From an optimization exercise on the open Yosys and OpenROAD flow, aimed at small area, a short achievable clock period and few clock cycles; shortcuts taken in it are not production practice. RTL that was checked went through simulation tests only; none was proved equivalent to the original. Not every run is shown, and edits may drop behaviour that the tests do not exercise. Only the layout flow was run in runs 1 to 5 and 9 to 14; the RTL was not checked for function there. Treat power and IR drop as tool artefacts here; the default activity estimate runs too high for this design.

### Routing congestion map, run 1

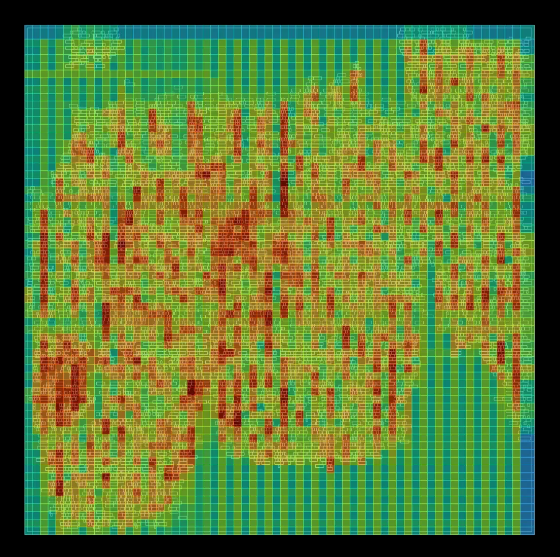
### Placement by cell class, run 1

Drawn at 1.5 px/um.
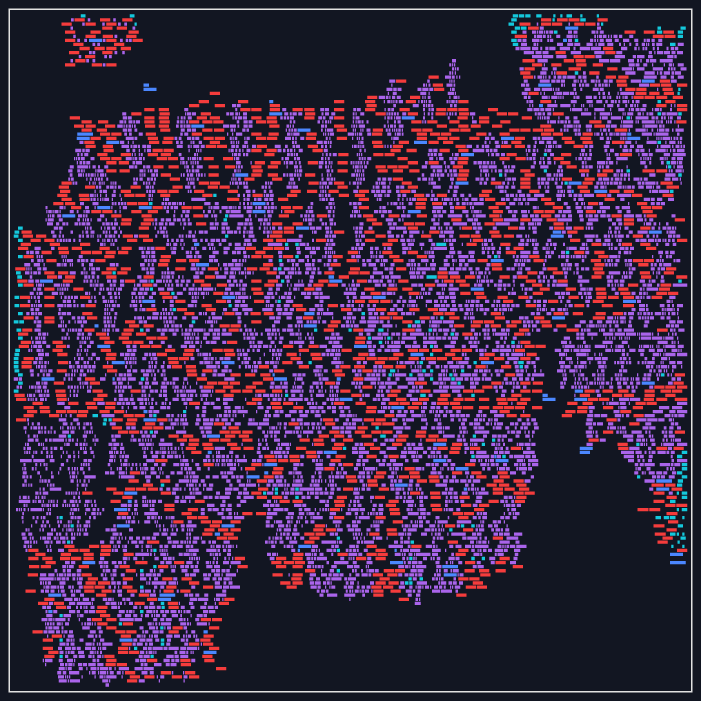
### Static IR drop, run 1

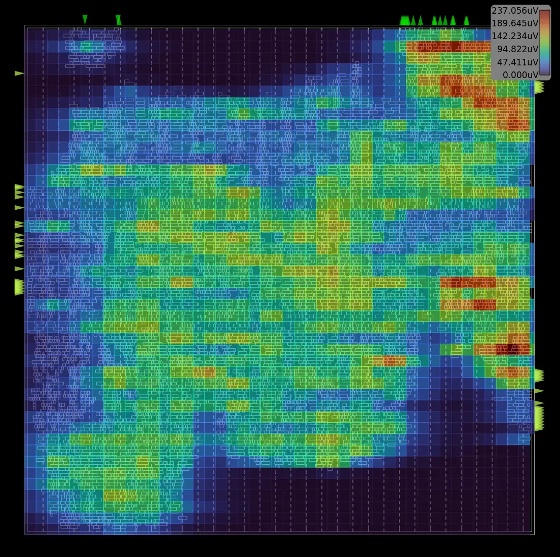
[design/flow/flow/run.sh]
#!/bin/bash
# The standard layout (standard.sh), with timing repair aiming for extra setup slack.
set -euo pipefail
export SETUP_SLACK_MARGIN=6.8
bash standard.sh > standard.log 2>&1
[design/flow/standard.sh]
#!/bin/bash
# synth_recipe.tcl (not shown) runs the flow's synth.tcl, then flattens the netlist and writes it again
# the make line also repeats each setting of config.mk as NAME=value (left out here)
make -C /OpenROAD-flow-scripts/flow DESIGN_CONFIG=/design/flow/config.mk WORK_HOME=/design/flow/orfs CLKGATE_MAP_FILE= SYNTH_SCRIPT=/design/flow/synth_recipe.tcl "${@:-finish}"
[design/flow/config.mk]
export PLATFORM = sky130hd
export DESIGN_NAME = cordic
export DESIGN_NICKNAME = cordic
export VERILOG_FILES = /design/flow/design.v
export SDC_FILE = /design/flow/constraint.sdc
export NUM_CORES = 4
export LEC_CHECK = 0
export CAP_MARGIN = 20
export CORE_MARGIN = 2
export CORE_UTILIZATION = 40
export CTS_BUF_LIST = sky130_fd_sc_hd__clkbuf_16
export CTS_CLUSTER_DIAMETER = 100
export CTS_CLUSTER_SIZE = 25
export SLEW_MARGIN = 20
export SYNTH_HIERARCHICAL = 1
export SYNTH_MEMORY_MAX_BITS = 16384
[design/flow/constraint.sdc]
create_clock -name core_clock -period 10.0 [get_ports {i_clk}]
set_input_delay 2.0000 -clock core_clock [delete_from_list [all_inputs] [get_ports {i_clk}]]
set_output_delay 2.0000 -clock core_clock [all_outputs]
set_load 0.01 [all_outputs]
[design/flow/design.v]
module fxp_smul
#( parameter QINT=8,
    parameter QFRAC=16)
(out, a, b);
    localparam BIT_WIDTH = QINT + QFRAC; 
    output signed [BIT_WIDTH-1:0] out;
    input signed [BIT_WIDTH-1:0] a;
    input signed [BIT_WIDTH-1:0] b;
    wire [BIT_WIDTH*2-1:0] mul_out;
    assign mul_out = a * b;
    assign out = {mul_out[BIT_WIDTH*2-1],mul_out[BIT_WIDTH*2-QINT-2:QFRAC]};
endmodule
module cordic(i_clk, i_rst, i_en, o_vld, o_cosine, o_sine, i_theta);
    input i_clk;
    input i_rst;
    input i_en;
    input signed [23:0] i_theta;
    output signed [23:0] o_cosine;
    output signed [23:0] o_sine;
    output o_vld;
    reg [29:0] vld;    
    assign o_vld = vld[29];
    always @(posedge i_clk)
        if (i_rst) vld <= 0;
        else vld <= {vld[28:0], i_en};
    wire signed [23:0] th;
    wire signed [18:0] phi0;
    wire sat0;
    wire sgn0;
    reg signed [18:0] phi0_q1;
    reg sat0_q1;
    reg sgn0_q1;
    wire n0;
    wire ltp0;
    wire ltn0;
    wire n1;
    wire signed [18:0] cs0;
    wire signed [18:0] ca0;
    wire signed [17:0] phi1;
    wire sat1;
    wire sgn1;
    reg signed [17:0] phi1_q2;
    reg sat1_q2;
    reg sgn1_q2;
    wire n2;
    wire ltp1;
    wire ltn1;
    wire n3;
    wire signed [17:0] cs1;
    wire signed [17:0] ca1;
    wire signed [16:0] phi2;
    wire sat2;
    wire sgn2;
    reg signed [16:0] phi2_q3;
    reg sat2_q3;
    reg sgn2_q3;
    wire n4;
    wire ltp2;
    wire ltn2;
    wire n5;
    wire signed [16:0] cs2;
    wire signed [16:0] ca2;
    wire signed [15:0] phi3;
    wire sat3;
    wire sgn3;
    reg signed [15:0] phi3_q4;
    reg sat3_q4;
    reg sgn3_q4;
    wire n6;
    wire ltp3;
    wire ltn3;
    wire n7;
    wire signed [15:0] cs3;
    wire signed [15:0] ca3;
    wire signed [14:0] phi4;
    wire sat4;
    wire sgn4;
    reg signed [14:0] phi4_q5;
    reg sat4_q5;
    reg sgn4_q5;
    wire n8;
    wire ltp4;
    wire ltn4;
    wire n9;
    wire signed [14:0] cs4;
    wire signed [14:0] ca4;
    wire signed [13:0] phi5;
    wire sat5;
    wire sgn5;
    reg signed [13:0] phi5_q6;
    reg signed [13:0] phi5_q7;
    reg sat5_q6;
    reg sat5_q7;
    reg sgn5_q6;
    reg sgn5_q7;
    wire n10;
    wire ltp5;
    wire ltn5;
    wire n11;
    wire signed [13:0] cs5;
    wire signed [13:0] ca5;
    wire signed [12:0] phi6;
    wire sat6;
    wire sgn6;
    reg signed [12:0] phi6_q8;
    reg signed [12:0] phi6_q9;
    reg sat6_q8;
    reg sat6_q9;
    reg sgn6_q8;
    reg sgn6_q9;
    wire n12;
    wire ltp6;
    wire ltn6;
    wire n13;
    wire signed [12:0] cs6;
    wire signed [12:0] ca6;
    wire signed [11:0] phi7;
    wire sat7;
    wire sgn7;
    reg signed [11:0] phi7_q10;
    reg signed [11:0] phi7_q11;
    reg sat7_q10;
    reg sat7_q11;
    reg sgn7_q10;
    reg sgn7_q11;
    wire n14;
    wire ltp7;
    wire ltn7;
    wire n15;
    wire signed [11:0] cs7;
    wire signed [11:0] ca7;
    wire signed [10:0] phi8;
    wire sat8;
    wire sgn8;
    reg signed [10:0] phi8_q12;
    reg signed [10:0] phi8_q13;
    reg sat8_q12;
    reg sat8_q13;
    reg sgn8_q12;
    reg sgn8_q13;
    wire n16;
    wire ltp8;
    wire ltn8;
    wire n17;
    wire signed [10:0] cs8;
    wire signed [10:0] ca8;
    wire signed [9:0] phi9;
    wire sat9;
    wire sgn9;
    reg signed [9:0] phi9_q14;
    reg sat9_q14;
    reg sgn9_q14;
    wire n18;
    wire ltp9;
    wire ltn9;
    wire n19;
    wire signed [9:0] cs9;
    wire signed [9:0] ca9;
    wire signed [8:0] phi10;
    wire sat10;
    wire sgn10;
    reg signed [8:0] phi10_q15;
    reg sat10_q15;
    reg sgn10_q15;
    wire n20;
    wire ltp10;
    wire ltn10;
    wire n21;
    wire signed [8:0] cs10;
    wire signed [8:0] ca10;
    wire signed [7:0] phi11;
    wire sat11;
    wire sgn11;
    reg signed [7:0] phi11_q16;
    reg sat11_q16;
    reg sgn11_q16;
    wire n22;
    wire ltp11;
    wire ltn11;
    wire n23;
    wire signed [7:0] cs11;
    wire signed [7:0] ca11;
    wire signed [6:0] phi12;
    wire sat12;
    wire sgn12;
    reg signed [6:0] phi12_q17;
    reg sat12_q17;
    reg sgn12_q17;
    wire n24;
    wire ltp12;
    wire ltn12;
    wire n25;
    wire signed [6:0] cs12;
    wire signed [6:0] ca12;
    wire signed [5:0] phi13;
    wire sat13;
    wire sgn13;
    reg signed [5:0] phi13_q18;
    reg sat13_q18;
    reg sgn13_q18;
    wire n26;
    wire ltp13;
    wire ltn13;
    wire n27;
    wire signed [5:0] cs13;
    wire signed [5:0] ca13;
    wire signed [3:0] phi14;
    wire sat14;
    wire sgn14;
    reg signed [3:0] phi14_q19;
    reg sat14_q19;
    reg sgn14_q19;
    wire n28;
    wire ltp14;
    wire ltn14;
    wire n29;
    reg n0_q2;
    reg n0_q3;
    reg n0_q4;
    reg n0_q5;
    reg n1_q2;
    reg n1_q3;
    reg n1_q4;
    reg n1_q5;
    reg n2_q3;
    reg n2_q4;
    reg n2_q5;
    reg n3_q3;
    reg n3_q4;
    reg n3_q5;
    reg n4_q4;
    reg n4_q5;
    reg n5_q4;
    reg n5_q5;
    reg n6_q5;
    reg n7_q5;
    wire le0;
    wire ls0;
    wire le1;
    wire ls1;
    wire le2;
    wire ls2;
    wire le3;
    wire ls3;
    wire [7:0] lutidx;
    reg signed [18:0] xl, yl;
    wire signed [18:0] x8;
    wire signed [18:0] y8;
    reg signed [18:0] x8_q6;
    reg signed [18:0] y8_q6;
    reg n8_q6;
    wire signed [18:0] xs8;
    wire signed [18:0] ys8;
    wire [18:0] x9_s;
    wire signed [18:0] x9;
    wire [18:0] y9_s;
    wire signed [18:0] y9;
    reg signed [18:0] x9_q7;
    reg signed [18:0] y9_q7;
    reg n9_q6;
    reg n9_q7;
    wire signed [18:0] xs9;
    wire signed [18:0] ys9;
    wire [18:0] x10_s;
    wire signed [18:0] x10;
    wire [18:0] y10_s;
    wire signed [18:0] y10;
    reg signed [18:0] x10_q8;
    reg signed [18:0] y10_q8;
    reg n10_q8;
    wire signed [18:0] xs10;
    wire signed [18:0] ys10;
    wire [18:0] x11_s;
    wire signed [18:0] x11;
    wire [18:0] y11_s;
    wire signed [18:0] y11;
    reg signed [18:0] x11_q9;
    reg signed [18:0] y11_q9;
    reg n11_q8;
    reg n11_q9;
    wire signed [18:0] xs11;
    wire signed [18:0] ys11;
    wire [18:0] x12_s;
    wire signed [18:0] x12;
    wire [18:0] y12_s;
    wire signed [18:0] y12;
    reg signed [18:0] x12_q10;
    reg signed [18:0] y12_q10;
    reg n12_q10;
    wire signed [18:0] xs12;
    wire signed [18:0] ys12;
    wire [18:0] x13_s;
    wire signed [18:0] x13;
    wire [18:0] y13_s;
    wire signed [18:0] y13;
    reg signed [18:0] x13_q11;
    reg signed [18:0] y13_q11;
    reg n13_q10;
    reg n13_q11;
    wire signed [18:0] xs13;
    wire signed [18:0] ys13;
    wire [18:0] x14_s;
    wire signed [18:0] x14;
    wire [18:0] y14_s;
    wire signed [18:0] y14;
    reg signed [18:0] x14_q12;
    reg signed [18:0] y14_q12;
    reg n14_q12;
    wire signed [18:0] xs14;
    wire signed [18:0] ys14;
    wire [18:0] x15_s;
    wire signed [18:0] x15;
    wire [18:0] y15_s;
    wire signed [18:0] y15;
    reg signed [18:0] x15_q13;
    reg signed [18:0] y15_q13;
    reg n15_q12;
    reg n15_q13;
    wire signed [18:0] xs15;
    wire signed [18:0] ys15;
    wire [18:0] x16_s;
    wire signed [18:0] x16;
    wire [18:0] y16_s;
    wire signed [18:0] y16;
    reg signed [18:0] x16_q14;
    reg signed [18:0] y16_q14;
    reg n16_q14;
    wire signed [18:0] xs16;
    wire signed [18:0] ys16;
    wire [18:0] x17_s;
    wire signed [18:0] x17;
    wire [18:0] y17_s;
    wire signed [18:0] y17;
    reg signed [18:0] x17_q15;
    reg signed [18:0] y17_q15;
    reg n17_q14;
    reg n17_q15;
    wire signed [18:0] xs17;
    wire signed [18:0] ys17;
    wire [18:0] x18_s;
    wire signed [18:0] x18;
    wire [18:0] y18_s;
    wire signed [18:0] y18;
    reg signed [18:0] x18_q16;
    reg signed [18:0] y18_q16;
    reg n18_q15;
    reg n18_q16;
    wire signed [18:0] xs18;
    wire signed [18:0] ys18;
    wire [18:0] x19_s;
    wire signed [18:0] x19;
    wire [18:0] y19_s;
    wire signed [18:0] y19;
    reg signed [18:0] x19_q17;
    reg signed [18:0] y19_q17;
    reg n19_q15;
    reg n19_q16;
    reg n19_q17;
    wire signed [18:0] xs19;
    wire signed [18:0] ys19;
    wire [18:0] x20_s;
    wire signed [18:0] x20;
    wire [18:0] y20_s;
    wire signed [18:0] y20;
    reg signed [18:0] x20_q18;
    reg signed [18:0] y20_q18;
    reg n20_q16;
    reg n20_q17;
    reg n20_q18;
    wire signed [18:0] xs20;
    wire signed [18:0] ys20;
    wire [18:0] x21_s;
    wire signed [18:0] x21;
    wire [18:0] y21_s;
    wire signed [18:0] y21;
    reg signed [18:0] x21_q19;
    reg signed [18:0] y21_q19;
    reg n21_q16;
    reg n21_q17;
    reg n21_q18;
    reg n21_q19;
    wire signed [18:0] xs21;
    wire signed [18:0] ys21;
    wire [18:0] x22_s;
    wire signed [18:0] x22;
    wire [18:0] y22_s;
    wire signed [18:0] y22;
    reg signed [18:0] x22_q20;
    reg signed [18:0] y22_q20;
    reg n22_q17;
    reg n22_q18;
    reg n22_q19;
    reg n22_q20;
    wire signed [18:0] xs22;
    wire signed [18:0] ys22;
    wire [18:0] x23_s;
    wire signed [18:0] x23;
    wire [18:0] y23_s;
    wire signed [18:0] y23;
    reg signed [18:0] x23_q21;
    reg signed [18:0] y23_q21;
    reg n23_q17;
    reg n23_q18;
    reg n23_q19;
    reg n23_q20;
    reg n23_q21;
    wire signed [18:0] xs23;
    wire signed [18:0] ys23;
    wire [18:0] x24_s;
    wire signed [18:0] x24;
    wire [18:0] y24_s;
    wire signed [18:0] y24;
    reg signed [18:0] x24_q22;
    reg signed [18:0] y24_q22;
    reg n24_q18;
    reg n24_q19;
    reg n24_q20;
    reg n24_q21;
    reg n24_q22;
    wire signed [18:0] xs24;
    wire signed [18:0] ys24;
    wire [18:0] x25_s;
    wire signed [18:0] x25;
    wire [18:0] y25_s;
    wire signed [18:0] y25;
    reg signed [18:0] x25_q23;
    reg signed [18:0] y25_q23;
    reg n25_q18;
    reg n25_q19;
    reg n25_q20;
    reg n25_q21;
    reg n25_q22;
    reg n25_q23;
    wire signed [18:0] xs25;
    wire signed [18:0] ys25;
    wire [18:0] x26_s;
    wire signed [18:0] x26;
    wire [18:0] y26_s;
    wire signed [18:0] y26;
    reg signed [18:0] x26_q24;
    reg signed [18:0] y26_q24;
    reg n26_q19;
    reg n26_q20;
    reg n26_q21;
    reg n26_q22;
    reg n26_q23;
    reg n26_q24;
    wire signed [18:0] xs26;
    wire signed [18:0] ys26;
    wire [18:0] x27_s;
    wire signed [18:0] x27;
    wire [18:0] y27_s;
    wire signed [18:0] y27;
    reg signed [18:0] x27_q25;
    reg signed [18:0] y27_q25;
    reg n27_q19;
    reg n27_q20;
    reg n27_q21;
    reg n27_q22;
    reg n27_q23;
    reg n27_q24;
    reg n27_q25;
    wire signed [18:0] xs27;
    wire signed [18:0] ys27;
    wire [18:0] x28_s;
    wire signed [18:0] x28;
    wire [18:0] y28_s;
    wire signed [18:0] y28;
    reg signed [18:0] x28_q26;
    reg signed [18:0] y28_q26;
    reg n28_q20;
    reg n28_q21;
    reg n28_q22;
    reg n28_q23;
    reg n28_q24;
    reg n28_q25;
    reg n28_q26;
    wire signed [18:0] xs28;
    wire signed [18:0] ys28;
    wire [18:0] x29_s;
    wire signed [18:0] x29;
    wire [18:0] y29_s;
    wire signed [18:0] y29;
    reg signed [18:0] x29_q27;
    reg signed [18:0] y29_q27;
    reg n29_q20;
    reg n29_q21;
    reg n29_q22;
    reg n29_q23;
    reg n29_q24;
    reg n29_q25;
    reg n29_q26;
    reg n29_q27;
    wire signed [18:0] xs29;
    wire signed [18:0] ys29;
    wire [18:0] x30_s;
    wire signed [18:0] x30;
    wire [18:0] y30_s;
    wire signed [18:0] y30;
    reg signed [18:0] x30_q28;
    wire signed [20:0] ax;
    wire signed [27:0] bx;
    reg signed [20:0] ax_q29;
    reg signed [27:0] bx_q29;
    wire signed [32:0] qx;
    reg signed [18:0] y30_q28;
    wire signed [20:0] ay;
    wire signed [27:0] by;
    reg signed [20:0] ay_q29;
    reg signed [27:0] by_q29;
    wire signed [32:0] qy;
    reg signed [32:0] qx_q30;
    reg signed [32:0] qy_q30;
    assign th = i_theta;
    assign phi0 = th[18:0];
    assign sat0 = ~((&th[23:18]) | ~(|th[23:18]));
    assign sgn0 = th[23];
    assign n0 = sat0_q1 ? sgn0_q1 : phi0_q1[18];
    assign ltp0 = phi0_q1 < 19'sd51471;
    assign ltn0 = phi0_q1 < -19'sd51471;
    assign n1 = sat0_q1 ? sgn0_q1 : (phi0_q1[18] ? ltn0 : ltp0);
    assign cs0 = phi0_q1 - 19'sd102942;
    assign ca0 = phi0_q1 + 19'sd102942;
    assign phi1 = ~ltp0 ? cs0[17:0] : ltn0 ? ca0[17:0] : phi0_q1[17:0];
    assign sat1 = sat0_q1 | (~ltp0 ? ~((&cs0[18:17]) | ~(|cs0[18:17])) : ltn0 ? ~((&ca0[18:17]) | ~(|ca0[18:17])) : 1'b0);
    assign sgn1 = sat0_q1 ? sgn0_q1 : ~ltp0 ? cs0[18] : ltn0 ? ca0[18] : phi0_q1[18];
    assign n2 = sat1_q2 ? sgn1_q2 : phi1_q2[17];
    assign ltp1 = phi1_q2 < 18'sd30385;
    assign ltn1 = phi1_q2 < -18'sd30385;
    assign n3 = sat1_q2 ? sgn1_q2 : (phi1_q2[17] ? ltn1 : ltp1);
    assign cs1 = phi1_q2 - 18'sd60770;
    assign ca1 = phi1_q2 + 18'sd60770;
    assign phi2 = ~ltp1 ? cs1[16:0] : ltn1 ? ca1[16:0] : phi1_q2[16:0];
    assign sat2 = sat1_q2 | (~ltp1 ? ~((&cs1[17:16]) | ~(|cs1[17:16])) : ltn1 ? ~((&ca1[17:16]) | ~(|ca1[17:16])) : 1'b0);
    assign sgn2 = sat1_q2 ? sgn1_q2 : ~ltp1 ? cs1[17] : ltn1 ? ca1[17] : phi1_q2[17];
    assign n4 = sat2_q3 ? sgn2_q3 : phi2_q3[16];
    assign ltp2 = phi2_q3 < 17'sd16054;
    assign ltn2 = phi2_q3 < -17'sd16054;
    assign n5 = sat2_q3 ? sgn2_q3 : (phi2_q3[16] ? ltn2 : ltp2);
    assign cs2 = phi2_q3 - 17'sd32108;
    assign ca2 = phi2_q3 + 17'sd32108;
    assign phi3 = ~ltp2 ? cs2[15:0] : ltn2 ? ca2[15:0] : phi2_q3[15:0];
    assign sat3 = sat2_q3 | (~ltp2 ? ~((&cs2[16:15]) | ~(|cs2[16:15])) : ltn2 ? ~((&ca2[16:15]) | ~(|ca2[16:15])) : 1'b0);
    assign sgn3 = sat2_q3 ? sgn2_q3 : ~ltp2 ? cs2[16] : ltn2 ? ca2[16] : phi2_q3[16];
    assign n6 = sat3_q4 ? sgn3_q4 : phi3_q4[15];
    assign ltp3 = phi3_q4 < 16'sd8149;
    assign ltn3 = phi3_q4 < -16'sd8149;
    assign n7 = sat3_q4 ? sgn3_q4 : (phi3_q4[15] ? ltn3 : ltp3);
    assign cs3 = phi3_q4 - 16'sd16298;
    assign ca3 = phi3_q4 + 16'sd16298;
    assign phi4 = ~ltp3 ? cs3[14:0] : ltn3 ? ca3[14:0] : phi3_q4[14:0];
    assign sat4 = sat3_q4 | (~ltp3 ? ~((&cs3[15:14]) | ~(|cs3[15:14])) : ltn3 ? ~((&ca3[15:14]) | ~(|ca3[15:14])) : 1'b0);
    assign sgn4 = sat3_q4 ? sgn3_q4 : ~ltp3 ? cs3[15] : ltn3 ? ca3[15] : phi3_q4[15];
    assign n8 = sat4_q5 ? sgn4_q5 : phi4_q5[14];
    assign ltp4 = phi4_q5 < 15'sd4090;
    assign ltn4 = phi4_q5 < -15'sd4090;
    assign n9 = sat4_q5 ? sgn4_q5 : (phi4_q5[14] ? ltn4 : ltp4);
    assign cs4 = phi4_q5 - 15'sd8180;
    assign ca4 = phi4_q5 + 15'sd8180;
    assign phi5 = ~ltp4 ? cs4[13:0] : ltn4 ? ca4[13:0] : phi4_q5[13:0];
    assign sat5 = sat4_q5 | (~ltp4 ? ~((&cs4[14:13]) | ~(|cs4[14:13])) : ltn4 ? ~((&ca4[14:13]) | ~(|ca4[14:13])) : 1'b0);
    assign sgn5 = sat4_q5 ? sgn4_q5 : ~ltp4 ? cs4[14] : ltn4 ? ca4[14] : phi4_q5[14];
    assign n10 = sat5_q7 ? sgn5_q7 : phi5_q7[13];
    assign ltp5 = phi5_q7 < 14'sd2047;
    assign ltn5 = phi5_q7 < -14'sd2047;
    assign n11 = sat5_q7 ? sgn5_q7 : (phi5_q7[13] ? ltn5 : ltp5);
    assign cs5 = phi5_q7 - 14'sd4094;
    assign ca5 = phi5_q7 + 14'sd4094;
    assign phi6 = ~ltp5 ? cs5[12:0] : ltn5 ? ca5[12:0] : phi5_q7[12:0];
    assign sat6 = sat5_q7 | (~ltp5 ? ~((&cs5[13:12]) | ~(|cs5[13:12])) : ltn5 ? ~((&ca5[13:12]) | ~(|ca5[13:12])) : 1'b0);
    assign sgn6 = sat5_q7 ? sgn5_q7 : ~ltp5 ? cs5[13] : ltn5 ? ca5[13] : phi5_q7[13];
    assign n12 = sat6_q9 ? sgn6_q9 : phi6_q9[12];
    assign ltp6 = phi6_q9 < 13'sd1023;
    assign ltn6 = phi6_q9 < -13'sd1023;
    assign n13 = sat6_q9 ? sgn6_q9 : (phi6_q9[12] ? ltn6 : ltp6);
    assign cs6 = phi6_q9 - 13'sd2046;
    assign ca6 = phi6_q9 + 13'sd2046;
    assign phi7 = ~ltp6 ? cs6[11:0] : ltn6 ? ca6[11:0] : phi6_q9[11:0];
    assign sat7 = sat6_q9 | (~ltp6 ? ~((&cs6[12:11]) | ~(|cs6[12:11])) : ltn6 ? ~((&ca6[12:11]) | ~(|ca6[12:11])) : 1'b0);
    assign sgn7 = sat6_q9 ? sgn6_q9 : ~ltp6 ? cs6[12] : ltn6 ? ca6[12] : phi6_q9[12];
    assign n14 = sat7_q11 ? sgn7_q11 : phi7_q11[11];
    assign ltp7 = phi7_q11 < 12'sd511;
    assign ltn7 = phi7_q11 < -12'sd511;
    assign n15 = sat7_q11 ? sgn7_q11 : (phi7_q11[11] ? ltn7 : ltp7);
    assign cs7 = phi7_q11 - 12'sd1022;
    assign ca7 = phi7_q11 + 12'sd1022;
    assign phi8 = ~ltp7 ? cs7[10:0] : ltn7 ? ca7[10:0] : phi7_q11[10:0];
    assign sat8 = sat7_q11 | (~ltp7 ? ~((&cs7[11:10]) | ~(|cs7[11:10])) : ltn7 ? ~((&ca7[11:10]) | ~(|ca7[11:10])) : 1'b0);
    assign sgn8 = sat7_q11 ? sgn7_q11 : ~ltp7 ? cs7[11] : ltn7 ? ca7[11] : phi7_q11[11];
    assign n16 = sat8_q13 ? sgn8_q13 : phi8_q13[10];
    assign ltp8 = phi8_q13 < 11'sd255;
    assign ltn8 = phi8_q13 < -11'sd255;
    assign n17 = sat8_q13 ? sgn8_q13 : (phi8_q13[10] ? ltn8 : ltp8);
    assign cs8 = phi8_q13 - 11'sd510;
    assign ca8 = phi8_q13 + 11'sd510;
    assign phi9 = ~ltp8 ? cs8[9:0] : ltn8 ? ca8[9:0] : phi8_q13[9:0];
    assign sat9 = sat8_q13 | (~ltp8 ? ~((&cs8[10:9]) | ~(|cs8[10:9])) : ltn8 ? ~((&ca8[10:9]) | ~(|ca8[10:9])) : 1'b0);
    assign sgn9 = sat8_q13 ? sgn8_q13 : ~ltp8 ? cs8[10] : ltn8 ? ca8[10] : phi8_q13[10];
    assign n18 = sat9_q14 ? sgn9_q14 : phi9_q14[9];
    assign ltp9 = phi9_q14 < 10'sd127;
    assign ltn9 = phi9_q14 < -10'sd127;
    assign n19 = sat9_q14 ? sgn9_q14 : (phi9_q14[9] ? ltn9 : ltp9);
    assign cs9 = phi9_q14 - 10'sd254;
    assign ca9 = phi9_q14 + 10'sd254;
    assign phi10 = ~ltp9 ? cs9[8:0] : ltn9 ? ca9[8:0] : phi9_q14[8:0];
    assign sat10 = sat9_q14 | (~ltp9 ? ~((&cs9[9:8]) | ~(|cs9[9:8])) : ltn9 ? ~((&ca9[9:8]) | ~(|ca9[9:8])) : 1'b0);
    assign sgn10 = sat9_q14 ? sgn9_q14 : ~ltp9 ? cs9[9] : ltn9 ? ca9[9] : phi9_q14[9];
    assign n20 = sat10_q15 ? sgn10_q15 : phi10_q15[8];
    assign ltp10 = phi10_q15 < 9'sd63;
    assign ltn10 = phi10_q15 < -9'sd63;
    assign n21 = sat10_q15 ? sgn10_q15 : (phi10_q15[8] ? ltn10 : ltp10);
    assign cs10 = phi10_q15 - 9'sd126;
    assign ca10 = phi10_q15 + 9'sd126;
    assign phi11 = ~ltp10 ? cs10[7:0] : ltn10 ? ca10[7:0] : phi10_q15[7:0];
    assign sat11 = sat10_q15 | (~ltp10 ? ~((&cs10[8:7]) | ~(|cs10[8:7])) : ltn10 ? ~((&ca10[8:7]) | ~(|ca10[8:7])) : 1'b0);
    assign sgn11 = sat10_q15 ? sgn10_q15 : ~ltp10 ? cs10[8] : ltn10 ? ca10[8] : phi10_q15[8];
    assign n22 = sat11_q16 ? sgn11_q16 : phi11_q16[7];
    assign ltp11 = phi11_q16 < 8'sd31;
    assign ltn11 = phi11_q16 < -8'sd31;
    assign n23 = sat11_q16 ? sgn11_q16 : (phi11_q16[7] ? ltn11 : ltp11);
    assign cs11 = phi11_q16 - 8'sd62;
    assign ca11 = phi11_q16 + 8'sd62;
    assign phi12 = ~ltp11 ? cs11[6:0] : ltn11 ? ca11[6:0] : phi11_q16[6:0];
    assign sat12 = sat11_q16 | (~ltp11 ? ~((&cs11[7:6]) | ~(|cs11[7:6])) : ltn11 ? ~((&ca11[7:6]) | ~(|ca11[7:6])) : 1'b0);
    assign sgn12 = sat11_q16 ? sgn11_q16 : ~ltp11 ? cs11[7] : ltn11 ? ca11[7] : phi11_q16[7];
    assign n24 = sat12_q17 ? sgn12_q17 : phi12_q17[6];
    assign ltp12 = phi12_q17 < 7'sd16;
    assign ltn12 = phi12_q17 < -7'sd16;
    assign n25 = sat12_q17 ? sgn12_q17 : (phi12_q17[6] ? ltn12 : ltp12);
    assign cs12 = phi12_q17 - 7'sd32;
    assign ca12 = phi12_q17 + 7'sd32;
    assign phi13 = ~ltp12 ? cs12[5:0] : ltn12 ? ca12[5:0] : phi12_q17[5:0];
    assign sat13 = sat12_q17 | (~ltp12 ? ~((&cs12[6:5]) | ~(|cs12[6:5])) : ltn12 ? ~((&ca12[6:5]) | ~(|ca12[6:5])) : 1'b0);
    assign sgn13 = sat12_q17 ? sgn12_q17 : ~ltp12 ? cs12[6] : ltn12 ? ca12[6] : phi12_q17[6];
    assign n26 = sat13_q18 ? sgn13_q18 : phi13_q18[5];
    assign ltp13 = phi13_q18 < 6'sd8;
    assign ltn13 = phi13_q18 < -6'sd8;
    assign n27 = sat13_q18 ? sgn13_q18 : (phi13_q18[5] ? ltn13 : ltp13);
    assign cs13 = phi13_q18 - 6'sd16;
    assign ca13 = phi13_q18 + 6'sd16;
    assign phi14 = ~ltp13 ? cs13[3:0] : ltn13 ? ca13[3:0] : phi13_q18[3:0];
    assign sat14 = sat13_q18 | (~ltp13 ? ~((&cs13[5:3]) | ~(|cs13[5:3])) : ltn13 ? ~((&ca13[5:3]) | ~(|ca13[5:3])) : 1'b0);
    assign sgn14 = sat13_q18 ? sgn13_q18 : ~ltp13 ? cs13[5] : ltn13 ? ca13[5] : phi13_q18[5];
    assign n28 = sat14_q19 ? sgn14_q19 : phi14_q19[3];
    assign ltp14 = phi14_q19 < 4'sd4;
    assign ltn14 = phi14_q19 < -4'sd4;
    assign n29 = sat14_q19 ? sgn14_q19 : (phi14_q19[3] ? ltn14 : ltp14);
    assign le0 = n0_q5 ^ n1_q5;
    assign ls0 = n0_q5 & ~le0;
    assign le1 = n2_q5 ^ n3_q5;
    assign ls1 = n2_q5 & ~le1;
    assign le2 = n4_q5 ^ n5_q5;
    assign ls2 = n4_q5 & ~le2;
    assign le3 = n6_q5 ^ n7_q5;
    assign ls3 = n6_q5 & ~le3;
    assign lutidx = {ls3,le3,ls2,le2,ls1,le1,ls0,le0};
    always @* begin
        case (lutidx)
            8'd0: begin xl = -19'sd176000; yl = -19'sd16800; end
            8'd1: begin xl = -19'sd16800; yl = 19'sd176000; end
            8'd2: begin xl = 19'sd176000; yl = 19'sd16800; end
            8'd3: begin xl = -19'sd16800; yl = 19'sd176000; end
            8'd4: begin xl = -19'sd119040; yl = 19'sd130720; end
            8'd5: begin xl = 19'sd130720; yl = 19'sd119040; end
            8'd6: begin xl = 19'sd119040; yl = -19'sd130720; end
            8'd7: begin xl = 19'sd130720; yl = 19'sd119040; end
            8'd8: begin xl = 19'sd33152; yl = 19'sd173664; end
            8'd9: begin xl = 19'sd173664; yl = -19'sd33152; end
            8'd10: begin xl = -19'sd33152; yl = -19'sd173664; end
            8'd11: begin xl = 19'sd173664; yl = -19'sd33152; end
            8'd12: begin xl = -19'sd119040; yl = 19'sd130720; end
            8'd13: begin xl = 19'sd130720; yl = 19'sd119040; end
            8'd14: begin xl = 19'sd119040; yl = -19'sd130720; end
            8'd15: begin xl = 19'sd130720; yl = 19'sd119040; end
            8'd16: begin xl = -19'sd163200; yl = 19'sd68000; end
            8'd17: begin xl = 19'sd68000; yl = 19'sd163200; end
            8'd18: begin xl = 19'sd163200; yl = -19'sd68000; end
            8'd19: begin xl = 19'sd68000; yl = 19'sd163200; end
            8'd20: begin xl = -19'sd43520; yl = 19'sd171360; end
            8'd21: begin xl = 19'sd171360; yl = 19'sd43520; end
            8'd22: begin xl = 19'sd43520; yl = -19'sd171360; end
            8'd23: begin xl = 19'sd171360; yl = 19'sd43520; end
            8'd24: begin xl = 19'sd110976; yl = 19'sd137632; end
            8'd25: begin xl = 19'sd137632; yl = -19'sd110976; end
            8'd26: begin xl = -19'sd110976; yl = -19'sd137632; end
            8'd27: begin xl = 19'sd137632; yl = -19'sd110976; end
            8'd28: begin xl = -19'sd43520; yl = 19'sd171360; end
            8'd29: begin xl = 19'sd171360; yl = 19'sd43520; end
            8'd30: begin xl = 19'sd43520; yl = -19'sd171360; end
            8'd31: begin xl = 19'sd171360; yl = 19'sd43520; end
            8'd32: begin xl = -19'sd112000; yl = 19'sd136800; end
            8'd33: begin xl = 19'sd136800; yl = 19'sd112000; end
            8'd34: begin xl = 19'sd112000; yl = -19'sd136800; end
            8'd35: begin xl = 19'sd136800; yl = 19'sd112000; end
            8'd36: begin xl = 19'sd42240; yl = 19'sd171680; end
            8'd37: begin xl = 19'sd171680; yl = -19'sd42240; end
            8'd38: begin xl = -19'sd42240; yl = -19'sd171680; end
            8'd39: begin xl = 19'sd171680; yl = -19'sd42240; end
            8'd40: begin xl = 19'sd162688; yl = 19'sd69216; end
            8'd41: begin xl = 19'sd69216; yl = -19'sd162688; end
            8'd42: begin xl = -19'sd162688; yl = -19'sd69216; end
            8'd43: begin xl = 19'sd69216; yl = -19'sd162688; end
            8'd44: begin xl = 19'sd42240; yl = 19'sd171680; end
            8'd45: begin xl = 19'sd171680; yl = -19'sd42240; end
            8'd46: begin xl = -19'sd42240; yl = -19'sd171680; end
            8'd47: begin xl = 19'sd171680; yl = -19'sd42240; end
            8'd48: begin xl = -19'sd163200; yl = 19'sd68000; end
            8'd49: begin xl = 19'sd68000; yl = 19'sd163200; end
            8'd50: begin xl = 19'sd163200; yl = -19'sd68000; end
            8'd51: begin xl = 19'sd68000; yl = 19'sd163200; end
            8'd52: begin xl = -19'sd43520; yl = 19'sd171360; end
            8'd53: begin xl = 19'sd171360; yl = 19'sd43520; end
            8'd54: begin xl = 19'sd43520; yl = -19'sd171360; end
            8'd55: begin xl = 19'sd171360; yl = 19'sd43520; end
            8'd56: begin xl = 19'sd110976; yl = 19'sd137632; end
            8'd57: begin xl = 19'sd137632; yl = -19'sd110976; end
            8'd58: begin xl = -19'sd110976; yl = -19'sd137632; end
            8'd59: begin xl = 19'sd137632; yl = -19'sd110976; end
            8'd60: begin xl = -19'sd43520; yl = 19'sd171360; end
            8'd61: begin xl = 19'sd171360; yl = 19'sd43520; end
            8'd62: begin xl = 19'sd43520; yl = -19'sd171360; end
            8'd63: begin xl = 19'sd171360; yl = 19'sd43520; end
            8'd64: begin xl = -19'sd174720; yl = 19'sd27040; end
            8'd65: begin xl = 19'sd27040; yl = 19'sd174720; end
            8'd66: begin xl = 19'sd174720; yl = -19'sd27040; end
            8'd67: begin xl = 19'sd27040; yl = 19'sd174720; end
            8'd68: begin xl = -19'sd83200; yl = 19'sd156000; end
            8'd69: begin xl = 19'sd156000; yl = 19'sd83200; end
            8'd70: begin xl = 19'sd83200; yl = -19'sd156000; end
            8'd71: begin xl = 19'sd156000; yl = 19'sd83200; end
            8'd72: begin xl = 19'sd74880; yl = 19'sd160160; end
            8'd73: begin xl = 19'sd160160; yl = -19'sd74880; end
            8'd74: begin xl = -19'sd74880; yl = -19'sd160160; end
            8'd75: begin xl = 19'sd160160; yl = -19'sd74880; end
            8'd76: begin xl = -19'sd83200; yl = 19'sd156000; end
            8'd77: begin xl = 19'sd156000; yl = 19'sd83200; end
            8'd78: begin xl = 19'sd83200; yl = -19'sd156000; end
            8'd79: begin xl = 19'sd156000; yl = 19'sd83200; end
            8'd80: begin xl = -19'sd141440; yl = 19'sd106080; end
            8'd81: begin xl = 19'sd106080; yl = 19'sd141440; end
            8'd82: begin xl = 19'sd141440; yl = -19'sd106080; end
            8'd83: begin xl = 19'sd106080; yl = 19'sd141440; end
            8'd84: begin xl = 19'sd0; yl = 19'sd176800; end
            8'd85: begin xl = 19'sd176800; yl = 19'sd0; end
            8'd86: begin xl = 19'sd0; yl = -19'sd176800; end
            8'd87: begin xl = 19'sd176800; yl = 19'sd0; end
            8'd88: begin xl = 19'sd141440; yl = 19'sd106080; end
            8'd89: begin xl = 19'sd106080; yl = -19'sd141440; end
            8'd90: begin xl = -19'sd141440; yl = -19'sd106080; end
            8'd91: begin xl = 19'sd106080; yl = -19'sd141440; end
            8'd92: begin xl = 19'sd0; yl = 19'sd176800; end
            8'd93: begin xl = 19'sd176800; yl = 19'sd0; end
            8'd94: begin xl = 19'sd0; yl = -19'sd176800; end
            8'd95: begin xl = 19'sd176800; yl = 19'sd0; end
            8'd96: begin xl = -19'sd74880; yl = 19'sd160160; end
            8'd97: begin xl = 19'sd160160; yl = 19'sd74880; end
            8'd98: begin xl = 19'sd74880; yl = -19'sd160160; end
            8'd99: begin xl = 19'sd160160; yl = 19'sd74880; end
            8'd100: begin xl = 19'sd83200; yl = 19'sd156000; end
            8'd101: begin xl = 19'sd156000; yl = -19'sd83200; end
            8'd102: begin xl = -19'sd83200; yl = -19'sd156000; end
            8'd103: begin xl = 19'sd156000; yl = -19'sd83200; end
            8'd104: begin xl = 19'sd174720; yl = 19'sd27040; end
            8'd105: begin xl = 19'sd27040; yl = -19'sd174720; end
            8'd106: begin xl = -19'sd174720; yl = -19'sd27040; end
            8'd107: begin xl = 19'sd27040; yl = -19'sd174720; end
            8'd108: begin xl = 19'sd83200; yl = 19'sd156000; end
            8'd109: begin xl = 19'sd156000; yl = -19'sd83200; end
            8'd110: begin xl = -19'sd83200; yl = -19'sd156000; end
            8'd111: begin xl = 19'sd156000; yl = -19'sd83200; end
            8'd112: begin xl = -19'sd141440; yl = 19'sd106080; end
            8'd113: begin xl = 19'sd106080; yl = 19'sd141440; end
            8'd114: begin xl = 19'sd141440; yl = -19'sd106080; end
            8'd115: begin xl = 19'sd106080; yl = 19'sd141440; end
            8'd116: begin xl = 19'sd0; yl = 19'sd176800; end
            8'd117: begin xl = 19'sd176800; yl = 19'sd0; end
            8'd118: begin xl = 19'sd0; yl = -19'sd176800; end
            8'd119: begin xl = 19'sd176800; yl = 19'sd0; end
            8'd120: begin xl = 19'sd141440; yl = 19'sd106080; end
            8'd121: begin xl = 19'sd106080; yl = -19'sd141440; end
            8'd122: begin xl = -19'sd141440; yl = -19'sd106080; end
            8'd123: begin xl = 19'sd106080; yl = -19'sd141440; end
            8'd124: begin xl = 19'sd0; yl = 19'sd176800; end
            8'd125: begin xl = 19'sd176800; yl = 19'sd0; end
            8'd126: begin xl = 19'sd0; yl = -19'sd176800; end
            8'd127: begin xl = 19'sd176800; yl = 19'sd0; end
            8'd128: begin xl = -19'sd162688; yl = 19'sd69216; end
            8'd129: begin xl = 19'sd69216; yl = 19'sd162688; end
            8'd130: begin xl = 19'sd162688; yl = -19'sd69216; end
            8'd131: begin xl = 19'sd69216; yl = 19'sd162688; end
            8'd132: begin xl = -19'sd42240; yl = 19'sd171680; end
            8'd133: begin xl = 19'sd171680; yl = 19'sd42240; end
            8'd134: begin xl = 19'sd42240; yl = -19'sd171680; end
            8'd135: begin xl = 19'sd171680; yl = 19'sd42240; end
            8'd136: begin xl = 19'sd112000; yl = 19'sd136800; end
            8'd137: begin xl = 19'sd136800; yl = -19'sd112000; end
            8'd138: begin xl = -19'sd112000; yl = -19'sd136800; end
            8'd139: begin xl = 19'sd136800; yl = -19'sd112000; end
            8'd140: begin xl = -19'sd42240; yl = 19'sd171680; end
            8'd141: begin xl = 19'sd171680; yl = 19'sd42240; end
            8'd142: begin xl = 19'sd42240; yl = -19'sd171680; end
            8'd143: begin xl = 19'sd171680; yl = 19'sd42240; end
            8'd144: begin xl = -19'sd110976; yl = 19'sd137632; end
            8'd145: begin xl = 19'sd137632; yl = 19'sd110976; end
            8'd146: begin xl = 19'sd110976; yl = -19'sd137632; end
            8'd147: begin xl = 19'sd137632; yl = 19'sd110976; end
            8'd148: begin xl = 19'sd43520; yl = 19'sd171360; end
            8'd149: begin xl = 19'sd171360; yl = -19'sd43520; end
            8'd150: begin xl = -19'sd43520; yl = -19'sd171360; end
            8'd151: begin xl = 19'sd171360; yl = -19'sd43520; end
            8'd152: begin xl = 19'sd163200; yl = 19'sd68000; end
            8'd153: begin xl = 19'sd68000; yl = -19'sd163200; end
            8'd154: begin xl = -19'sd163200; yl = -19'sd68000; end
            8'd155: begin xl = 19'sd68000; yl = -19'sd163200; end
            8'd156: begin xl = 19'sd43520; yl = 19'sd171360; end
            8'd157: begin xl = 19'sd171360; yl = -19'sd43520; end
            8'd158: begin xl = -19'sd43520; yl = -19'sd171360; end
            8'd159: begin xl = 19'sd171360; yl = -19'sd43520; end
            8'd160: begin xl = -19'sd33152; yl = 19'sd173664; end
            8'd161: begin xl = 19'sd173664; yl = 19'sd33152; end
            8'd162: begin xl = 19'sd33152; yl = -19'sd173664; end
            8'd163: begin xl = 19'sd173664; yl = 19'sd33152; end
            8'd164: begin xl = 19'sd119040; yl = 19'sd130720; end
            8'd165: begin xl = 19'sd130720; yl = -19'sd119040; end
            8'd166: begin xl = -19'sd119040; yl = -19'sd130720; end
            8'd167: begin xl = 19'sd130720; yl = -19'sd119040; end
            8'd168: begin xl = 19'sd176000; yl = -19'sd16800; end
            8'd169: begin xl = -19'sd16800; yl = -19'sd176000; end
            8'd170: begin xl = -19'sd176000; yl = 19'sd16800; end
            8'd171: begin xl = -19'sd16800; yl = -19'sd176000; end
            8'd172: begin xl = 19'sd119040; yl = 19'sd130720; end
            8'd173: begin xl = 19'sd130720; yl = -19'sd119040; end
            8'd174: begin xl = -19'sd119040; yl = -19'sd130720; end
            8'd175: begin xl = 19'sd130720; yl = -19'sd119040; end
            8'd176: begin xl = -19'sd110976; yl = 19'sd137632; end
            8'd177: begin xl = 19'sd137632; yl = 19'sd110976; end
            8'd178: begin xl = 19'sd110976; yl = -19'sd137632; end
            8'd179: begin xl = 19'sd137632; yl = 19'sd110976; end
            8'd180: begin xl = 19'sd43520; yl = 19'sd171360; end
            8'd181: begin xl = 19'sd171360; yl = -19'sd43520; end
            8'd182: begin xl = -19'sd43520; yl = -19'sd171360; end
            8'd183: begin xl = 19'sd171360; yl = -19'sd43520; end
            8'd184: begin xl = 19'sd163200; yl = 19'sd68000; end
            8'd185: begin xl = 19'sd68000; yl = -19'sd163200; end
            8'd186: begin xl = -19'sd163200; yl = -19'sd68000; end
            8'd187: begin xl = 19'sd68000; yl = -19'sd163200; end
            8'd188: begin xl = 19'sd43520; yl = 19'sd171360; end
            8'd189: begin xl = 19'sd171360; yl = -19'sd43520; end
            8'd190: begin xl = -19'sd43520; yl = -19'sd171360; end
            8'd191: begin xl = 19'sd171360; yl = -19'sd43520; end
            8'd192: begin xl = -19'sd174720; yl = 19'sd27040; end
            8'd193: begin xl = 19'sd27040; yl = 19'sd174720; end
            8'd194: begin xl = 19'sd174720; yl = -19'sd27040; end
            8'd195: begin xl = 19'sd27040; yl = 19'sd174720; end
            8'd196: begin xl = -19'sd83200; yl = 19'sd156000; end
            8'd197: begin xl = 19'sd156000; yl = 19'sd83200; end
            8'd198: begin xl = 19'sd83200; yl = -19'sd156000; end
            8'd199: begin xl = 19'sd156000; yl = 19'sd83200; end
            8'd200: begin xl = 19'sd74880; yl = 19'sd160160; end
            8'd201: begin xl = 19'sd160160; yl = -19'sd74880; end
            8'd202: begin xl = -19'sd74880; yl = -19'sd160160; end
            8'd203: begin xl = 19'sd160160; yl = -19'sd74880; end
            8'd204: begin xl = -19'sd83200; yl = 19'sd156000; end
            8'd205: begin xl = 19'sd156000; yl = 19'sd83200; end
            8'd206: begin xl = 19'sd83200; yl = -19'sd156000; end
            8'd207: begin xl = 19'sd156000; yl = 19'sd83200; end
            8'd208: begin xl = -19'sd141440; yl = 19'sd106080; end
            8'd209: begin xl = 19'sd106080; yl = 19'sd141440; end
            8'd210: begin xl = 19'sd141440; yl = -19'sd106080; end
            8'd211: begin xl = 19'sd106080; yl = 19'sd141440; end
            8'd212: begin xl = 19'sd0; yl = 19'sd176800; end
            8'd213: begin xl = 19'sd176800; yl = 19'sd0; end
            8'd214: begin xl = 19'sd0; yl = -19'sd176800; end
            8'd215: begin xl = 19'sd176800; yl = 19'sd0; end
            8'd216: begin xl = 19'sd141440; yl = 19'sd106080; end
            8'd217: begin xl = 19'sd106080; yl = -19'sd141440; end
            8'd218: begin xl = -19'sd141440; yl = -19'sd106080; end
            8'd219: begin xl = 19'sd106080; yl = -19'sd141440; end
            8'd220: begin xl = 19'sd0; yl = 19'sd176800; end
            8'd221: begin xl = 19'sd176800; yl = 19'sd0; end
            8'd222: begin xl = 19'sd0; yl = -19'sd176800; end
            8'd223: begin xl = 19'sd176800; yl = 19'sd0; end
            8'd224: begin xl = -19'sd74880; yl = 19'sd160160; end
            8'd225: begin xl = 19'sd160160; yl = 19'sd74880; end
            8'd226: begin xl = 19'sd74880; yl = -19'sd160160; end
            8'd227: begin xl = 19'sd160160; yl = 19'sd74880; end
            8'd228: begin xl = 19'sd83200; yl = 19'sd156000; end
            8'd229: begin xl = 19'sd156000; yl = -19'sd83200; end
            8'd230: begin xl = -19'sd83200; yl = -19'sd156000; end
            8'd231: begin xl = 19'sd156000; yl = -19'sd83200; end
            8'd232: begin xl = 19'sd174720; yl = 19'sd27040; end
            8'd233: begin xl = 19'sd27040; yl = -19'sd174720; end
            8'd234: begin xl = -19'sd174720; yl = -19'sd27040; end
            8'd235: begin xl = 19'sd27040; yl = -19'sd174720; end
            8'd236: begin xl = 19'sd83200; yl = 19'sd156000; end
            8'd237: begin xl = 19'sd156000; yl = -19'sd83200; end
            8'd238: begin xl = -19'sd83200; yl = -19'sd156000; end
            8'd239: begin xl = 19'sd156000; yl = -19'sd83200; end
            8'd240: begin xl = -19'sd141440; yl = 19'sd106080; end
            8'd241: begin xl = 19'sd106080; yl = 19'sd141440; end
            8'd242: begin xl = 19'sd141440; yl = -19'sd106080; end
            8'd243: begin xl = 19'sd106080; yl = 19'sd141440; end
            8'd244: begin xl = 19'sd0; yl = 19'sd176800; end
            8'd245: begin xl = 19'sd176800; yl = 19'sd0; end
            8'd246: begin xl = 19'sd0; yl = -19'sd176800; end
            8'd247: begin xl = 19'sd176800; yl = 19'sd0; end
            8'd248: begin xl = 19'sd141440; yl = 19'sd106080; end
            8'd249: begin xl = 19'sd106080; yl = -19'sd141440; end
            8'd250: begin xl = -19'sd141440; yl = -19'sd106080; end
            8'd251: begin xl = 19'sd106080; yl = -19'sd141440; end
            8'd252: begin xl = 19'sd0; yl = 19'sd176800; end
            8'd253: begin xl = 19'sd176800; yl = 19'sd0; end
            8'd254: begin xl = 19'sd0; yl = -19'sd176800; end
            8'd255: begin xl = 19'sd176800; yl = 19'sd0; end
            default: begin xl = 19'sd0; yl = 19'sd0; end
        endcase
    end
    assign x8 = xl;
    assign y8 = yl;
    assign xs8 = x8_q6 >>> 4;
    assign ys8 = y8_q6 >>> 4;
    cordic_add_s4 x9_add(.a(x8_q6), .b(ys8), .sub(~n8_q6), .s(x9_s));
    assign x9 = x9_s;
    cordic_add_s4 y9_add(.a(y8_q6), .b(xs8), .sub(n8_q6), .s(y9_s));
    assign y9 = y9_s;
    assign xs9 = x9_q7 >>> 4;
    assign ys9 = y9_q7 >>> 4;
    cordic_add_s4 x10_add(.a(x9_q7), .b(ys9), .sub(~n9_q7), .s(x10_s));
    assign x10 = x10_s;
    cordic_add_s4 y10_add(.a(y9_q7), .b(xs9), .sub(n9_q7), .s(y10_s));
    assign y10 = y10_s;
    assign xs10 = x10_q8 >>> 5;
    assign ys10 = y10_q8 >>> 5;
    cordic_add_s5 x11_add(.a(x10_q8), .b(ys10), .sub(~n10_q8), .s(x11_s));
    assign x11 = x11_s;
    cordic_add_s5 y11_add(.a(y10_q8), .b(xs10), .sub(n10_q8), .s(y11_s));
    assign y11 = y11_s;
    assign xs11 = x11_q9 >>> 5;
    assign ys11 = y11_q9 >>> 5;
    cordic_add_s5 x12_add(.a(x11_q9), .b(ys11), .sub(~n11_q9), .s(x12_s));
    assign x12 = x12_s;
    cordic_add_s5 y12_add(.a(y11_q9), .b(xs11), .sub(n11_q9), .s(y12_s));
    assign y12 = y12_s;
    assign xs12 = x12_q10 >>> 6;
    assign ys12 = y12_q10 >>> 6;
    cordic_add_s6 x13_add(.a(x12_q10), .b(ys12), .sub(~n12_q10), .s(x13_s));
    assign x13 = x13_s;
    cordic_add_s6 y13_add(.a(y12_q10), .b(xs12), .sub(n12_q10), .s(y13_s));
    assign y13 = y13_s;
    assign xs13 = x13_q11 >>> 6;
    assign ys13 = y13_q11 >>> 6;
    cordic_add_s6 x14_add(.a(x13_q11), .b(ys13), .sub(~n13_q11), .s(x14_s));
    assign x14 = x14_s;
    cordic_add_s6 y14_add(.a(y13_q11), .b(xs13), .sub(n13_q11), .s(y14_s));
    assign y14 = y14_s;
    assign xs14 = x14_q12 >>> 7;
    assign ys14 = y14_q12 >>> 7;
    cordic_add_s7 x15_add(.a(x14_q12), .b(ys14), .sub(~n14_q12), .s(x15_s));
    assign x15 = x15_s;
    cordic_add_s7 y15_add(.a(y14_q12), .b(xs14), .sub(n14_q12), .s(y15_s));
    assign y15 = y15_s;
    assign xs15 = x15_q13 >>> 7;
    assign ys15 = y15_q13 >>> 7;
    cordic_add_s7 x16_add(.a(x15_q13), .b(ys15), .sub(~n15_q13), .s(x16_s));
    assign x16 = x16_s;
    cordic_add_s7 y16_add(.a(y15_q13), .b(xs15), .sub(n15_q13), .s(y16_s));
    assign y16 = y16_s;
    assign xs16 = x16_q14 >>> 8;
    assign ys16 = y16_q14 >>> 8;
    cordic_add_s8 x17_add(.a(x16_q14), .b(ys16), .sub(~n16_q14), .s(x17_s));
    assign x17 = x17_s;
    cordic_add_s8 y17_add(.a(y16_q14), .b(xs16), .sub(n16_q14), .s(y17_s));
    assign y17 = y17_s;
    assign xs17 = x17_q15 >>> 8;
    assign ys17 = y17_q15 >>> 8;
    cordic_add_s8 x18_add(.a(x17_q15), .b(ys17), .sub(~n17_q15), .s(x18_s));
    assign x18 = x18_s;
    cordic_add_s8 y18_add(.a(y17_q15), .b(xs17), .sub(n17_q15), .s(y18_s));
    assign y18 = y18_s;
    assign xs18 = x18_q16 >>> 9;
    assign ys18 = y18_q16 >>> 9;
    cordic_add_s9 x19_add(.a(x18_q16), .b(ys18), .sub(~n18_q16), .s(x19_s));
    assign x19 = x19_s;
    cordic_add_s9 y19_add(.a(y18_q16), .b(xs18), .sub(n18_q16), .s(y19_s));
    assign y19 = y19_s;
    assign xs19 = x19_q17 >>> 9;
    assign ys19 = y19_q17 >>> 9;
    cordic_add_s9 x20_add(.a(x19_q17), .b(ys19), .sub(~n19_q17), .s(x20_s));
    assign x20 = x20_s;
    cordic_add_s9 y20_add(.a(y19_q17), .b(xs19), .sub(n19_q17), .s(y20_s));
    assign y20 = y20_s;
    assign xs20 = x20_q18 >>> 10;
    assign ys20 = y20_q18 >>> 10;
    cordic_add_s10 x21_add(.a(x20_q18), .b(ys20), .sub(~n20_q18), .s(x21_s));
    assign x21 = x21_s;
    cordic_add_s10 y21_add(.a(y20_q18), .b(xs20), .sub(n20_q18), .s(y21_s));
    assign y21 = y21_s;
    assign xs21 = x21_q19 >>> 10;
    assign ys21 = y21_q19 >>> 10;
    cordic_add_s10 x22_add(.a(x21_q19), .b(ys21), .sub(~n21_q19), .s(x22_s));
    assign x22 = x22_s;
    cordic_add_s10 y22_add(.a(y21_q19), .b(xs21), .sub(n21_q19), .s(y22_s));
    assign y22 = y22_s;
    assign xs22 = x22_q20 >>> 11;
    assign ys22 = y22_q20 >>> 11;
    cordic_add_s11 x23_add(.a(x22_q20), .b(ys22), .sub(~n22_q20), .s(x23_s));
    assign x23 = x23_s;
    cordic_add_s11 y23_add(.a(y22_q20), .b(xs22), .sub(n22_q20), .s(y23_s));
    assign y23 = y23_s;
    assign xs23 = x23_q21 >>> 11;
    assign ys23 = y23_q21 >>> 11;
    cordic_add_s11 x24_add(.a(x23_q21), .b(ys23), .sub(~n23_q21), .s(x24_s));
    assign x24 = x24_s;
    cordic_add_s11 y24_add(.a(y23_q21), .b(xs23), .sub(n23_q21), .s(y24_s));
    assign y24 = y24_s;
    assign xs24 = x24_q22 >>> 12;
    assign ys24 = y24_q22 >>> 12;
    cordic_add_s12 x25_add(.a(x24_q22), .b(ys24), .sub(~n24_q22), .s(x25_s));
    assign x25 = x25_s;
    cordic_add_s12 y25_add(.a(y24_q22), .b(xs24), .sub(n24_q22), .s(y25_s));
    assign y25 = y25_s;
    assign xs25 = x25_q23 >>> 12;
    assign ys25 = y25_q23 >>> 12;
    cordic_add_s12 x26_add(.a(x25_q23), .b(ys25), .sub(~n25_q23), .s(x26_s));
    assign x26 = x26_s;
    cordic_add_s12 y26_add(.a(y25_q23), .b(xs25), .sub(n25_q23), .s(y26_s));
    assign y26 = y26_s;
    assign xs26 = x26_q24 >>> 13;
    assign ys26 = y26_q24 >>> 13;
    cordic_add_s13 x27_add(.a(x26_q24), .b(ys26), .sub(~n26_q24), .s(x27_s));
    assign x27 = x27_s;
    cordic_add_s13 y27_add(.a(y26_q24), .b(xs26), .sub(n26_q24), .s(y27_s));
    assign y27 = y27_s;
    assign xs27 = x27_q25 >>> 13;
    assign ys27 = y27_q25 >>> 13;
    cordic_add_s13 x28_add(.a(x27_q25), .b(ys27), .sub(~n27_q25), .s(x28_s));
    assign x28 = x28_s;
    cordic_add_s13 y28_add(.a(y27_q25), .b(xs27), .sub(n27_q25), .s(y28_s));
    assign y28 = y28_s;
    assign xs28 = x28_q26 >>> 14;
    assign ys28 = y28_q26 >>> 14;
    cordic_add_s14 x29_add(.a(x28_q26), .b(ys28), .sub(~n28_q26), .s(x29_s));
    assign x29 = x29_s;
    cordic_add_s14 y29_add(.a(y28_q26), .b(xs28), .sub(n28_q26), .s(y29_s));
    assign y29 = y29_s;
    assign xs29 = x29_q27 >>> 14;
    assign ys29 = y29_q27 >>> 14;
    cordic_add_s14 x30_add(.a(x29_q27), .b(ys29), .sub(~n29_q27), .s(x30_s));
    assign x30 = x30_s;
    cordic_add_s14 y30_add(.a(y29_q27), .b(xs29), .sub(n29_q27), .s(y30_s));
    assign y30 = y30_s;
    assign ax = {{2{x30_q28[18]}}, x30_q28} + {x30_q28[18], x30_q28, 1'b0};
    assign bx = (({{14{x30_q28[18]}}, x30_q28} <<< 5) + ({{14{x30_q28[18]}}, x30_q28} <<< 4) - ({{14{x30_q28[18]}}, x30_q28} <<< 8));
    assign qx = ({{12{ax_q29[20]}}, ax_q29} <<< 12) + {{12{ax_q29[20]}}, ax_q29} + {{5{bx_q29[27]}}, bx_q29};
    assign ay = {{2{y30_q28[18]}}, y30_q28} + {y30_q28[18], y30_q28, 1'b0};
    assign by = (({{14{y30_q28[18]}}, y30_q28} <<< 5) + ({{14{y30_q28[18]}}, y30_q28} <<< 4) - ({{14{y30_q28[18]}}, y30_q28} <<< 8));
    assign qy = ({{12{ay_q29[20]}}, ay_q29} <<< 12) + {{12{ay_q29[20]}}, ay_q29} + {{5{by_q29[27]}}, by_q29};
    always @(posedge i_clk) begin
        phi0_q1 <= phi0;
        sat0_q1 <= sat0;
        sgn0_q1 <= sgn0;
        phi1_q2 <= phi1;
        sat1_q2 <= sat1;
        sgn1_q2 <= sgn1;
        phi2_q3 <= phi2;
        sat2_q3 <= sat2;
        sgn2_q3 <= sgn2;
        phi3_q4 <= phi3;
        sat3_q4 <= sat3;
        sgn3_q4 <= sgn3;
        phi4_q5 <= phi4;
        sat4_q5 <= sat4;
        sgn4_q5 <= sgn4;
        phi5_q6 <= phi5;
        phi5_q7 <= phi5_q6;
        sat5_q6 <= sat5;
        sat5_q7 <= sat5_q6;
        sgn5_q6 <= sgn5;
        sgn5_q7 <= sgn5_q6;
        phi6_q8 <= phi6;
        phi6_q9 <= phi6_q8;
        sat6_q8 <= sat6;
        sat6_q9 <= sat6_q8;
        sgn6_q8 <= sgn6;
        sgn6_q9 <= sgn6_q8;
        phi7_q10 <= phi7;
        phi7_q11 <= phi7_q10;
        sat7_q10 <= sat7;
        sat7_q11 <= sat7_q10;
        sgn7_q10 <= sgn7;
        sgn7_q11 <= sgn7_q10;
        phi8_q12 <= phi8;
        phi8_q13 <= phi8_q12;
        sat8_q12 <= sat8;
        sat8_q13 <= sat8_q12;
        sgn8_q12 <= sgn8;
        sgn8_q13 <= sgn8_q12;
        phi9_q14 <= phi9;
        sat9_q14 <= sat9;
        sgn9_q14 <= sgn9;
        phi10_q15 <= phi10;
        sat10_q15 <= sat10;
        sgn10_q15 <= sgn10;
        phi11_q16 <= phi11;
        sat11_q16 <= sat11;
        sgn11_q16 <= sgn11;
        phi12_q17 <= phi12;
        sat12_q17 <= sat12;
        sgn12_q17 <= sgn12;
        phi13_q18 <= phi13;
        sat13_q18 <= sat13;
        sgn13_q18 <= sgn13;
        phi14_q19 <= phi14;
        sat14_q19 <= sat14;
        sgn14_q19 <= sgn14;
        n0_q2 <= n0;
        n0_q3 <= n0_q2;
        n0_q4 <= n0_q3;
        n0_q5 <= n0_q4;
        n1_q2 <= n1;
        n1_q3 <= n1_q2;
        n1_q4 <= n1_q3;
        n1_q5 <= n1_q4;
        n2_q3 <= n2;
        n2_q4 <= n2_q3;
        n2_q5 <= n2_q4;
        n3_q3 <= n3;
        n3_q4 <= n3_q3;
        n3_q5 <= n3_q4;
        n4_q4 <= n4;
        n4_q5 <= n4_q4;
        n5_q4 <= n5;
        n5_q5 <= n5_q4;
        n6_q5 <= n6;
        n7_q5 <= n7;
        x8_q6 <= x8;
        y8_q6 <= y8;
        n8_q6 <= n8;
        x9_q7 <= x9;
        y9_q7 <= y9;
        n9_q6 <= n9;
        n9_q7 <= n9_q6;
        x10_q8 <= x10;
        y10_q8 <= y10;
        n10_q8 <= n10;
        x11_q9 <= x11;
        y11_q9 <= y11;
        n11_q8 <= n11;
        n11_q9 <= n11_q8;
        x12_q10 <= x12;
        y12_q10 <= y12;
        n12_q10 <= n12;
        x13_q11 <= x13;
        y13_q11 <= y13;
        n13_q10 <= n13;
        n13_q11 <= n13_q10;
        x14_q12 <= x14;
        y14_q12 <= y14;
        n14_q12 <= n14;
        x15_q13 <= x15;
        y15_q13 <= y15;
        n15_q12 <= n15;
        n15_q13 <= n15_q12;
        x16_q14 <= x16;
        y16_q14 <= y16;
        n16_q14 <= n16;
        x17_q15 <= x17;
        y17_q15 <= y17;
        n17_q14 <= n17;
        n17_q15 <= n17_q14;
        x18_q16 <= x18;
        y18_q16 <= y18;
        n18_q15 <= n18;
        n18_q16 <= n18_q15;
        x19_q17 <= x19;
        y19_q17 <= y19;
        n19_q15 <= n19;
        n19_q16 <= n19_q15;
        n19_q17 <= n19_q16;
        x20_q18 <= x20;
        y20_q18 <= y20;
        n20_q16 <= n20;
        n20_q17 <= n20_q16;
        n20_q18 <= n20_q17;
        x21_q19 <= x21;
        y21_q19 <= y21;
        n21_q16 <= n21;
        n21_q17 <= n21_q16;
        n21_q18 <= n21_q17;
        n21_q19 <= n21_q18;
        x22_q20 <= x22;
        y22_q20 <= y22;
        n22_q17 <= n22;
        n22_q18 <= n22_q17;
        n22_q19 <= n22_q18;
        n22_q20 <= n22_q19;
        x23_q21 <= x23;
        y23_q21 <= y23;
        n23_q17 <= n23;
        n23_q18 <= n23_q17;
        n23_q19 <= n23_q18;
        n23_q20 <= n23_q19;
        n23_q21 <= n23_q20;
        x24_q22 <= x24;
        y24_q22 <= y24;
        n24_q18 <= n24;
        n24_q19 <= n24_q18;
        n24_q20 <= n24_q19;
        n24_q21 <= n24_q20;
        n24_q22 <= n24_q21;
        x25_q23 <= x25;
        y25_q23 <= y25;
        n25_q18 <= n25;
        n25_q19 <= n25_q18;
        n25_q20 <= n25_q19;
        n25_q21 <= n25_q20;
        n25_q22 <= n25_q21;
        n25_q23 <= n25_q22;
        x26_q24 <= x26;
        y26_q24 <= y26;
        n26_q19 <= n26;
        n26_q20 <= n26_q19;
        n26_q21 <= n26_q20;
        n26_q22 <= n26_q21;
        n26_q23 <= n26_q22;
        n26_q24 <= n26_q23;
        x27_q25 <= x27;
        y27_q25 <= y27;
        n27_q19 <= n27;
        n27_q20 <= n27_q19;
        n27_q21 <= n27_q20;
        n27_q22 <= n27_q21;
        n27_q23 <= n27_q22;
        n27_q24 <= n27_q23;
        n27_q25 <= n27_q24;
        x28_q26 <= x28;
        y28_q26 <= y28;
        n28_q20 <= n28;
        n28_q21 <= n28_q20;
        n28_q22 <= n28_q21;
        n28_q23 <= n28_q22;
        n28_q24 <= n28_q23;
        n28_q25 <= n28_q24;
        n28_q26 <= n28_q25;
        x29_q27 <= x29;
        y29_q27 <= y29;
        n29_q20 <= n29;
        n29_q21 <= n29_q20;
        n29_q22 <= n29_q21;
        n29_q23 <= n29_q22;
        n29_q24 <= n29_q23;
        n29_q25 <= n29_q24;
        n29_q26 <= n29_q25;
        n29_q27 <= n29_q26;
        x30_q28 <= x30;
        ax_q29 <= ax;
        bx_q29 <= bx;
        y30_q28 <= y30;
        ay_q29 <= ay;
        by_q29 <= by;
        qx_q30 <= qx;
        qy_q30 <= qy;
    end
    assign o_cosine = {{7{qx_q30[32]}}, qx_q30[31:15]};
    assign o_sine   = {{7{qy_q30[32]}}, qy_q30[31:15]};
endmodule
module cordic_add_s10(a, b, sub, s);
    input [18:0] a, b;
    input sub;
    output [18:0] s;
    wire [18:0] bb = b ^ {19{sub}};
wire [9:0] p_lo;
wire [8:0] p_l_p0 = a[8:0] ^ bb[8:0];
wire [8:0] p_l_g0 = a[8:0] & bb[8:0];
wire p_l_G0 = p_l_g0[0] | (p_l_p0[0] & sub);
wire p_l_G1 = p_l_g0[2] | (p_l_p0[2] & p_l_g0[1]);
wire p_l_P1 = p_l_p0[2] & p_l_p0[1];
wire p_l_G2 = p_l_g0[4] | (p_l_p0[4] & p_l_g0[3]);
wire p_l_P2 = p_l_p0[4] & p_l_p0[3];
wire p_l_G3 = p_l_g0[6] | (p_l_p0[6] & p_l_g0[5]);
wire p_l_P3 = p_l_p0[6] & p_l_p0[5];
wire p_l_G4 = p_l_g0[8] | (p_l_p0[8] & p_l_g0[7]);
wire p_l_P4 = p_l_p0[8] & p_l_p0[7];
wire p_l_G5 = p_l_g0[1] | (p_l_p0[1] & p_l_G0);
wire p_l_G6 = p_l_G1 | (p_l_P1 & p_l_G0);
wire p_l_G7 = p_l_g0[5] | (p_l_p0[5] & p_l_G2);
wire p_l_P7 = p_l_p0[5] & p_l_P2;
wire p_l_G8 = p_l_G3 | (p_l_P3 & p_l_G2);
wire p_l_P8 = p_l_P3 & p_l_P2;
wire p_l_G9 = p_l_g0[3] | (p_l_p0[3] & p_l_G6);
wire p_l_G10 = p_l_G2 | (p_l_P2 & p_l_G6);
wire p_l_G11 = p_l_G7 | (p_l_P7 & p_l_G6);
wire p_l_G12 = p_l_G8 | (p_l_P8 & p_l_G6);
wire p_l_G13 = p_l_g0[7] | (p_l_p0[7] & p_l_G12);
wire p_l_G14 = p_l_G4 | (p_l_P4 & p_l_G12);
wire p_co = p_l_G14;
wire [8:0] p_l_c = {p_l_G13,p_l_G12,p_l_G11,p_l_G10,p_l_G9,p_l_G6,p_l_G5,p_l_G0,sub};
assign p_lo[8:0] = p_l_p0 ^ p_l_c;
wire p_en = p_co ^ bb[8];
wire [9:0] p_y = a[18:9] ^ {10{bb[8]}};
wire [9:0] p_t;
assign p_t[0] = p_en;
assign p_t[1] = p_en & (&p_y[0:0]);
assign p_t[2] = p_en & (&p_y[1:0]);
assign p_t[3] = p_en & (&p_y[2:0]);
assign p_t[4] = p_en & (&p_y[3:0]);
assign p_t[5] = p_en & (&p_y[4:0]);
assign p_t[6] = p_en & (&p_y[5:0]);
assign p_t[7] = p_en & (&p_y[6:0]);
assign p_t[8] = p_en & (&p_y[7:0]);
assign p_t[9] = p_en & (&p_y[8:0]);
assign s = {a[18:9] ^ p_t, p_lo[8:0]};
endmodule
module cordic_add_s11(a, b, sub, s);
    input [18:0] a, b;
    input sub;
    output [18:0] s;
    wire [18:0] bb = b ^ {19{sub}};
wire [8:0] p_lo;
wire [7:0] p_l_p0 = a[7:0] ^ bb[7:0];
wire [7:0] p_l_g0 = a[7:0] & bb[7:0];
wire p_l_G0 = p_l_g0[0] | (p_l_p0[0] & sub);
wire p_l_G1 = p_l_g0[2] | (p_l_p0[2] & p_l_g0[1]);
wire p_l_P1 = p_l_p0[2] & p_l_p0[1];
wire p_l_G2 = p_l_g0[4] | (p_l_p0[4] & p_l_g0[3]);
wire p_l_P2 = p_l_p0[4] & p_l_p0[3];
wire p_l_G3 = p_l_g0[6] | (p_l_p0[6] & p_l_g0[5]);
wire p_l_P3 = p_l_p0[6] & p_l_p0[5];
wire p_l_G4 = p_l_g0[1] | (p_l_p0[1] & p_l_G0);
wire p_l_G5 = p_l_G1 | (p_l_P1 & p_l_G0);
wire p_l_G6 = p_l_g0[5] | (p_l_p0[5] & p_l_G2);
wire p_l_P6 = p_l_p0[5] & p_l_P2;
wire p_l_G7 = p_l_G3 | (p_l_P3 & p_l_G2);
wire p_l_P7 = p_l_P3 & p_l_P2;
wire p_l_G8 = p_l_g0[3] | (p_l_p0[3] & p_l_G5);
wire p_l_G9 = p_l_G2 | (p_l_P2 & p_l_G5);
wire p_l_G10 = p_l_G6 | (p_l_P6 & p_l_G5);
wire p_l_G11 = p_l_G7 | (p_l_P7 & p_l_G5);
wire p_l_G12 = p_l_g0[7] | (p_l_p0[7] & p_l_G11);
wire p_co = p_l_G12;
wire [7:0] p_l_c = {p_l_G11,p_l_G10,p_l_G9,p_l_G8,p_l_G5,p_l_G4,p_l_G0,sub};
assign p_lo[7:0] = p_l_p0 ^ p_l_c;
wire p_en = p_co ^ bb[7];
wire [10:0] p_y = a[18:8] ^ {11{bb[7]}};
wire [10:0] p_t;
assign p_t[0] = p_en;
assign p_t[1] = p_en & (&p_y[0:0]);
assign p_t[2] = p_en & (&p_y[1:0]);
assign p_t[3] = p_en & (&p_y[2:0]);
assign p_t[4] = p_en & (&p_y[3:0]);
assign p_t[5] = p_en & (&p_y[4:0]);
assign p_t[6] = p_en & (&p_y[5:0]);
assign p_t[7] = p_en & (&p_y[6:0]);
assign p_t[8] = p_en & (&p_y[7:0]);
assign p_t[9] = p_en & (&p_y[8:0]);
assign p_t[10] = p_en & (&p_y[9:0]);
assign s = {a[18:8] ^ p_t, p_lo[7:0]};
endmodule
module cordic_add_s12(a, b, sub, s);
    input [18:0] a, b;
    input sub;
    output [18:0] s;
    wire [18:0] bb = b ^ {19{sub}};
wire [7:0] p_lo;
wire [6:0] p_l_p0 = a[6:0] ^ bb[6:0];
wire [6:0] p_l_g0 = a[6:0] & bb[6:0];
wire p_l_G0 = p_l_g0[0] | (p_l_p0[0] & sub);
wire p_l_G1 = p_l_g0[2] | (p_l_p0[2] & p_l_g0[1]);
wire p_l_P1 = p_l_p0[2] & p_l_p0[1];
wire p_l_G2 = p_l_g0[4] | (p_l_p0[4] & p_l_g0[3]);
wire p_l_P2 = p_l_p0[4] & p_l_p0[3];
wire p_l_G3 = p_l_g0[6] | (p_l_p0[6] & p_l_g0[5]);
wire p_l_P3 = p_l_p0[6] & p_l_p0[5];
wire p_l_G4 = p_l_g0[1] | (p_l_p0[1] & p_l_G0);
wire p_l_G5 = p_l_G1 | (p_l_P1 & p_l_G0);
wire p_l_G6 = p_l_g0[5] | (p_l_p0[5] & p_l_G2);
wire p_l_P6 = p_l_p0[5] & p_l_P2;
wire p_l_G7 = p_l_G3 | (p_l_P3 & p_l_G2);
wire p_l_P7 = p_l_P3 & p_l_P2;
wire p_l_G8 = p_l_g0[3] | (p_l_p0[3] & p_l_G5);
wire p_l_G9 = p_l_G2 | (p_l_P2 & p_l_G5);
wire p_l_G10 = p_l_G6 | (p_l_P6 & p_l_G5);
wire p_l_G11 = p_l_G7 | (p_l_P7 & p_l_G5);
wire p_co = p_l_G11;
wire [6:0] p_l_c = {p_l_G10,p_l_G9,p_l_G8,p_l_G5,p_l_G4,p_l_G0,sub};
assign p_lo[6:0] = p_l_p0 ^ p_l_c;
wire p_en = p_co ^ bb[6];
wire [11:0] p_y = a[18:7] ^ {12{bb[6]}};
wire [11:0] p_t;
assign p_t[0] = p_en;
assign p_t[1] = p_en & (&p_y[0:0]);
assign p_t[2] = p_en & (&p_y[1:0]);
assign p_t[3] = p_en & (&p_y[2:0]);
assign p_t[4] = p_en & (&p_y[3:0]);
assign p_t[5] = p_en & (&p_y[4:0]);
assign p_t[6] = p_en & (&p_y[5:0]);
assign p_t[7] = p_en & (&p_y[6:0]);
assign p_t[8] = p_en & (&p_y[7:0]);
assign p_t[9] = p_en & (&p_y[8:0]);
assign p_t[10] = p_en & (&p_y[9:0]);
assign p_t[11] = p_en & (&p_y[10:0]);
assign s = {a[18:7] ^ p_t, p_lo[6:0]};
endmodule
module cordic_add_s13(a, b, sub, s);
    input [18:0] a, b;
    input sub;
    output [18:0] s;
    wire [18:0] bb = b ^ {19{sub}};
wire [6:0] p_lo;
wire [5:0] p_l_p0 = a[5:0] ^ bb[5:0];
wire [5:0] p_l_g0 = a[5:0] & bb[5:0];
wire p_l_G0 = p_l_g0[0] | (p_l_p0[0] & sub);
wire p_l_G1 = p_l_g0[2] | (p_l_p0[2] & p_l_g0[1]);
wire p_l_P1 = p_l_p0[2] & p_l_p0[1];
wire p_l_G2 = p_l_g0[4] | (p_l_p0[4] & p_l_g0[3]);
wire p_l_P2 = p_l_p0[4] & p_l_p0[3];
wire p_l_G3 = p_l_g0[1] | (p_l_p0[1] & p_l_G0);
wire p_l_G4 = p_l_G1 | (p_l_P1 & p_l_G0);
wire p_l_G5 = p_l_g0[5] | (p_l_p0[5] & p_l_G2);
wire p_l_P5 = p_l_p0[5] & p_l_P2;
wire p_l_G6 = p_l_g0[3] | (p_l_p0[3] & p_l_G4);
wire p_l_G7 = p_l_G2 | (p_l_P2 & p_l_G4);
wire p_l_G8 = p_l_G5 | (p_l_P5 & p_l_G4);
wire p_co = p_l_G8;
wire [5:0] p_l_c = {p_l_G7,p_l_G6,p_l_G4,p_l_G3,p_l_G0,sub};
assign p_lo[5:0] = p_l_p0 ^ p_l_c;
wire p_en = p_co ^ bb[5];
wire [12:0] p_y = a[18:6] ^ {13{bb[5]}};
wire [12:0] p_t;
assign p_t[0] = p_en;
assign p_t[1] = p_en & (&p_y[0:0]);
assign p_t[2] = p_en & (&p_y[1:0]);
assign p_t[3] = p_en & (&p_y[2:0]);
assign p_t[4] = p_en & (&p_y[3:0]);
assign p_t[5] = p_en & (&p_y[4:0]);
assign p_t[6] = p_en & (&p_y[5:0]);
assign p_t[7] = p_en & (&p_y[6:0]);
assign p_t[8] = p_en & (&p_y[7:0]);
assign p_t[9] = p_en & (&p_y[8:0]);
assign p_t[10] = p_en & (&p_y[9:0]);
assign p_t[11] = p_en & (&p_y[10:0]);
assign p_t[12] = p_en & (&p_y[11:0]);
assign s = {a[18:6] ^ p_t, p_lo[5:0]};
endmodule
module cordic_add_s14(a, b, sub, s);
    input [18:0] a, b;
    input sub;
    output [18:0] s;
    wire [18:0] bb = b ^ {19{sub}};
wire [5:0] p_lo;
wire [4:0] p_l_p0 = a[4:0] ^ bb[4:0];
wire [4:0] p_l_g0 = a[4:0] & bb[4:0];
wire p_l_G0 = p_l_g0[0] | (p_l_p0[0] & sub);
wire p_l_G1 = p_l_g0[2] | (p_l_p0[2] & p_l_g0[1]);
wire p_l_P1 = p_l_p0[2] & p_l_p0[1];
wire p_l_G2 = p_l_g0[4] | (p_l_p0[4] & p_l_g0[3]);
wire p_l_P2 = p_l_p0[4] & p_l_p0[3];
wire p_l_G3 = p_l_g0[1] | (p_l_p0[1] & p_l_G0);
wire p_l_G4 = p_l_G1 | (p_l_P1 & p_l_G0);
wire p_l_G5 = p_l_g0[3] | (p_l_p0[3] & p_l_G4);
wire p_l_G6 = p_l_G2 | (p_l_P2 & p_l_G4);
wire p_co = p_l_G6;
wire [4:0] p_l_c = {p_l_G5,p_l_G4,p_l_G3,p_l_G0,sub};
assign p_lo[4:0] = p_l_p0 ^ p_l_c;
wire p_en = p_co ^ bb[4];
wire [13:0] p_y = a[18:5] ^ {14{bb[4]}};
wire [13:0] p_t;
assign p_t[0] = p_en;
assign p_t[1] = p_en & (&p_y[0:0]);
assign p_t[2] = p_en & (&p_y[1:0]);
assign p_t[3] = p_en & (&p_y[2:0]);
assign p_t[4] = p_en & (&p_y[3:0]);
assign p_t[5] = p_en & (&p_y[4:0]);
assign p_t[6] = p_en & (&p_y[5:0]);
assign p_t[7] = p_en & (&p_y[6:0]);
assign p_t[8] = p_en & (&p_y[7:0]);
assign p_t[9] = p_en & (&p_y[8:0]);
assign p_t[10] = p_en & (&p_y[9:0]);
assign p_t[11] = p_en & (&p_y[10:0]);
assign p_t[12] = p_en & (&p_y[11:0]);
assign p_t[13] = p_en & (&p_y[12:0]);
assign s = {a[18:5] ^ p_t, p_lo[4:0]};
endmodule
module cordic_add_s4(a, b, sub, s);
    input [18:0] a, b;
    input sub;
    output [18:0] s;
    wire [18:0] bb = b ^ {19{sub}};
wire [15:0] p_lo;
wire [14:0] p_l_p0 = a[14:0] ^ bb[14:0];
wire [14:0] p_l_g0 = a[14:0] & bb[14:0];
wire p_l_G0 = p_l_g0[0] | (p_l_p0[0] & sub);
wire p_l_G1 = p_l_g0[2] | (p_l_p0[2] & p_l_g0[1]);
wire p_l_P1 = p_l_p0[2] & p_l_p0[1];
wire p_l_G2 = p_l_g0[4] | (p_l_p0[4] & p_l_g0[3]);
wire p_l_P2 = p_l_p0[4] & p_l_p0[3];
wire p_l_G3 = p_l_g0[6] | (p_l_p0[6] & p_l_g0[5]);
wire p_l_P3 = p_l_p0[6] & p_l_p0[5];
wire p_l_G4 = p_l_g0[8] | (p_l_p0[8] & p_l_g0[7]);
wire p_l_P4 = p_l_p0[8] & p_l_p0[7];
wire p_l_G5 = p_l_g0[10] | (p_l_p0[10] & p_l_g0[9]);
wire p_l_P5 = p_l_p0[10] & p_l_p0[9];
wire p_l_G6 = p_l_g0[12] | (p_l_p0[12] & p_l_g0[11]);
wire p_l_P6 = p_l_p0[12] & p_l_p0[11];
wire p_l_G7 = p_l_g0[14] | (p_l_p0[14] & p_l_g0[13]);
wire p_l_P7 = p_l_p0[14] & p_l_p0[13];
wire p_l_G8 = p_l_g0[1] | (p_l_p0[1] & p_l_G0);
wire p_l_G9 = p_l_G1 | (p_l_P1 & p_l_G0);
wire p_l_G10 = p_l_g0[5] | (p_l_p0[5] & p_l_G2);
wire p_l_P10 = p_l_p0[5] & p_l_P2;
wire p_l_G11 = p_l_G3 | (p_l_P3 & p_l_G2);
wire p_l_P11 = p_l_P3 & p_l_P2;
wire p_l_G12 = p_l_g0[9] | (p_l_p0[9] & p_l_G4);
wire p_l_P12 = p_l_p0[9] & p_l_P4;
wire p_l_G13 = p_l_G5 | (p_l_P5 & p_l_G4);
wire p_l_P13 = p_l_P5 & p_l_P4;
wire p_l_G14 = p_l_g0[13] | (p_l_p0[13] & p_l_G6);
wire p_l_P14 = p_l_p0[13] & p_l_P6;
wire p_l_G15 = p_l_G7 | (p_l_P7 & p_l_G6);
wire p_l_P15 = p_l_P7 & p_l_P6;
wire p_l_G16 = p_l_g0[3] | (p_l_p0[3] & p_l_G9);
wire p_l_G17 = p_l_G2 | (p_l_P2 & p_l_G9);
wire p_l_G18 = p_l_G10 | (p_l_P10 & p_l_G9);
wire p_l_G19 = p_l_G11 | (p_l_P11 & p_l_G9);
wire p_l_G20 = p_l_g0[11] | (p_l_p0[11] & p_l_G13);
wire p_l_P20 = p_l_p0[11] & p_l_P13;
wire p_l_G21 = p_l_G6 | (p_l_P6 & p_l_G13);
wire p_l_P21 = p_l_P6 & p_l_P13;
wire p_l_G22 = p_l_G14 | (p_l_P14 & p_l_G13);
wire p_l_P22 = p_l_P14 & p_l_P13;
wire p_l_G23 = p_l_G15 | (p_l_P15 & p_l_G13);
wire p_l_P23 = p_l_P15 & p_l_P13;
wire p_l_G24 = p_l_g0[7] | (p_l_p0[7] & p_l_G19);
wire p_l_G25 = p_l_G4 | (p_l_P4 & p_l_G19);
wire p_l_G26 = p_l_G12 | (p_l_P12 & p_l_G19);
wire p_l_G27 = p_l_G13 | (p_l_P13 & p_l_G19);
wire p_l_G28 = p_l_G20 | (p_l_P20 & p_l_G19);
wire p_l_G29 = p_l_G21 | (p_l_P21 & p_l_G19);
wire p_l_G30 = p_l_G22 | (p_l_P22 & p_l_G19);
wire p_l_G31 = p_l_G23 | (p_l_P23 & p_l_G19);
wire p_co = p_l_G31;
wire [14:0] p_l_c = {p_l_G30,p_l_G29,p_l_G28,p_l_G27,p_l_G26,p_l_G25,p_l_G24,p_l_G19,p_l_G18,p_l_G17,p_l_G16,p_l_G9,p_l_G8,p_l_G0,sub};
assign p_lo[14:0] = p_l_p0 ^ p_l_c;
wire p_en = p_co ^ bb[14];
wire [3:0] p_y = a[18:15] ^ {4{bb[14]}};
wire [3:0] p_t;
assign p_t[0] = p_en;
assign p_t[1] = p_en & (&p_y[0:0]);
assign p_t[2] = p_en & (&p_y[1:0]);
assign p_t[3] = p_en & (&p_y[2:0]);
assign s = {a[18:15] ^ p_t, p_lo[14:0]};
endmodule
module cordic_add_s5(a, b, sub, s);
    input [18:0] a, b;
    input sub;
    output [18:0] s;
    wire [18:0] bb = b ^ {19{sub}};
wire [14:0] p_lo;
wire [13:0] p_l_p0 = a[13:0] ^ bb[13:0];
wire [13:0] p_l_g0 = a[13:0] & bb[13:0];
wire p_l_G0 = p_l_g0[0] | (p_l_p0[0] & sub);
wire p_l_G1 = p_l_g0[2] | (p_l_p0[2] & p_l_g0[1]);
wire p_l_P1 = p_l_p0[2] & p_l_p0[1];
wire p_l_G2 = p_l_g0[4] | (p_l_p0[4] & p_l_g0[3]);
wire p_l_P2 = p_l_p0[4] & p_l_p0[3];
wire p_l_G3 = p_l_g0[6] | (p_l_p0[6] & p_l_g0[5]);
wire p_l_P3 = p_l_p0[6] & p_l_p0[5];
wire p_l_G4 = p_l_g0[8] | (p_l_p0[8] & p_l_g0[7]);
wire p_l_P4 = p_l_p0[8] & p_l_p0[7];
wire p_l_G5 = p_l_g0[10] | (p_l_p0[10] & p_l_g0[9]);
wire p_l_P5 = p_l_p0[10] & p_l_p0[9];
wire p_l_G6 = p_l_g0[12] | (p_l_p0[12] & p_l_g0[11]);
wire p_l_P6 = p_l_p0[12] & p_l_p0[11];
wire p_l_G7 = p_l_g0[1] | (p_l_p0[1] & p_l_G0);
wire p_l_G8 = p_l_G1 | (p_l_P1 & p_l_G0);
wire p_l_G9 = p_l_g0[5] | (p_l_p0[5] & p_l_G2);
wire p_l_P9 = p_l_p0[5] & p_l_P2;
wire p_l_G10 = p_l_G3 | (p_l_P3 & p_l_G2);
wire p_l_P10 = p_l_P3 & p_l_P2;
wire p_l_G11 = p_l_g0[9] | (p_l_p0[9] & p_l_G4);
wire p_l_P11 = p_l_p0[9] & p_l_P4;
wire p_l_G12 = p_l_G5 | (p_l_P5 & p_l_G4);
wire p_l_P12 = p_l_P5 & p_l_P4;
wire p_l_G13 = p_l_g0[13] | (p_l_p0[13] & p_l_G6);
wire p_l_P13 = p_l_p0[13] & p_l_P6;
wire p_l_G14 = p_l_g0[3] | (p_l_p0[3] & p_l_G8);
wire p_l_G15 = p_l_G2 | (p_l_P2 & p_l_G8);
wire p_l_G16 = p_l_G9 | (p_l_P9 & p_l_G8);
wire p_l_G17 = p_l_G10 | (p_l_P10 & p_l_G8);
wire p_l_G18 = p_l_g0[11] | (p_l_p0[11] & p_l_G12);
wire p_l_P18 = p_l_p0[11] & p_l_P12;
wire p_l_G19 = p_l_G6 | (p_l_P6 & p_l_G12);
wire p_l_P19 = p_l_P6 & p_l_P12;
wire p_l_G20 = p_l_G13 | (p_l_P13 & p_l_G12);
wire p_l_P20 = p_l_P13 & p_l_P12;
wire p_l_G21 = p_l_g0[7] | (p_l_p0[7] & p_l_G17);
wire p_l_G22 = p_l_G4 | (p_l_P4 & p_l_G17);
wire p_l_G23 = p_l_G11 | (p_l_P11 & p_l_G17);
wire p_l_G24 = p_l_G12 | (p_l_P12 & p_l_G17);
wire p_l_G25 = p_l_G18 | (p_l_P18 & p_l_G17);
wire p_l_G26 = p_l_G19 | (p_l_P19 & p_l_G17);
wire p_l_G27 = p_l_G20 | (p_l_P20 & p_l_G17);
wire p_co = p_l_G27;
wire [13:0] p_l_c = {p_l_G26,p_l_G25,p_l_G24,p_l_G23,p_l_G22,p_l_G21,p_l_G17,p_l_G16,p_l_G15,p_l_G14,p_l_G8,p_l_G7,p_l_G0,sub};
assign p_lo[13:0] = p_l_p0 ^ p_l_c;
wire p_en = p_co ^ bb[13];
wire [4:0] p_y = a[18:14] ^ {5{bb[13]}};
wire [4:0] p_t;
assign p_t[0] = p_en;
assign p_t[1] = p_en & (&p_y[0:0]);
assign p_t[2] = p_en & (&p_y[1:0]);
assign p_t[3] = p_en & (&p_y[2:0]);
assign p_t[4] = p_en & (&p_y[3:0]);
assign s = {a[18:14] ^ p_t, p_lo[13:0]};
endmodule
module cordic_add_s6(a, b, sub, s);
    input [18:0] a, b;
    input sub;
    output [18:0] s;
    wire [18:0] bb = b ^ {19{sub}};
wire [13:0] p_lo;
wire [12:0] p_l_p0 = a[12:0] ^ bb[12:0];
wire [12:0] p_l_g0 = a[12:0] & bb[12:0];
wire p_l_G0 = p_l_g0[0] | (p_l_p0[0] & sub);
wire p_l_G1 = p_l_g0[2] | (p_l_p0[2] & p_l_g0[1]);
wire p_l_P1 = p_l_p0[2] & p_l_p0[1];
wire p_l_G2 = p_l_g0[4] | (p_l_p0[4] & p_l_g0[3]);
wire p_l_P2 = p_l_p0[4] & p_l_p0[3];
wire p_l_G3 = p_l_g0[6] | (p_l_p0[6] & p_l_g0[5]);
wire p_l_P3 = p_l_p0[6] & p_l_p0[5];
wire p_l_G4 = p_l_g0[8] | (p_l_p0[8] & p_l_g0[7]);
wire p_l_P4 = p_l_p0[8] & p_l_p0[7];
wire p_l_G5 = p_l_g0[10] | (p_l_p0[10] & p_l_g0[9]);
wire p_l_P5 = p_l_p0[10] & p_l_p0[9];
wire p_l_G6 = p_l_g0[12] | (p_l_p0[12] & p_l_g0[11]);
wire p_l_P6 = p_l_p0[12] & p_l_p0[11];
wire p_l_G7 = p_l_g0[1] | (p_l_p0[1] & p_l_G0);
wire p_l_G8 = p_l_G1 | (p_l_P1 & p_l_G0);
wire p_l_G9 = p_l_g0[5] | (p_l_p0[5] & p_l_G2);
wire p_l_P9 = p_l_p0[5] & p_l_P2;
wire p_l_G10 = p_l_G3 | (p_l_P3 & p_l_G2);
wire p_l_P10 = p_l_P3 & p_l_P2;
wire p_l_G11 = p_l_g0[9] | (p_l_p0[9] & p_l_G4);
wire p_l_P11 = p_l_p0[9] & p_l_P4;
wire p_l_G12 = p_l_G5 | (p_l_P5 & p_l_G4);
wire p_l_P12 = p_l_P5 & p_l_P4;
wire p_l_G13 = p_l_g0[3] | (p_l_p0[3] & p_l_G8);
wire p_l_G14 = p_l_G2 | (p_l_P2 & p_l_G8);
wire p_l_G15 = p_l_G9 | (p_l_P9 & p_l_G8);
wire p_l_G16 = p_l_G10 | (p_l_P10 & p_l_G8);
wire p_l_G17 = p_l_g0[11] | (p_l_p0[11] & p_l_G12);
wire p_l_P17 = p_l_p0[11] & p_l_P12;
wire p_l_G18 = p_l_G6 | (p_l_P6 & p_l_G12);
wire p_l_P18 = p_l_P6 & p_l_P12;
wire p_l_G19 = p_l_g0[7] | (p_l_p0[7] & p_l_G16);
wire p_l_G20 = p_l_G4 | (p_l_P4 & p_l_G16);
wire p_l_G21 = p_l_G11 | (p_l_P11 & p_l_G16);
wire p_l_G22 = p_l_G12 | (p_l_P12 & p_l_G16);
wire p_l_G23 = p_l_G17 | (p_l_P17 & p_l_G16);
wire p_l_G24 = p_l_G18 | (p_l_P18 & p_l_G16);
wire p_co = p_l_G24;
wire [12:0] p_l_c = {p_l_G23,p_l_G22,p_l_G21,p_l_G20,p_l_G19,p_l_G16,p_l_G15,p_l_G14,p_l_G13,p_l_G8,p_l_G7,p_l_G0,sub};
assign p_lo[12:0] = p_l_p0 ^ p_l_c;
wire p_en = p_co ^ bb[12];
wire [5:0] p_y = a[18:13] ^ {6{bb[12]}};
wire [5:0] p_t;
assign p_t[0] = p_en;
assign p_t[1] = p_en & (&p_y[0:0]);
assign p_t[2] = p_en & (&p_y[1:0]);
assign p_t[3] = p_en & (&p_y[2:0]);
assign p_t[4] = p_en & (&p_y[3:0]);
assign p_t[5] = p_en & (&p_y[4:0]);
assign s = {a[18:13] ^ p_t, p_lo[12:0]};
endmodule
module cordic_add_s7(a, b, sub, s);
    input [18:0] a, b;
    input sub;
    output [18:0] s;
    wire [18:0] bb = b ^ {19{sub}};
wire [12:0] p_lo;
wire [11:0] p_l_p0 = a[11:0] ^ bb[11:0];
wire [11:0] p_l_g0 = a[11:0] & bb[11:0];
wire p_l_G0 = p_l_g0[0] | (p_l_p0[0] & sub);
wire p_l_G1 = p_l_g0[2] | (p_l_p0[2] & p_l_g0[1]);
wire p_l_P1 = p_l_p0[2] & p_l_p0[1];
wire p_l_G2 = p_l_g0[4] | (p_l_p0[4] & p_l_g0[3]);
wire p_l_P2 = p_l_p0[4] & p_l_p0[3];
wire p_l_G3 = p_l_g0[6] | (p_l_p0[6] & p_l_g0[5]);
wire p_l_P3 = p_l_p0[6] & p_l_p0[5];
wire p_l_G4 = p_l_g0[8] | (p_l_p0[8] & p_l_g0[7]);
wire p_l_P4 = p_l_p0[8] & p_l_p0[7];
wire p_l_G5 = p_l_g0[10] | (p_l_p0[10] & p_l_g0[9]);
wire p_l_P5 = p_l_p0[10] & p_l_p0[9];
wire p_l_G6 = p_l_g0[1] | (p_l_p0[1] & p_l_G0);
wire p_l_G7 = p_l_G1 | (p_l_P1 & p_l_G0);
wire p_l_G8 = p_l_g0[5] | (p_l_p0[5] & p_l_G2);
wire p_l_P8 = p_l_p0[5] & p_l_P2;
wire p_l_G9 = p_l_G3 | (p_l_P3 & p_l_G2);
wire p_l_P9 = p_l_P3 & p_l_P2;
wire p_l_G10 = p_l_g0[9] | (p_l_p0[9] & p_l_G4);
wire p_l_P10 = p_l_p0[9] & p_l_P4;
wire p_l_G11 = p_l_G5 | (p_l_P5 & p_l_G4);
wire p_l_P11 = p_l_P5 & p_l_P4;
wire p_l_G12 = p_l_g0[3] | (p_l_p0[3] & p_l_G7);
wire p_l_G13 = p_l_G2 | (p_l_P2 & p_l_G7);
wire p_l_G14 = p_l_G8 | (p_l_P8 & p_l_G7);
wire p_l_G15 = p_l_G9 | (p_l_P9 & p_l_G7);
wire p_l_G16 = p_l_g0[11] | (p_l_p0[11] & p_l_G11);
wire p_l_P16 = p_l_p0[11] & p_l_P11;
wire p_l_G17 = p_l_g0[7] | (p_l_p0[7] & p_l_G15);
wire p_l_G18 = p_l_G4 | (p_l_P4 & p_l_G15);
wire p_l_G19 = p_l_G10 | (p_l_P10 & p_l_G15);
wire p_l_G20 = p_l_G11 | (p_l_P11 & p_l_G15);
wire p_l_G21 = p_l_G16 | (p_l_P16 & p_l_G15);
wire p_co = p_l_G21;
wire [11:0] p_l_c = {p_l_G20,p_l_G19,p_l_G18,p_l_G17,p_l_G15,p_l_G14,p_l_G13,p_l_G12,p_l_G7,p_l_G6,p_l_G0,sub};
assign p_lo[11:0] = p_l_p0 ^ p_l_c;
wire p_en = p_co ^ bb[11];
wire [6:0] p_y = a[18:12] ^ {7{bb[11]}};
wire [6:0] p_t;
assign p_t[0] = p_en;
assign p_t[1] = p_en & (&p_y[0:0]);
assign p_t[2] = p_en & (&p_y[1:0]);
assign p_t[3] = p_en & (&p_y[2:0]);
assign p_t[4] = p_en & (&p_y[3:0]);
assign p_t[5] = p_en & (&p_y[4:0]);
assign p_t[6] = p_en & (&p_y[5:0]);
assign s = {a[18:12] ^ p_t, p_lo[11:0]};
endmodule
module cordic_add_s8(a, b, sub, s);
    input [18:0] a, b;
    input sub;
    output [18:0] s;
    wire [18:0] bb = b ^ {19{sub}};
wire [11:0] p_lo;
wire [10:0] p_l_p0 = a[10:0] ^ bb[10:0];
wire [10:0] p_l_g0 = a[10:0] & bb[10:0];
wire p_l_G0 = p_l_g0[0] | (p_l_p0[0] & sub);
wire p_l_G1 = p_l_g0[2] | (p_l_p0[2] & p_l_g0[1]);
wire p_l_P1 = p_l_p0[2] & p_l_p0[1];
wire p_l_G2 = p_l_g0[4] | (p_l_p0[4] & p_l_g0[3]);
wire p_l_P2 = p_l_p0[4] & p_l_p0[3];
wire p_l_G3 = p_l_g0[6] | (p_l_p0[6] & p_l_g0[5]);
wire p_l_P3 = p_l_p0[6] & p_l_p0[5];
wire p_l_G4 = p_l_g0[8] | (p_l_p0[8] & p_l_g0[7]);
wire p_l_P4 = p_l_p0[8] & p_l_p0[7];
wire p_l_G5 = p_l_g0[10] | (p_l_p0[10] & p_l_g0[9]);
wire p_l_P5 = p_l_p0[10] & p_l_p0[9];
wire p_l_G6 = p_l_g0[1] | (p_l_p0[1] & p_l_G0);
wire p_l_G7 = p_l_G1 | (p_l_P1 & p_l_G0);
wire p_l_G8 = p_l_g0[5] | (p_l_p0[5] & p_l_G2);
wire p_l_P8 = p_l_p0[5] & p_l_P2;
wire p_l_G9 = p_l_G3 | (p_l_P3 & p_l_G2);
wire p_l_P9 = p_l_P3 & p_l_P2;
wire p_l_G10 = p_l_g0[9] | (p_l_p0[9] & p_l_G4);
wire p_l_P10 = p_l_p0[9] & p_l_P4;
wire p_l_G11 = p_l_G5 | (p_l_P5 & p_l_G4);
wire p_l_P11 = p_l_P5 & p_l_P4;
wire p_l_G12 = p_l_g0[3] | (p_l_p0[3] & p_l_G7);
wire p_l_G13 = p_l_G2 | (p_l_P2 & p_l_G7);
wire p_l_G14 = p_l_G8 | (p_l_P8 & p_l_G7);
wire p_l_G15 = p_l_G9 | (p_l_P9 & p_l_G7);
wire p_l_G16 = p_l_g0[7] | (p_l_p0[7] & p_l_G15);
wire p_l_G17 = p_l_G4 | (p_l_P4 & p_l_G15);
wire p_l_G18 = p_l_G10 | (p_l_P10 & p_l_G15);
wire p_l_G19 = p_l_G11 | (p_l_P11 & p_l_G15);
wire p_co = p_l_G19;
wire [10:0] p_l_c = {p_l_G18,p_l_G17,p_l_G16,p_l_G15,p_l_G14,p_l_G13,p_l_G12,p_l_G7,p_l_G6,p_l_G0,sub};
assign p_lo[10:0] = p_l_p0 ^ p_l_c;
wire p_en = p_co ^ bb[10];
wire [7:0] p_y = a[18:11] ^ {8{bb[10]}};
wire [7:0] p_t;
assign p_t[0] = p_en;
assign p_t[1] = p_en & (&p_y[0:0]);
assign p_t[2] = p_en & (&p_y[1:0]);
assign p_t[3] = p_en & (&p_y[2:0]);
assign p_t[4] = p_en & (&p_y[3:0]);
assign p_t[5] = p_en & (&p_y[4:0]);
assign p_t[6] = p_en & (&p_y[5:0]);
assign p_t[7] = p_en & (&p_y[6:0]);
assign s = {a[18:11] ^ p_t, p_lo[10:0]};
endmodule
module cordic_add_s9(a, b, sub, s);
    input [18:0] a, b;
    input sub;
    output [18:0] s;
    wire [18:0] bb = b ^ {19{sub}};
wire [10:0] p_lo;
wire [9:0] p_l_p0 = a[9:0] ^ bb[9:0];
wire [9:0] p_l_g0 = a[9:0] & bb[9:0];
wire p_l_G0 = p_l_g0[0] | (p_l_p0[0] & sub);
wire p_l_G1 = p_l_g0[2] | (p_l_p0[2] & p_l_g0[1]);
wire p_l_P1 = p_l_p0[2] & p_l_p0[1];
wire p_l_G2 = p_l_g0[4] | (p_l_p0[4] & p_l_g0[3]);
wire p_l_P2 = p_l_p0[4] & p_l_p0[3];
wire p_l_G3 = p_l_g0[6] | (p_l_p0[6] & p_l_g0[5]);
wire p_l_P3 = p_l_p0[6] & p_l_p0[5];
wire p_l_G4 = p_l_g0[8] | (p_l_p0[8] & p_l_g0[7]);
wire p_l_P4 = p_l_p0[8] & p_l_p0[7];
wire p_l_G5 = p_l_g0[1] | (p_l_p0[1] & p_l_G0);
wire p_l_G6 = p_l_G1 | (p_l_P1 & p_l_G0);
wire p_l_G7 = p_l_g0[5] | (p_l_p0[5] & p_l_G2);
wire p_l_P7 = p_l_p0[5] & p_l_P2;
wire p_l_G8 = p_l_G3 | (p_l_P3 & p_l_G2);
wire p_l_P8 = p_l_P3 & p_l_P2;
wire p_l_G9 = p_l_g0[9] | (p_l_p0[9] & p_l_G4);
wire p_l_P9 = p_l_p0[9] & p_l_P4;
wire p_l_G10 = p_l_g0[3] | (p_l_p0[3] & p_l_G6);
wire p_l_G11 = p_l_G2 | (p_l_P2 & p_l_G6);
wire p_l_G12 = p_l_G7 | (p_l_P7 & p_l_G6);
wire p_l_G13 = p_l_G8 | (p_l_P8 & p_l_G6);
wire p_l_G14 = p_l_g0[7] | (p_l_p0[7] & p_l_G13);
wire p_l_G15 = p_l_G4 | (p_l_P4 & p_l_G13);
wire p_l_G16 = p_l_G9 | (p_l_P9 & p_l_G13);
wire p_co = p_l_G16;
wire [9:0] p_l_c = {p_l_G15,p_l_G14,p_l_G13,p_l_G12,p_l_G11,p_l_G10,p_l_G6,p_l_G5,p_l_G0,sub};
assign p_lo[9:0] = p_l_p0 ^ p_l_c;
wire p_en = p_co ^ bb[9];
wire [8:0] p_y = a[18:10] ^ {9{bb[9]}};
wire [8:0] p_t;
assign p_t[0] = p_en;
assign p_t[1] = p_en & (&p_y[0:0]);
assign p_t[2] = p_en & (&p_y[1:0]);
assign p_t[3] = p_en & (&p_y[2:0]);
assign p_t[4] = p_en & (&p_y[3:0]);
assign p_t[5] = p_en & (&p_y[4:0]);
assign p_t[6] = p_en & (&p_y[5:0]);
assign p_t[7] = p_en & (&p_y[6:0]);
assign p_t[8] = p_en & (&p_y[7:0]);
assign s = {a[18:10] ^ p_t, p_lo[9:0]};
endmodule
==> flow_metrics.tcl, run 1 <==
set metrics [dict create \
    mostFrequentLayoutCells "dfxtp_1, xor2_1, ha_1" \
    met2_usage 0.318 \
    synth_edf_count 0 \
    largest_reg_flops 30 \
    synthArstFlopShare 0 \
    tritoncts "built" \
    postCtsHoldBufs 0 \
    num-clock-buffers 77 \
    antenna_found_initial 1 \
    num_vias 59900 \
    place.gp.congestion 0.908 \
    status "no timing/DRC/antenna violations" \
    yosys.area.top_type "dfxtp_1" \
    multi_input_area_mm2 0.0512 \
    start_util 0.402 \
    grt-busiest-layer "met2" \
    skew_ps 57.6 \
    diodes 0 \
    arrival_ps 1350 \
    htreeDepth 3 \
    synth_top_family_by_area "compound AO/OA/AOI/OAI gates" \
    fin_tns_setup_ps 0 \
    worst_pin_slew_ps 986 \
    rsz0062_at_grt "yes" \
    avgViaCountPerCell 5.30 \
    drt-total-wl_um 185000 \
    multi_input_cells 6410 \
    fin_nets 9407 \
    clockNetworkAreaShare 0.0265 \
    grt_pass1_wl_um 299000 \
    ys_ff_latch 1372 \
    insertion_delay_ps 730 \
    cts.sinks 1372 \
    reg2reg_slack_ps 6780 \
    largest_cell_class "multi-input combinational cells" \
    hold_viol 0 \
    top_register "vld" \
    place_ws_ps 5970 \
    synth_compound_area_frac 0.160 \
    dr.first_iter.drc_count 3116 \
]
About 'Routing congestion map':
Finished Core Util: 0.438
gr usage total: 0.174
met1 Usage GRT: 0.211
DR WL/cell: 16.4 um

About 'Placement by cell class':
Key: registers = red [cells 1372, share of their area 32%]; clock drivers and dummy loads = blue [cells 110, share of their area 2.8%]; remaining logic cells = purple [cells 6935, share of their area 63%]; remaining buffers and delay cells = cyan [cells 214, share of their area 2.1%]
Core Area: 0.202 mm^2
std cell rows: 165
Design Area, Final: 0.0884 mm^2
sequential cell area share: 0.313

About 'Static IR drop':

## run 1: Yosys stat by module (local to each module, per instance), excerpt
module	copies in the design	area, um^2	flops+latches
cordic_add_s8	4	801	0
cordic_add_s14	4	713	0
cordic_add_s12	4	737	0
cordic_add_s11	4	736	0
cordic_add_s9	4	835	0
cordic_add_s5	4	953	0
cordic_add_s4	4	846	0
cordic_add_s7	4	1030	0
## run 1: through the flow
stage	area (um^2)
final	88400
after global routing	88400
after CTS	86900
after detailed placement	83900
after global placement	83900
after floorplan	81100
## run 1: worst max-delay path by stage
stage               startpoint      endpoint  cells after the start
detailed placement     n23_q21   x24_q22[18]                     12
finish              qx_q30[32]  o_cosine[23]                      2
floorplan           ax_q29[20]    qx_q30[32]                     11
global placement       n23_q21   x24_q22[18]                     12
global route        qx_q30[32]  o_cosine[23]                      2
CTS                 qx_q30[32]  o_cosine[23]                      2
## run 1: repair_timing
item                       in CTS  in global routing
gates cloned                    0                  1
setup endpoints to repair     271                278
pin swaps                      18                 64
buffers inserted               42                 81
gates resized for setup       340                196
## run 1: critical path, stage by stage (launching register included)
cell,delay (ps)
dfxtp_4,390
buf_6,120
buf_6,110
### Power grid, run 1

Drawn at 1 px/um. Pins as bars on the die edge. Tap cells in grey.
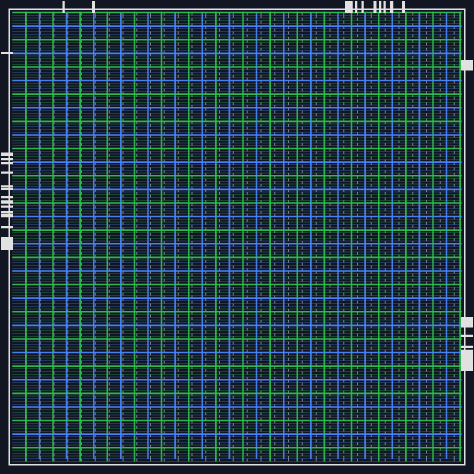

## Run 2: large edit since run 1, in outline
design/flow/design.v: 1831 -> 4234 lines; modules unchanged: 1
  cordic: edited, 1254 -> 4222 lines
  removed: cordic_add_s10, cordic_add_s11, cordic_add_s12, cordic_add_s13, cordic_add_s14, cordic_add_s4, cordic_add_s5, cordic_add_s6, cordic_add_s7, cordic_add_s8, cordic_add_s9
==> design/flow/run.sh (new file) <==
#!/bin/bash
# synth_recipe.tcl (not shown) runs the flow's synth.tcl, then flattens the netlist and writes it again
# the make line also repeats each setting of config.mk as NAME=value (left out here)
make -C /OpenROAD-flow-scripts/flow DESIGN_CONFIG=/design/flow/config.mk WORK_HOME=/design/flow/orfs CLKGATE_MAP_FILE= SYNTH_SCRIPT=/design/flow/synth_recipe.tcl finish
--- a/design/flow/config.mk
+++ b/design/flow/config.mk
@@ -9,8 +9,4 @@
 export CORE_MARGIN = 2
 export CORE_UTILIZATION = 40
-export CTS_BUF_LIST = sky130_fd_sc_hd__clkbuf_16
-export CTS_CLUSTER_DIAMETER = 100
-export CTS_CLUSTER_SIZE = 25
 export SLEW_MARGIN = 20
-export SYNTH_HIERARCHICAL = 1
 export SYNTH_MEMORY_MAX_BITS = 16384
removed: design/flow/flow/run.sh
removed: design/flow/standard.sh
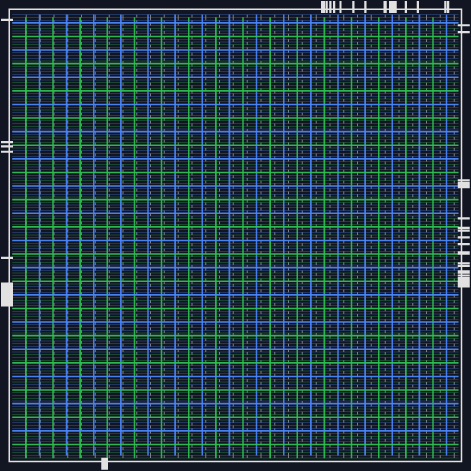
*Power grid, run 2*
Drawn at 1 px/um. Pins as bars on the die edge. Tap cells in grey.
Key: VDD = blue; VSS = green
76 signal pins sit on the boundary. The core has 163 rows. 2640 tap cells. 164 met1 rails follow the rows.
Core Area: 0.198 mm^2

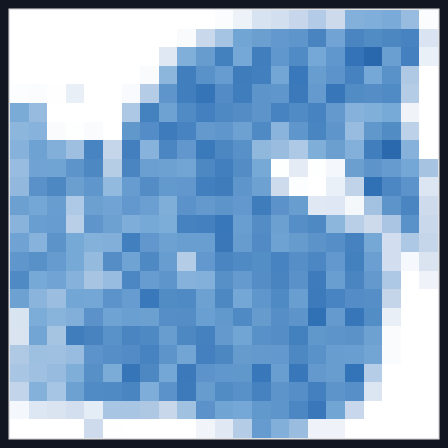
*Local utilization, run 2*
The die is cut into 23 by 23 equal tiles; white is low, dark blue is high, 0 to 100% covered.
0.40% of the tiles are over 75% full. The emptiest ninth of the die: upper left. The mean over all tiles is 42%. The fullest tile reaches 78%. 17% of the tiles are nearly empty.
Finished Core Util: 0.451
Initial Util: 0.404

==> run 2 against run 1 <==
Effect of this change: worst setup slack lost 1000 ps; core utilization is 1.2 points higher; register-to-register slack got worse by 1200 ps; critical path depth up 9; still clean; synthesized cell count decreased by 1.2%; critical path type is now reg2reg.
==> flow_metrics.tcl, run 2 <==
set metrics [dict create \
    status "no timing/DRC/antenna violations" \
    crit_start "n22_q20" \
    cp_cell_sequence "xnor2_1 > ha_1 > or4_1 > o221ai_1 > o21ai_1 > o21a_1 > o21a_1 > or2_1 > a21oi_1 > fa_1 > inv_1" \
    cts_resized 0 \
    fin_area_mm2 0.0891 \
    cpLargestDelayFamily "compound AO/OA/AOI/OAI gates" \
    fin_nets 9862 \
    drt-total-wl_um 168000 \
    tritoncts "built" \
    postCtsHoldBufs 0 \
    yosys.area.top_type "dfxtp_1" \
    multi_input_area_mm2 0.0485 \
    postCtsSetupBuffers 0 \
    placed_cell_area_mm2 0.0836 \
    arrival_ps 5100 \
    htreeDepth 4 \
    rsz0062_at_grt "no" \
    cts.sinks 1370 \
    mostFrequentLayoutCells "dfxtp_1, ha_1, inv_1" \
    avgViaCountPerCell 4.97 \
    cp.buffers_inverters 1 \
    reg2reg_slack_ps 5620 \
    num_rows 163 \
    skew_ps 23.7 \
    place_ws_ps 5480 \
    insertion_delay_ps 780 \
    wl_per_cell_um 14.8 \
    cp.depth 11 \
    top_register "vld" \
    grt_usage 0.166 \
    synthArstFlopShare 0 \
]
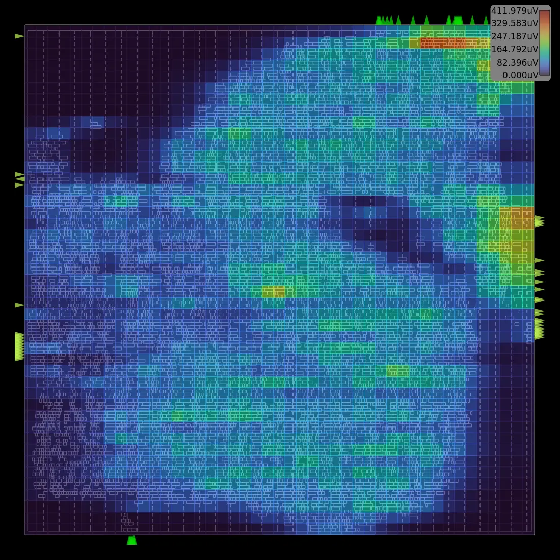
*Static IR drop, run 2*

## run 2: layout make-up
| class | instances | area share |
|---|---|---|
| tap | 2640 | 0.0371 |
| clock inverter | 71 | 0.0101 |
| multi-input combinational | 6028 | 0.544 |
| inverter | 887 | 0.0374 |
| antenna | 3 | 0.0000842 |
| sequential | 1370 | 0.308 |
| clock buffer | 214 | 0.0516 |
| timing repair buffer | 115 | 0.0118 |
## run 2: cells by family (layout without fill, tap and decap cells)
logic type	count (synthesis)	count (layout)	share of synthesized area
and+or+nand+nor	1870	1870	0.113
AOI/OAI and AO/OA	1694	1694	0.139
DFF	1370	1370	0.343
adders and majority gates	1277	1277	0.223
xor gates and xnor gates	1125	1125	0.123
buffers and inverters	1035	1287	0.0497
muxes	62	62	0.00804
other	0	3	0
## run 2: layer usage
layer	part of all wire	wire, um	GRT usage	up-vias
li1	-	-	-	29100
met3	0.032	5420	0.0237	284
met4	0.025	4110	0.0492	0
met1	0.46	78000	0.210	26200
met5	0	0	0	-
met2	0.48	80300	0.290	770
### Placement by cell class, run 2

Drawn at 1.5 px/um.
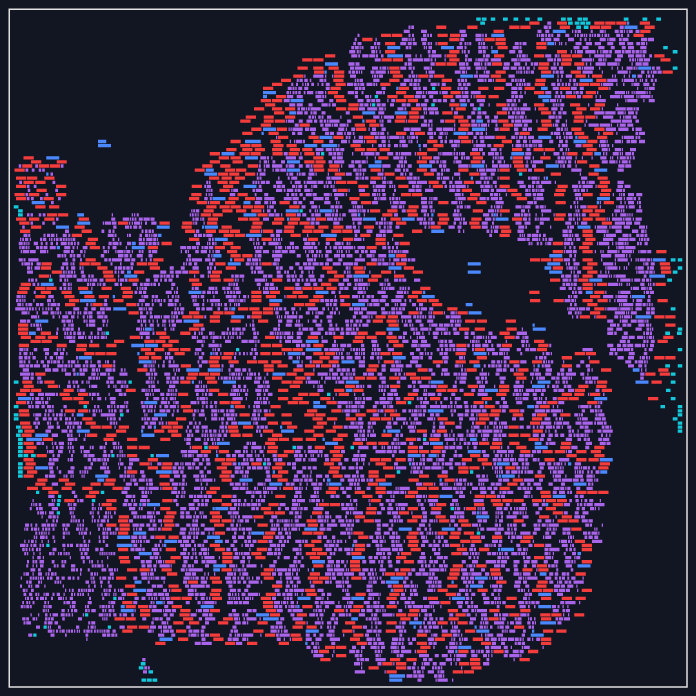

==> inputs of run 3 (changes only) <==
--- a/design/flow/design.v
+++ b/design/flow/design.v
@@ -34,7 +34,8 @@
     wire ltp0;
     wire ltn0;
     wire n1;
-    wire signed [18:0] pn0;
+    wire signed [18:0] cs0;
+    wire signed [18:0] ca0;
     wire signed [17:0] phi1;
     wire sat1;
     wire sgn1;
@@ -45,7 +46,8 @@
     wire ltp1;
     wire ltn1;
     wire n3;
-    wire signed [17:0] pn1;
+    wire signed [17:0] cs1;
+    wire signed [17:0] ca1;
     wire signed [16:0] phi2;
     wire sat2;
     wire sgn2;
@@ -56,7 +58,8 @@
     wire ltp2;
     wire ltn2;
     wire n5;
-    wire signed [16:0] pn2;
+    wire signed [16:0] cs2;
+    wire signed [16:0] ca2;
     wire signed [15:0] phi3;
     wire sat3;
     wire sgn3;
@@ -67,7 +70,8 @@
     wire ltp3;
     wire ltn3;
     wire n7;
-    wire signed [15:0] pn3;
+    wire signed [15:0] cs3;
+    wire signed [15:0] ca3;
     wire signed [14:0] phi4;
     wire sat4;
     wire sgn4;
@@ -78,112 +82,134 @@
     wire ltp4;
     wire ltn4;
     wire n9;
-    wire signed [14:0] pn4;
+    wire signed [14:0] cs4;
+    wire signed [14:0] ca4;
     wire signed [13:0] phi5;
     wire sat5;
     wire sgn5;
     reg signed [13:0] phi5_q6;
+    reg signed [13:0] phi5_q7;
     reg sat5_q6;
+    reg sat5_q7;
     reg sgn5_q6;
+    reg sgn5_q7;
     wire n10;
     wire ltp5;
     wire ltn5;
     wire n11;
-    wire signed [13:0] pn5;
+    wire signed [13:0] cs5;
+    wire signed [13:0] ca5;
     wire signed [12:0] phi6;
     wire sat6;
     wire sgn6;
-    reg signed [12:0] phi6_q7;
-    reg sat6_q7;
-    reg sgn6_q7;
+    reg signed [12:0] phi6_q8;
+    reg signed [12:0] phi6_q9;
+    reg sat6_q8;
+    reg sat6_q9;
+    reg sgn6_q8;
+    reg sgn6_q9;
     wire n12;
     wire ltp6;
     wire ltn6;
     wire n13;
-    wire signed [12:0] pn6;
+    wire signed [12:0] cs6;
+    wire signed [12:0] ca6;
     wire signed [11:0] phi7;
     wire sat7;
     wire sgn7;
-    reg signed [11:0] phi7_q8;
-    reg sat7_q8;
-    reg sgn7_q8;
+    reg signed [11:0] phi7_q10;
+    reg signed [11:0] phi7_q11;
+    reg sat7_q10;
+    reg sat7_q11;
+    reg sgn7_q10;
+    reg sgn7_q11;
     wire n14;
     wire ltp7;
     wire ltn7;
     wire n15;
-    wire signed [11:0] pn7;
+    wire signed [11:0] cs7;
+    wire signed [11:0] ca7;
     wire signed [10:0] phi8;
     wire sat8;
     wire sgn8;
-    reg signed [10:0] phi8_q9;
-    reg sat8_q9;
-    reg sgn8_q9;
+    reg signed [10:0] phi8_q12;
+    reg signed [10:0] phi8_q13;
+    reg sat8_q12;
+    reg sat8_q13;
+    reg sgn8_q12;
+    reg sgn8_q13;
     wire n16;
     wire ltp8;
     wire ltn8;
     wire n17;
-    wire signed [10:0] pn8;
+    wire signed [10:0] cs8;
+    wire signed [10:0] ca8;
     wire signed [9:0] phi9;
     wire sat9;
     wire sgn9;
-    reg signed [9:0] phi9_q10;
-    reg sat9_q10;
-    reg sgn9_q10;
+    reg signed [9:0] phi9_q14;
+    reg sat9_q14;
+    reg sgn9_q14;
     wire n18;
     wire ltp9;
     wire ltn9;
     wire n19;
-    wire signed [9:0] pn9;
+    wire signed [9:0] cs9;
+    wire signed [9:0] ca9;
     wire signed [8:0] phi10;
     wire sat10;
     wire sgn10;
-    reg signed [8:0] phi10_q11;
-    reg sat10_q11;
-    reg sgn10_q11;
+    reg signed [8:0] phi10_q15;
+    reg sat10_q15;
+    reg sgn10_q15;
     wire n20;
     wire ltp10;
     wire ltn10;
     wire n21;
-    wire signed [8:0] pn10;
+    wire signed [8:0] cs10;
+    wire signed [8:0] ca10;
     wire signed [7:0] phi11;
     wire sat11;
     wire sgn11;
-    reg signed [7:0] phi11_q12;
-    reg sat11_q12;
-    reg sgn11_q12;
+    reg signed [7:0] phi11_q16;
+    reg sat11_q16;
+    reg sgn11_q16;
     wire n22;
     wire ltp11;
     wire ltn11;
     wire n23;
-    wire signed [7:0] pn11;
+    wire signed [7:0] cs11;
+    wire signed [7:0] ca11;
     wire signed [6:0] phi12;
     wire sat12;
     wire sgn12;
-    reg signed [6:0] phi12_q13;
-    reg sat12_q13;
-    reg sgn12_q13;
+    reg signed [6:0] phi12_q17;
+    reg sat12_q17;
+    reg sgn12_q17;
     wire n24;
     wire ltp12;
     wire ltn12;
     wire n25;
-    wire signed [6:0] pn12;
+    wire signed [6:0] cs12;
+    wire signed [6:0] ca12;
     wire signed [5:0] phi13;
     wire sat13;
     wire sgn13;
-    reg signed [5:0] phi13_q14;
-    reg sat13_q14;
-    reg sgn13_q14;
+    reg signed [5:0] phi13_q18;
+    reg sat13_q18;
+    reg sgn13_q18;
     wire n26;
     wire ltp13;
     wire ltn13;
     wire n27;
-    wire signed [5:0] pn13;
+    wire signed [5:0] cs13;
+    wire signed [5:0] ca13;
     wire signed [3:0] phi14;
     wire sat14;
     wire sgn14;
-    reg signed [3:0] phi14_q15;
-    reg sat14_q15;
-    reg sgn14_q15;
+    reg signed [3:0] phi14_q19;
+    reg sat14_q19;
+    reg sgn14_q19;
     wire n28;
     wire ltp14;
     wire ltn14;
@@ -237,7 +263,6 @@
     wire signed [18:0] y10;
     reg signed [18:0] x10_q8;
     reg signed [18:0] y10_q8;
-    reg n10_q7;
     reg n10_q8;
     wire signed [18:0] xs10;
     wire signed [18:0] ys10;
@@ -249,7 +274,6 @@
     wire signed [18:0] y11;
     reg signed [18:0] x11_q9;
     reg signed [18:0] y11_q9;
-    reg n11_q7;
     reg n11_q8;
     reg n11_q9;
     wire signed [18:0] xs11;
@@ -262,8 +286,6 @@
     wire signed [18:0] y12;
     reg signed [18:0] x12_q10;
     reg signed [18:0] y12_q10;
-    reg n12_q8;
-    reg n12_q9;
     reg n12_q10;
     wire signed [18:0] xs12;
     wire signed [18:0] ys12;
@@ -275,8 +297,6 @@
     wire signed [18:0] y13;
     reg signed [18:0] x13_q11;
     reg signed [18:0] y13_q11;
-    reg n13_q8;
-    reg n13_q9;
     reg n13_q10;
     reg n13_q11;
     wire signed [18:0] xs13;
@@ -289,9 +309,6 @@
     wire signed [18:0] y14;
     reg signed [18:0] x14_q12;
     reg signed [18:0] y14_q12;
-    reg n14_q9;
-    reg n14_q10;
-    reg n14_q11;
     reg n14_q12;
     wire signed [18:0] xs14;
     wire signed [18:0] ys14;
@@ -303,9 +320,6 @@
     wire signed [18:0] y15;
     reg signed [18:0] x15_q13;
     reg signed [18:0] y15_q13;
-    reg n15_q9;
-    reg n15_q10;
-    reg n15_q11;
     reg n15_q12;
     reg n15_q13;
     wire signed [18:0] xs15;
@@ -318,10 +332,6 @@
     wire signed [18:0] y16;
     reg signed [18:0] x16_q14;
     reg signed [18:0] y16_q14;
-    reg n16_q10;
-    reg n16_q11;
-    reg n16_q12;
-    reg n16_q13;
     reg n16_q14;
     wire signed [18:0] xs16;
     wire signed [18:0] ys16;
@@ -333,10 +343,6 @@
     wire signed [18:0] y17;
     reg signed [18:0] x17_q15;
     reg signed [18:0] y17_q15;
-    reg n17_q10;
-    reg n17_q11;
-    reg n17_q12;
-    reg n17_q13;
     reg n17_q14;
     reg n17_q15;
     wire signed [18:0] xs17;
@@ -349,10 +355,6 @@
     wire signed [18:0] y18;
     reg signed [18:0] x18_q16;
     reg signed [18:0] y18_q16;
-    reg n18_q11;
-    reg n18_q12;
-    reg n18_q13;
-    reg n18_q14;
     reg n18_q15;
     reg n18_q16;
     wire signed [18:0] xs18;
@@ -365,10 +367,6 @@
     wire signed [18:0] y19;
     reg signed [18:0] x19_q17;
     reg signed [18:0] y19_q17;
-    reg n19_q11;
-    reg n19_q12;
-    reg n19_q13;
-    reg n19_q14;
     reg n19_q15;
     reg n19_q16;
     reg n19_q17;
@@ -382,10 +380,6 @@
     wire signed [18:0] y20;
     reg signed [18:0] x20_q18;
     reg signed [18:0] y20_q18;
-    reg n20_q12;
-    reg n20_q13;
-    reg n20_q14;
-    reg n20_q15;
     reg n20_q16;
     reg n20_q17;
     reg n20_q18;
@@ -399,10 +393,6 @@
     wire signed [18:0] y21;
     reg signed [18:0] x21_q19;
     reg signed [18:0] y21_q19;
-    reg n21_q12;
-    reg n21_q13;
-    reg n21_q14;
-    reg n21_q15;
     reg n21_q16;
     reg n21_q17;
     reg n21_q18;
@@ -417,10 +407,6 @@
     wire signed [18:0] y22;
     reg signed [18:0] x22_q20;
     reg signed [18:0] y22_q20;
-    reg n22_q13;
-    reg n22_q14;
-    reg n22_q15;
-    reg n22_q16;
     reg n22_q17;
     reg n22_q18;
     reg n22_q19;
@@ -435,10 +421,6 @@
     wire signed [18:0] y23;
     reg signed [18:0] x23_q21;
     reg signed [18:0] y23_q21;
-    reg n23_q13;
-    reg n23_q14;
-    reg n23_q15;
-    reg n23_q16;
     reg n23_q17;
     reg n23_q18;
     reg n23_q19;
@@ -454,10 +436,6 @@
     wire signed [18:0] y24;
     reg signed [18:0] x24_q22;
     reg signed [18:0] y24_q22;
-    reg n24_q14;
-    reg n24_q15;
-    reg n24_q16;
-    reg n24_q17;
     reg n24_q18;
     reg n24_q19;
     reg n24_q20;
@@ -473,10 +451,6 @@
     wire signed [18:0] y25;
     reg signed [18:0] x25_q23;
     reg signed [18:0] y25_q23;
-    reg n25_q14;
-    reg n25_q15;
-    reg n25_q16;
-    reg n25_q17;
     reg n25_q18;
     reg n25_q19;
     reg n25_q20;
@@ -493,10 +467,6 @@
     wire signed [18:0] y26;
     reg signed [18:0] x26_q24;
     reg signed [18:0] y26_q24;
-    reg n26_q15;
-    reg n26_q16;
-    reg n26_q17;
-    reg n26_q18;
     reg n26_q19;
     reg n26_q20;
     reg n26_q21;
@@ -513,10 +483,6 @@
     wire signed [18:0] y27;
     reg signed [18:0] x27_q25;
     reg signed [18:0] y27_q25;
-    reg n27_q15;
-    reg n27_q16;
-    reg n27_q17;
-    reg n27_q18;
     reg n27_q19;
     reg n27_q20;
     reg n27_q21;
@@ -534,10 +500,6 @@
     wire signed [18:0] y28;
     reg signed [18:0] x28_q26;
     reg signed [18:0] y28_q26;
-    reg n28_q16;
-    reg n28_q17;
-    reg n28_q18;
-    reg n28_q19;
     reg n28_q20;
     reg n28_q21;
     reg n28_q22;
@@ -555,10 +517,6 @@
     wire signed [18:0] y29;
     reg signed [18:0] x29_q27;
     reg signed [18:0] y29_q27;
-    reg n29_q16;
-    reg n29_q17;
-    reg n29_q18;
-    reg n29_q19;
     reg n29_q20;
     reg n29_q21;
     reg n29_q22;
@@ -594,119 +552,133 @@
     assign n0 = sat0_q1 ? sgn0_q1 : phi0_q1[18];
     assign ltp0 = phi0_q1 < 19'sd51471;
     assign ltn0 = phi0_q1 < -19'sd51471;
-    assign n1 = sat0_q1 ? sgn0_q1 : (n0 ? ltn0 : ltp0);
-    assign pn0 = (n0 == n1) ? (n0 ? phi0_q1 + 19'sd102942 : phi0_q1 - 19'sd102942) : phi0_q1;
-    assign phi1 = pn0[17:0];
-    assign sat1 = sat0_q1 | ~((&pn0[18:17]) | ~(|pn0[18:17]));
-    assign sgn1 = sat0_q1 ? sgn0_q1 : pn0[18];
+    assign n1 = sat0_q1 ? sgn0_q1 : (phi0_q1[18] ? ltn0 : ltp0);
+    assign cs0 = phi0_q1 - 19'sd102942;
+    assign ca0 = phi0_q1 + 19'sd102942;
+    assign phi1 = ~ltp0 ? cs0[17:0] : ltn0 ? ca0[17:0] : phi0_q1[17:0];
+    assign sat1 = sat0_q1 | (~ltp0 ? ~((&cs0[18:17]) | ~(|cs0[18:17])) : ltn0 ? ~((&ca0[18:17]) | ~(|ca0[18:17])) : 1'b0);
+    assign sgn1 = sat0_q1 ? sgn0_q1 : ~ltp0 ? cs0[18] : ltn0 ? ca0[18] : phi0_q1[18];
     assign n2 = sat1_q2 ? sgn1_q2 : phi1_q2[17];
     assign ltp1 = phi1_q2 < 18'sd30385;
     assign ltn1 = phi1_q2 < -18'sd30385;
-    assign n3 = sat1_q2 ? sgn1_q2 : (n2 ? ltn1 : ltp1);
-    assign pn1 = (n2 == n3) ? (n2 ? phi1_q2 + 18'sd60770 : phi1_q2 - 18'sd60770) : phi1_q2;
-    assign phi2 = pn1[16:0];
-    assign sat2 = sat1_q2 | ~((&pn1[17:16]) | ~(|pn1[17:16]));
-    assign sgn2 = sat1_q2 ? sgn1_q2 : pn1[17];
+    assign n3 = sat1_q2 ? sgn1_q2 : (phi1_q2[17] ? ltn1 : ltp1);
+    assign cs1 = phi1_q2 - 18'sd60770;
+    assign ca1 = phi1_q2 + 18'sd60770;
+    assign phi2 = ~ltp1 ? cs1[16:0] : ltn1 ? ca1[16:0] : phi1_q2[16:0];
+    assign sat2 = sat1_q2 | (~ltp1 ? ~((&cs1[17:16]) | ~(|cs1[17:16])) : ltn1 ? ~((&ca1[17:16]) | ~(|ca1[17:16])) : 1'b0);
+    assign sgn2 = sat1_q2 ? sgn1_q2 : ~ltp1 ? cs1[17] : ltn1 ? ca1[17] : phi1_q2[17];
     assign n4 = sat2_q3 ? sgn2_q3 : phi2_q3[16];
     assign ltp2 = phi2_q3 < 17'sd16054;
     assign ltn2 = phi2_q3 < -17'sd16054;
-    assign n5 = sat2_q3 ? sgn2_q3 : (n4 ? ltn2 : ltp2);
-    assign pn2 = (n4 == n5) ? (n4 ? phi2_q3 + 17'sd32108 : phi2_q3 - 17'sd32108) : phi2_q3;
-    assign phi3 = pn2[15:0];
-    assign sat3 = sat2_q3 | ~((&pn2[16:15]) | ~(|pn2[16:15]));
-    assign sgn3 = sat2_q3 ? sgn2_q3 : pn2[16];
+    assign n5 = sat2_q3 ? sgn2_q3 : (phi2_q3[16] ? ltn2 : ltp2);
+    assign cs2 = phi2_q3 - 17'sd32108;
+    assign ca2 = phi2_q3 + 17'sd32108;
+    assign phi3 = ~ltp2 ? cs2[15:0] : ltn2 ? ca2[15:0] : phi2_q3[15:0];
+    assign sat3 = sat2_q3 | (~ltp2 ? ~((&cs2[16:15]) | ~(|cs2[16:15])) : ltn2 ? ~((&ca2[16:15]) | ~(|ca2[16:15])) : 1'b0);
+    assign sgn3 = sat2_q3 ? sgn2_q3 : ~ltp2 ? cs2[16] : ltn2 ? ca2[16] : phi2_q3[16];
     assign n6 = sat3_q4 ? sgn3_q4 : phi3_q4[15];
     assign ltp3 = phi3_q4 < 16'sd8149;
     assign ltn3 = phi3_q4 < -16'sd8149;
-    assign n7 = sat3_q4 ? sgn3_q4 : (n6 ? ltn3 : ltp3);
-    assign pn3 = (n6 == n7) ? (n6 ? phi3_q4 + 16'sd16298 : phi3_q4 - 16'sd16298) : phi3_q4;
-    assign phi4 = pn3[14:0];
-    assign sat4 = sat3_q4 | ~((&pn3[15:14]) | ~(|pn3[15:14]));
-    assign sgn4 = sat3_q4 ? sgn3_q4 : pn3[15];
+    assign n7 = sat3_q4 ? sgn3_q4 : (phi3_q4[15] ? ltn3 : ltp3);
+    assign cs3 = phi3_q4 - 16'sd16298;
+    assign ca3 = phi3_q4 + 16'sd16298;
+    assign phi4 = ~ltp3 ? cs3[14:0] : ltn3 ? ca3[14:0] : phi3_q4[14:0];
+    assign sat4 = sat3_q4 | (~ltp3 ? ~((&cs3[15:14]) | ~(|cs3[15:14])) : ltn3 ? ~((&ca3[15:14]) | ~(|ca3[15:14])) : 1'b0);
+    assign sgn4 = sat3_q4 ? sgn3_q4 : ~ltp3 ? cs3[15] : ltn3 ? ca3[15] : phi3_q4[15];
     assign n8 = sat4_q5 ? sgn4_q5 : phi4_q5[14];
     assign ltp4 = phi4_q5 < 15'sd4090;
     assign ltn4 = phi4_q5 < -15'sd4090;
-    assign n9 = sat4_q5 ? sgn4_q5 : (n8 ? ltn4 : ltp4);
-    assign pn4 = (n8 == n9) ? (n8 ? phi4_q5 + 15'sd8180 : phi4_q5 - 15'sd8180) : phi4_q5;
-    assign phi5 = pn4[13:0];
-    assign sat5 = sat4_q5 | ~((&pn4[14:13]) | ~(|pn4[14:13]));
-    assign sgn5 = sat4_q5 ? sgn4_q5 : pn4[14];
-    assign n10 = sat5_q6 ? sgn5_q6 : phi5_q6[13];
-    assign ltp5 = phi5_q6 < 14'sd2047;
-    assign ltn5 = phi5_q6 < -14'sd2047;
-    assign n11 = sat5_q6 ? sgn5_q6 : (n10 ? ltn5 : ltp5);
-    assign pn5 = (n10 == n11) ? (n10 ? phi5_q6 + 14'sd4094 : phi5_q6 - 14'sd4094) : phi5_q6;
-    assign phi6 = pn5[12:0];
-    assign sat6 = sat5_q6 | ~((&pn5[13:12]) | ~(|pn5[13:12]));
-    assign sgn6 = sat5_q6 ? sgn5_q6 : pn5[13];
-    assign n12 = sat6_q7 ? sgn6_q7 : phi6_q7[12];
-    assign ltp6 = phi6_q7 < 13'sd1023;
-    assign ltn6 = phi6_q7 < -13'sd1023;
-    assign n13 = sat6_q7 ? sgn6_q7 : (n12 ? ltn6 : ltp6);
-    assign pn6 = (n12 == n13) ? (n12 ? phi6_q7 + 13'sd2046 : phi6_q7 - 13'sd2046) : phi6_q7;
-    assign phi7 = pn6[11:0];
-    assign sat7 = sat6_q7 | ~((&pn6[12:11]) | ~(|pn6[12:11]));
-    assign sgn7 = sat6_q7 ? sgn6_q7 : pn6[12];
-    assign n14 = sat7_q8 ? sgn7_q8 : phi7_q8[11];
-    assign ltp7 = phi7_q8 < 12'sd511;
-    assign ltn7 = phi7_q8 < -12'sd511;
-    assign n15 = sat7_q8 ? sgn7_q8 : (n14 ? ltn7 : ltp7);
-    assign pn7 = (n14 == n15) ? (n14 ? phi7_q8 + 12'sd1022 : phi7_q8 - 12'sd1022) : phi7_q8;
-    assign phi8 = pn7[10:0];
-    assign sat8 = sat7_q8 | ~((&pn7[11:10]) | ~(|pn7[11:10]));
-    assign sgn8 = sat7_q8 ? sgn7_q8 : pn7[11];
-    assign n16 = sat8_q9 ? sgn8_q9 : phi8_q9[10];
-    assign ltp8 = phi8_q9 < 11'sd255;
-    assign ltn8 = phi8_q9 < -11'sd255;
-    assign n17 = sat8_q9 ? sgn8_q9 : (n16 ? ltn8 : ltp8);
-    assign pn8 = (n16 == n17) ? (n16 ? phi8_q9 + 11'sd510 : phi8_q9 - 11'sd510) : phi8_q9;
-    assign phi9 = pn8[9:0];
-    assign sat9 = sat8_q9 | ~((&pn8[10:9]) | ~(|pn8[10:9]));
-    assign sgn9 = sat8_q9 ? sgn8_q9 : pn8[10];
-    assign n18 = sat9_q10 ? sgn9_q10 : phi9_q10[9];
-    assign ltp9 = phi9_q10 < 10'sd127;
-    assign ltn9 = phi9_q10 < -10'sd127;
-    assign n19 = sat9_q10 ? sgn9_q10 : (n18 ? ltn9 : ltp9);
-    assign pn9 = (n18 == n19) ? (n18 ? phi9_q10 + 10'sd254 : phi9_q10 - 10'sd254) : phi9_q10;
-    assign phi10 = pn9[8:0];
-    assign sat10 = sat9_q10 | ~((&pn9[9:8]) | ~(|pn9[9:8]));
-    assign sgn10 = sat9_q10 ? sgn9_q10 : pn9[9];
-    assign n20 = sat10_q11 ? sgn10_q11 : phi10_q11[8];
-    assign ltp10 = phi10_q11 < 9'sd63;
-    assign ltn10 = phi10_q11 < -9'sd63;
-    assign n21 = sat10_q11 ? sgn10_q11 : (n20 ? ltn10 : ltp10);
-    assign pn10 = (n20 == n21) ? (n20 ? phi10_q11 + 9'sd126 : phi10_q11 - 9'sd126) : phi10_q11;
-    assign phi11 = pn10[7:0];
-    assign sat11 = sat10_q11 | ~((&pn10[8:7]) | ~(|pn10[8:7]));
-    assign sgn11 = sat10_q11 ? sgn10_q11 : pn10[8];
-    assign n22 = sat11_q12 ? sgn11_q12 : phi11_q12[7];
-    assign ltp11 = phi11_q12 < 8'sd31;
-    assign ltn11 = phi11_q12 < -8'sd31;
-    assign n23 = sat11_q12 ? sgn11_q12 : (n22 ? ltn11 : ltp11);
-    assign pn11 = (n22 == n23) ? (n22 ? phi11_q12 + 8'sd62 : phi11_q12 - 8'sd62) : phi11_q12;
-    assign phi12 = pn11[6:0];
-    assign sat12 = sat11_q12 | ~((&pn11[7:6]) | ~(|pn11[7:6]));
-    assign sgn12 = sat11_q12 ? sgn11_q12 : pn11[7];
-    assign n24 = sat12_q13 ? sgn12_q13 : phi12_q13[6];
-    assign ltp12 = phi12_q13 < 7'sd16;
-    assign ltn12 = phi12_q13 < -7'sd16;
-    assign n25 = sat12_q13 ? sgn12_q13 : (n24 ? ltn12 : ltp12);
-    assign pn12 = (n24 == n25) ? (n24 ? phi12_q13 + 7'sd32 : phi12_q13 - 7'sd32) : phi12_q13;
-    assign phi13 = pn12[5:0];
-    assign sat13 = sat12_q13 | ~((&pn12[6:5]) | ~(|pn12[6:5]));
-    assign sgn13 = sat12_q13 ? sgn12_q13 : pn12[6];
-    assign n26 = sat13_q14 ? sgn13_q14 : phi13_q14[5];
-    assign ltp13 = phi13_q14 < 6'sd8;
-    assign ltn13 = phi13_q14 < -6'sd8;
-    assign n27 = sat13_q14 ? sgn13_q14 : (n26 ? ltn13 : ltp13);
-    assign pn13 = (n26 == n27) ? (n26 ? phi13_q14 + 6'sd16 : phi13_q14 - 6'sd16) : phi13_q14;
-    assign phi14 = pn13[3:0];
-    assign sat14 = sat13_q14 | ~((&pn13[5:3]) | ~(|pn13[5:3]));
-    assign sgn14 = sat13_q14 ? sgn13_q14 : pn13[5];
-    assign n28 = sat14_q15 ? sgn14_q15 : phi14_q15[3];
-    assign ltp14 = phi14_q15 < 4'sd4;
-    assign ltn14 = phi14_q15 < -4'sd4;
-    assign n29 = sat14_q15 ? sgn14_q15 : (n28 ? ltn14 : ltp14);
+    assign n9 = sat4_q5 ? sgn4_q5 : (phi4_q5[14] ? ltn4 : ltp4);
+    assign cs4 = phi4_q5 - 15'sd8180;
+    assign ca4 = phi4_q5 + 15'sd8180;
+    assign phi5 = ~ltp4 ? cs4[13:0] : ltn4 ? ca4[13:0] : phi4_q5[13:0];
+    assign sat5 = sat4_q5 | (~ltp4 ? ~((&cs4[14:13]) | ~(|cs4[14:13])) : ltn4 ? ~((&ca4[14:13]) | ~(|ca4[14:13])) : 1'b0);
+    assign sgn5 = sat4_q5 ? sgn4_q5 : ~ltp4 ? cs4[14] : ltn4 ? ca4[14] : phi4_q5[14];
+    assign n10 = sat5_q7 ? sgn5_q7 : phi5_q7[13];
+    assign ltp5 = phi5_q7 < 14'sd2047;
+    assign ltn5 = phi5_q7 < -14'sd2047;
+    assign n11 = sat5_q7 ? sgn5_q7 : (phi5_q7[13] ? ltn5 : ltp5);
+    assign cs5 = phi5_q7 - 14'sd4094;
+    assign ca5 = phi5_q7 + 14'sd4094;
+    assign phi6 = ~ltp5 ? cs5[12:0] : ltn5 ? ca5[12:0] : phi5_q7[12:0];
+    assign sat6 = sat5_q7 | (~ltp5 ? ~((&cs5[13:12]) | ~(|cs5[13:12])) : ltn5 ? ~((&ca5[13:12]) | ~(|ca5[13:12])) : 1'b0);
+    assign sgn6 = sat5_q7 ? sgn5_q7 : ~ltp5 ? cs5[13] : ltn5 ? ca5[13] : phi5_q7[13];
+    assign n12 = sat6_q9 ? sgn6_q9 : phi6_q9[12];
+    assign ltp6 = phi6_q9 < 13'sd1023;
+    assign ltn6 = phi6_q9 < -13'sd1023;
+    assign n13 = sat6_q9 ? sgn6_q9 : (phi6_q9[12] ? ltn6 : ltp6);
+    assign cs6 = phi6_q9 - 13'sd2046;
+    assign ca6 = phi6_q9 + 13'sd2046;
+    assign phi7 = ~ltp6 ? cs6[11:0] : ltn6 ? ca6[11:0] : phi6_q9[11:0];
+    assign sat7 = sat6_q9 | (~ltp6 ? ~((&cs6[12:11]) | ~(|cs6[12:11])) : ltn6 ? ~((&ca6[12:11]) | ~(|ca6[12:11])) : 1'b0);
+    assign sgn7 = sat6_q9 ? sgn6_q9 : ~ltp6 ? cs6[12] : ltn6 ? ca6[12] : phi6_q9[12];
+    assign n14 = sat7_q11 ? sgn7_q11 : phi7_q11[11];
+    assign ltp7 = phi7_q11 < 12'sd511;
+    assign ltn7 = phi7_q11 < -12'sd511;
+    assign n15 = sat7_q11 ? sgn7_q11 : (phi7_q11[11] ? ltn7 : ltp7);
+    assign cs7 = phi7_q11 - 12'sd1022;
+    assign ca7 = phi7_q11 + 12'sd1022;
+    assign phi8 = ~ltp7 ? cs7[10:0] : ltn7 ? ca7[10:0] : phi7_q11[10:0];
+    assign sat8 = sat7_q11 | (~ltp7 ? ~((&cs7[11:10]) | ~(|cs7[11:10])) : ltn7 ? ~((&ca7[11:10]) | ~(|ca7[11:10])) : 1'b0);
+    assign sgn8 = sat7_q11 ? sgn7_q11 : ~ltp7 ? cs7[11] : ltn7 ? ca7[11] : phi7_q11[11];
+    assign n16 = sat8_q13 ? sgn8_q13 : phi8_q13[10];
+    assign ltp8 = phi8_q13 < 11'sd255;
+    assign ltn8 = phi8_q13 < -11'sd255;
+    assign n17 = sat8_q13 ? sgn8_q13 : (phi8_q13[10] ? ltn8 : ltp8);
+    assign cs8 = phi8_q13 - 11'sd510;
+    assign ca8 = phi8_q13 + 11'sd510;
+    assign phi9 = ~ltp8 ? cs8[9:0] : ltn8 ? ca8[9:0] : phi8_q13[9:0];
+    assign sat9 = sat8_q13 | (~ltp8 ? ~((&cs8[10:9]) | ~(|cs8[10:9])) : ltn8 ? ~((&ca8[10:9]) | ~(|ca8[10:9])) : 1'b0);
+    assign sgn9 = sat8_q13 ? sgn8_q13 : ~ltp8 ? cs8[10] : ltn8 ? ca8[10] : phi8_q13[10];
+    assign n18 = sat9_q14 ? sgn9_q14 : phi9_q14[9];
+    assign ltp9 = phi9_q14 < 10'sd127;
+    assign ltn9 = phi9_q14 < -10'sd127;
+    assign n19 = sat9_q14 ? sgn9_q14 : (phi9_q14[9] ? ltn9 : ltp9);
+    assign cs9 = phi9_q14 - 10'sd254;
+    assign ca9 = phi9_q14 + 10'sd254;
+    assign phi10 = ~ltp9 ? cs9[8:0] : ltn9 ? ca9[8:0] : phi9_q14[8:0];
+    assign sat10 = sat9_q14 | (~ltp9 ? ~((&cs9[9:8]) | ~(|cs9[9:8])) : ltn9 ? ~((&ca9[9:8]) | ~(|ca9[9:8])) : 1'b0);
+    assign sgn10 = sat9_q14 ? sgn9_q14 : ~ltp9 ? cs9[9] : ltn9 ? ca9[9] : phi9_q14[9];
+    assign n20 = sat10_q15 ? sgn10_q15 : phi10_q15[8];
+    assign ltp10 = phi10_q15 < 9'sd63;
+    assign ltn10 = phi10_q15 < -9'sd63;
+    assign n21 = sat10_q15 ? sgn10_q15 : (phi10_q15[8] ? ltn10 : ltp10);
+    assign cs10 = phi10_q15 - 9'sd126;
+    assign ca10 = phi10_q15 + 9'sd126;
+    assign phi11 = ~ltp10 ? cs10[7:0] : ltn10 ? ca10[7:0] : phi10_q15[7:0];
+    assign sat11 = sat10_q15 | (~ltp10 ? ~((&cs10[8:7]) | ~(|cs10[8:7])) : ltn10 ? ~((&ca10[8:7]) | ~(|ca10[8:7])) : 1'b0);
+    assign sgn11 = sat10_q15 ? sgn10_q15 : ~ltp10 ? cs10[8] : ltn10 ? ca10[8] : phi10_q15[8];
+    assign n22 = sat11_q16 ? sgn11_q16 : phi11_q16[7];
+    assign ltp11 = phi11_q16 < 8'sd31;
+    assign ltn11 = phi11_q16 < -8'sd31;
+    assign n23 = sat11_q16 ? sgn11_q16 : (phi11_q16[7] ? ltn11 : ltp11);
+    assign cs11 = phi11_q16 - 8'sd62;
+    assign ca11 = phi11_q16 + 8'sd62;
+    assign phi12 = ~ltp11 ? cs11[6:0] : ltn11 ? ca11[6:0] : phi11_q16[6:0];
+    assign sat12 = sat11_q16 | (~ltp11 ? ~((&cs11[7:6]) | ~(|cs11[7:6])) : ltn11 ? ~((&ca11[7:6]) | ~(|ca11[7:6])) : 1'b0);
+    assign sgn12 = sat11_q16 ? sgn11_q16 : ~ltp11 ? cs11[7] : ltn11 ? ca11[7] : phi11_q16[7];
+    assign n24 = sat12_q17 ? sgn12_q17 : phi12_q17[6];
+    assign ltp12 = phi12_q17 < 7'sd16;
+    assign ltn12 = phi12_q17 < -7'sd16;
+    assign n25 = sat12_q17 ? sgn12_q17 : (phi12_q17[6] ? ltn12 : ltp12);
+    assign cs12 = phi12_q17 - 7'sd32;
+    assign ca12 = phi12_q17 + 7'sd32;
+    assign phi13 = ~ltp12 ? cs12[5:0] : ltn12 ? ca12[5:0] : phi12_q17[5:0];
+    assign sat13 = sat12_q17 | (~ltp12 ? ~((&cs12[6:5]) | ~(|cs12[6:5])) : ltn12 ? ~((&ca12[6:5]) | ~(|ca12[6:5])) : 1'b0);
+    assign sgn13 = sat12_q17 ? sgn12_q17 : ~ltp12 ? cs12[6] : ltn12 ? ca12[6] : phi12_q17[6];
+    assign n26 = sat13_q18 ? sgn13_q18 : phi13_q18[5];
+    assign ltp13 = phi13_q18 < 6'sd8;
+    assign ltn13 = phi13_q18 < -6'sd8;
+    assign n27 = sat13_q18 ? sgn13_q18 : (phi13_q18[5] ? ltn13 : ltp13);
+    assign cs13 = phi13_q18 - 6'sd16;
+    assign ca13 = phi13_q18 + 6'sd16;
+    assign phi14 = ~ltp13 ? cs13[3:0] : ltn13 ? ca13[3:0] : phi13_q18[3:0];
+    assign sat14 = sat13_q18 | (~ltp13 ? ~((&cs13[5:3]) | ~(|cs13[5:3])) : ltn13 ? ~((&ca13[5:3]) | ~(|ca13[5:3])) : 1'b0);
+    assign sgn14 = sat13_q18 ? sgn13_q18 : ~ltp13 ? cs13[5] : ltn13 ? ca13[5] : phi13_q18[5];
+    assign n28 = sat14_q19 ? sgn14_q19 : phi14_q19[3];
+    assign ltp14 = phi14_q19 < 4'sd4;
+    assign ltn14 = phi14_q19 < -4'sd4;
+    assign n29 = sat14_q19 ? sgn14_q19 : (phi14_q19[3] ? ltn14 : ltp14);
     assign lutidx = {n7_q5,n6_q5,n5_q5,n4_q5,n3_q5,n2_q5,n1_q5,n0_q5};
     always @* begin
         case (lutidx)
@@ -3984,35 +3956,47 @@
         sat4_q5 <= sat4;
         sgn4_q5 <= sgn4;
         phi5_q6 <= phi5;
+        phi5_q7 <= phi5_q6;
         sat5_q6 <= sat5;
+        sat5_q7 <= sat5_q6;
         sgn5_q6 <= sgn5;
-        phi6_q7 <= phi6;
-        sat6_q7 <= sat6;
-        sgn6_q7 <= sgn6;
-        phi7_q8 <= phi7;
-        sat7_q8 <= sat7;
-        sgn7_q8 <= sgn7;
-        phi8_q9 <= phi8;
-        sat8_q9 <= sat8;
-        sgn8_q9 <= sgn8;
-        phi9_q10 <= phi9;
-        sat9_q10 <= sat9;
-        sgn9_q10 <= sgn9;
-        phi10_q11 <= phi10;
-        sat10_q11 <= sat10;
-        sgn10_q11 <= sgn10;
-        phi11_q12 <= phi11;
-        sat11_q12 <= sat11;
-        sgn11_q12 <= sgn11;
-        phi12_q13 <= phi12;
-        sat12_q13 <= sat12;
-        sgn12_q13 <= sgn12;
-        phi13_q14 <= phi13;
-        sat13_q14 <= sat13;
-        sgn13_q14 <= sgn13;
-        phi14_q15 <= phi14;
-        sat14_q15 <= sat14;
-        sgn14_q15 <= sgn14;
+        sgn5_q7 <= sgn5_q6;
+        phi6_q8 <= phi6;
+        phi6_q9 <= phi6_q8;
+        sat6_q8 <= sat6;
+        sat6_q9 <= sat6_q8;
+        sgn6_q8 <= sgn6;
+        sgn6_q9 <= sgn6_q8;
+        phi7_q10 <= phi7;
+        phi7_q11 <= phi7_q10;
+        sat7_q10 <= sat7;
+        sat7_q11 <= sat7_q10;
+        sgn7_q10 <= sgn7;
+        sgn7_q11 <= sgn7_q10;
+        phi8_q12 <= phi8;
+        phi8_q13 <= phi8_q12;
+        sat8_q12 <= sat8;
+        sat8_q13 <= sat8_q12;
+        sgn8_q12 <= sgn8;
+        sgn8_q13 <= sgn8_q12;
+        phi9_q14 <= phi9;
+        sat9_q14 <= sat9;
+        sgn9_q14 <= sgn9;
+        phi10_q15 <= phi10;
+        sat10_q15 <= sat10;
+        sgn10_q15 <= sgn10;
+        phi11_q16 <= phi11;
+        sat11_q16 <= sat11;
+        sgn11_q16 <= sgn11;
+        phi12_q17 <= phi12;
+        sat12_q17 <= sat12;
+        sgn12_q17 <= sgn12;
+        phi13_q18 <= phi13;
+        sat13_q18 <= sat13;
+        sgn13_q18 <= sgn13;
+        phi14_q19 <= phi14;
+        sat14_q19 <= sat14;
+        sgn14_q19 <= sgn14;
         n0_q2 <= n0;
         n0_q3 <= n0_q2;
         n0_q4 <= n0_q3;
@@ -4042,127 +4026,75 @@
         n9_q7 <= n9_q6;
         x10_q8 <= x10;
         y10_q8 <= y10;
-        n10_q7 <= n10;
-        n10_q8 <= n10_q7;
+        n10_q8 <= n10;
         x11_q9 <= x11;
         y11_q9 <= y11;
-        n11_q7 <= n11;
-        n11_q8 <= n11_q7;
+        n11_q8 <= n11;
         n11_q9 <= n11_q8;
         x12_q10 <= x12;
         y12_q10 <= y12;
-        n12_q8 <= n12;
-        n12_q9 <= n12_q8;
-        n12_q10 <= n12_q9;
+        n12_q10 <= n12;
         x13_q11 <= x13;
         y13_q11 <= y13;
-        n13_q8 <= n13;
-        n13_q9 <= n13_q8;
-        n13_q10 <= n13_q9;
+        n13_q10 <= n13;
         n13_q11 <= n13_q10;
         x14_q12 <= x14;
         y14_q12 <= y14;
-        n14_q9 <= n14;
-        n14_q10 <= n14_q9;
-        n14_q11 <= n14_q10;
-        n14_q12 <= n14_q11;
+        n14_q12 <= n14;
         x15_q13 <= x15;
         y15_q13 <= y15;
-        n15_q9 <= n15;
-        n15_q10 <= n15_q9;
-        n15_q11 <= n15_q10;
-        n15_q12 <= n15_q11;
+        n15_q12 <= n15;
         n15_q13 <= n15_q12;
         x16_q14 <= x16;
         y16_q14 <= y16;
-        n16_q10 <= n16;
-        n16_q11 <= n16_q10;
-        n16_q12 <= n16_q11;
-        n16_q13 <= n16_q12;
-        n16_q14 <= n16_q13;
+        n16_q14 <= n16;
         x17_q15 <= x17;
         y17_q15 <= y17;
-        n17_q10 <= n17;
-        n17_q11 <= n17_q10;
-        n17_q12 <= n17_q11;
-        n17_q13 <= n17_q12;
-        n17_q14 <= n17_q13;
+        n17_q14 <= n17;
         n17_q15 <= n17_q14;
         x18_q16 <= x18;
         y18_q16 <= y18;
-        n18_q11 <= n18;
-        n18_q12 <= n18_q11;
-        n18_q13 <= n18_q12;
-        n18_q14 <= n18_q13;
-        n18_q15 <= n18_q14;
+        n18_q15 <= n18;
         n18_q16 <= n18_q15;
         x19_q17 <= x19;
         y19_q17 <= y19;
-        n19_q11 <= n19;
-        n19_q12 <= n19_q11;
-        n19_q13 <= n19_q12;
-        n19_q14 <= n19_q13;
-        n19_q15 <= n19_q14;
+        n19_q15 <= n19;
         n19_q16 <= n19_q15;
         n19_q17 <= n19_q16;
         x20_q18 <= x20;
         y20_q18 <= y20;
-        n20_q12 <= n20;
-        n20_q13 <= n20_q12;
-        n20_q14 <= n20_q13;
-        n20_q15 <= n20_q14;
-        n20_q16 <= n20_q15;
+        n20_q16 <= n20;
         n20_q17 <= n20_q16;
         n20_q18 <= n20_q17;
         x21_q19 <= x21;
         y21_q19 <= y21;
-        n21_q12 <= n21;
-        n21_q13 <= n21_q12;
-        n21_q14 <= n21_q13;
-        n21_q15 <= n21_q14;
-        n21_q16 <= n21_q15;
+        n21_q16 <= n21;
         n21_q17 <= n21_q16;
         n21_q18 <= n21_q17;
         n21_q19 <= n21_q18;
         x22_q20 <= x22;
         y22_q20 <= y22;
-        n22_q13 <= n22;
-        n22_q14 <= n22_q13;
-        n22_q15 <= n22_q14;
-        n22_q16 <= n22_q15;
-        n22_q17 <= n22_q16;
+        n22_q17 <= n22;
         n22_q18 <= n22_q17;
         n22_q19 <= n22_q18;
         n22_q20 <= n22_q19;
         x23_q21 <= x23;
         y23_q21 <= y23;
-        n23_q13 <= n23;
-        n23_q14 <= n23_q13;
-        n23_q15 <= n23_q14;
-        n23_q16 <= n23_q15;
-        n23_q17 <= n23_q16;
+        n23_q17 <= n23;
         n23_q18 <= n23_q17;
         n23_q19 <= n23_q18;
         n23_q20 <= n23_q19;
         n23_q21 <= n23_q20;
         x24_q22 <= x24;
         y24_q22 <= y24;
-        n24_q14 <= n24;
-        n24_q15 <= n24_q14;
-        n24_q16 <= n24_q15;
-        n24_q17 <= n24_q16;
-        n24_q18 <= n24_q17;
+        n24_q18 <= n24;
         n24_q19 <= n24_q18;
         n24_q20 <= n24_q19;
         n24_q21 <= n24_q20;
         n24_q22 <= n24_q21;
         x25_q23 <= x25;
         y25_q23 <= y25;
-        n25_q14 <= n25;
-        n25_q15 <= n25_q14;
-        n25_q16 <= n25_q15;
-        n25_q17 <= n25_q16;
-        n25_q18 <= n25_q17;
+        n25_q18 <= n25;
         n25_q19 <= n25_q18;
         n25_q20 <= n25_q19;
         n25_q21 <= n25_q20;
@@ -4170,11 +4102,7 @@
         n25_q23 <= n25_q22;
         x26_q24 <= x26;
         y26_q24 <= y26;
-        n26_q15 <= n26;
-        n26_q16 <= n26_q15;
-        n26_q17 <= n26_q16;
-        n26_q18 <= n26_q17;
-        n26_q19 <= n26_q18;
+        n26_q19 <= n26;
         n26_q20 <= n26_q19;
         n26_q21 <= n26_q20;
         n26_q22 <= n26_q21;
@@ -4182,11 +4110,7 @@
         n26_q24 <= n26_q23;
         x27_q25 <= x27;
         y27_q25 <= y27;
-        n27_q15 <= n27;
-        n27_q16 <= n27_q15;
-        n27_q17 <= n27_q16;
-        n27_q18 <= n27_q17;
-        n27_q19 <= n27_q18;
+        n27_q19 <= n27;
         n27_q20 <= n27_q19;
         n27_q21 <= n27_q20;
         n27_q22 <= n27_q21;
@@ -4195,11 +4119,7 @@
         n27_q25 <= n27_q24;
         x28_q26 <= x28;
         y28_q26 <= y28;
-        n28_q16 <= n28;
-        n28_q17 <= n28_q16;
-        n28_q18 <= n28_q17;
-        n28_q19 <= n28_q18;
-        n28_q20 <= n28_q19;
+        n28_q20 <= n28;
         n28_q21 <= n28_q20;
         n28_q22 <= n28_q21;
         n28_q23 <= n28_q22;
@@ -4208,11 +4128,7 @@
         n28_q26 <= n28_q25;
         x29_q27 <= x29;
         y29_q27 <= y29;
-        n29_q16 <= n29;
-        n29_q17 <= n29_q16;
-        n29_q18 <= n29_q17;
-        n29_q19 <= n29_q18;
-        n29_q20 <= n29_q19;
+        n29_q20 <= n29;
         n29_q21 <= n29_q20;
         n29_q22 <= n29_q21;
         n29_q23 <= n29_q22;
==> design/flow/flow/run.sh (new file) <==
#!/bin/bash
# The standard layout (standard.sh), with timing repair aiming for extra setup slack.
set -euo pipefail
export SETUP_SLACK_MARGIN=6.6
bash standard.sh > standard.log 2>&1
==> design/flow/standard.sh (new file) <==
#!/bin/bash
# synth_recipe.tcl (not shown) runs the flow's synth.tcl, then flattens the netlist and writes it again
# the make line also repeats each setting of config.mk as NAME=value (left out here)
make -C /OpenROAD-flow-scripts/flow DESIGN_CONFIG=/design/flow/config.mk WORK_HOME=/design/flow/orfs CLKGATE_MAP_FILE= SYNTH_SCRIPT=/design/flow/synth_recipe.tcl "${@:-finish}"
--- a/design/flow/config.mk
+++ b/design/flow/config.mk
@@ -8,5 +8,7 @@
 export CAP_MARGIN = 20
 export CORE_MARGIN = 2
 export CORE_UTILIZATION = 40
+export CTS_BUF_LIST = sky130_fd_sc_hd__clkbuf_8
+export CTS_CLUSTER_SIZE = 25
 export SLEW_MARGIN = 20
 export SYNTH_MEMORY_MAX_BITS = 16384
removed: design/flow/run.sh
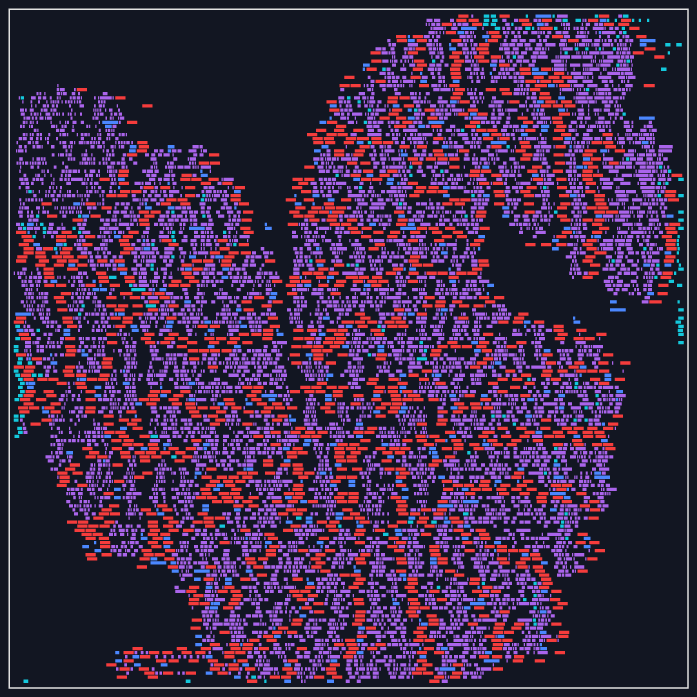
*Placement by cell class, run 3*
Drawn at 1.5 px/um.
Key: remaining buffers and delay cells = cyan [cells 200, share of their area 2.0%]; registers = red [cells 1360, share of their area 31%]; remaining logic cells = purple [cells 6986, share of their area 61%]; clock drivers and dummy loads = blue [cells 432, share of their area 6.1%]
sequential cell area share: 0.301
Design Area, Final: 0.0907 mm^2
std cell rows: 164
Finished Core Util: 0.455

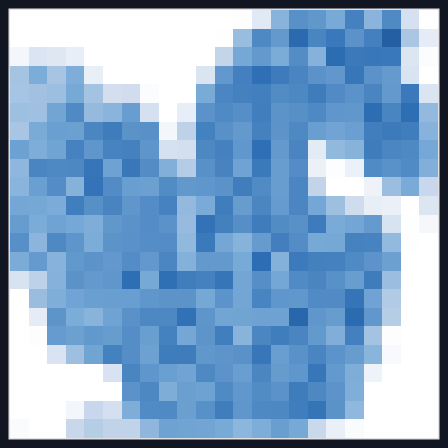
*Local utilization, run 3*
The die is cut into 23 by 23 equal tiles; white is low, dark blue is high, 0 to 100% covered.
1.3% of the tiles are over 75% full. The fullest tile reaches 81%. 19% of the tiles are nearly empty. The mean over all tiles is 43%.
Initial Util: 0.402
Core Area: 0.199 mm^2

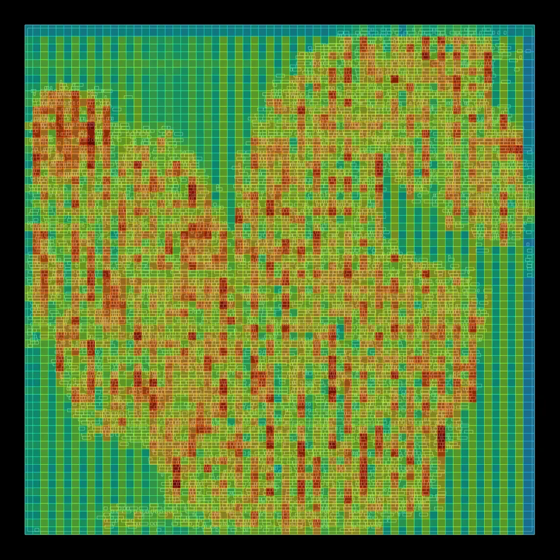
*Routing congestion map, run 3*
gr usage total: 0.171
busiest grt layer: met2
met1 Usage GRT: 0.223

==> run 3 against run 2 <==
Effect of this change: die area rose by 0.35%; critical path depth increased by 1; highest routed layer unchanged.
==> flow_metrics.tcl, run 3 <==
set metrics [dict create \
    wl_met2_um 83200 \
    die_w_um 452 \
    reg2reg_slack_ps 6460 \
    dr.first_iter.drc_count 2858 \
    fin_nets 9983 \
    area_delta_synth_final_pct 13.2 \
    path_max_fanout 5 \
    mostFrequentLayoutCells "dfxtp_1, ha_1, inv_1" \
    synthXorXnorAreaFrac 0.135 \
    grt_max_degree 86 \
    use_met3 0.0248 \
    met2_usage 0.292 \
    htreeDepth 4 \
    wl_met3_um 6070 \
    wirelength_met1_um 82600 \
    cp.depth 12 \
    rsz0062_at_grt "yes" \
    cpPeakStageDelay_ps 560 \
    placed_cell_area_mm2 0.0838 \
    status "no timing/DRC/antenna violations" \
    cts.sinks 1360 \
    top_register "vld" \
    arrival_ps 4390 \
    drt-total-wl_um 176000 \
    cp_cell_sequence "fa_1 > fa_1 > ha_4 > a21oi_4 > o211ai_1 > buf_4 > nor4b_2 > o21ai_2 > a311oi_2 > o21ai_0 > a31o_2 > xor2_1" \
    setup_ws_ps 6460 \
    syn-cell-area_mm2 0.0801 \
    fp.dieH_um 452 \
    yosys.area_share.adder 0.206 \
    cp.buffers_inverters 1 \
    ant_nets 0 \
    cpLargestDelayFamily "adder cells" \
    wl_per_cell_um 15.1 \
    holdPathStages 0 \
    tritoncts "built" \
    insertion_delay_ps 950 \
    yosys_warnings 1 \
    synth_area_leaders "dfxtp_1, ha_1, xnor2_1, fa_1, xor2_1" \
    synthSimpleGateAreaFrac 0.108 \
    skew_ps 44.8 \
    place_ws_ps 5720 \
    dpl.hpwl_um 135000 \
    synthMuxAreaShare 0.00717 \
    crit_start "tx_q29[2]" \
    drive_gt1_frac 0.0982 \
    synth_compound_area_frac 0.153 \
    avgViaCountPerCell 5.01 \
    antenna_found_initial 3 \
    grt_pass1_wl_um 293000 \
    highest_layer "met4" \
    synth_top_family_by_area "adder cells" \
    synthArstFlopShare 0 \
    yosys.area.top_type "dfxtp_1" \
]
run 3: cell count changes in the layout (fill, tap and decap cells not counted), moves of 59 or more:
cell       previous run  this run
a31o_2                2        68
nand2_1             353       427
buf_4                40       112
and3_1               62       133
nor2_1              563       479
nor3_1              226       167
a21o_1              108       281
dfxtp_1            1367      1304
ha_1               1032       932
clkbuf_8             33       291
o21a_1              174        72
clkbuf_16           163         0
nor2b_1             169        77
run 3: cell type report:
cell class	instances	area [um^2]	share of cell area
diodes	4	10.0	0.000110
clock buffers	291	4010	0.0441
clock inverters	141	1310	0.0144
inverters	873	3280	0.0362
multi-input cells	6113	49800	0.548
flip-flops and latches	1360	27300	0.301
well taps	2656	3320	0.0366
repair buffers	200	1710	0.0188
run 3: repair_timing:
action                     4_1_cts  5_1_grt
gates resized for setup        344      135
setup buffers                   21       70
pin swaps                       28       42
hold buffers                     0        0
setup endpoints to repair      194      146
### Static IR drop, run 3

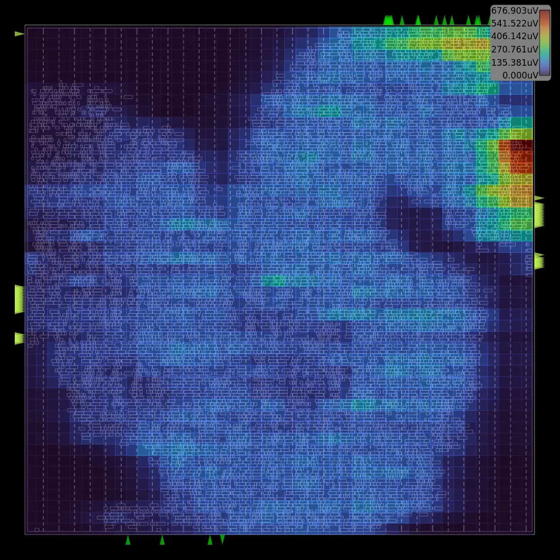

==> inputs of run 4 (changes only) <==
--- a/design/flow/config.mk
+++ b/design/flow/config.mk
@@ -8,7 +8,8 @@
 export CAP_MARGIN = 20
 export CORE_MARGIN = 2
 export CORE_UTILIZATION = 40
-export CTS_BUF_LIST = sky130_fd_sc_hd__clkbuf_8
+export CTS_BUF_LIST = sky130_fd_sc_hd__clkbuf_16
+export CTS_CLUSTER_DIAMETER = 100
 export CTS_CLUSTER_SIZE = 25
 export SLEW_MARGIN = 20
 export SYNTH_MEMORY_MAX_BITS = 16384
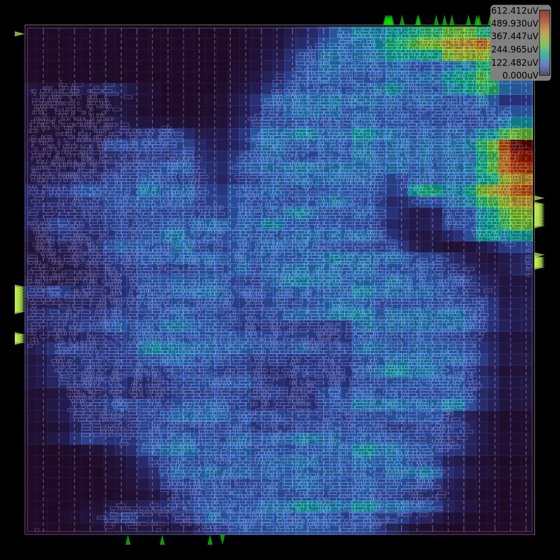
*Static IR drop, run 4*

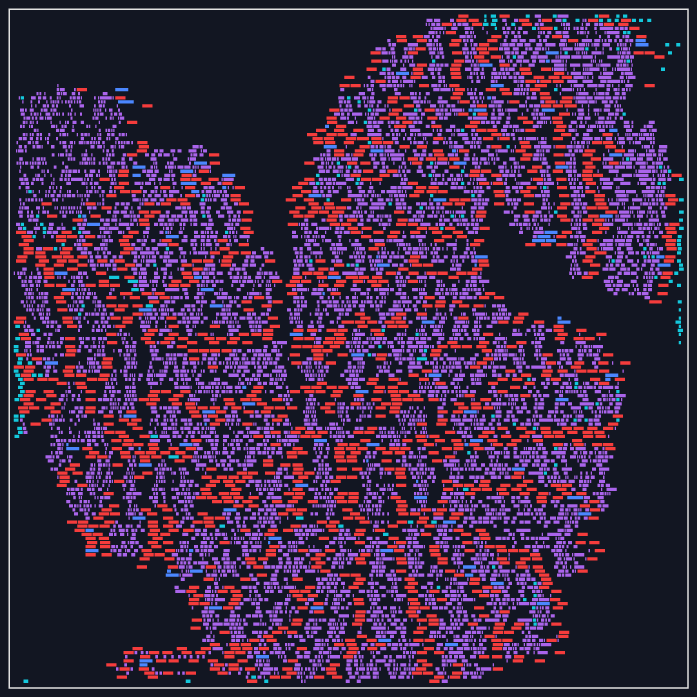
*Placement by cell class, run 4*
Drawn at 1.5 px/um.
Key: remaining logic cells = purple [cells 6987, share of their area 63%]; clock drivers and dummy loads = blue [cells 110, share of their area 2.7%]; remaining buffers and delay cells = cyan [cells 199, share of their area 2.0%]; registers = red [cells 1360, share of their area 32%]

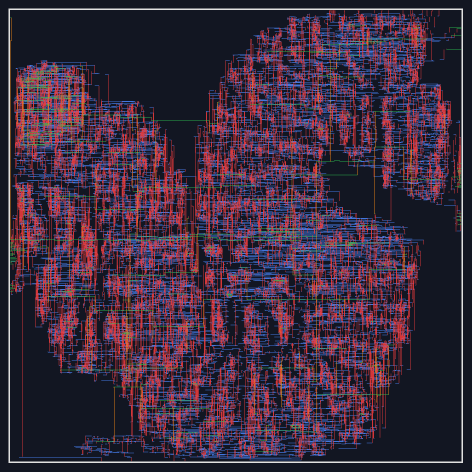
*Metal layers overlaid, run 4*
Drawn at 1 px/um.
Key: M1 = blue [wire length 82.1 mm]; M2 = red [wire length 82.1 mm]; M3 = green [wire length 4830 um]; M4 = orange [wire length 3410 um]
vias: 57300
WL final: 172000 um
DR WL/cell: 15.2 um

==> run 4 against run 3 <==
Effect of this change: flip-flop and latch count did not move; first-iteration DRC count rose by 2.6%; core utilization fell by 1.6 points; via count fell by 1.8%; clock-buffer cell count fell by 217; clock skew fell by 9.1 ps; non-clock buffer count fell by 1; synthesized area did not move; critical endpoint unchanged; largest cell class unchanged; highest routed layer unchanged.
==> flow_metrics.tcl, run 4 <==
set metrics [dict create \
    skew_ps 35.7 \
    cts.sinks 1360 \
    met2_usage 0.290 \
    status "no timing/DRC/antenna violations" \
    synthXorXnorAreaFrac 0.135 \
    post-route-util 0.439 \
    place_ws_ps 5720 \
    top_register "vld" \
    fin_area_mm2 0.0876 \
    synth_area_leaders "dfxtp_1, ha_1, xnor2_1, fa_1, xor2_1" \
    arrival_ps 4190 \
    num_rows 164 \
    dpl.hpwl_um 135000 \
    avgViaCountPerCell 5.06 \
    synthSimpleGateAreaFrac 0.108 \
    highest_layer "met4" \
    rsz0062_at_grt "yes" \
    grt_pass1_wl_um 287000 \
    cp_cell_sequence "fa_1 > inv_1 > fa_1 > inv_1 > ha_4 > nand2_1 > o211ai_1 > buf_4 > o311ai_2 > o21ai_2 > a311oi_2 > or4_1 > a31o_2 > xor2_1" \
    postCtsHoldBufs 0 \
    use_met3 0.0153 \
    cts_resized 216 \
    synth_compound_area_frac 0.153 \
    core_mm2 0.199 \
    postCtsSetupBuffers 22 \
    yosys.area.top_type "dfxtp_1" \
    yosys.area_share.adder 0.206 \
    wl_met2_um 82100 \
    mostFrequentLayoutCells "dfxtp_1, ha_1, inv_1" \
    synth_top_family_by_area "adder cells" \
    crit_start "tx_q29[4]" \
]
-- run 4: changes by cell type in the layout (fill, tap and decap cells not counted), sizes merged, moves of 10 or more --
cell / previous run / this run
clkbuf: 291 / 74
clkinvlp: 12 / 2
buf: 174 / 132
bufinv: 22 / 1
dlygate4sd2: 0 / 30
clkdlybuf4s15: 0 / 11
clkinv: 46 / 23
inv: 934 / 883
-- run 4: critical path: cells and delay by family, from the launching register on --
kind	cells	cell delay [ps]
AND/OR/NAND/NOR	2	470
AO/OA/AOI/OAI	5	900
buffers and inverters	3	270
XOR/XNOR	1	140
adder cells (fa/ha/maj)	3	1320
flip-flops	1	360
-- run 4: cell type report --
cell class | count | area [um^2] | area share
Antenna cell | 2 | 5.00 | 0.0000571
Clock buffer | 74 | 1850 | 0.0211
Clock inverter | 36 | 420 | 0.00480
Inverter | 873 | 3280 | 0.0375
Multi-Input combinational cell | 6114 | 49700 | 0.567
Sequential cell | 1360 | 27300 | 0.312
Tap cell | 2656 | 3320 | 0.0379
Timing Repair Buffer | 199 | 1710 | 0.0196
### Routing congestion map, run 4

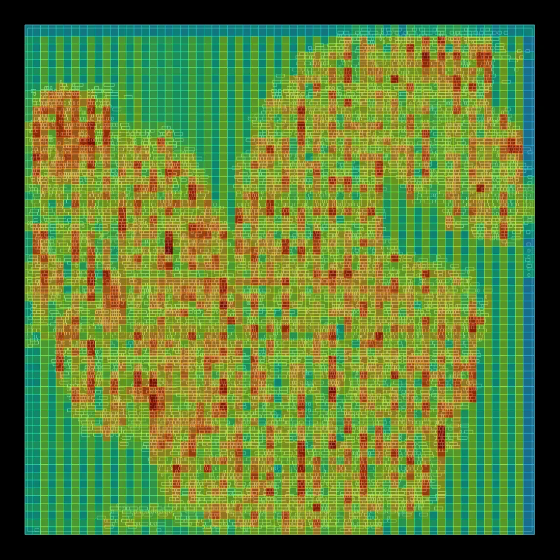

==> inputs of run 5 (changes only) <==
--- a/design/flow/design.v
+++ b/design/flow/design.v
@@ -534,14 +534,16 @@
     wire [18:0] y30_s;
     wire signed [18:0] y30;
     reg signed [18:0] x30_q28;
-    wire signed [20:0] tx;
-    reg signed [20:0] tx_q29;
-    reg signed [18:0] x30_q29;
+    wire signed [20:0] ax;
+    wire signed [27:0] bx;
+    reg signed [20:0] ax_q29;
+    reg signed [27:0] bx_q29;
     wire signed [32:0] qx;
     reg signed [18:0] y30_q28;
-    wire signed [20:0] ty;
-    reg signed [20:0] ty_q29;
-    reg signed [18:0] y30_q29;
+    wire signed [20:0] ay;
+    wire signed [27:0] by;
+    reg signed [20:0] ay_q29;
+    reg signed [27:0] by_q29;
     wire signed [32:0] qy;
     reg signed [32:0] qx_q30;
     reg signed [32:0] qy_q30;
@@ -3935,10 +3937,12 @@
 wire [18:0] y30_c = {y30_G38,y30_G37,y30_G36,y30_G35,y30_G34,y30_G33,y30_G32,y30_G31,y30_G30,y30_G29,y30_G28,y30_G23,y30_G22,y30_G21,y30_G20,y30_G11,y30_G10,y30_G0,n29_q27};
 assign y30_s = y30_p0 ^ y30_c;
     assign y30 = y30_s;
-    assign tx = {{2{x30_q28[18]}}, x30_q28} + {x30_q28[18], x30_q28, 1'b0};
-    assign qx = ({{12{tx_q29[20]}}, tx_q29} <<< 12) + ({{12{tx_q29[20]}}, tx_q29} <<< 4) + {{12{tx_q29[20]}}, tx_q29} - ({{14{x30_q29[18]}}, x30_q29} <<< 8);
-    assign ty = {{2{y30_q28[18]}}, y30_q28} + {y30_q28[18], y30_q28, 1'b0};
-    assign qy = ({{12{ty_q29[20]}}, ty_q29} <<< 12) + ({{12{ty_q29[20]}}, ty_q29} <<< 4) + {{12{ty_q29[20]}}, ty_q29} - ({{14{y30_q29[18]}}, y30_q29} <<< 8);
+    assign ax = {{2{x30_q28[18]}}, x30_q28} + {x30_q28[18], x30_q28, 1'b0};
+    assign bx = (({{14{x30_q28[18]}}, x30_q28} <<< 5) + ({{14{x30_q28[18]}}, x30_q28} <<< 4) - ({{14{x30_q28[18]}}, x30_q28} <<< 8));
+    assign qx = ({{12{ax_q29[20]}}, ax_q29} <<< 12) + {{12{ax_q29[20]}}, ax_q29} + {{5{bx_q29[27]}}, bx_q29};
+    assign ay = {{2{y30_q28[18]}}, y30_q28} + {y30_q28[18], y30_q28, 1'b0};
+    assign by = (({{14{y30_q28[18]}}, y30_q28} <<< 5) + ({{14{y30_q28[18]}}, y30_q28} <<< 4) - ({{14{y30_q28[18]}}, y30_q28} <<< 8));
+    assign qy = ({{12{ay_q29[20]}}, ay_q29} <<< 12) + {{12{ay_q29[20]}}, ay_q29} + {{5{by_q29[27]}}, by_q29};
     always @(posedge i_clk) begin
         phi0_q1 <= phi0;
         sat0_q1 <= sat0;
@@ -4137,11 +4141,11 @@
         n29_q26 <= n29_q25;
         n29_q27 <= n29_q26;
         x30_q28 <= x30;
-        tx_q29 <= tx;
-        x30_q29 <= x30_q28;
+        ax_q29 <= ax;
+        bx_q29 <= bx;
         y30_q28 <= y30;
-        ty_q29 <= ty;
-        y30_q29 <= y30_q28;
+        ay_q29 <= ay;
+        by_q29 <= by;
         qx_q30 <= qx;
         qy_q30 <= qy;
     end
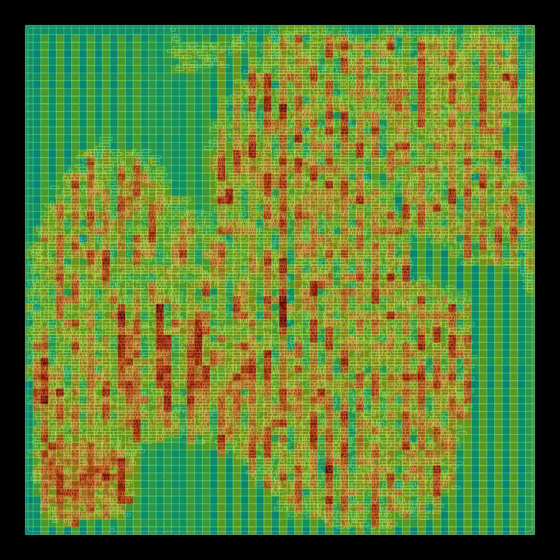
*Routing congestion map, run 5*
GR Layer Usage met3: 0.0171
met1 Usage GRT: 0.221

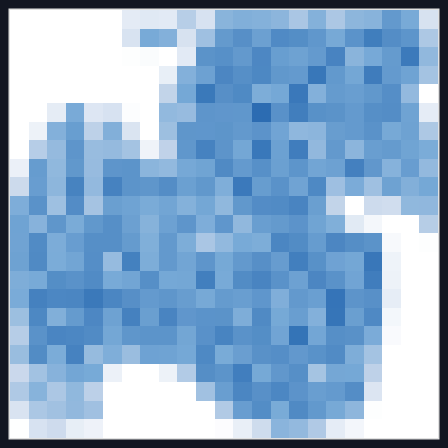
*Local utilization, run 5*
The die is cut into 23 by 23 equal tiles; white is low, dark blue is high, 0 to 100% covered.
The fullest tile reaches 76%. The emptiest ninth of the die: upper left. The mean over all tiles is 41%. 0.20% of the tiles are over 75% full. 18% of the tiles are nearly empty.

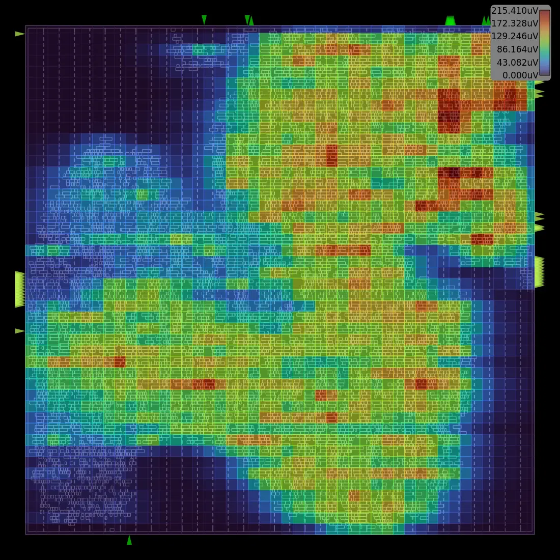
*Static IR drop, run 5*

==> run 5 against run 4 <==
Effect of this change: via count rose by 3.0%; wire length rose by 6.2%; highest routed layer unchanged; sequential share of layout area barely moved; fmax rose by 7.4%; global-route usage rose by 0.53 points; cell count rose by 0.76%; clock skew rose by 11 ps; still clean; critical path depth fell by 13.
==> flow_metrics.tcl, run 5 <==
set metrics [dict create \
    postCtsSetupBuffers 3 \
    status "no timing/DRC/antenna violations" \
    final_common_cell "dfxtp_1" \
    dpl.hpwl_um 147000 \
    antenna_found_initial 2 \
    insertion_delay_ps 740 \
    yosys.area.top_type "dfxtp_1" \
    cts.sinks 1370 \
    grt_pass1_wl_um 301000 \
    ff_latch_area_mm2 0.0275 \
    postCtsHoldBufs 0 \
    grt_usage 0.173 \
    crit_start "qy_q30[32]" \
    fin_area_mm2 0.0881 \
    synth_area_leaders "dfxtp_1, ha_1, xnor2_1, fa_1, xor2_1" \
    dr.first_iter.drc_count 3097 \
    top_register "vld" \
    num_vias 59000 \
    cts_resized 114 \
    met2_usage 0.308 \
    avgViaCountPerCell 5.17 \
    skew_ps 47.0 \
    cp.buffers_inverters 1 \
    wl_per_cell_um 16.1 \
    r2r-start "n11_q9" \
    rsz0062_at_grt "yes" \
    cp_cell_sequence "clkdlybuf4s15_2" \
    arrival_ps 1330 \
    cap_viol_max_count 0 \
    fin_nets 9892 \
    drt-total-wl_um 183000 \
    post-route-util 0.431 \
    num_rows 166 \
    multi_input_area_mm2 0.0511 \
    mostFrequentLayoutCells "dfxtp_1, ha_1, inv_1" \
    core_mm2 0.204 \
    cpLargestDelayFamily "flip-flops" \
    place_ws_ps 6180 \
]
[run 5: cell families after synthesis]
group	Yosys count	share of synthesized area
buf+inv	971	0.0452
compound gates	2045	0.167
mux	70	0.00917
flops	1370	0.335
fa+ha+maj	1185	0.203
xor+xnor	1217	0.130
simple gates	1831	0.111
[run 5: per-layer routing]
layer | wire length [um] | share of wire
met2 | 88900 | 0.49
met5 | 0 | 0
met3 | 4870 | 0.027
met1 | 84800 | 0.46
met4 | 4620 | 0.025
[run 5: area by class of cell]
| type | instances | share of cell area |
|---|---|---|
| Sequential cell | 1370 | 0.312 |
| Antenna cell | 3 | 0.0000853 |
| Clock inverter | 29 | 0.00372 |
| Timing Repair Buffer | 111 | 0.0118 |
| Clock buffer | 72 | 0.0205 |
| Tap cell | 2688 | 0.0382 |
| Multi-Input combinational cell | 6348 | 0.581 |
| Inverter | 779 | 0.0332 |
[run 5: final timing paths]
kind	endpoint	slack (ps)	cells past startpoint
worst max-delay path	o_sine[23]	6670	1
worst max register to register	x12_q10[15]	6710	12
worst min register to register	n29_q24	300	0
worst min-delay path	n29_q24	300	0
### Placement by cell class, run 5

Drawn at 1.5 px/um.
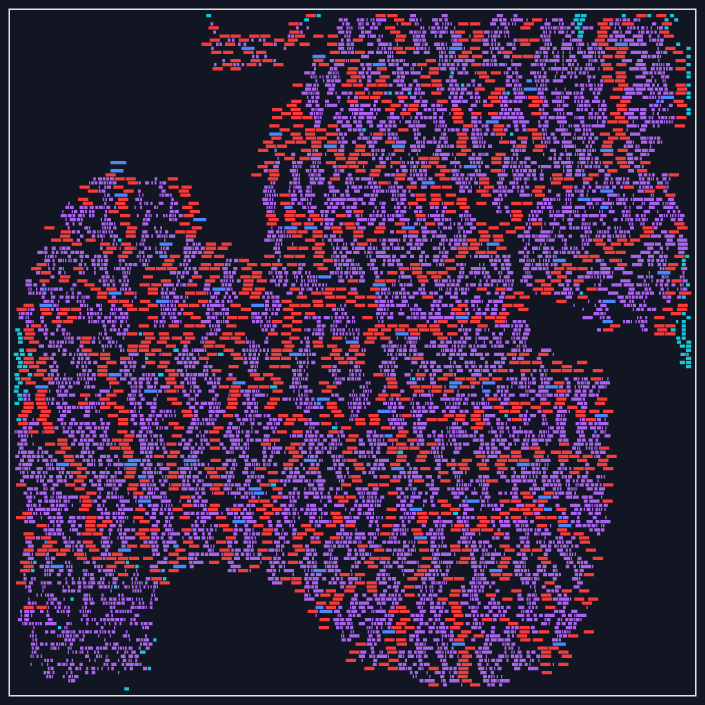

==> run 6: too many edits to list; what changed since run 5 <==
design/flow/design.v: 4154 -> 3334 lines; modules unchanged: 1
  cordic: edited, 4142 -> 3322 lines
==> design/flow/flow/run.sh (replaced) <==
#!/bin/bash
# The standard layout (standard.sh), with timing repair aiming for extra setup slack.
set -euo pipefail
export SETUP_SLACK_MARGIN=6.8
bash standard.sh > standard.log 2>&1
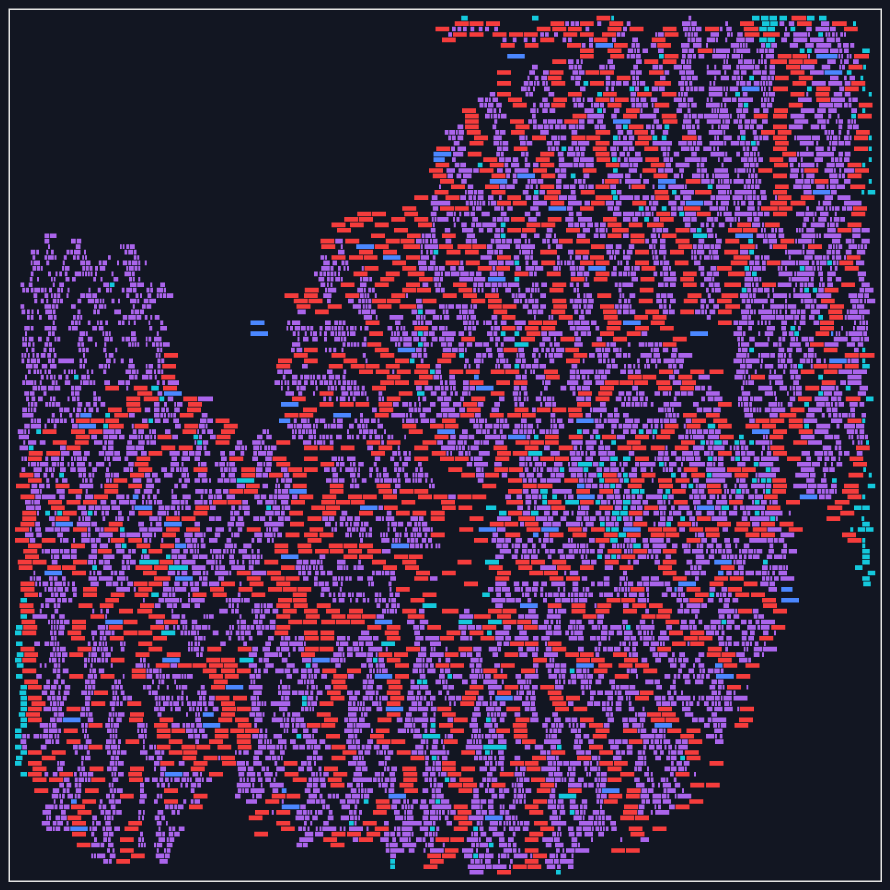
*Placement by cell class, run 6*
Drawn at 2 px/um.
Key: remaining logic cells = purple [cells 6287, share of their area 60%]; registers = red [cells 1370, share of their area 35%]; remaining buffers and delay cells = cyan [cells 292, share of their area 3.3%]; clock drivers and dummy loads = blue [cells 88, share of their area 2.5%]
sequential cell area share: 0.333
Finished Core Util: 0.448
Core Area: 0.185 mm^2
std cell rows: 158

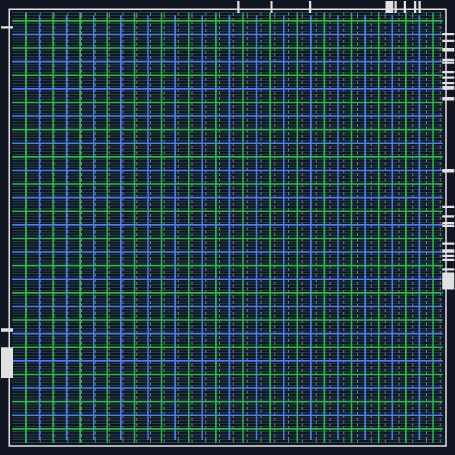
*Power grid, run 6*
Drawn at 1 px/um. Pins as bars on the die edge. Tap cells in grey.
Key: VDD = blue; VSS = green
2480 tap cells. 31 straps on met4.

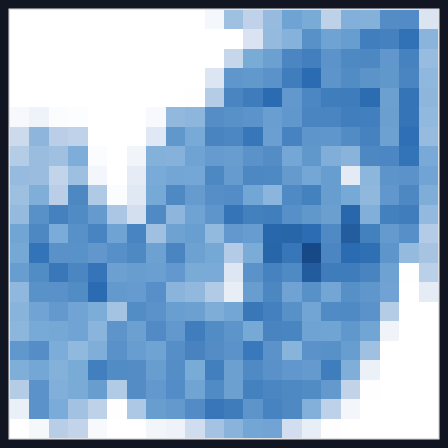
*Local utilization, run 6*
The die is cut into 22 by 22 equal tiles; white is low, dark blue is high, 0 to 100% covered.
The mean over all tiles is 42%. 2.7% of the tiles are over 75% full. The emptiest ninth of the die: upper left.
Initial Util: 0.402

==> run 6 against run 5 <==
Effect of this change: worst setup slack worse by 230 ps; die area decreased by 9.2%; critical endpoint is now y21_q19[6]; flip-flop and latch count did not move; clock-buffer cell count down 3; register-to-register slack worse by 270 ps; non-clock buffer count increased by 181; still clean on timing, DRC and antenna; first-iteration DRC count fell by 16%; highest routed layer unchanged; largest cell class unchanged; critical path depth up 23.
==> flow_metrics.tcl, run 6 <==
set metrics [dict create \
    antenna_found_initial 1 \
    holdPathStages 0 \
    finalNonFillerCells 10500 \
    insertion_delay_ps 720 \
    status "no timing/DRC/antenna violations" \
    drt-total-wl_um 163000 \
    avgViaCountPerCell 5.08 \
    fin_area_mm2 0.0830 \
    met2_usage 0.295 \
    mostFrequentLayoutCells "dfxtp_1, xnor2_1, xor2_1" \
    synth_area_leaders "dfxtp_1, xnor2_1, ha_1, xor2_1, fa_1" \
    cp.buffers_inverters 15 \
    grt_pass1_wl_um 263000 \
    drc 0 \
    dr.first_iter.drc_count 2586 \
    min_to "phi7_q11[4]" \
    top_register "vld" \
    cap_viol_max_count 0 \
    portBuffers 75 \
    diodes 0 \
    reg2reg_slack_ps 6440 \
    postCtsSetupBuffers 104 \
    rr_worst_depth 24 \
    wl_per_cell_um 15.5 \
    postCtsHoldBufs 0 \
    num_vias 53500 \
    grt_usage 0.166 \
    arrival_ps 4160 \
    fin_nets 8766 \
    use_met3 0.0185 \
    dpl.hpwl_um 123000 \
    cts.sinks 1370 \
    cp_cell_sequence "xor2_2 > ha_1 > a21o_1 > a21oi_2 > o21bai_1 > a21oi_2 > nor2b_1 > buf_4 > buf_4 > buf_4 > buf_6 > buf_6 > buf_6 > buf_4 > buf_4 > buf_4 > buf_6 > buf_6 > buf_6 > buf_6 > buf_6 > buf_6 > nor3_2 > nor2_1" \
    place_ws_ps 5640 \
    cpLargestDelayFamily "buffers and inverters" \
    cpMaxStageDelayCell "dfxtp_4" \
    synthArstFlopShare 0 \
    skew_ps 41.6 \
]
Testbench counts for the RTL of run 6, summed over its fixed seeds: cycles 8,432.
## run 6: worst max-delay path by stage
stage           startpoint          end  slack, ps  depth (start not counted)
6_report           n20_q18   y21_q19[6]       6440                         24
5_1_grt        x20_q18[11]  y21_q19[18]       6310                         18
4_1_cts            n20_q18  y21_q19[17]       6500                         18
3_5_place_dp       n20_q18  y21_q19[18]       5640                         18
3_3_place_gp       n20_q18  y21_q19[17]       5640                         18
2_1_floorplan      n20_q18  y21_q19[18]       6480                         20
## run 6: cell type report
type                    instances  area, um^2
clock buffers                  69        1730
clock inverters                19         239
fillers                     17600      102000
inverters                     452        1700
multi-input cells            5835       46000
flip-flops and latches       1370       27600
well taps                    2480        3100
repair buffers                292        2660
## run 6: kinds of logic (layout without fill, tap and decap cells)
kind of cell | after synthesis | count (layout) | share of synthesized area
compound gates | 1423 | 1423 | 0.124
xor+xnor | 1447 | 1447 | 0.170
fa+ha+maj | 720 | 720 | 0.140
buf+inv | 716 | 832 | 0.0373
flops | 1370 | 1370 | 0.369
mux | 135 | 135 | 0.0192
simple gates | 2110 | 2110 | 0.141
## run 6: metal layers
metal	wire [um]	vias up
li1	-	27200
met2	79700	829
met1	73400	25200
met4	4530	0
met3	5060	212
met5	0	-
### Routing congestion map, run 6

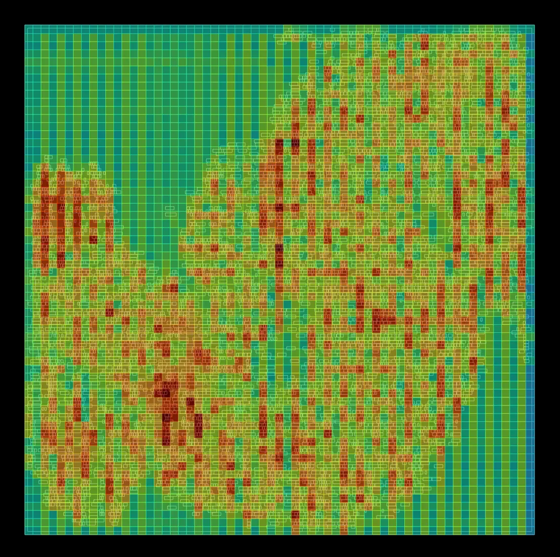

==> inputs of run 7 (changes only) <==
==> design/flow/flow/run.sh (replaced) <==
#!/bin/bash
# The standard layout (standard.sh), with timing repair aiming for extra setup slack.
set -euo pipefail
export SETUP_SLACK_MARGIN=6.6
bash standard.sh > standard.log 2>&1
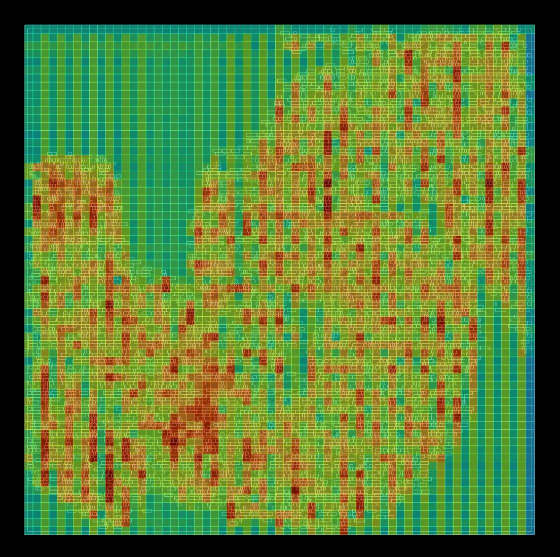
*Routing congestion map, run 7*
met1 Usage GRT: 0.210
GR Layer Usage met3: 0.0172
Finished Core Util: 0.439
DR WL/cell: 15.4 um
gr usage total: 0.164

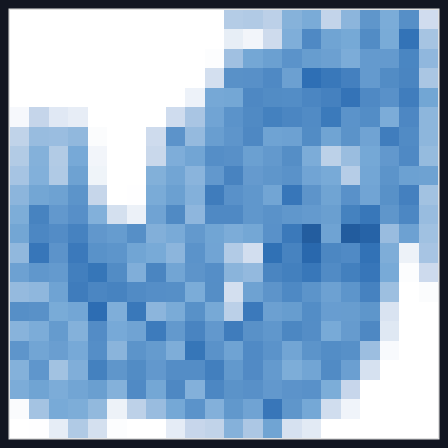
*Local utilization, run 7*
The die is cut into 22 by 22 equal tiles; white is low, dark blue is high, 0 to 100% covered.
The emptiest ninth of the die: upper left. 20% of the tiles are nearly empty. The fullest tile reaches 82%. The mean over all tiles is 41%.

==> run 7 against run 6 <==
Effect of this change: critical endpoint is now y21_q19[17]; cell count down 0.99%; still clean; critical path type unchanged; synthesized cell count unchanged; largest cell class unchanged; die area unchanged.
==> flow_metrics.tcl, run 7 <==
set metrics [dict create \
    status "no timing/DRC/antenna violations" \
    dr.first_iter.drc_count 2748 \
    cp-endpoint "y21_q19[17]" \
    top_register "vld" \
    avgViaCountPerCell 5.10 \
    cp_cell_sequence "buf_12 > xor2_4 > ha_4 > a21o_1 > a21oi_2 > o21bai_1 > a21oi_2 > nor2b_2 > o21a_1 > nor2_2 > fa_2 > nand2_2 > or3_4 > nor3_4 > a31oi_2 > a21o_1 > a21o_1 > nor2_1 > xor2_1" \
    min_to "n25_q20" \
    grt_pass1_wl_um 262000 \
    flops_and_latches 1370 \
    largest_cell_class "multi-input combinational cells" \
    reg2reg_slack_ps 6520 \
    met2_usage 0.292 \
    tritoncts "built" \
    highest_layer "met4" \
    synth_top_area_share 0.369 \
    skew_ps 41.7 \
    wl_met3_um 4510 \
    multi_input_area_mm2 0.0452 \
    finalNonFillerCells 10400 \
    num_rows 158 \
    holdPathStages 0 \
    cap_viol_max_count 0 \
    finalSetupViolations 0 \
    crit_required_ps 10630 \
    core_mm2 0.185 \
    drc 0 \
    synthArstFlopShare 0 \
    place_ws_ps 5990 \
    ff_latch_area_mm2 0.0275 \
    rr_worst_depth 19 \
    fin_nets 8661 \
    multi_input_cells 5835 \
    arrival_ps 4110 \
    n_all_buffers 189 \
    final_common_cell "dfxtp_1" \
    cts.sinks 1370 \
    multi_input_area_share 0.556 \
    diodes 0 \
    cpMaxStageDelayCell "or3_4" \
    inverters 452 \
    num-clock-buffers 71 \
    antenna_found_initial 2 \
    wl_met2_um 78200 \
    start_util 0.402 \
    fin_area_mm2 0.0813 \
    mostFrequentLayoutCells "dfxtp_1, xnor2_1, xor2_1" \
    insertion_delay_ps 720 \
]
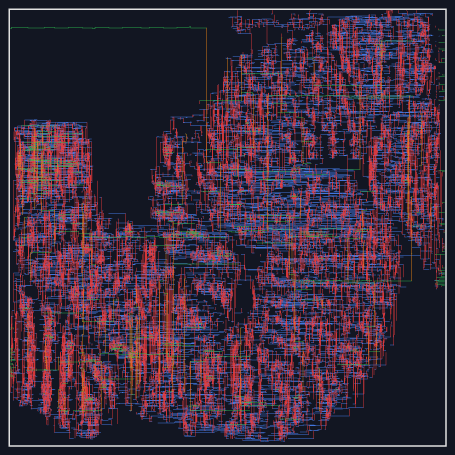
*Metal layers overlaid, run 7*
Drawn at 1 px/um.
Key: M3 = green [wire length 4510 um]; M2 = red [wire length 78.2 mm]; M4 = orange [wire length 4120 um]; M1 = blue [wire length 73.2 mm]
vias: 53100
WL final: 160000 um

## run 7: cell counts after synthesis
Identical to the previous run, type by type.
## run 7: logic make-up (layout without fill, tap and decap cells)
logic type,Yosys count,in the layout,share of synthesized area
flops,1370,1370,0.369
fa+ha+maj,720,720,0.140
buf+inv,716,728,0.0373
xor+xnor,1447,1447,0.170
simple gates,2110,2110,0.141
compound gates,1423,1423,0.124
mux,135,135,0.0192
## run 7: critical path, delay by kind of cell, from the launching register on
kind / cells / cell delay (ps)
flip-flops: 1 / 340
AND/OR/NAND/NOR: 6 / 850
AO/OA/AOI/OAI: 8 / 1290
buffers and inverters: 1 / 130
adder cells (fa/ha/maj): 2 / 450
XOR/XNOR: 2 / 350
## run 7: timing repair
action                                  in CTS  in global routing
hold buffers                                 0                  0
gates cloned                                 0                  2
gates resized for setup                    182                184
endpoints found under the setup margin     181                193
setup buffers                               35                 43
pin swaps                                   16                 53
### Power grid, run 7

Drawn at 1 px/um. Pins as bars on the die edge. Tap cells in grey.
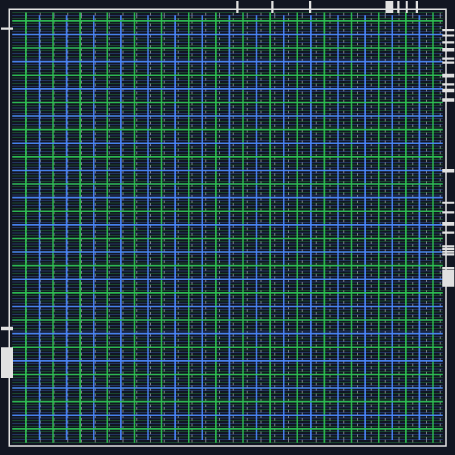

==> inputs of run 8 (changes only) <==
--- a/design/flow/config.mk
+++ b/design/flow/config.mk
@@ -7,9 +7,10 @@
 export LEC_CHECK = 0
 export CAP_MARGIN = 20
 export CORE_MARGIN = 2
-export CORE_UTILIZATION = 40
+export CORE_UTILIZATION = 60
 export CTS_BUF_LIST = sky130_fd_sc_hd__clkbuf_16
 export CTS_CLUSTER_DIAMETER = 100
 export CTS_CLUSTER_SIZE = 25
+export PLACE_DENSITY = 0.72
 export SLEW_MARGIN = 20
 export SYNTH_MEMORY_MAX_BITS = 16384
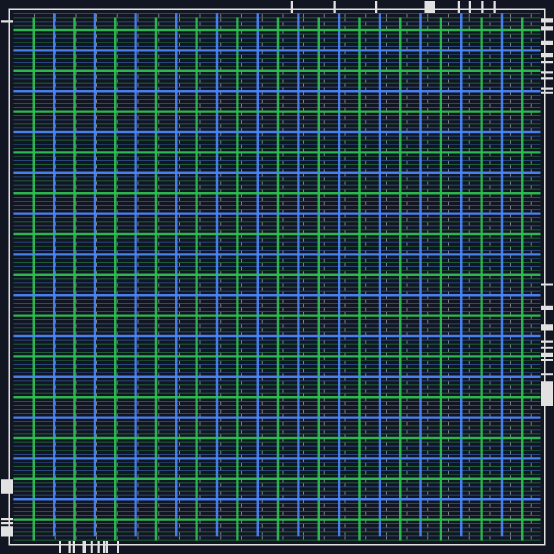
*Power grid, run 8*
Drawn at 1.5 px/um. Pins as bars on the die edge. Tap cells in grey.
Key: VSS = green; VDD = blue
76 signal pins sit on the boundary. 130 met1 rails follow the rows. The core has 129 rows. 25 straps on met4.

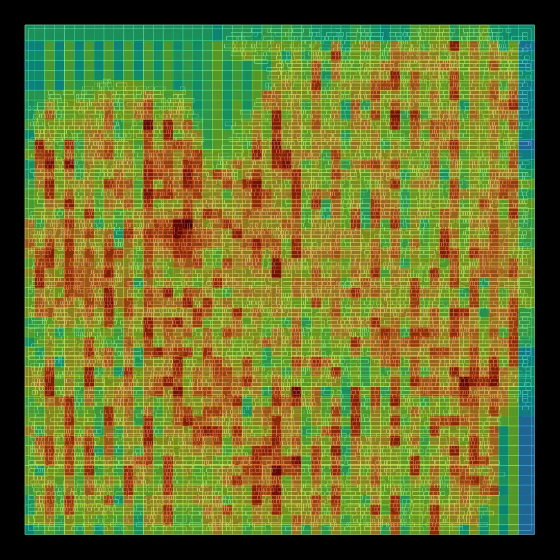
*Routing congestion map, run 8*
Finished Core Util: 0.647
grt met2 use: 0.437
DR WL/cell: 16.4 um

==> run 8 against run 7 <==
Effect of this change: hold slack improved by 18 ps; wire length is 2.0% lower; register-to-register slack got worse by 170 ps; worst setup slack lost 170 ps; critical path depth is the same; core utilization up 21 points; first-iteration DRC count increased by 12%; global-route usage up 7.7 points; via count increased by 0.58%; critical path type unchanged.
==> flow_metrics.tcl, run 8 <==
set metrics [dict create \
    top_register "vld" \
    cap_viol_max_count 0 \
    synthArstFlopShare 0 \
    antenna_found_initial 0 \
    fin_area_mm2 0.0798 \
    mostFrequentLayoutCells "dfxtp_1, xnor2_1, xor2_1" \
    avgViaCountPerCell 5.59 \
    multi_input_area_mm2 0.0452 \
    status "no timing/DRC/antenna violations" \
    finalSetupViolations 0 \
    num_vias 53400 \
    place_ws_ps 5770 \
    cpMaxStageDelayCell "or3_4" \
    synthXorXnorAreaFrac 0.170 \
    tritoncts "built" \
    yosys.area_share.adder 0.140 \
    synth_top_area_share 0.369 \
    finalNonFillerCells 9556 \
    grt_usage 0.241 \
    arrival_ps 4280 \
    ff_latch_area_mm2 0.0275 \
    diodes 0 \
    cts.sinks 1370 \
    skew_ps 25.3 \
    dr.first_iter.drc_count 3090 \
    num_rows 129 \
    drc 0 \
    cp_cell_sequence "buf_6 > xor2_1 > ha_1 > a21oi_2 > o21bai_1 > a21oi_2 > nor2b_2 > o21a_1 > nor2_2 > fa_2 > nand2_2 > or3_4 > nor3_4 > a31oi_2 > a21o_1 > buf_6 > buf_6 > nor2_4 > xor2_1" \
    postCtsHoldBufs 0 \
    synth_top_family_by_area "XOR/XNOR gates" \
    drt-total-wl_um 157000 \
    cpLargestDelayFamily "compound AO/OA/AOI/OAI gates" \
]
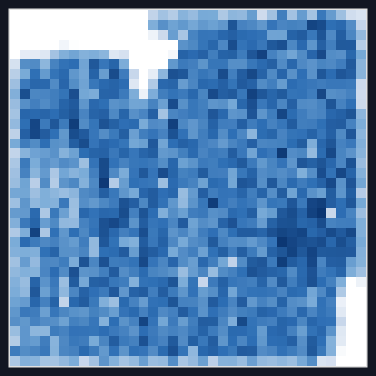
*Local utilization, run 8*
Drawn at 1 px/um. The die is cut into 36 by 36 equal tiles; white is low, dark blue is high, 0 to 100% covered.
The fullest tile reaches 98%. 29% of the tiles are over 75% full. The emptiest ninth of the die: upper left. 6.7% of the tiles are nearly empty. The mean over all tiles is 61%.
Initial Util: 0.603
Core Area: 0.123 mm^2

-- run 8: cell counts after synthesis --
No cell type changed its count.
-- run 8: layer usage --
metal	GRT usage	up-vias	routed length, um
met4	0.0765	0	4990
met3	0.0179	269	4620
met5	0	-	0
met2	0.437	914	78500
met1	0.304	25300	68700
li1	-	26900	-
-- run 8: repair_timing --
action	in CTS	in global routing
setup buffers	27	56
resized for setup	160	182
endpoints found under the setup margin	189	174
pin swaps	18	59
gates cloned	0	1
-- run 8: final cells by class --
cell class              instances  area share
well taps                    1637      0.0257
clock inverters                11     0.00133
flip-flops and latches       1370       0.345
clock buffers                  61      0.0191
repair buffers                190      0.0216
inverters                     452      0.0213
multi-input cells            5835       0.566
-- run 8: final timing paths --
check | to | slack (ps) | cells past startpoint
worst max register to register | y21_q19[15] | 6350 | 19
worst min register to register | n24_q22 | 320 | 0
worst max-delay path | y21_q19[15] | 6350 | 19
worst min-delay path | n24_q22 | 320 | 0
### Static IR drop, run 8

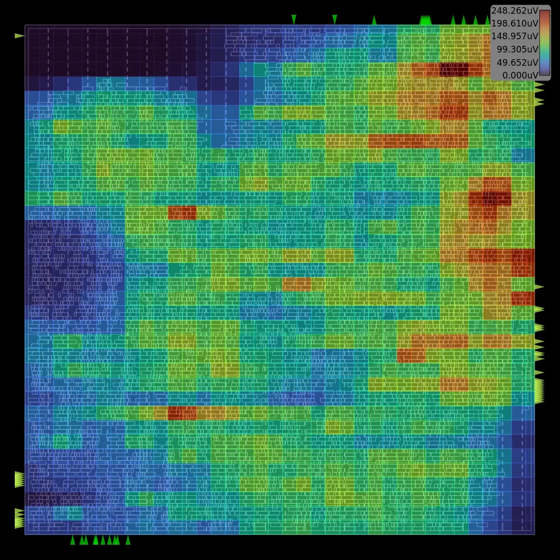

## Run 9: large edit since run 8, in outline
design/flow/design.v: 3334 -> 3290 lines; modules unchanged: 1
  cordic: edited, 3322 -> 3278 lines
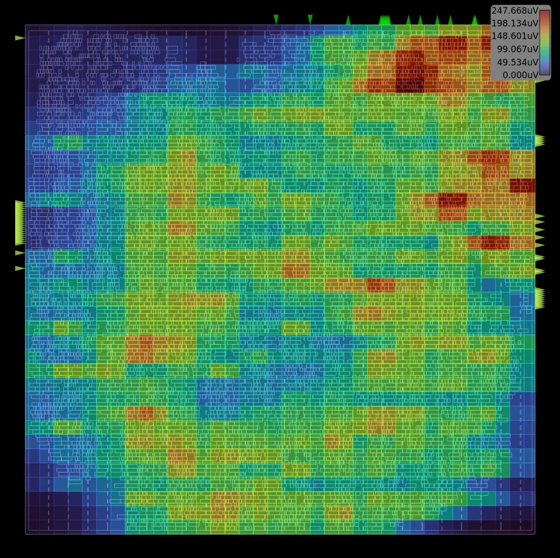
*Static IR drop, run 9*

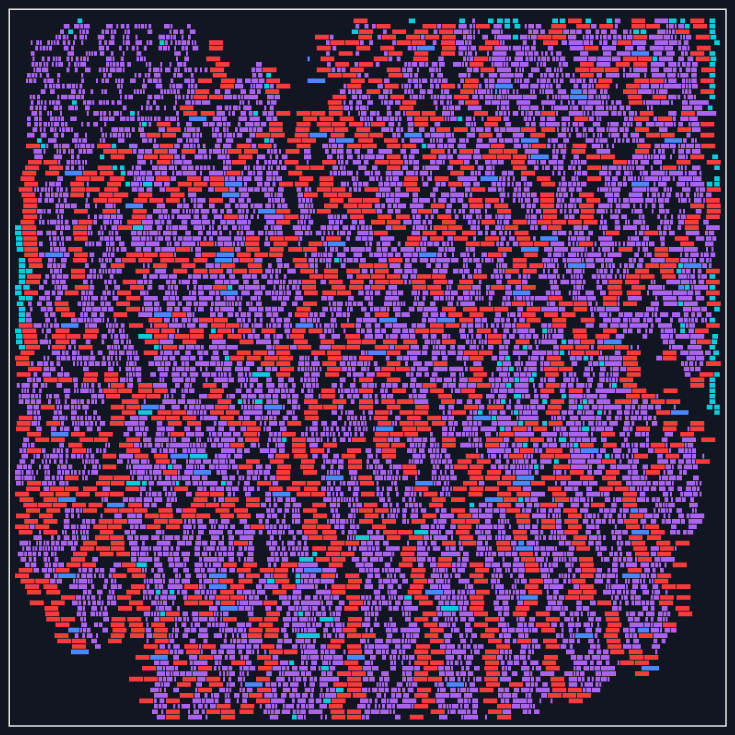
*Placement by cell class, run 9*
Drawn at 2 px/um.
Key: remaining logic cells = purple [cells 6448, share of their area 61%]; registers = red [cells 1370, share of their area 35%]; clock drivers and dummy loads = blue [cells 79, share of their area 2.4%]; remaining buffers and delay cells = cyan [cells 182, share of their area 2.2%]

==> run 9 against run 8 <==
Effect of this change: die area increased by 0.90%; sequential share of layout area shrank 0.51 points; via count up 2.2%; clock skew increased by 0.89 ps; register-to-register slack better by 220 ps; synthesized cell count rose by 2.1%; final area increased by 1.4%; cell count rose by 1.7%; hold slack better by 11 ps.
==> flow_metrics.tcl, run 9 <==
set metrics [dict create \
    start_util 0.605 \
    largest_cell_class "multi-input combinational cells" \
    n_all_buffers 182 \
    drc 0 \
    buf_share 0.0212 \
    inverters 503 \
    area_delta_synth_final_pct 7.80 \
    cpLargestDelayFamily "compound AO/OA/AOI/OAI gates" \
    multi_input_cells 5945 \
    place_ws_ps 5920 \
    diodes 0 \
    antenna_found_initial 1 \
    ff_latch_area_mm2 0.0275 \
    holdPathStages 0 \
    wl_per_cell_um 16.5 \
    synth_top_area_share 0.365 \
    cp-start-kind "flip-flop" \
    dr.first_iter.drc_count 3314 \
    clockNetworkAreaShare 0.0230 \
    flops_and_latches 1370 \
    synthArstFlopShare 0 \
    htreeDepth 3 \
    cts.sinks 1370 \
    drt-total-wl_um 160000 \
    status "no timing/DRC/antenna violations" \
    multi_input_area_share 0.567 \
    cp.depth 12 \
    finalSetupViolations 0 \
    rsz0062_at_grt "yes" \
    postCtsHoldBufs 0 \
    synth_top_family_by_area "XOR/XNOR gates" \
    core_mm2 0.124 \
    arrival_ps 3970 \
    num-clock-buffers 71 \
    cts_resized 122 \
    skew_ps 26.2 \
    place_inst 9561 \
    num_rows 129 \
    postCtsSetupBuffers 21 \
    avgViaCountPerCell 5.62 \
    top_register "vld" \
    num_vias 54600 \
    tritoncts "built" \
    syn_inst 8086 \
    taps 1637 \
    cp_cell_sequence "buf_12 > xor2_1 > ha_1 > and3_1 > a221o_1 > o311a_1 > o31a_1 > or4_4 > a31oi_4 > nor3b_2 > o21ai_1 > xnor2_1" \
    mostFrequentLayoutCells "dfxtp_1, xnor2_1, xor2_1" \
    synthXorXnorAreaFrac 0.163 \
    yosys.area_share.adder 0.148 \
]
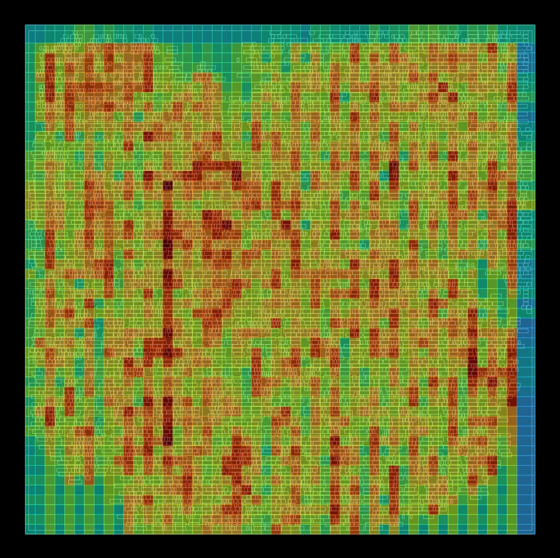
*Routing congestion map, run 9*
GR Layer Usage met3: 0.0230
Finished Core Util: 0.653
grt met2 use: 0.419
gr usage total: 0.244
met1 Usage GRT: 0.327

## run 9: changes by cell type after synthesis, moves of 26 or more
cell / before / now
nand2_1: 445 / 482
inv_1: 450 / 482
nor3_1: 246 / 220
o21ai_0: 315 / 119
or2_2: 45 / 11
or2_1: 4 / 33
xor2_1: 636 / 600
o21a_1: 89 / 58
o21ai_1: 9 / 233
nor2_1: 553 / 586
ha_1: 533 / 580
a21oi_1: 373 / 419
## run 9: final timing paths
| path | end | slack, ps |
|---|---|---|
| max | y16_q14[15] | 6580 |
| min | n4_q5 | 330 |
| max reg2reg | y16_q14[15] | 6580 |
| min reg2reg | n4_q5 | 330 |
## run 9: per-layer routing
layer  routed length [um]  track usage  vias to the layer above
met5                   13            0                        -
met4                 4090       0.0676                        2
met3                 5970       0.0230                      236
met2                76100        0.419                     1100
met1                73700        0.327                    25800
li1                     -            -                    27500
### Local utilization, run 9

Drawn at 1 px/um. The die is cut into 36 by 36 equal tiles; white is low, dark blue is high, 0 to 100% covered.
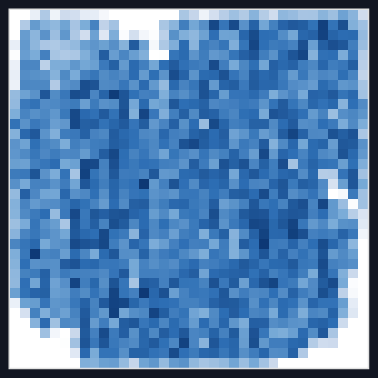

==> inputs of run 10 (changes only) <==
--- a/design/flow/config.mk
+++ b/design/flow/config.mk
@@ -7,10 +7,9 @@
 export LEC_CHECK = 0
 export CAP_MARGIN = 20
 export CORE_MARGIN = 2
-export CORE_UTILIZATION = 60
+export CORE_UTILIZATION = 40
 export CTS_BUF_LIST = sky130_fd_sc_hd__clkbuf_16
 export CTS_CLUSTER_DIAMETER = 100
 export CTS_CLUSTER_SIZE = 25
-export PLACE_DENSITY = 0.72
 export SLEW_MARGIN = 20
 export SYNTH_MEMORY_MAX_BITS = 16384
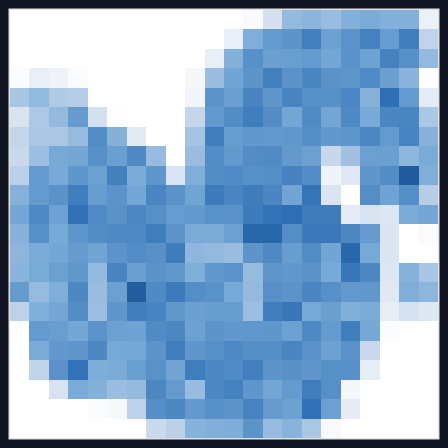
*Local utilization, run 10*
The die is cut into 22 by 22 equal tiles; white is low, dark blue is high, 0 to 100% covered.
19% of the tiles are nearly empty. 1.0% of the tiles are over 75% full. The mean over all tiles is 41%. The fullest tile reaches 82%. The emptiest ninth of the die: upper left.
Finished Core Util: 0.442
Initial Util: 0.404
Core Area: 0.186 mm^2

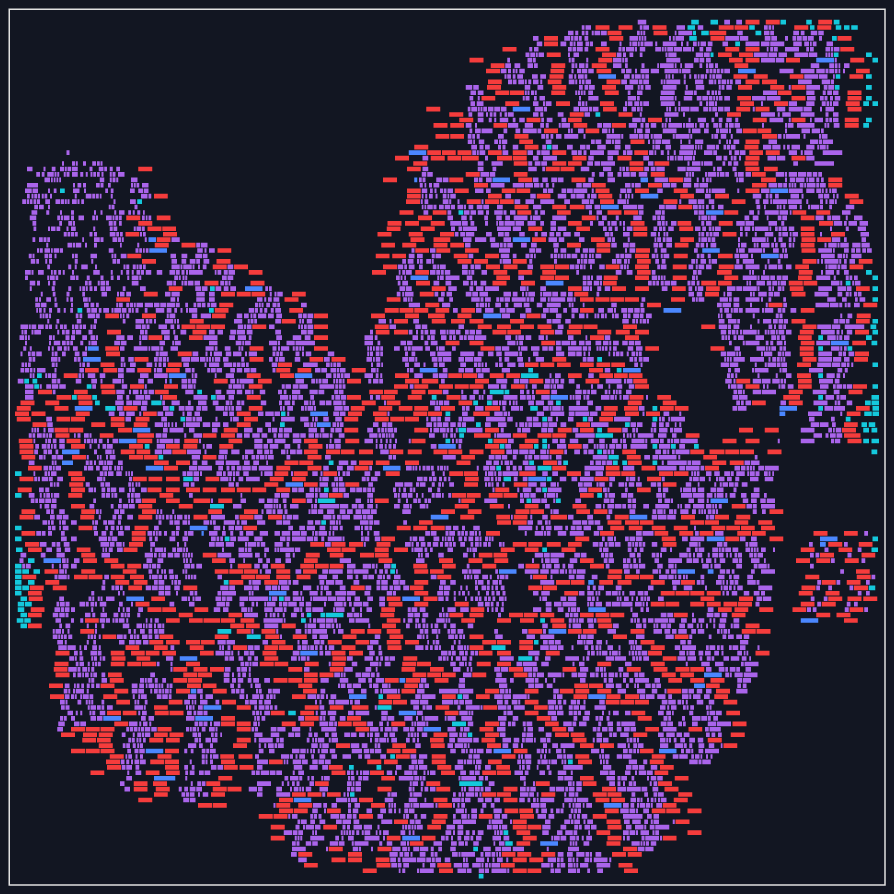
*Placement by cell class, run 10*
Drawn at 2 px/um.
Key: clock drivers and dummy loads = blue [cells 86, share of their area 2.4%]; registers = red [cells 1370, share of their area 35%]; remaining buffers and delay cells = cyan [cells 199, share of their area 2.4%]; remaining logic cells = purple [cells 6449, share of their area 60%]

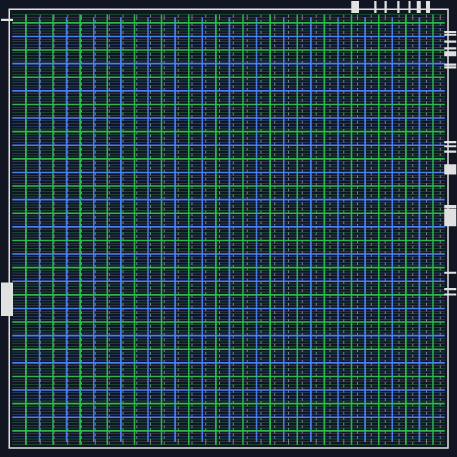
*Power grid, run 10*
Drawn at 1 px/um. Pins as bars on the die edge. Tap cells in grey.
Key: VSS = green; VDD = blue
159 met1 rails follow the rows. 76 signal pins sit on the boundary. 31 straps on met4. The core has 158 rows. 31 straps on met5.
Die Y-Extent: 437 um
Die Width: 437 um

==> run 10 against run 9 <==
Effect of this change: die area increased by 49%; flip-flop and latch count did not move; wire length increased by 2.0%; cell count increased by 8.9%; clock-buffer cell count down 2; fmax up 0.32%; core utilization shrank 21 points; register-to-register slack hardly changed; global-route usage decreased by 7.8 points; sequential share of layout area is 0.55 points lower.
==> flow_metrics.tcl, run 10 <==
set metrics [dict create \
    cts_resized 162 \
    syn_inst 8086 \
    avgViaCountPerCell 5.10 \
    ff_latch_area_mm2 0.0275 \
    taps 2480 \
    mostFrequentLayoutCells "dfxtp_1, xnor2_1, xor2_1, nor2_1, ha_1" \
    cp_cell_sequence "buf_12 > xor2_2 > ha_1 > and3_4 > a221o_1 > o311a_4 > o31a_1 > or4_4 > a31oi_4 > xnor2_2 > nand2b_4 > xnor2_2" \
    area_delta_synth_final_pct 9.57 \
    status "no timing/DRC/antenna violations" \
    dr.first_iter.drc_count 2671 \
    skew_ps 25.6 \
    rsz0062_at_grt "yes" \
    multi_input_cells 5946 \
    synth_top_family_by_area "XOR/XNOR gates" \
    flops_and_latches 1370 \
    synth_top_area_share 0.365 \
    cpLargestDelayFamily "compound AO/OA/AOI/OAI gates" \
    postCtsHoldBufs 0 \
    drc 0 \
    place_ws_ps 5810 \
    place_inst 10400 \
    arrival_ps 4020 \
    clockNetworkAreaShare 0.0233 \
    diodes 0 \
    inverters 503 \
    r2r_end "y16_q14[14]" \
    cts.sinks 1370 \
    multi_input_area_share 0.558 \
    reg2reg_slack_ps 6590 \
    top_register "vld" \
    htreeDepth 3 \
    finalSetupViolations 0 \
    num_rows 158 \
    buf_share 0.0231 \
    postCtsSetupBuffers 24 \
    holdPathStages 0 \
    drt-total-wl_um 163000 \
    grt_usage 0.166 \
    synthArstFlopShare 0 \
    min_to "n23_q19" \
    n_all_buffers 199 \
    tritoncts "built" \
    wl_per_cell_um 15.4 \
    num_vias 54000 \
]
[run 10: cell counts after synthesis]
No cell type changed its count.
[run 10: metal layers]
layer  up-vias  part of all wire  GRT usage
met5         -                 0          0
met4         0             0.023     0.0406
met3       203             0.029     0.0185
met2       754              0.49      0.294
met1     25500              0.46      0.214
li1      27500                 -          -
[run 10: how the worst max path moves through the flow]
| stage | start | end | cells past startpoint | slack, ps |
|---|---|---|---|---|
| 2_1_floorplan | n15_q13 | y16_q14[14] | 14 | 6500 |
| 3_3_place_gp | n23_q21 | x24_q22[17] | 16 | 5780 |
| 3_5_place_dp | n23_q21 | x24_q22[17] | 16 | 5810 |
| 4_1_cts | n15_q13 | y16_q14[18] | 12 | 6500 |
| 5_1_grt | n22_q20 | x23_q21[15] | 17 | 6410 |
| 6_report | n15_q13 | y16_q14[14] | 12 | 6590 |
### Static IR drop, run 10

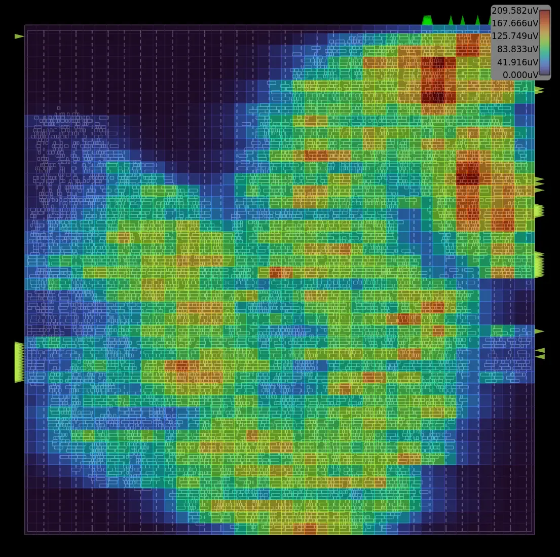

--- run 11: outline of the changes from run 10 ---
design/flow/design.v: 3290 -> 3306 lines; modules unchanged: 1
  cordic: edited, 3278 -> 3294 lines
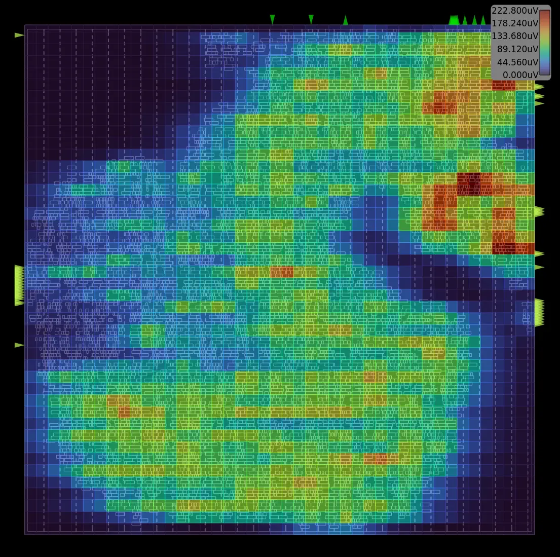
*Static IR drop, run 11*

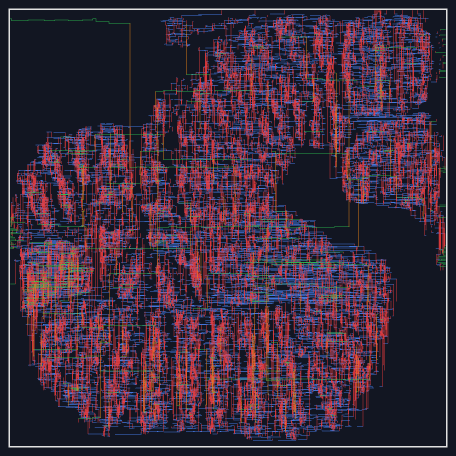
*Metal layers overlaid, run 11*
Drawn at 1 px/um.
Key: M3 = green [wire length 4710 um]; M2 = red [wire length 78.3 mm]; M1 = blue [wire length 72.9 mm]; M4 = orange [wire length 4490 um]

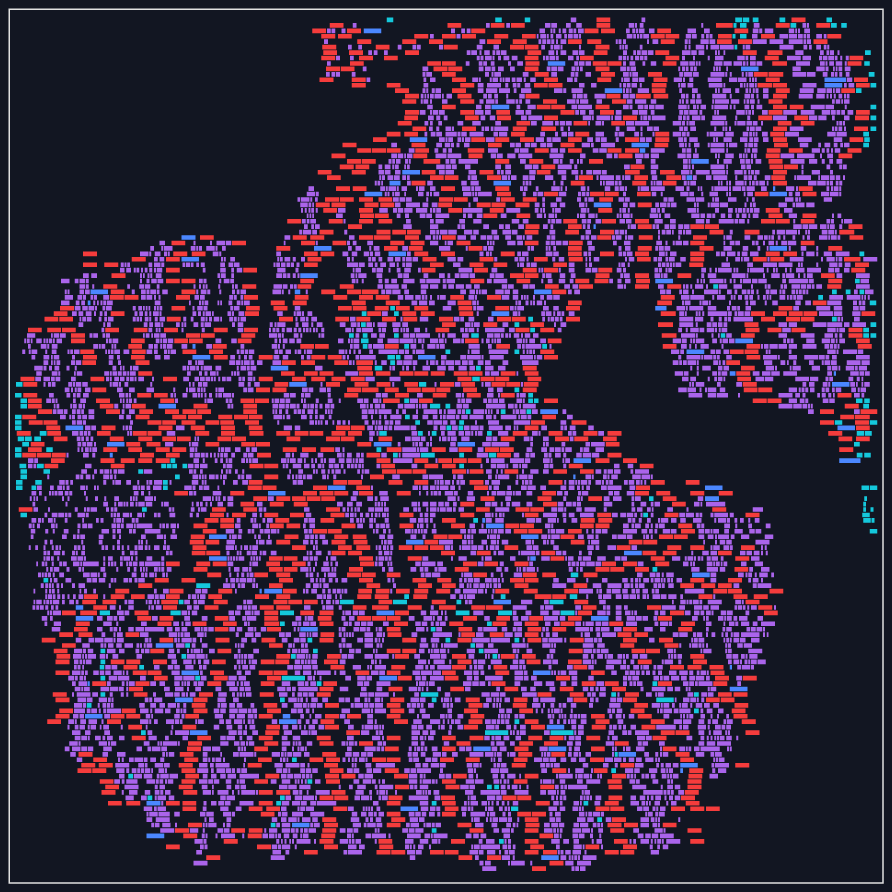
*Placement by cell class, run 11*
Drawn at 2 px/um.
Key: registers = red [cells 1370, share of their area 35%]; remaining buffers and delay cells = cyan [cells 218, share of their area 2.6%]; clock drivers and dummy loads = blue [cells 98, share of their area 2.6%]; remaining logic cells = purple [cells 6373, share of their area 60%]

==> run 11 against run 10 <==
Effect of this change: worst setup slack got worse by 52 ps; synthesized area is 0.49% lower; hold slack gained 2.2 ps; largest cell class unchanged; still clean.
==> flow_metrics.tcl, run 11 <==
set metrics [dict create \
    crit_required_ps 10600 \
    cpLargestDelayFamily "compound AO/OA/AOI/OAI gates" \
    post-route-util 0.445 \
    met2_usage 0.290 \
    r2r_end "y15_q13[18]" \
    synthXorXnorAreaFrac 0.165 \
    area_delta_synth_final_pct 10.4 \
    grt-busiest-layer "met2" \
    mostFrequentLayoutCells "dfxtp_1, xnor2_1, nor2_1" \
    drt_first_pass_iters 5 \
    reg2reg_slack_ps 6530 \
    wl_met3_um 4710 \
    arrival_ps 4070 \
    finalSetupViolations 0 \
    cp_cell_sequence "xor2_4 > ha_4 > and3_4 > a2111o_1 > o311a_1 > o31a_1 > or4_4 > a31oi_4 > xnor2_4 > o211ai_2 > xnor2_1" \
    synth_top_family_by_area "XOR/XNOR gates" \
    use_met3 0.0175 \
    place_inst 10300 \
    avgViaCountPerCell 5.08 \
    tritoncts "built" \
    num_vias 53500 \
    holdPathStages 0 \
    start_util 0.403 \
    wl_per_cell_um 15.2 \
    htreeDepth 3 \
    diodes 0 \
    wl_met2_um 78300 \
    io-pin-count 76 \
    skew_ps 37.3 \
    die_w_um 436 \
    num_rows 158 \
    synth_top_area_share 0.367 \
    synthArstFlopShare 0 \
    status "no timing/DRC/antenna violations" \
    cts.sinks 1370 \
    syn_inst 7983 \
    dr.first_iter.drc_count 2771 \
    rsz0062_at_grt "yes" \
]
[run 11: logic make-up (layout without fill, tap and decap cells)]
kind of cell    Yosys count  count (layout)
compound gates         1422            1423
flops                  1370            1370
simple gates           2153            2153
xor+xnor               1402            1402
mux                     121             121
buf+inv                 739             814
fa+ha+maj               776             776
[run 11: worst max path at each step]
stage          cells past startpoint           to        from
6_report                          11  y15_q13[18]  x14_q12[8]
5_1_grt                           12  y15_q13[18]     n14_q12
4_1_cts                           12  y15_q13[18]     n14_q12
3_5_place_dp                      16  x23_q21[17]     n22_q20
3_3_place_gp                      16  x24_q22[17]     n23_q21
2_1_floorplan                     14  y15_q13[17]     n14_q12
[run 11: area by class of cell]
type / instances / area [um^2]
fillers: 17800 / 103000
multi-input cells: 5875 / 45900
inverters: 498 / 1870
well taps: 2480 / 3100
flip-flops and latches: 1370 / 27500
clock inverters: 26 / 270
repair buffers: 218 / 2050
clock buffers: 72 / 1800
[run 11: timing repair]
item                                   4_1_cts  5_1_grt
pin swaps                                   18       56
cloned                                       3        3
gates resized for setup                    196      210
setup endpoints to repair                  263      208
setup buffers                               32       81
endpoints found under the hold margin        0        0
hold buffers                                 0        0
### Routing congestion map, run 11

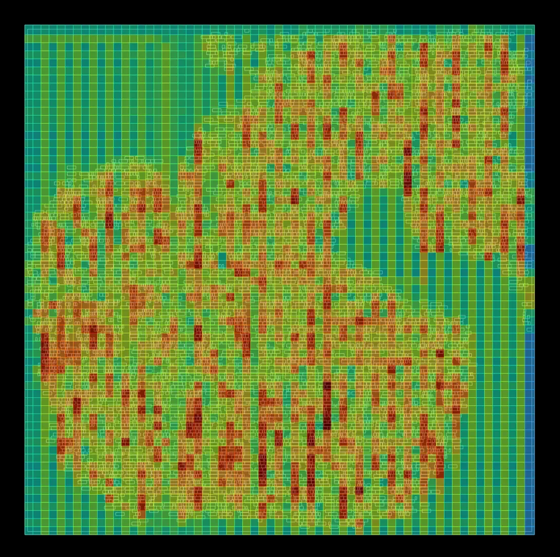

==> inputs of run 12 (changes only) <==
==> design/flow/flow/run.sh (replaced) <==
#!/bin/bash
# The standard layout (standard.sh), with timing repair aiming for extra setup slack.
set -euo pipefail
export SETUP_SLACK_MARGIN=6.7
bash standard.sh > standard.log 2>&1
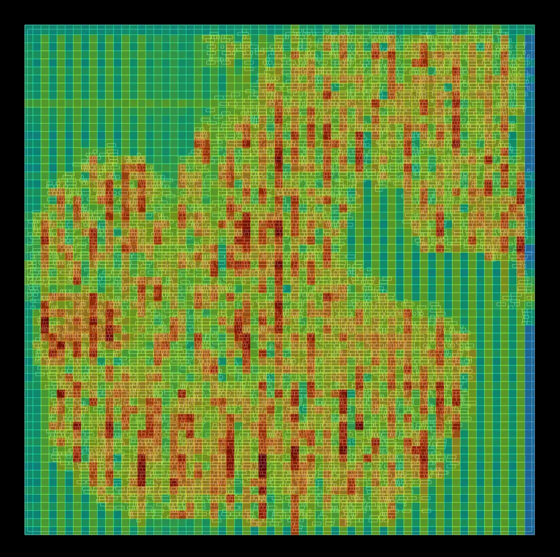
*Routing congestion map, run 12*
DR WL/cell: 15.3 um
grt met2 use: 0.293
Finished Core Util: 0.448
GR Layer Usage met3: 0.0185
met1 Usage GRT: 0.209

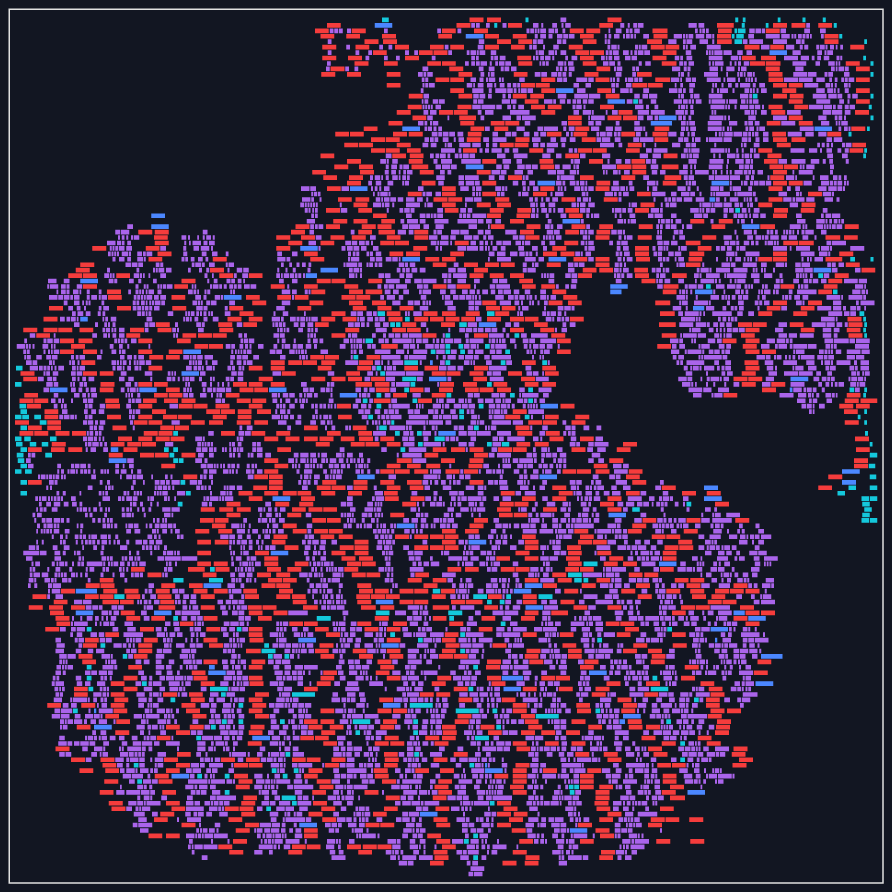
*Placement by cell class, run 12*
Drawn at 2 px/um.
Key: remaining logic cells = purple [cells 6372, share of their area 60%]; remaining buffers and delay cells = cyan [cells 236, share of their area 2.7%]; registers = red [cells 1370, share of their area 34%]; clock drivers and dummy loads = blue [cells 92, share of their area 2.6%]
Design Area, Final: 0.0831 mm^2
Core Area: 0.185 mm^2
sequential cell area share: 0.331

==> run 12 against run 11 <==
Effect of this change: still clean; first-iteration DRC count shrank 0.43%; global-route usage is 0.16 points higher; clock skew increased by 8.7 ps; core utilization up 0.36 points; cell count rose by 0.11%; register-to-register slack got worse by 20 ps.
==> flow_metrics.tcl, run 12 <==
set metrics [dict create \
    drt_first_pass_iters 6 \
    avgViaCountPerCell 5.10 \
    cts.sinks 1370 \
    io-pin-count 76 \
    area_delta_synth_final_pct 11.3 \
    tritoncts "built" \
    die_w_um 436 \
    holdPathStages 0 \
    cp_cell_sequence "buf_12 > xor2_2 > ha_1 > and3_1 > a2111o_1 > o311a_1 > o31a_1 > or4_4 > a31oi_4 > xnor2_4 > o211ai_2 > xnor2_1" \
    cpLargestDelayFamily "compound AO/OA/AOI/OAI gates" \
    htreeDepth 3 \
    skew_ps 46.1 \
    dr.first_iter.drc_count 2759 \
    arrival_ps 4100 \
    place_inst 10300 \
    start_util 0.403 \
    synth_top_area_share 0.367 \
    mostFrequentLayoutCells "dfxtp_1, xnor2_1, nor2_1" \
    status "no timing/DRC/antenna violations" \
    synthXorXnorAreaFrac 0.165 \
    cp-endpoint "y15_q13[18]" \
    synth_top_family_by_area "XOR/XNOR gates" \
]
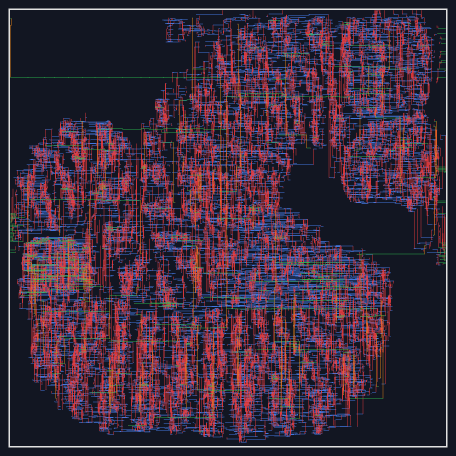
*Metal layers overlaid, run 12*
Drawn at 1 px/um.
Key: M4 = orange [wire length 4540 um]; M2 = red [wire length 79.3 mm]; M1 = blue [wire length 73.0 mm]; M3 = green [wire length 5120 um]
gr usage total: 0.165
WL final: 162000 um
vias: 53800

run 12: stage by stage:
stage / hold WS (ps)
2_1_floorplan: 310
3_3_place_gp: 310
3_5_place_dp: 312
4_1_cts: 310
5_1_grt: 322
6_report: 305
run 12: layout make-up:
| type | count | area [um^2] | share of cell area |
|---|---|---|---|
| Antenna cell | 1 | 2.50 | 0.0000301 |
| Clock buffer | 71 | 1780 | 0.0214 |
| Clock inverter | 21 | 315 | 0.00379 |
| Inverter | 498 | 1870 | 0.0225 |
| Multi-Input combinational cell | 5874 | 46400 | 0.558 |
| Sequential cell | 1370 | 27500 | 0.331 |
| Tap cell | 2480 | 3100 | 0.0373 |
| Timing Repair Buffer | 236 | 2170 | 0.0261 |
run 12: per-layer routing:
metal	vias to the layer above	part of all wire	track usage
met5	-	0	0
met4	0	0.028	0.0468
li1	27300	-	-
met2	841	0.49	0.293
met3	251	0.032	0.0185
met1	25400	0.45	0.209
run 12: what timing repair did:
item	CTS	global route
setup buffers	58	69
pin swaps	43	98
gates resized for setup	348	251
hold buffers	0	0
gates cloned	4	3
setup endpoints to repair	325	233
### Local utilization, run 12

The die is cut into 22 by 22 equal tiles; white is low, dark blue is high, 0 to 100% covered.
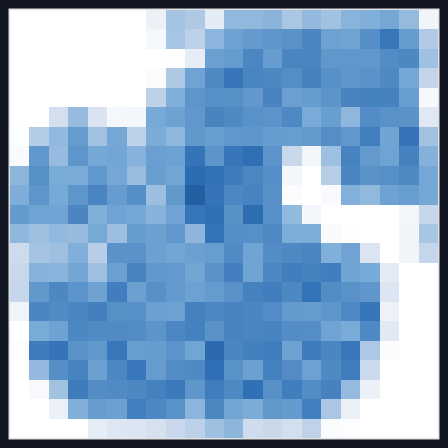

--- run 13: outline of the changes from run 12 ---
design/flow/design.v: 3306 -> 3308 lines; modules unchanged: 1
  cordic: edited, 3294 -> 3296 lines
==> design/flow/flow/run.sh (replaced) <==
#!/bin/bash
# The standard layout (standard.sh), with timing repair aiming for extra setup slack.
set -euo pipefail
export SETUP_SLACK_MARGIN=6.6
bash standard.sh > standard.log 2>&1
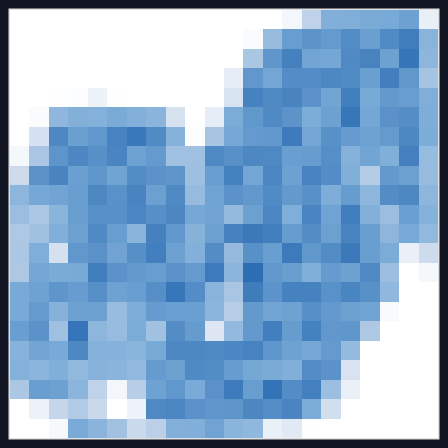
*Local utilization, run 13*
The die is cut into 22 by 22 equal tiles; white is low, dark blue is high, 0 to 100% covered.
The emptiest ninth of the die: upper left. 21% of the tiles are nearly empty. The fullest tile reaches 75%.

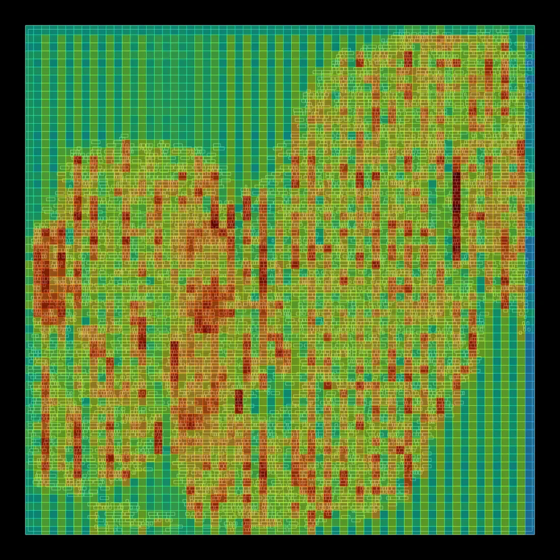
*Routing congestion map, run 13*
met1 Usage GRT: 0.200
gr usage total: 0.161
Finished Core Util: 0.433
GR Layer Usage met3: 0.0172
DR WL/cell: 14.9 um

==> run 13 against run 12 <==
Effect of this change: cell count is 0.82% lower; flip-flop and latch count rose by 3; synthesized area fell by 0.14%; still clean on timing, DRC and antenna; critical endpoint is now o_sine[23]; worst setup slack improved by 160 ps; sequential share of layout area increased by 1.1 points; critical path depth shrank 10.
==> flow_metrics.tcl, run 13 <==
set metrics [dict create \
    arrival_ps 1320 \
    fin_tns_setup_ps 0 \
    highest_layer "met4" \
    wirelength_met1_um 70200 \
    drt_first_pass_iters 9 \
    skew_ps 48.2 \
    die_w_um 436 \
    synth_top_family_by_area "XOR/XNOR gates" \
    synthXorXnorAreaFrac 0.175 \
    htreeDepth 3 \
    area_delta_synth_final_pct 7.69 \
    io-pin-count 76 \
    avgViaCountPerCell 5.05 \
    start_util 0.402 \
    core_mm2 0.185 \
    wl_met2_um 76900 \
    synth_top_area_share 0.369 \
    postCtsHoldBufs 0 \
    multi_input_area_mm2 0.0446 \
    met2_usage 0.290 \
    status "no timing/DRC/antenna violations" \
    mostFrequentLayoutCells "dfxtp_1, xnor2_1, ha_1" \
    cts.sinks 1373 \
    num_rows 158 \
    postCtsSetupBuffers 5 \
    place_inst 10400 \
    wl_met3_um 4620 \
    grt-busiest-layer "met2" \
    fin_area_mm2 0.0803 \
    tritoncts "built" \
]
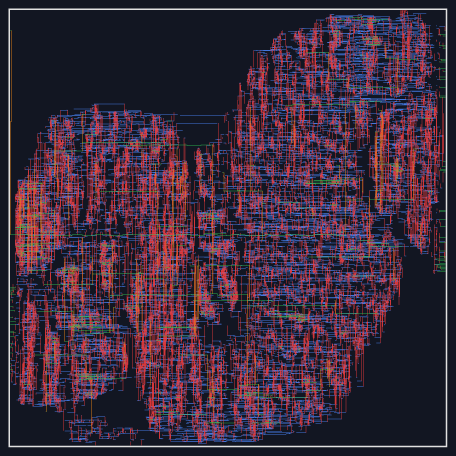
*Metal layers overlaid, run 13*
Drawn at 1 px/um.
Key: M1 = blue [wire length 70.2 mm]; M2 = red [wire length 76.9 mm]; M4 = orange [wire length 4260 um]; M3 = green [wire length 4620 um]
WL final: 156000 um
vias: 52800

[run 13: cell types whose count changed in the layout (fill, tap and decap cells not counted), sizes merged, moves of 37 or more]
cell,change
nor2,-65
buf,-143
a21o,+39
xor2,-212
fa,-37
xnor2,+297
inv,+66
o21ai,+56
[run 13: worst paths after layout]
check / from / end / slack (ps) / cells past startpoint
max: qy_q30[32] / o_sine[23] / 6680 / 2
min: n29_q22 / n29_q23 / 320 / 0
max reg2reg: n22_q20 / x23_q21[17] / 6740 / 16
min reg2reg: n29_q22 / n29_q23 / 320 / 0
[run 13: cell type report]
| class | instances | area share |
|---|---|---|
| Clock buffer | 71 | 0.0221 |
| Clock inverter | 21 | 0.00235 |
| Timing Repair Buffer | 121 | 0.0128 |
| Multi-Input combinational cell | 5836 | 0.555 |
| Sequential cell | 1373 | 0.343 |
| Inverter | 561 | 0.0263 |
| Antenna cell | 1 | 0.0000312 |
| Timing Repair inverter | 1 | 0.0000623 |
| Tap cell | 2480 | 0.0386 |
[run 13: critical path, stage by stage (launching register included)]
cell and delay, ps:
dfxtp_4 370, buf_6 120, buf_6 110
### Static IR drop, run 13

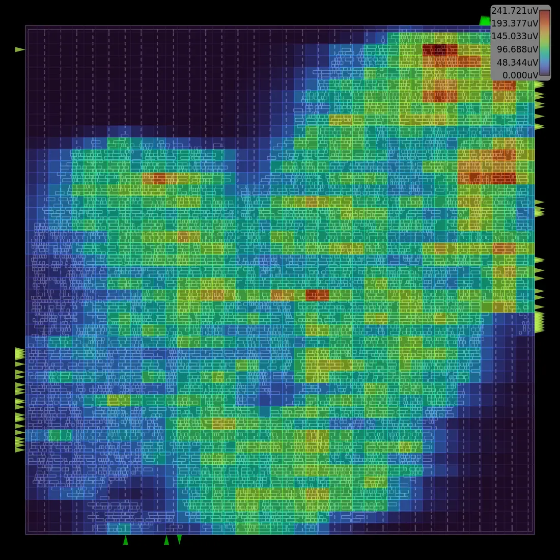

==> inputs of run 14 (changes only) <==
==> design/flow/flow/run.sh (replaced) <==
#!/bin/bash
# The standard layout (standard.sh), with timing repair aiming for extra setup slack.
set -euo pipefail
export SETUP_SLACK_MARGIN=6.8
bash standard.sh > standard.log 2>&1
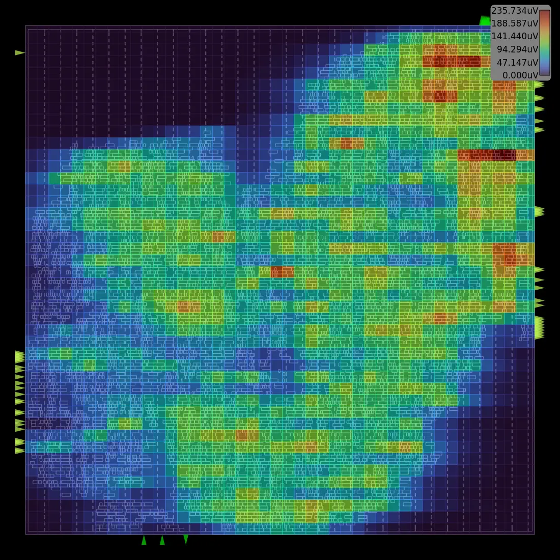
*Static IR drop, run 14*

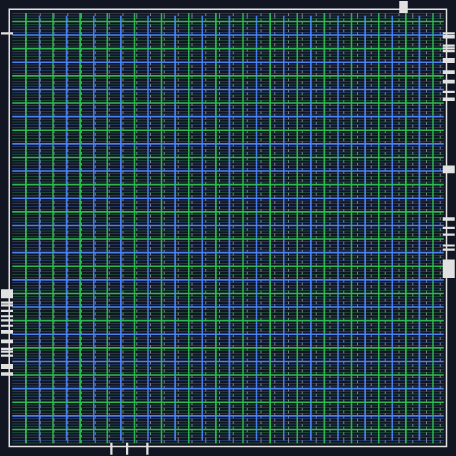
*Power grid, run 14*
Drawn at 1 px/um. Pins as bars on the die edge. Tap cells in grey.
Key: VSS = green; VDD = blue
31 straps on met5. 31 straps on met4.

==> run 14 against run 13 <==
Effect of this change: largest cell class unchanged; cell count rose by 0.39%; wire length increased by 1.2%; flip-flop and latch count unchanged; via count is 0.34% higher; worst setup slack worse by 6.1 ps; clock-buffer cell count fell by 1; global-route usage rose by 0.16 points; still clean on timing, DRC and antenna.
==> flow_metrics.tcl, run 14 <==
set metrics [dict create \
    rr_worst_depth 14 \
    drt_first_pass_iters 5 \
    cpPeakStageDelay_ps 390 \
    buf_share 0.0165 \
    place_inst 10400 \
    multi_input_area_share 0.554 \
    status "no timing/DRC/antenna violations" \
    drt-total-wl_um 158000 \
    seq_share 0.339 \
    num-clock-buffers 70 \
    multi_input_area_mm2 0.0451 \
    area_delta_synth_final_pct 9.09 \
    diodes 1 \
    crit_start "qy_q30[32]" \
    hold_start "n29_q21" \
    cpLargestDelayFamily "flip-flops" \
    arrival_ps 1330 \
    cp-endpoint "o_sine[19]" \
    inverters 561 \
    die_w_um 436 \
    start_util 0.402 \
    min_to "n29_q22" \
    num_vias 53000 \
    n_all_buffers 161 \
    fin_tns_setup_ps 0 \
    flops_and_latches 1373 \
    cp.buffers_inverters 2 \
    htreeDepth 3 \
    largest_cell_class "multi-input combinational cells" \
    num_rows 158 \
    cp_cell_sequence "buf_6 > buf_6" \
    core_mm2 0.185 \
    avgViaCountPerCell 5.04 \
]
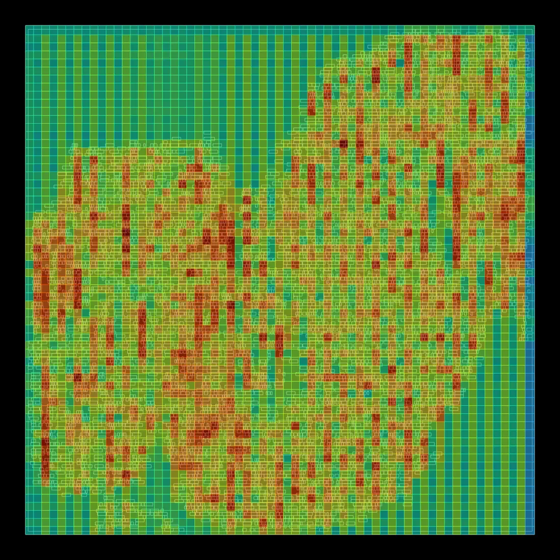
*Routing congestion map, run 14*
GR Layer Usage met3: 0.0171
DR WL/cell: 15.0 um
gr usage total: 0.162
Finished Core Util: 0.439
grt met2 use: 0.295

run 14: per-stage QoR:
step	setup WS, ps	util	instance area [um^2]
final	6670	0.439	81400
after floorplan	6800	-	74600
after CTS	6550	0.433	80400
after detailed placement	6180	0.421	78000
after global placement	6250	0.421	78000
after global routing	6550	0.439	81400
run 14: what timing repair did:
item                                    4_1_cts  5_1_grt
pin swaps                                    15       44
resized for setup                           257      200
setup buffers                                25       28
endpoints found under the setup margin      116      250
run 14: cells by family (layout without fill, tap and decap cells):
kind of cell	Yosys count	after routing	share of synthesized area
AO/OA/AOI/OAI	1443	1443	0.125
flip-flops	1373	1373	0.369
buffers and inverters	775	816	0.0399
XOR/XNOR	1487	1487	0.175
other	0	1	0
AND/OR/NAND/NOR	2045	2045	0.135
multiplexers	99	99	0.0139
adder cells (fa/ha/maj)	762	762	0.143
run 14: per-layer routing:
metal / vias to the layer above / part of all wire / GRT usage / wire (um)
li1: 27200 / - / - / -
met1: 24900 / 0.45 / 0.203 / 71000
met2: 727 / 0.50 / 0.295 / 78800
met3: 200 / 0.026 / 0.0171 / 4080
met4: 0 / 0.025 / 0.0441 / 3880
met5: - / 0 / 0 / 0
### Metal layers overlaid, run 14

Drawn at 1 px/um.
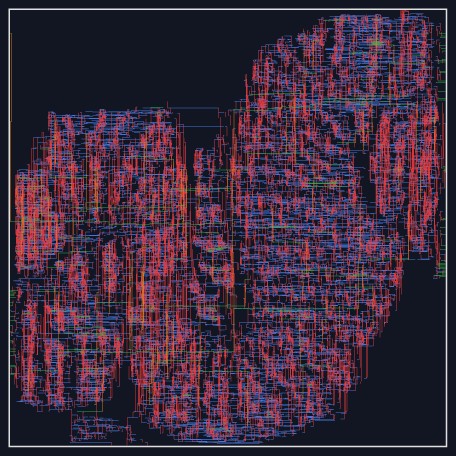

==> inputs of run 15 (changes only) <==
--- a/design/flow/design.v
+++ b/design/flow/design.v
@@ -556,6 +556,16 @@
     wire signed [32:0] qy;
     reg signed [32:0] qx_q30;
     reg signed [32:0] qy_q30;
+    wire sax;
+    wire sxx;
+    reg sax_q30;
+    reg sxx_q29;
+    reg sxx_q30;
+    wire say;
+    wire sxy;
+    reg say_q30;
+    reg sxy_q29;
+    reg sxy_q30;
     assign th = i_theta;
     assign phi0 = th[18:0];
     assign sat0 = ~((&th[23:18]) | ~(|th[23:18]));
@@ -3097,6 +3107,10 @@
     assign ay = {{2{y30_q28[18]}}, y30_q28} + {y30_q28[18], y30_q28, 1'b0};
     assign by = (({{14{y30_q28[18]}}, y30_q28} <<< 5) + ({{14{y30_q28[18]}}, y30_q28} <<< 4) - ({{14{y30_q28[18]}}, y30_q28} <<< 8));
     assign qy = ({{12{ay_q29[20]}}, ay_q29} <<< 12) + {{12{ay_q29[20]}}, ay_q29} + {{5{by_q29[27]}}, by_q29};
+    assign sax = ax_q29[20];
+    assign sxx = x30_q28[18];
+    assign say = ay_q29[20];
+    assign sxy = y30_q28[18];
     always @(posedge i_clk) begin
         phi0_q1 <= phi0;
         sat0_q1 <= sat0;
@@ -3302,7 +3316,13 @@
         by_q29 <= by;
         qx_q30 <= qx;
         qy_q30 <= qy;
+        sax_q30 <= sax;
+        sxx_q29 <= sxx;
+        sxx_q30 <= sxx_q29;
+        say_q30 <= say;
+        sxy_q29 <= sxy;
+        sxy_q30 <= sxy_q29;
     end
-    assign o_cosine = {{7{qx_q30[32]}}, qx_q30[31:15]};
-    assign o_sine   = {{7{qy_q30[32]}}, qy_q30[31:15]};
+    assign o_cosine = {sxx_q30, sxx_q30, sax_q30, sax_q30, qx_q30[32], qx_q30[32], qx_q30[32], qx_q30[31:15]};
+    assign o_sine = {sxy_q30, sxy_q30, say_q30, say_q30, qy_q30[32], qy_q30[32], qy_q30[32], qy_q30[31:15]};
 endmodule
==> design/flow/flow/run.sh (replaced) <==
#!/bin/bash
# The standard layout (standard.sh), with timing repair aiming for extra setup slack.
# make's full output goes to standard.log; ORFS's own per-step logs are under orfs/logs.
set -euo pipefail
export SETUP_SLACK_MARGIN=6.8
bash standard.sh > standard.log 2>&1
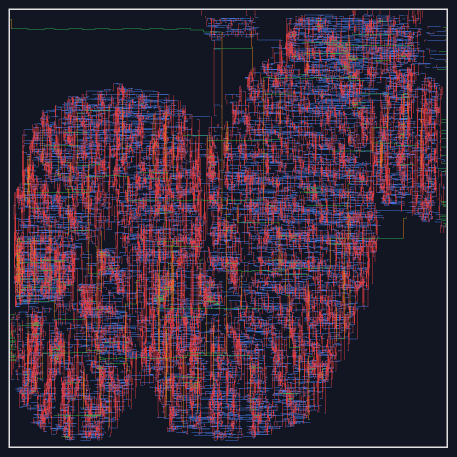
*Metal layers overlaid, run 15*
Drawn at 1 px/um.
Key: M4 = orange [wire length 4380 um]; M2 = red [wire length 79.7 mm]; M1 = blue [wire length 69.4 mm]; M3 = green [wire length 3940 um]
DR WL/cell: 14.9 um
WL final: 157000 um

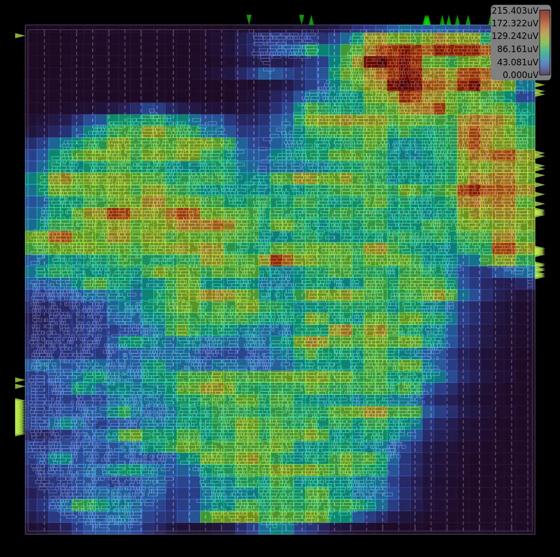
*Static IR drop, run 15*

==> run 15 against run 14 <==
Effect of this change: fmax grew 0.49%; sequential share of layout area decreased by 0.23 points; clock skew rose by 6.7 ps; synthesized cell count up 0.11%; still clean.
==> flow_metrics.tcl, run 15 <==
set metrics [dict create \
    synthSimpleGateAreaFrac 0.130 \
    hold_start "phi8_q12[2]" \
    start_util 0.403 \
    crit_start "say_q30" \
    diodes 0 \
    wl_met3_um 3940 \
    yosys.area.top_type "dfxtp_1" \
    insertion_delay_ps 730 \
    fin_crit_ps 3310 \
    synth_compound_area_frac 0.129 \
    synthXorXnorAreaFrac 0.172 \
    cp-endpoint "o_sine[20]" \
    die_w_um 437 \
    n_fill_cell 17900 \
    arrival_ps 1310 \
    synthMuxAreaShare 0.0158 \
    drt_first_pass_iters 6 \
    area_delta_synth_final_pct 9.61 \
    wl_met2_um 79700 \
    yosys.area_share.adder 0.143 \
    core_mm2 0.186 \
    place_ws_ps 5980 \
    grt_pass1_wl_um 260000 \
    clock-root-buffer "clkbuf_16" \
    syn_inst 7993 \
    num_rows 158 \
    rr_worst_depth 11 \
    highest_layer "met4" \
    multi_input_area_mm2 0.0455 \
    final_common_cell "dfxtp_1" \
    fin_tns_setup_ps 0 \
    finalCritPeriodShare 0.331 \
    skew_ps 42.7 \
    fin_area_mm2 0.0820 \
    status "no timing/DRC/antenna violations" \
    wirelength_met1_um 69400 \
    avgViaCountPerCell 5.05 \
    grt_usage 0.162 \
    cp-start-kind "flip-flop" \
    placed_cell_area_mm2 0.0782 \
    post-route-util 0.442 \
    min_to "phi8_q13[2]" \
    setup_ws_ps 6690 \
    postCtsHoldBufs 0 \
    syn-cell-area_mm2 0.0748 \
    num_vias 53300 \
    synth_top_family_by_area "XOR/XNOR gates" \
    synthArstFlopShare 0 \
    htreeDepth 3 \
    place_inst 10400 \
    drc 0 \
]
Testbench counts for the RTL of run 15, summed over its fixed seeds: cycles 8,432.
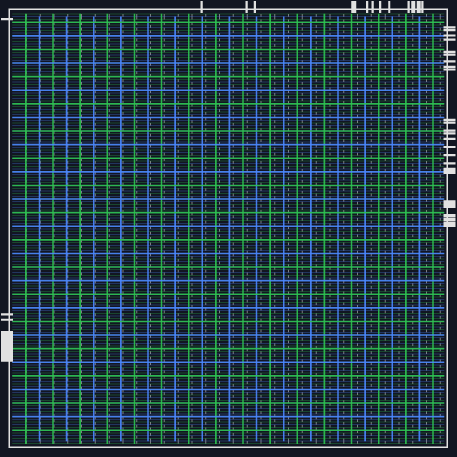
*Power grid, run 15*
Drawn at 1 px/um. Pins as bars on the die edge. Tap cells in grey.
Key: VDD = blue; VSS = green
31 straps on met5. 159 met1 rails follow the rows. 76 signal pins sit on the boundary. 31 straps on met4. The core has 158 rows.

## run 15: worst max-delay path, stage by stage, from the launching register on
cell,delay [ps]
dfxtp_2,350
buf_4,130
buf_6,110
## run 15: area by class of cell
| type | count | share of cell area |
|---|---|---|
| inverters | 607 | 0.0278 |
| flip-flops and latches | 1375 | 0.337 |
| clock buffers | 70 | 0.0214 |
| repair buffers | 194 | 0.0189 |
| clock inverters | 22 | 0.00313 |
| multi-input cells | 5801 | 0.554 |
| well taps | 2480 | 0.0378 |
## run 15: timing repair
action,4_1_cts,5_1_grt
cloned,0,1
endpoints found under the setup margin,183,259
endpoints found under the hold margin,0,0
buffers inserted,28,57
gates resized for setup,286,232
pin swaps,24,80
## run 15: layer usage
metal / global-route usage / vias up
li1: - / 27300
met1: 0.195 / 25000
met2: 0.300 / 753
met3: 0.0178 / 233
met4: 0.0478 / 0
met5: 0 / -

==> screenshots <==
Power grid.
Plate I
Drawn at 1 px/um. Pins as bars on the die edge. Tap cells in grey.
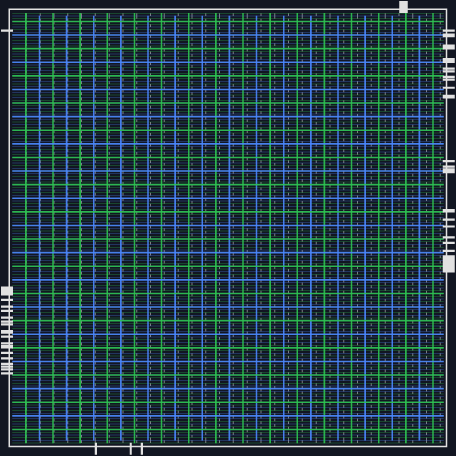
Plate II
Drawn at 1 px/um. Pins as bars on the die edge. Tap cells in grey.
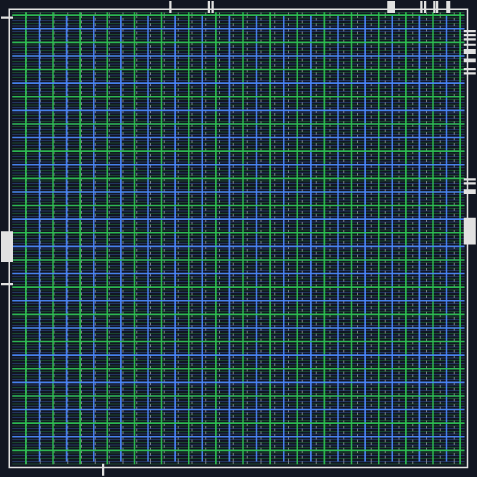
Plate III
Drawn at 1.5 px/um. Pins as bars on the die edge. Tap cells in grey.
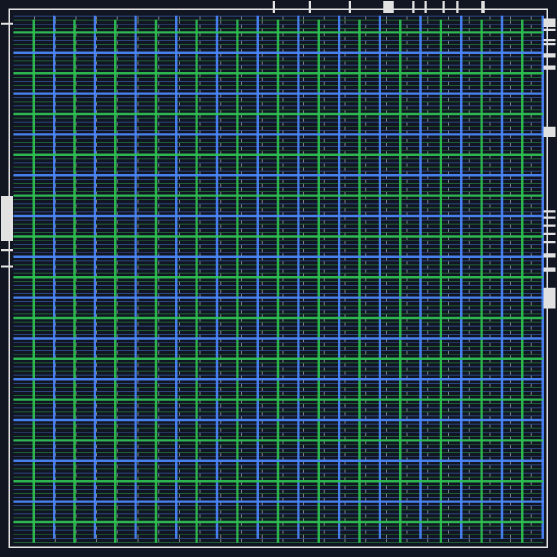
| picture | from |
|---|---|
| Plate I | run 13 |
| Plate II | run 5 |
| Plate III | run 9 |
The one with the smallest die is Plate III.

Key to Plate I:
Key: VDD = blue; VSS = green
2480 tap cells. 76 signal pins sit on the boundary. 159 met1 rails follow the rows.

==> port drivers added, routing unchanged <==
The flow's constraints put no driver on any port. The routed layouts listed below were extracted and timed again, unchanged, in two steps. Step 1, drivers: a clkbuf_16 drives i_clk and a buf_2 each remaining input, both assumed. Step 2, shift: input delay + t, output delay - t, t = (earliest + latest rising clock arrival at the registers) / 2. This alone moves slack from input paths to output paths. a / b / c = ideal / step 1 / step 2; a / b = the first two.
run | t, ns | slack for setup (ns) | latest minus earliest clock arrival (ns) | cell pins on the clock port's net
run 1 | 0.788 | 6.653 / 6.567 / 6.613 | 0.064 / 0.063 | 1
run 2 | 0.857 | 5.618 / 5.618 / 5.618 | 0.035 / 0.035 | 1
run 3 | 1.019 | 6.455 / 6.444 / 6.455 | 0.059 / 0.059 | 1
run 4 | 0.800 | 6.422 / 6.422 / 6.422 | 0.055 / 0.056 | 1
run 5 | 0.793 | 6.668 / 6.582 / 6.573 | 0.071 / 0.071 | 1
run 6 | 0.781 | 6.441 / 6.441 / 6.441 | 0.054 / 0.054 | 1
run 7 | 0.774 | 6.519 / 6.519 / 6.519 | 0.050 / 0.049 | 1
run 8 | 0.786 | 6.352 / 6.352 / 6.352 | 0.030 / 0.030 | 1
run 9 | 0.722 | 6.575 / 6.575 / 6.575 | 0.030 / 0.030 | 1
run 10 | 0.782 | 6.586 / 6.586 / 6.517 | 0.029 / 0.029 | 1
run 11 | 0.791 | 6.534 / 6.534 / 6.534 | 0.046 / 0.046 | 1
run 12 | 0.775 | 6.514 / 6.514 / 6.514 | 0.049 / 0.050 | 1
run 13 | 0.777 | 6.678 / 6.599 / 6.650 | 0.050 / 0.050 | 1
run 14 | 0.795 | 6.672 / 6.595 / 6.617 | 0.043 / 0.043 | 1
run 15 | 0.786 | 6.688 / 6.613 / 6.616 | 0.049 / 0.049 | 1
After both steps every run listed still meets setup and hold. For run 5, which loses most, drivers alone change the setup slack by -0.086 ns; drivers and shift together by -0.095 ns.
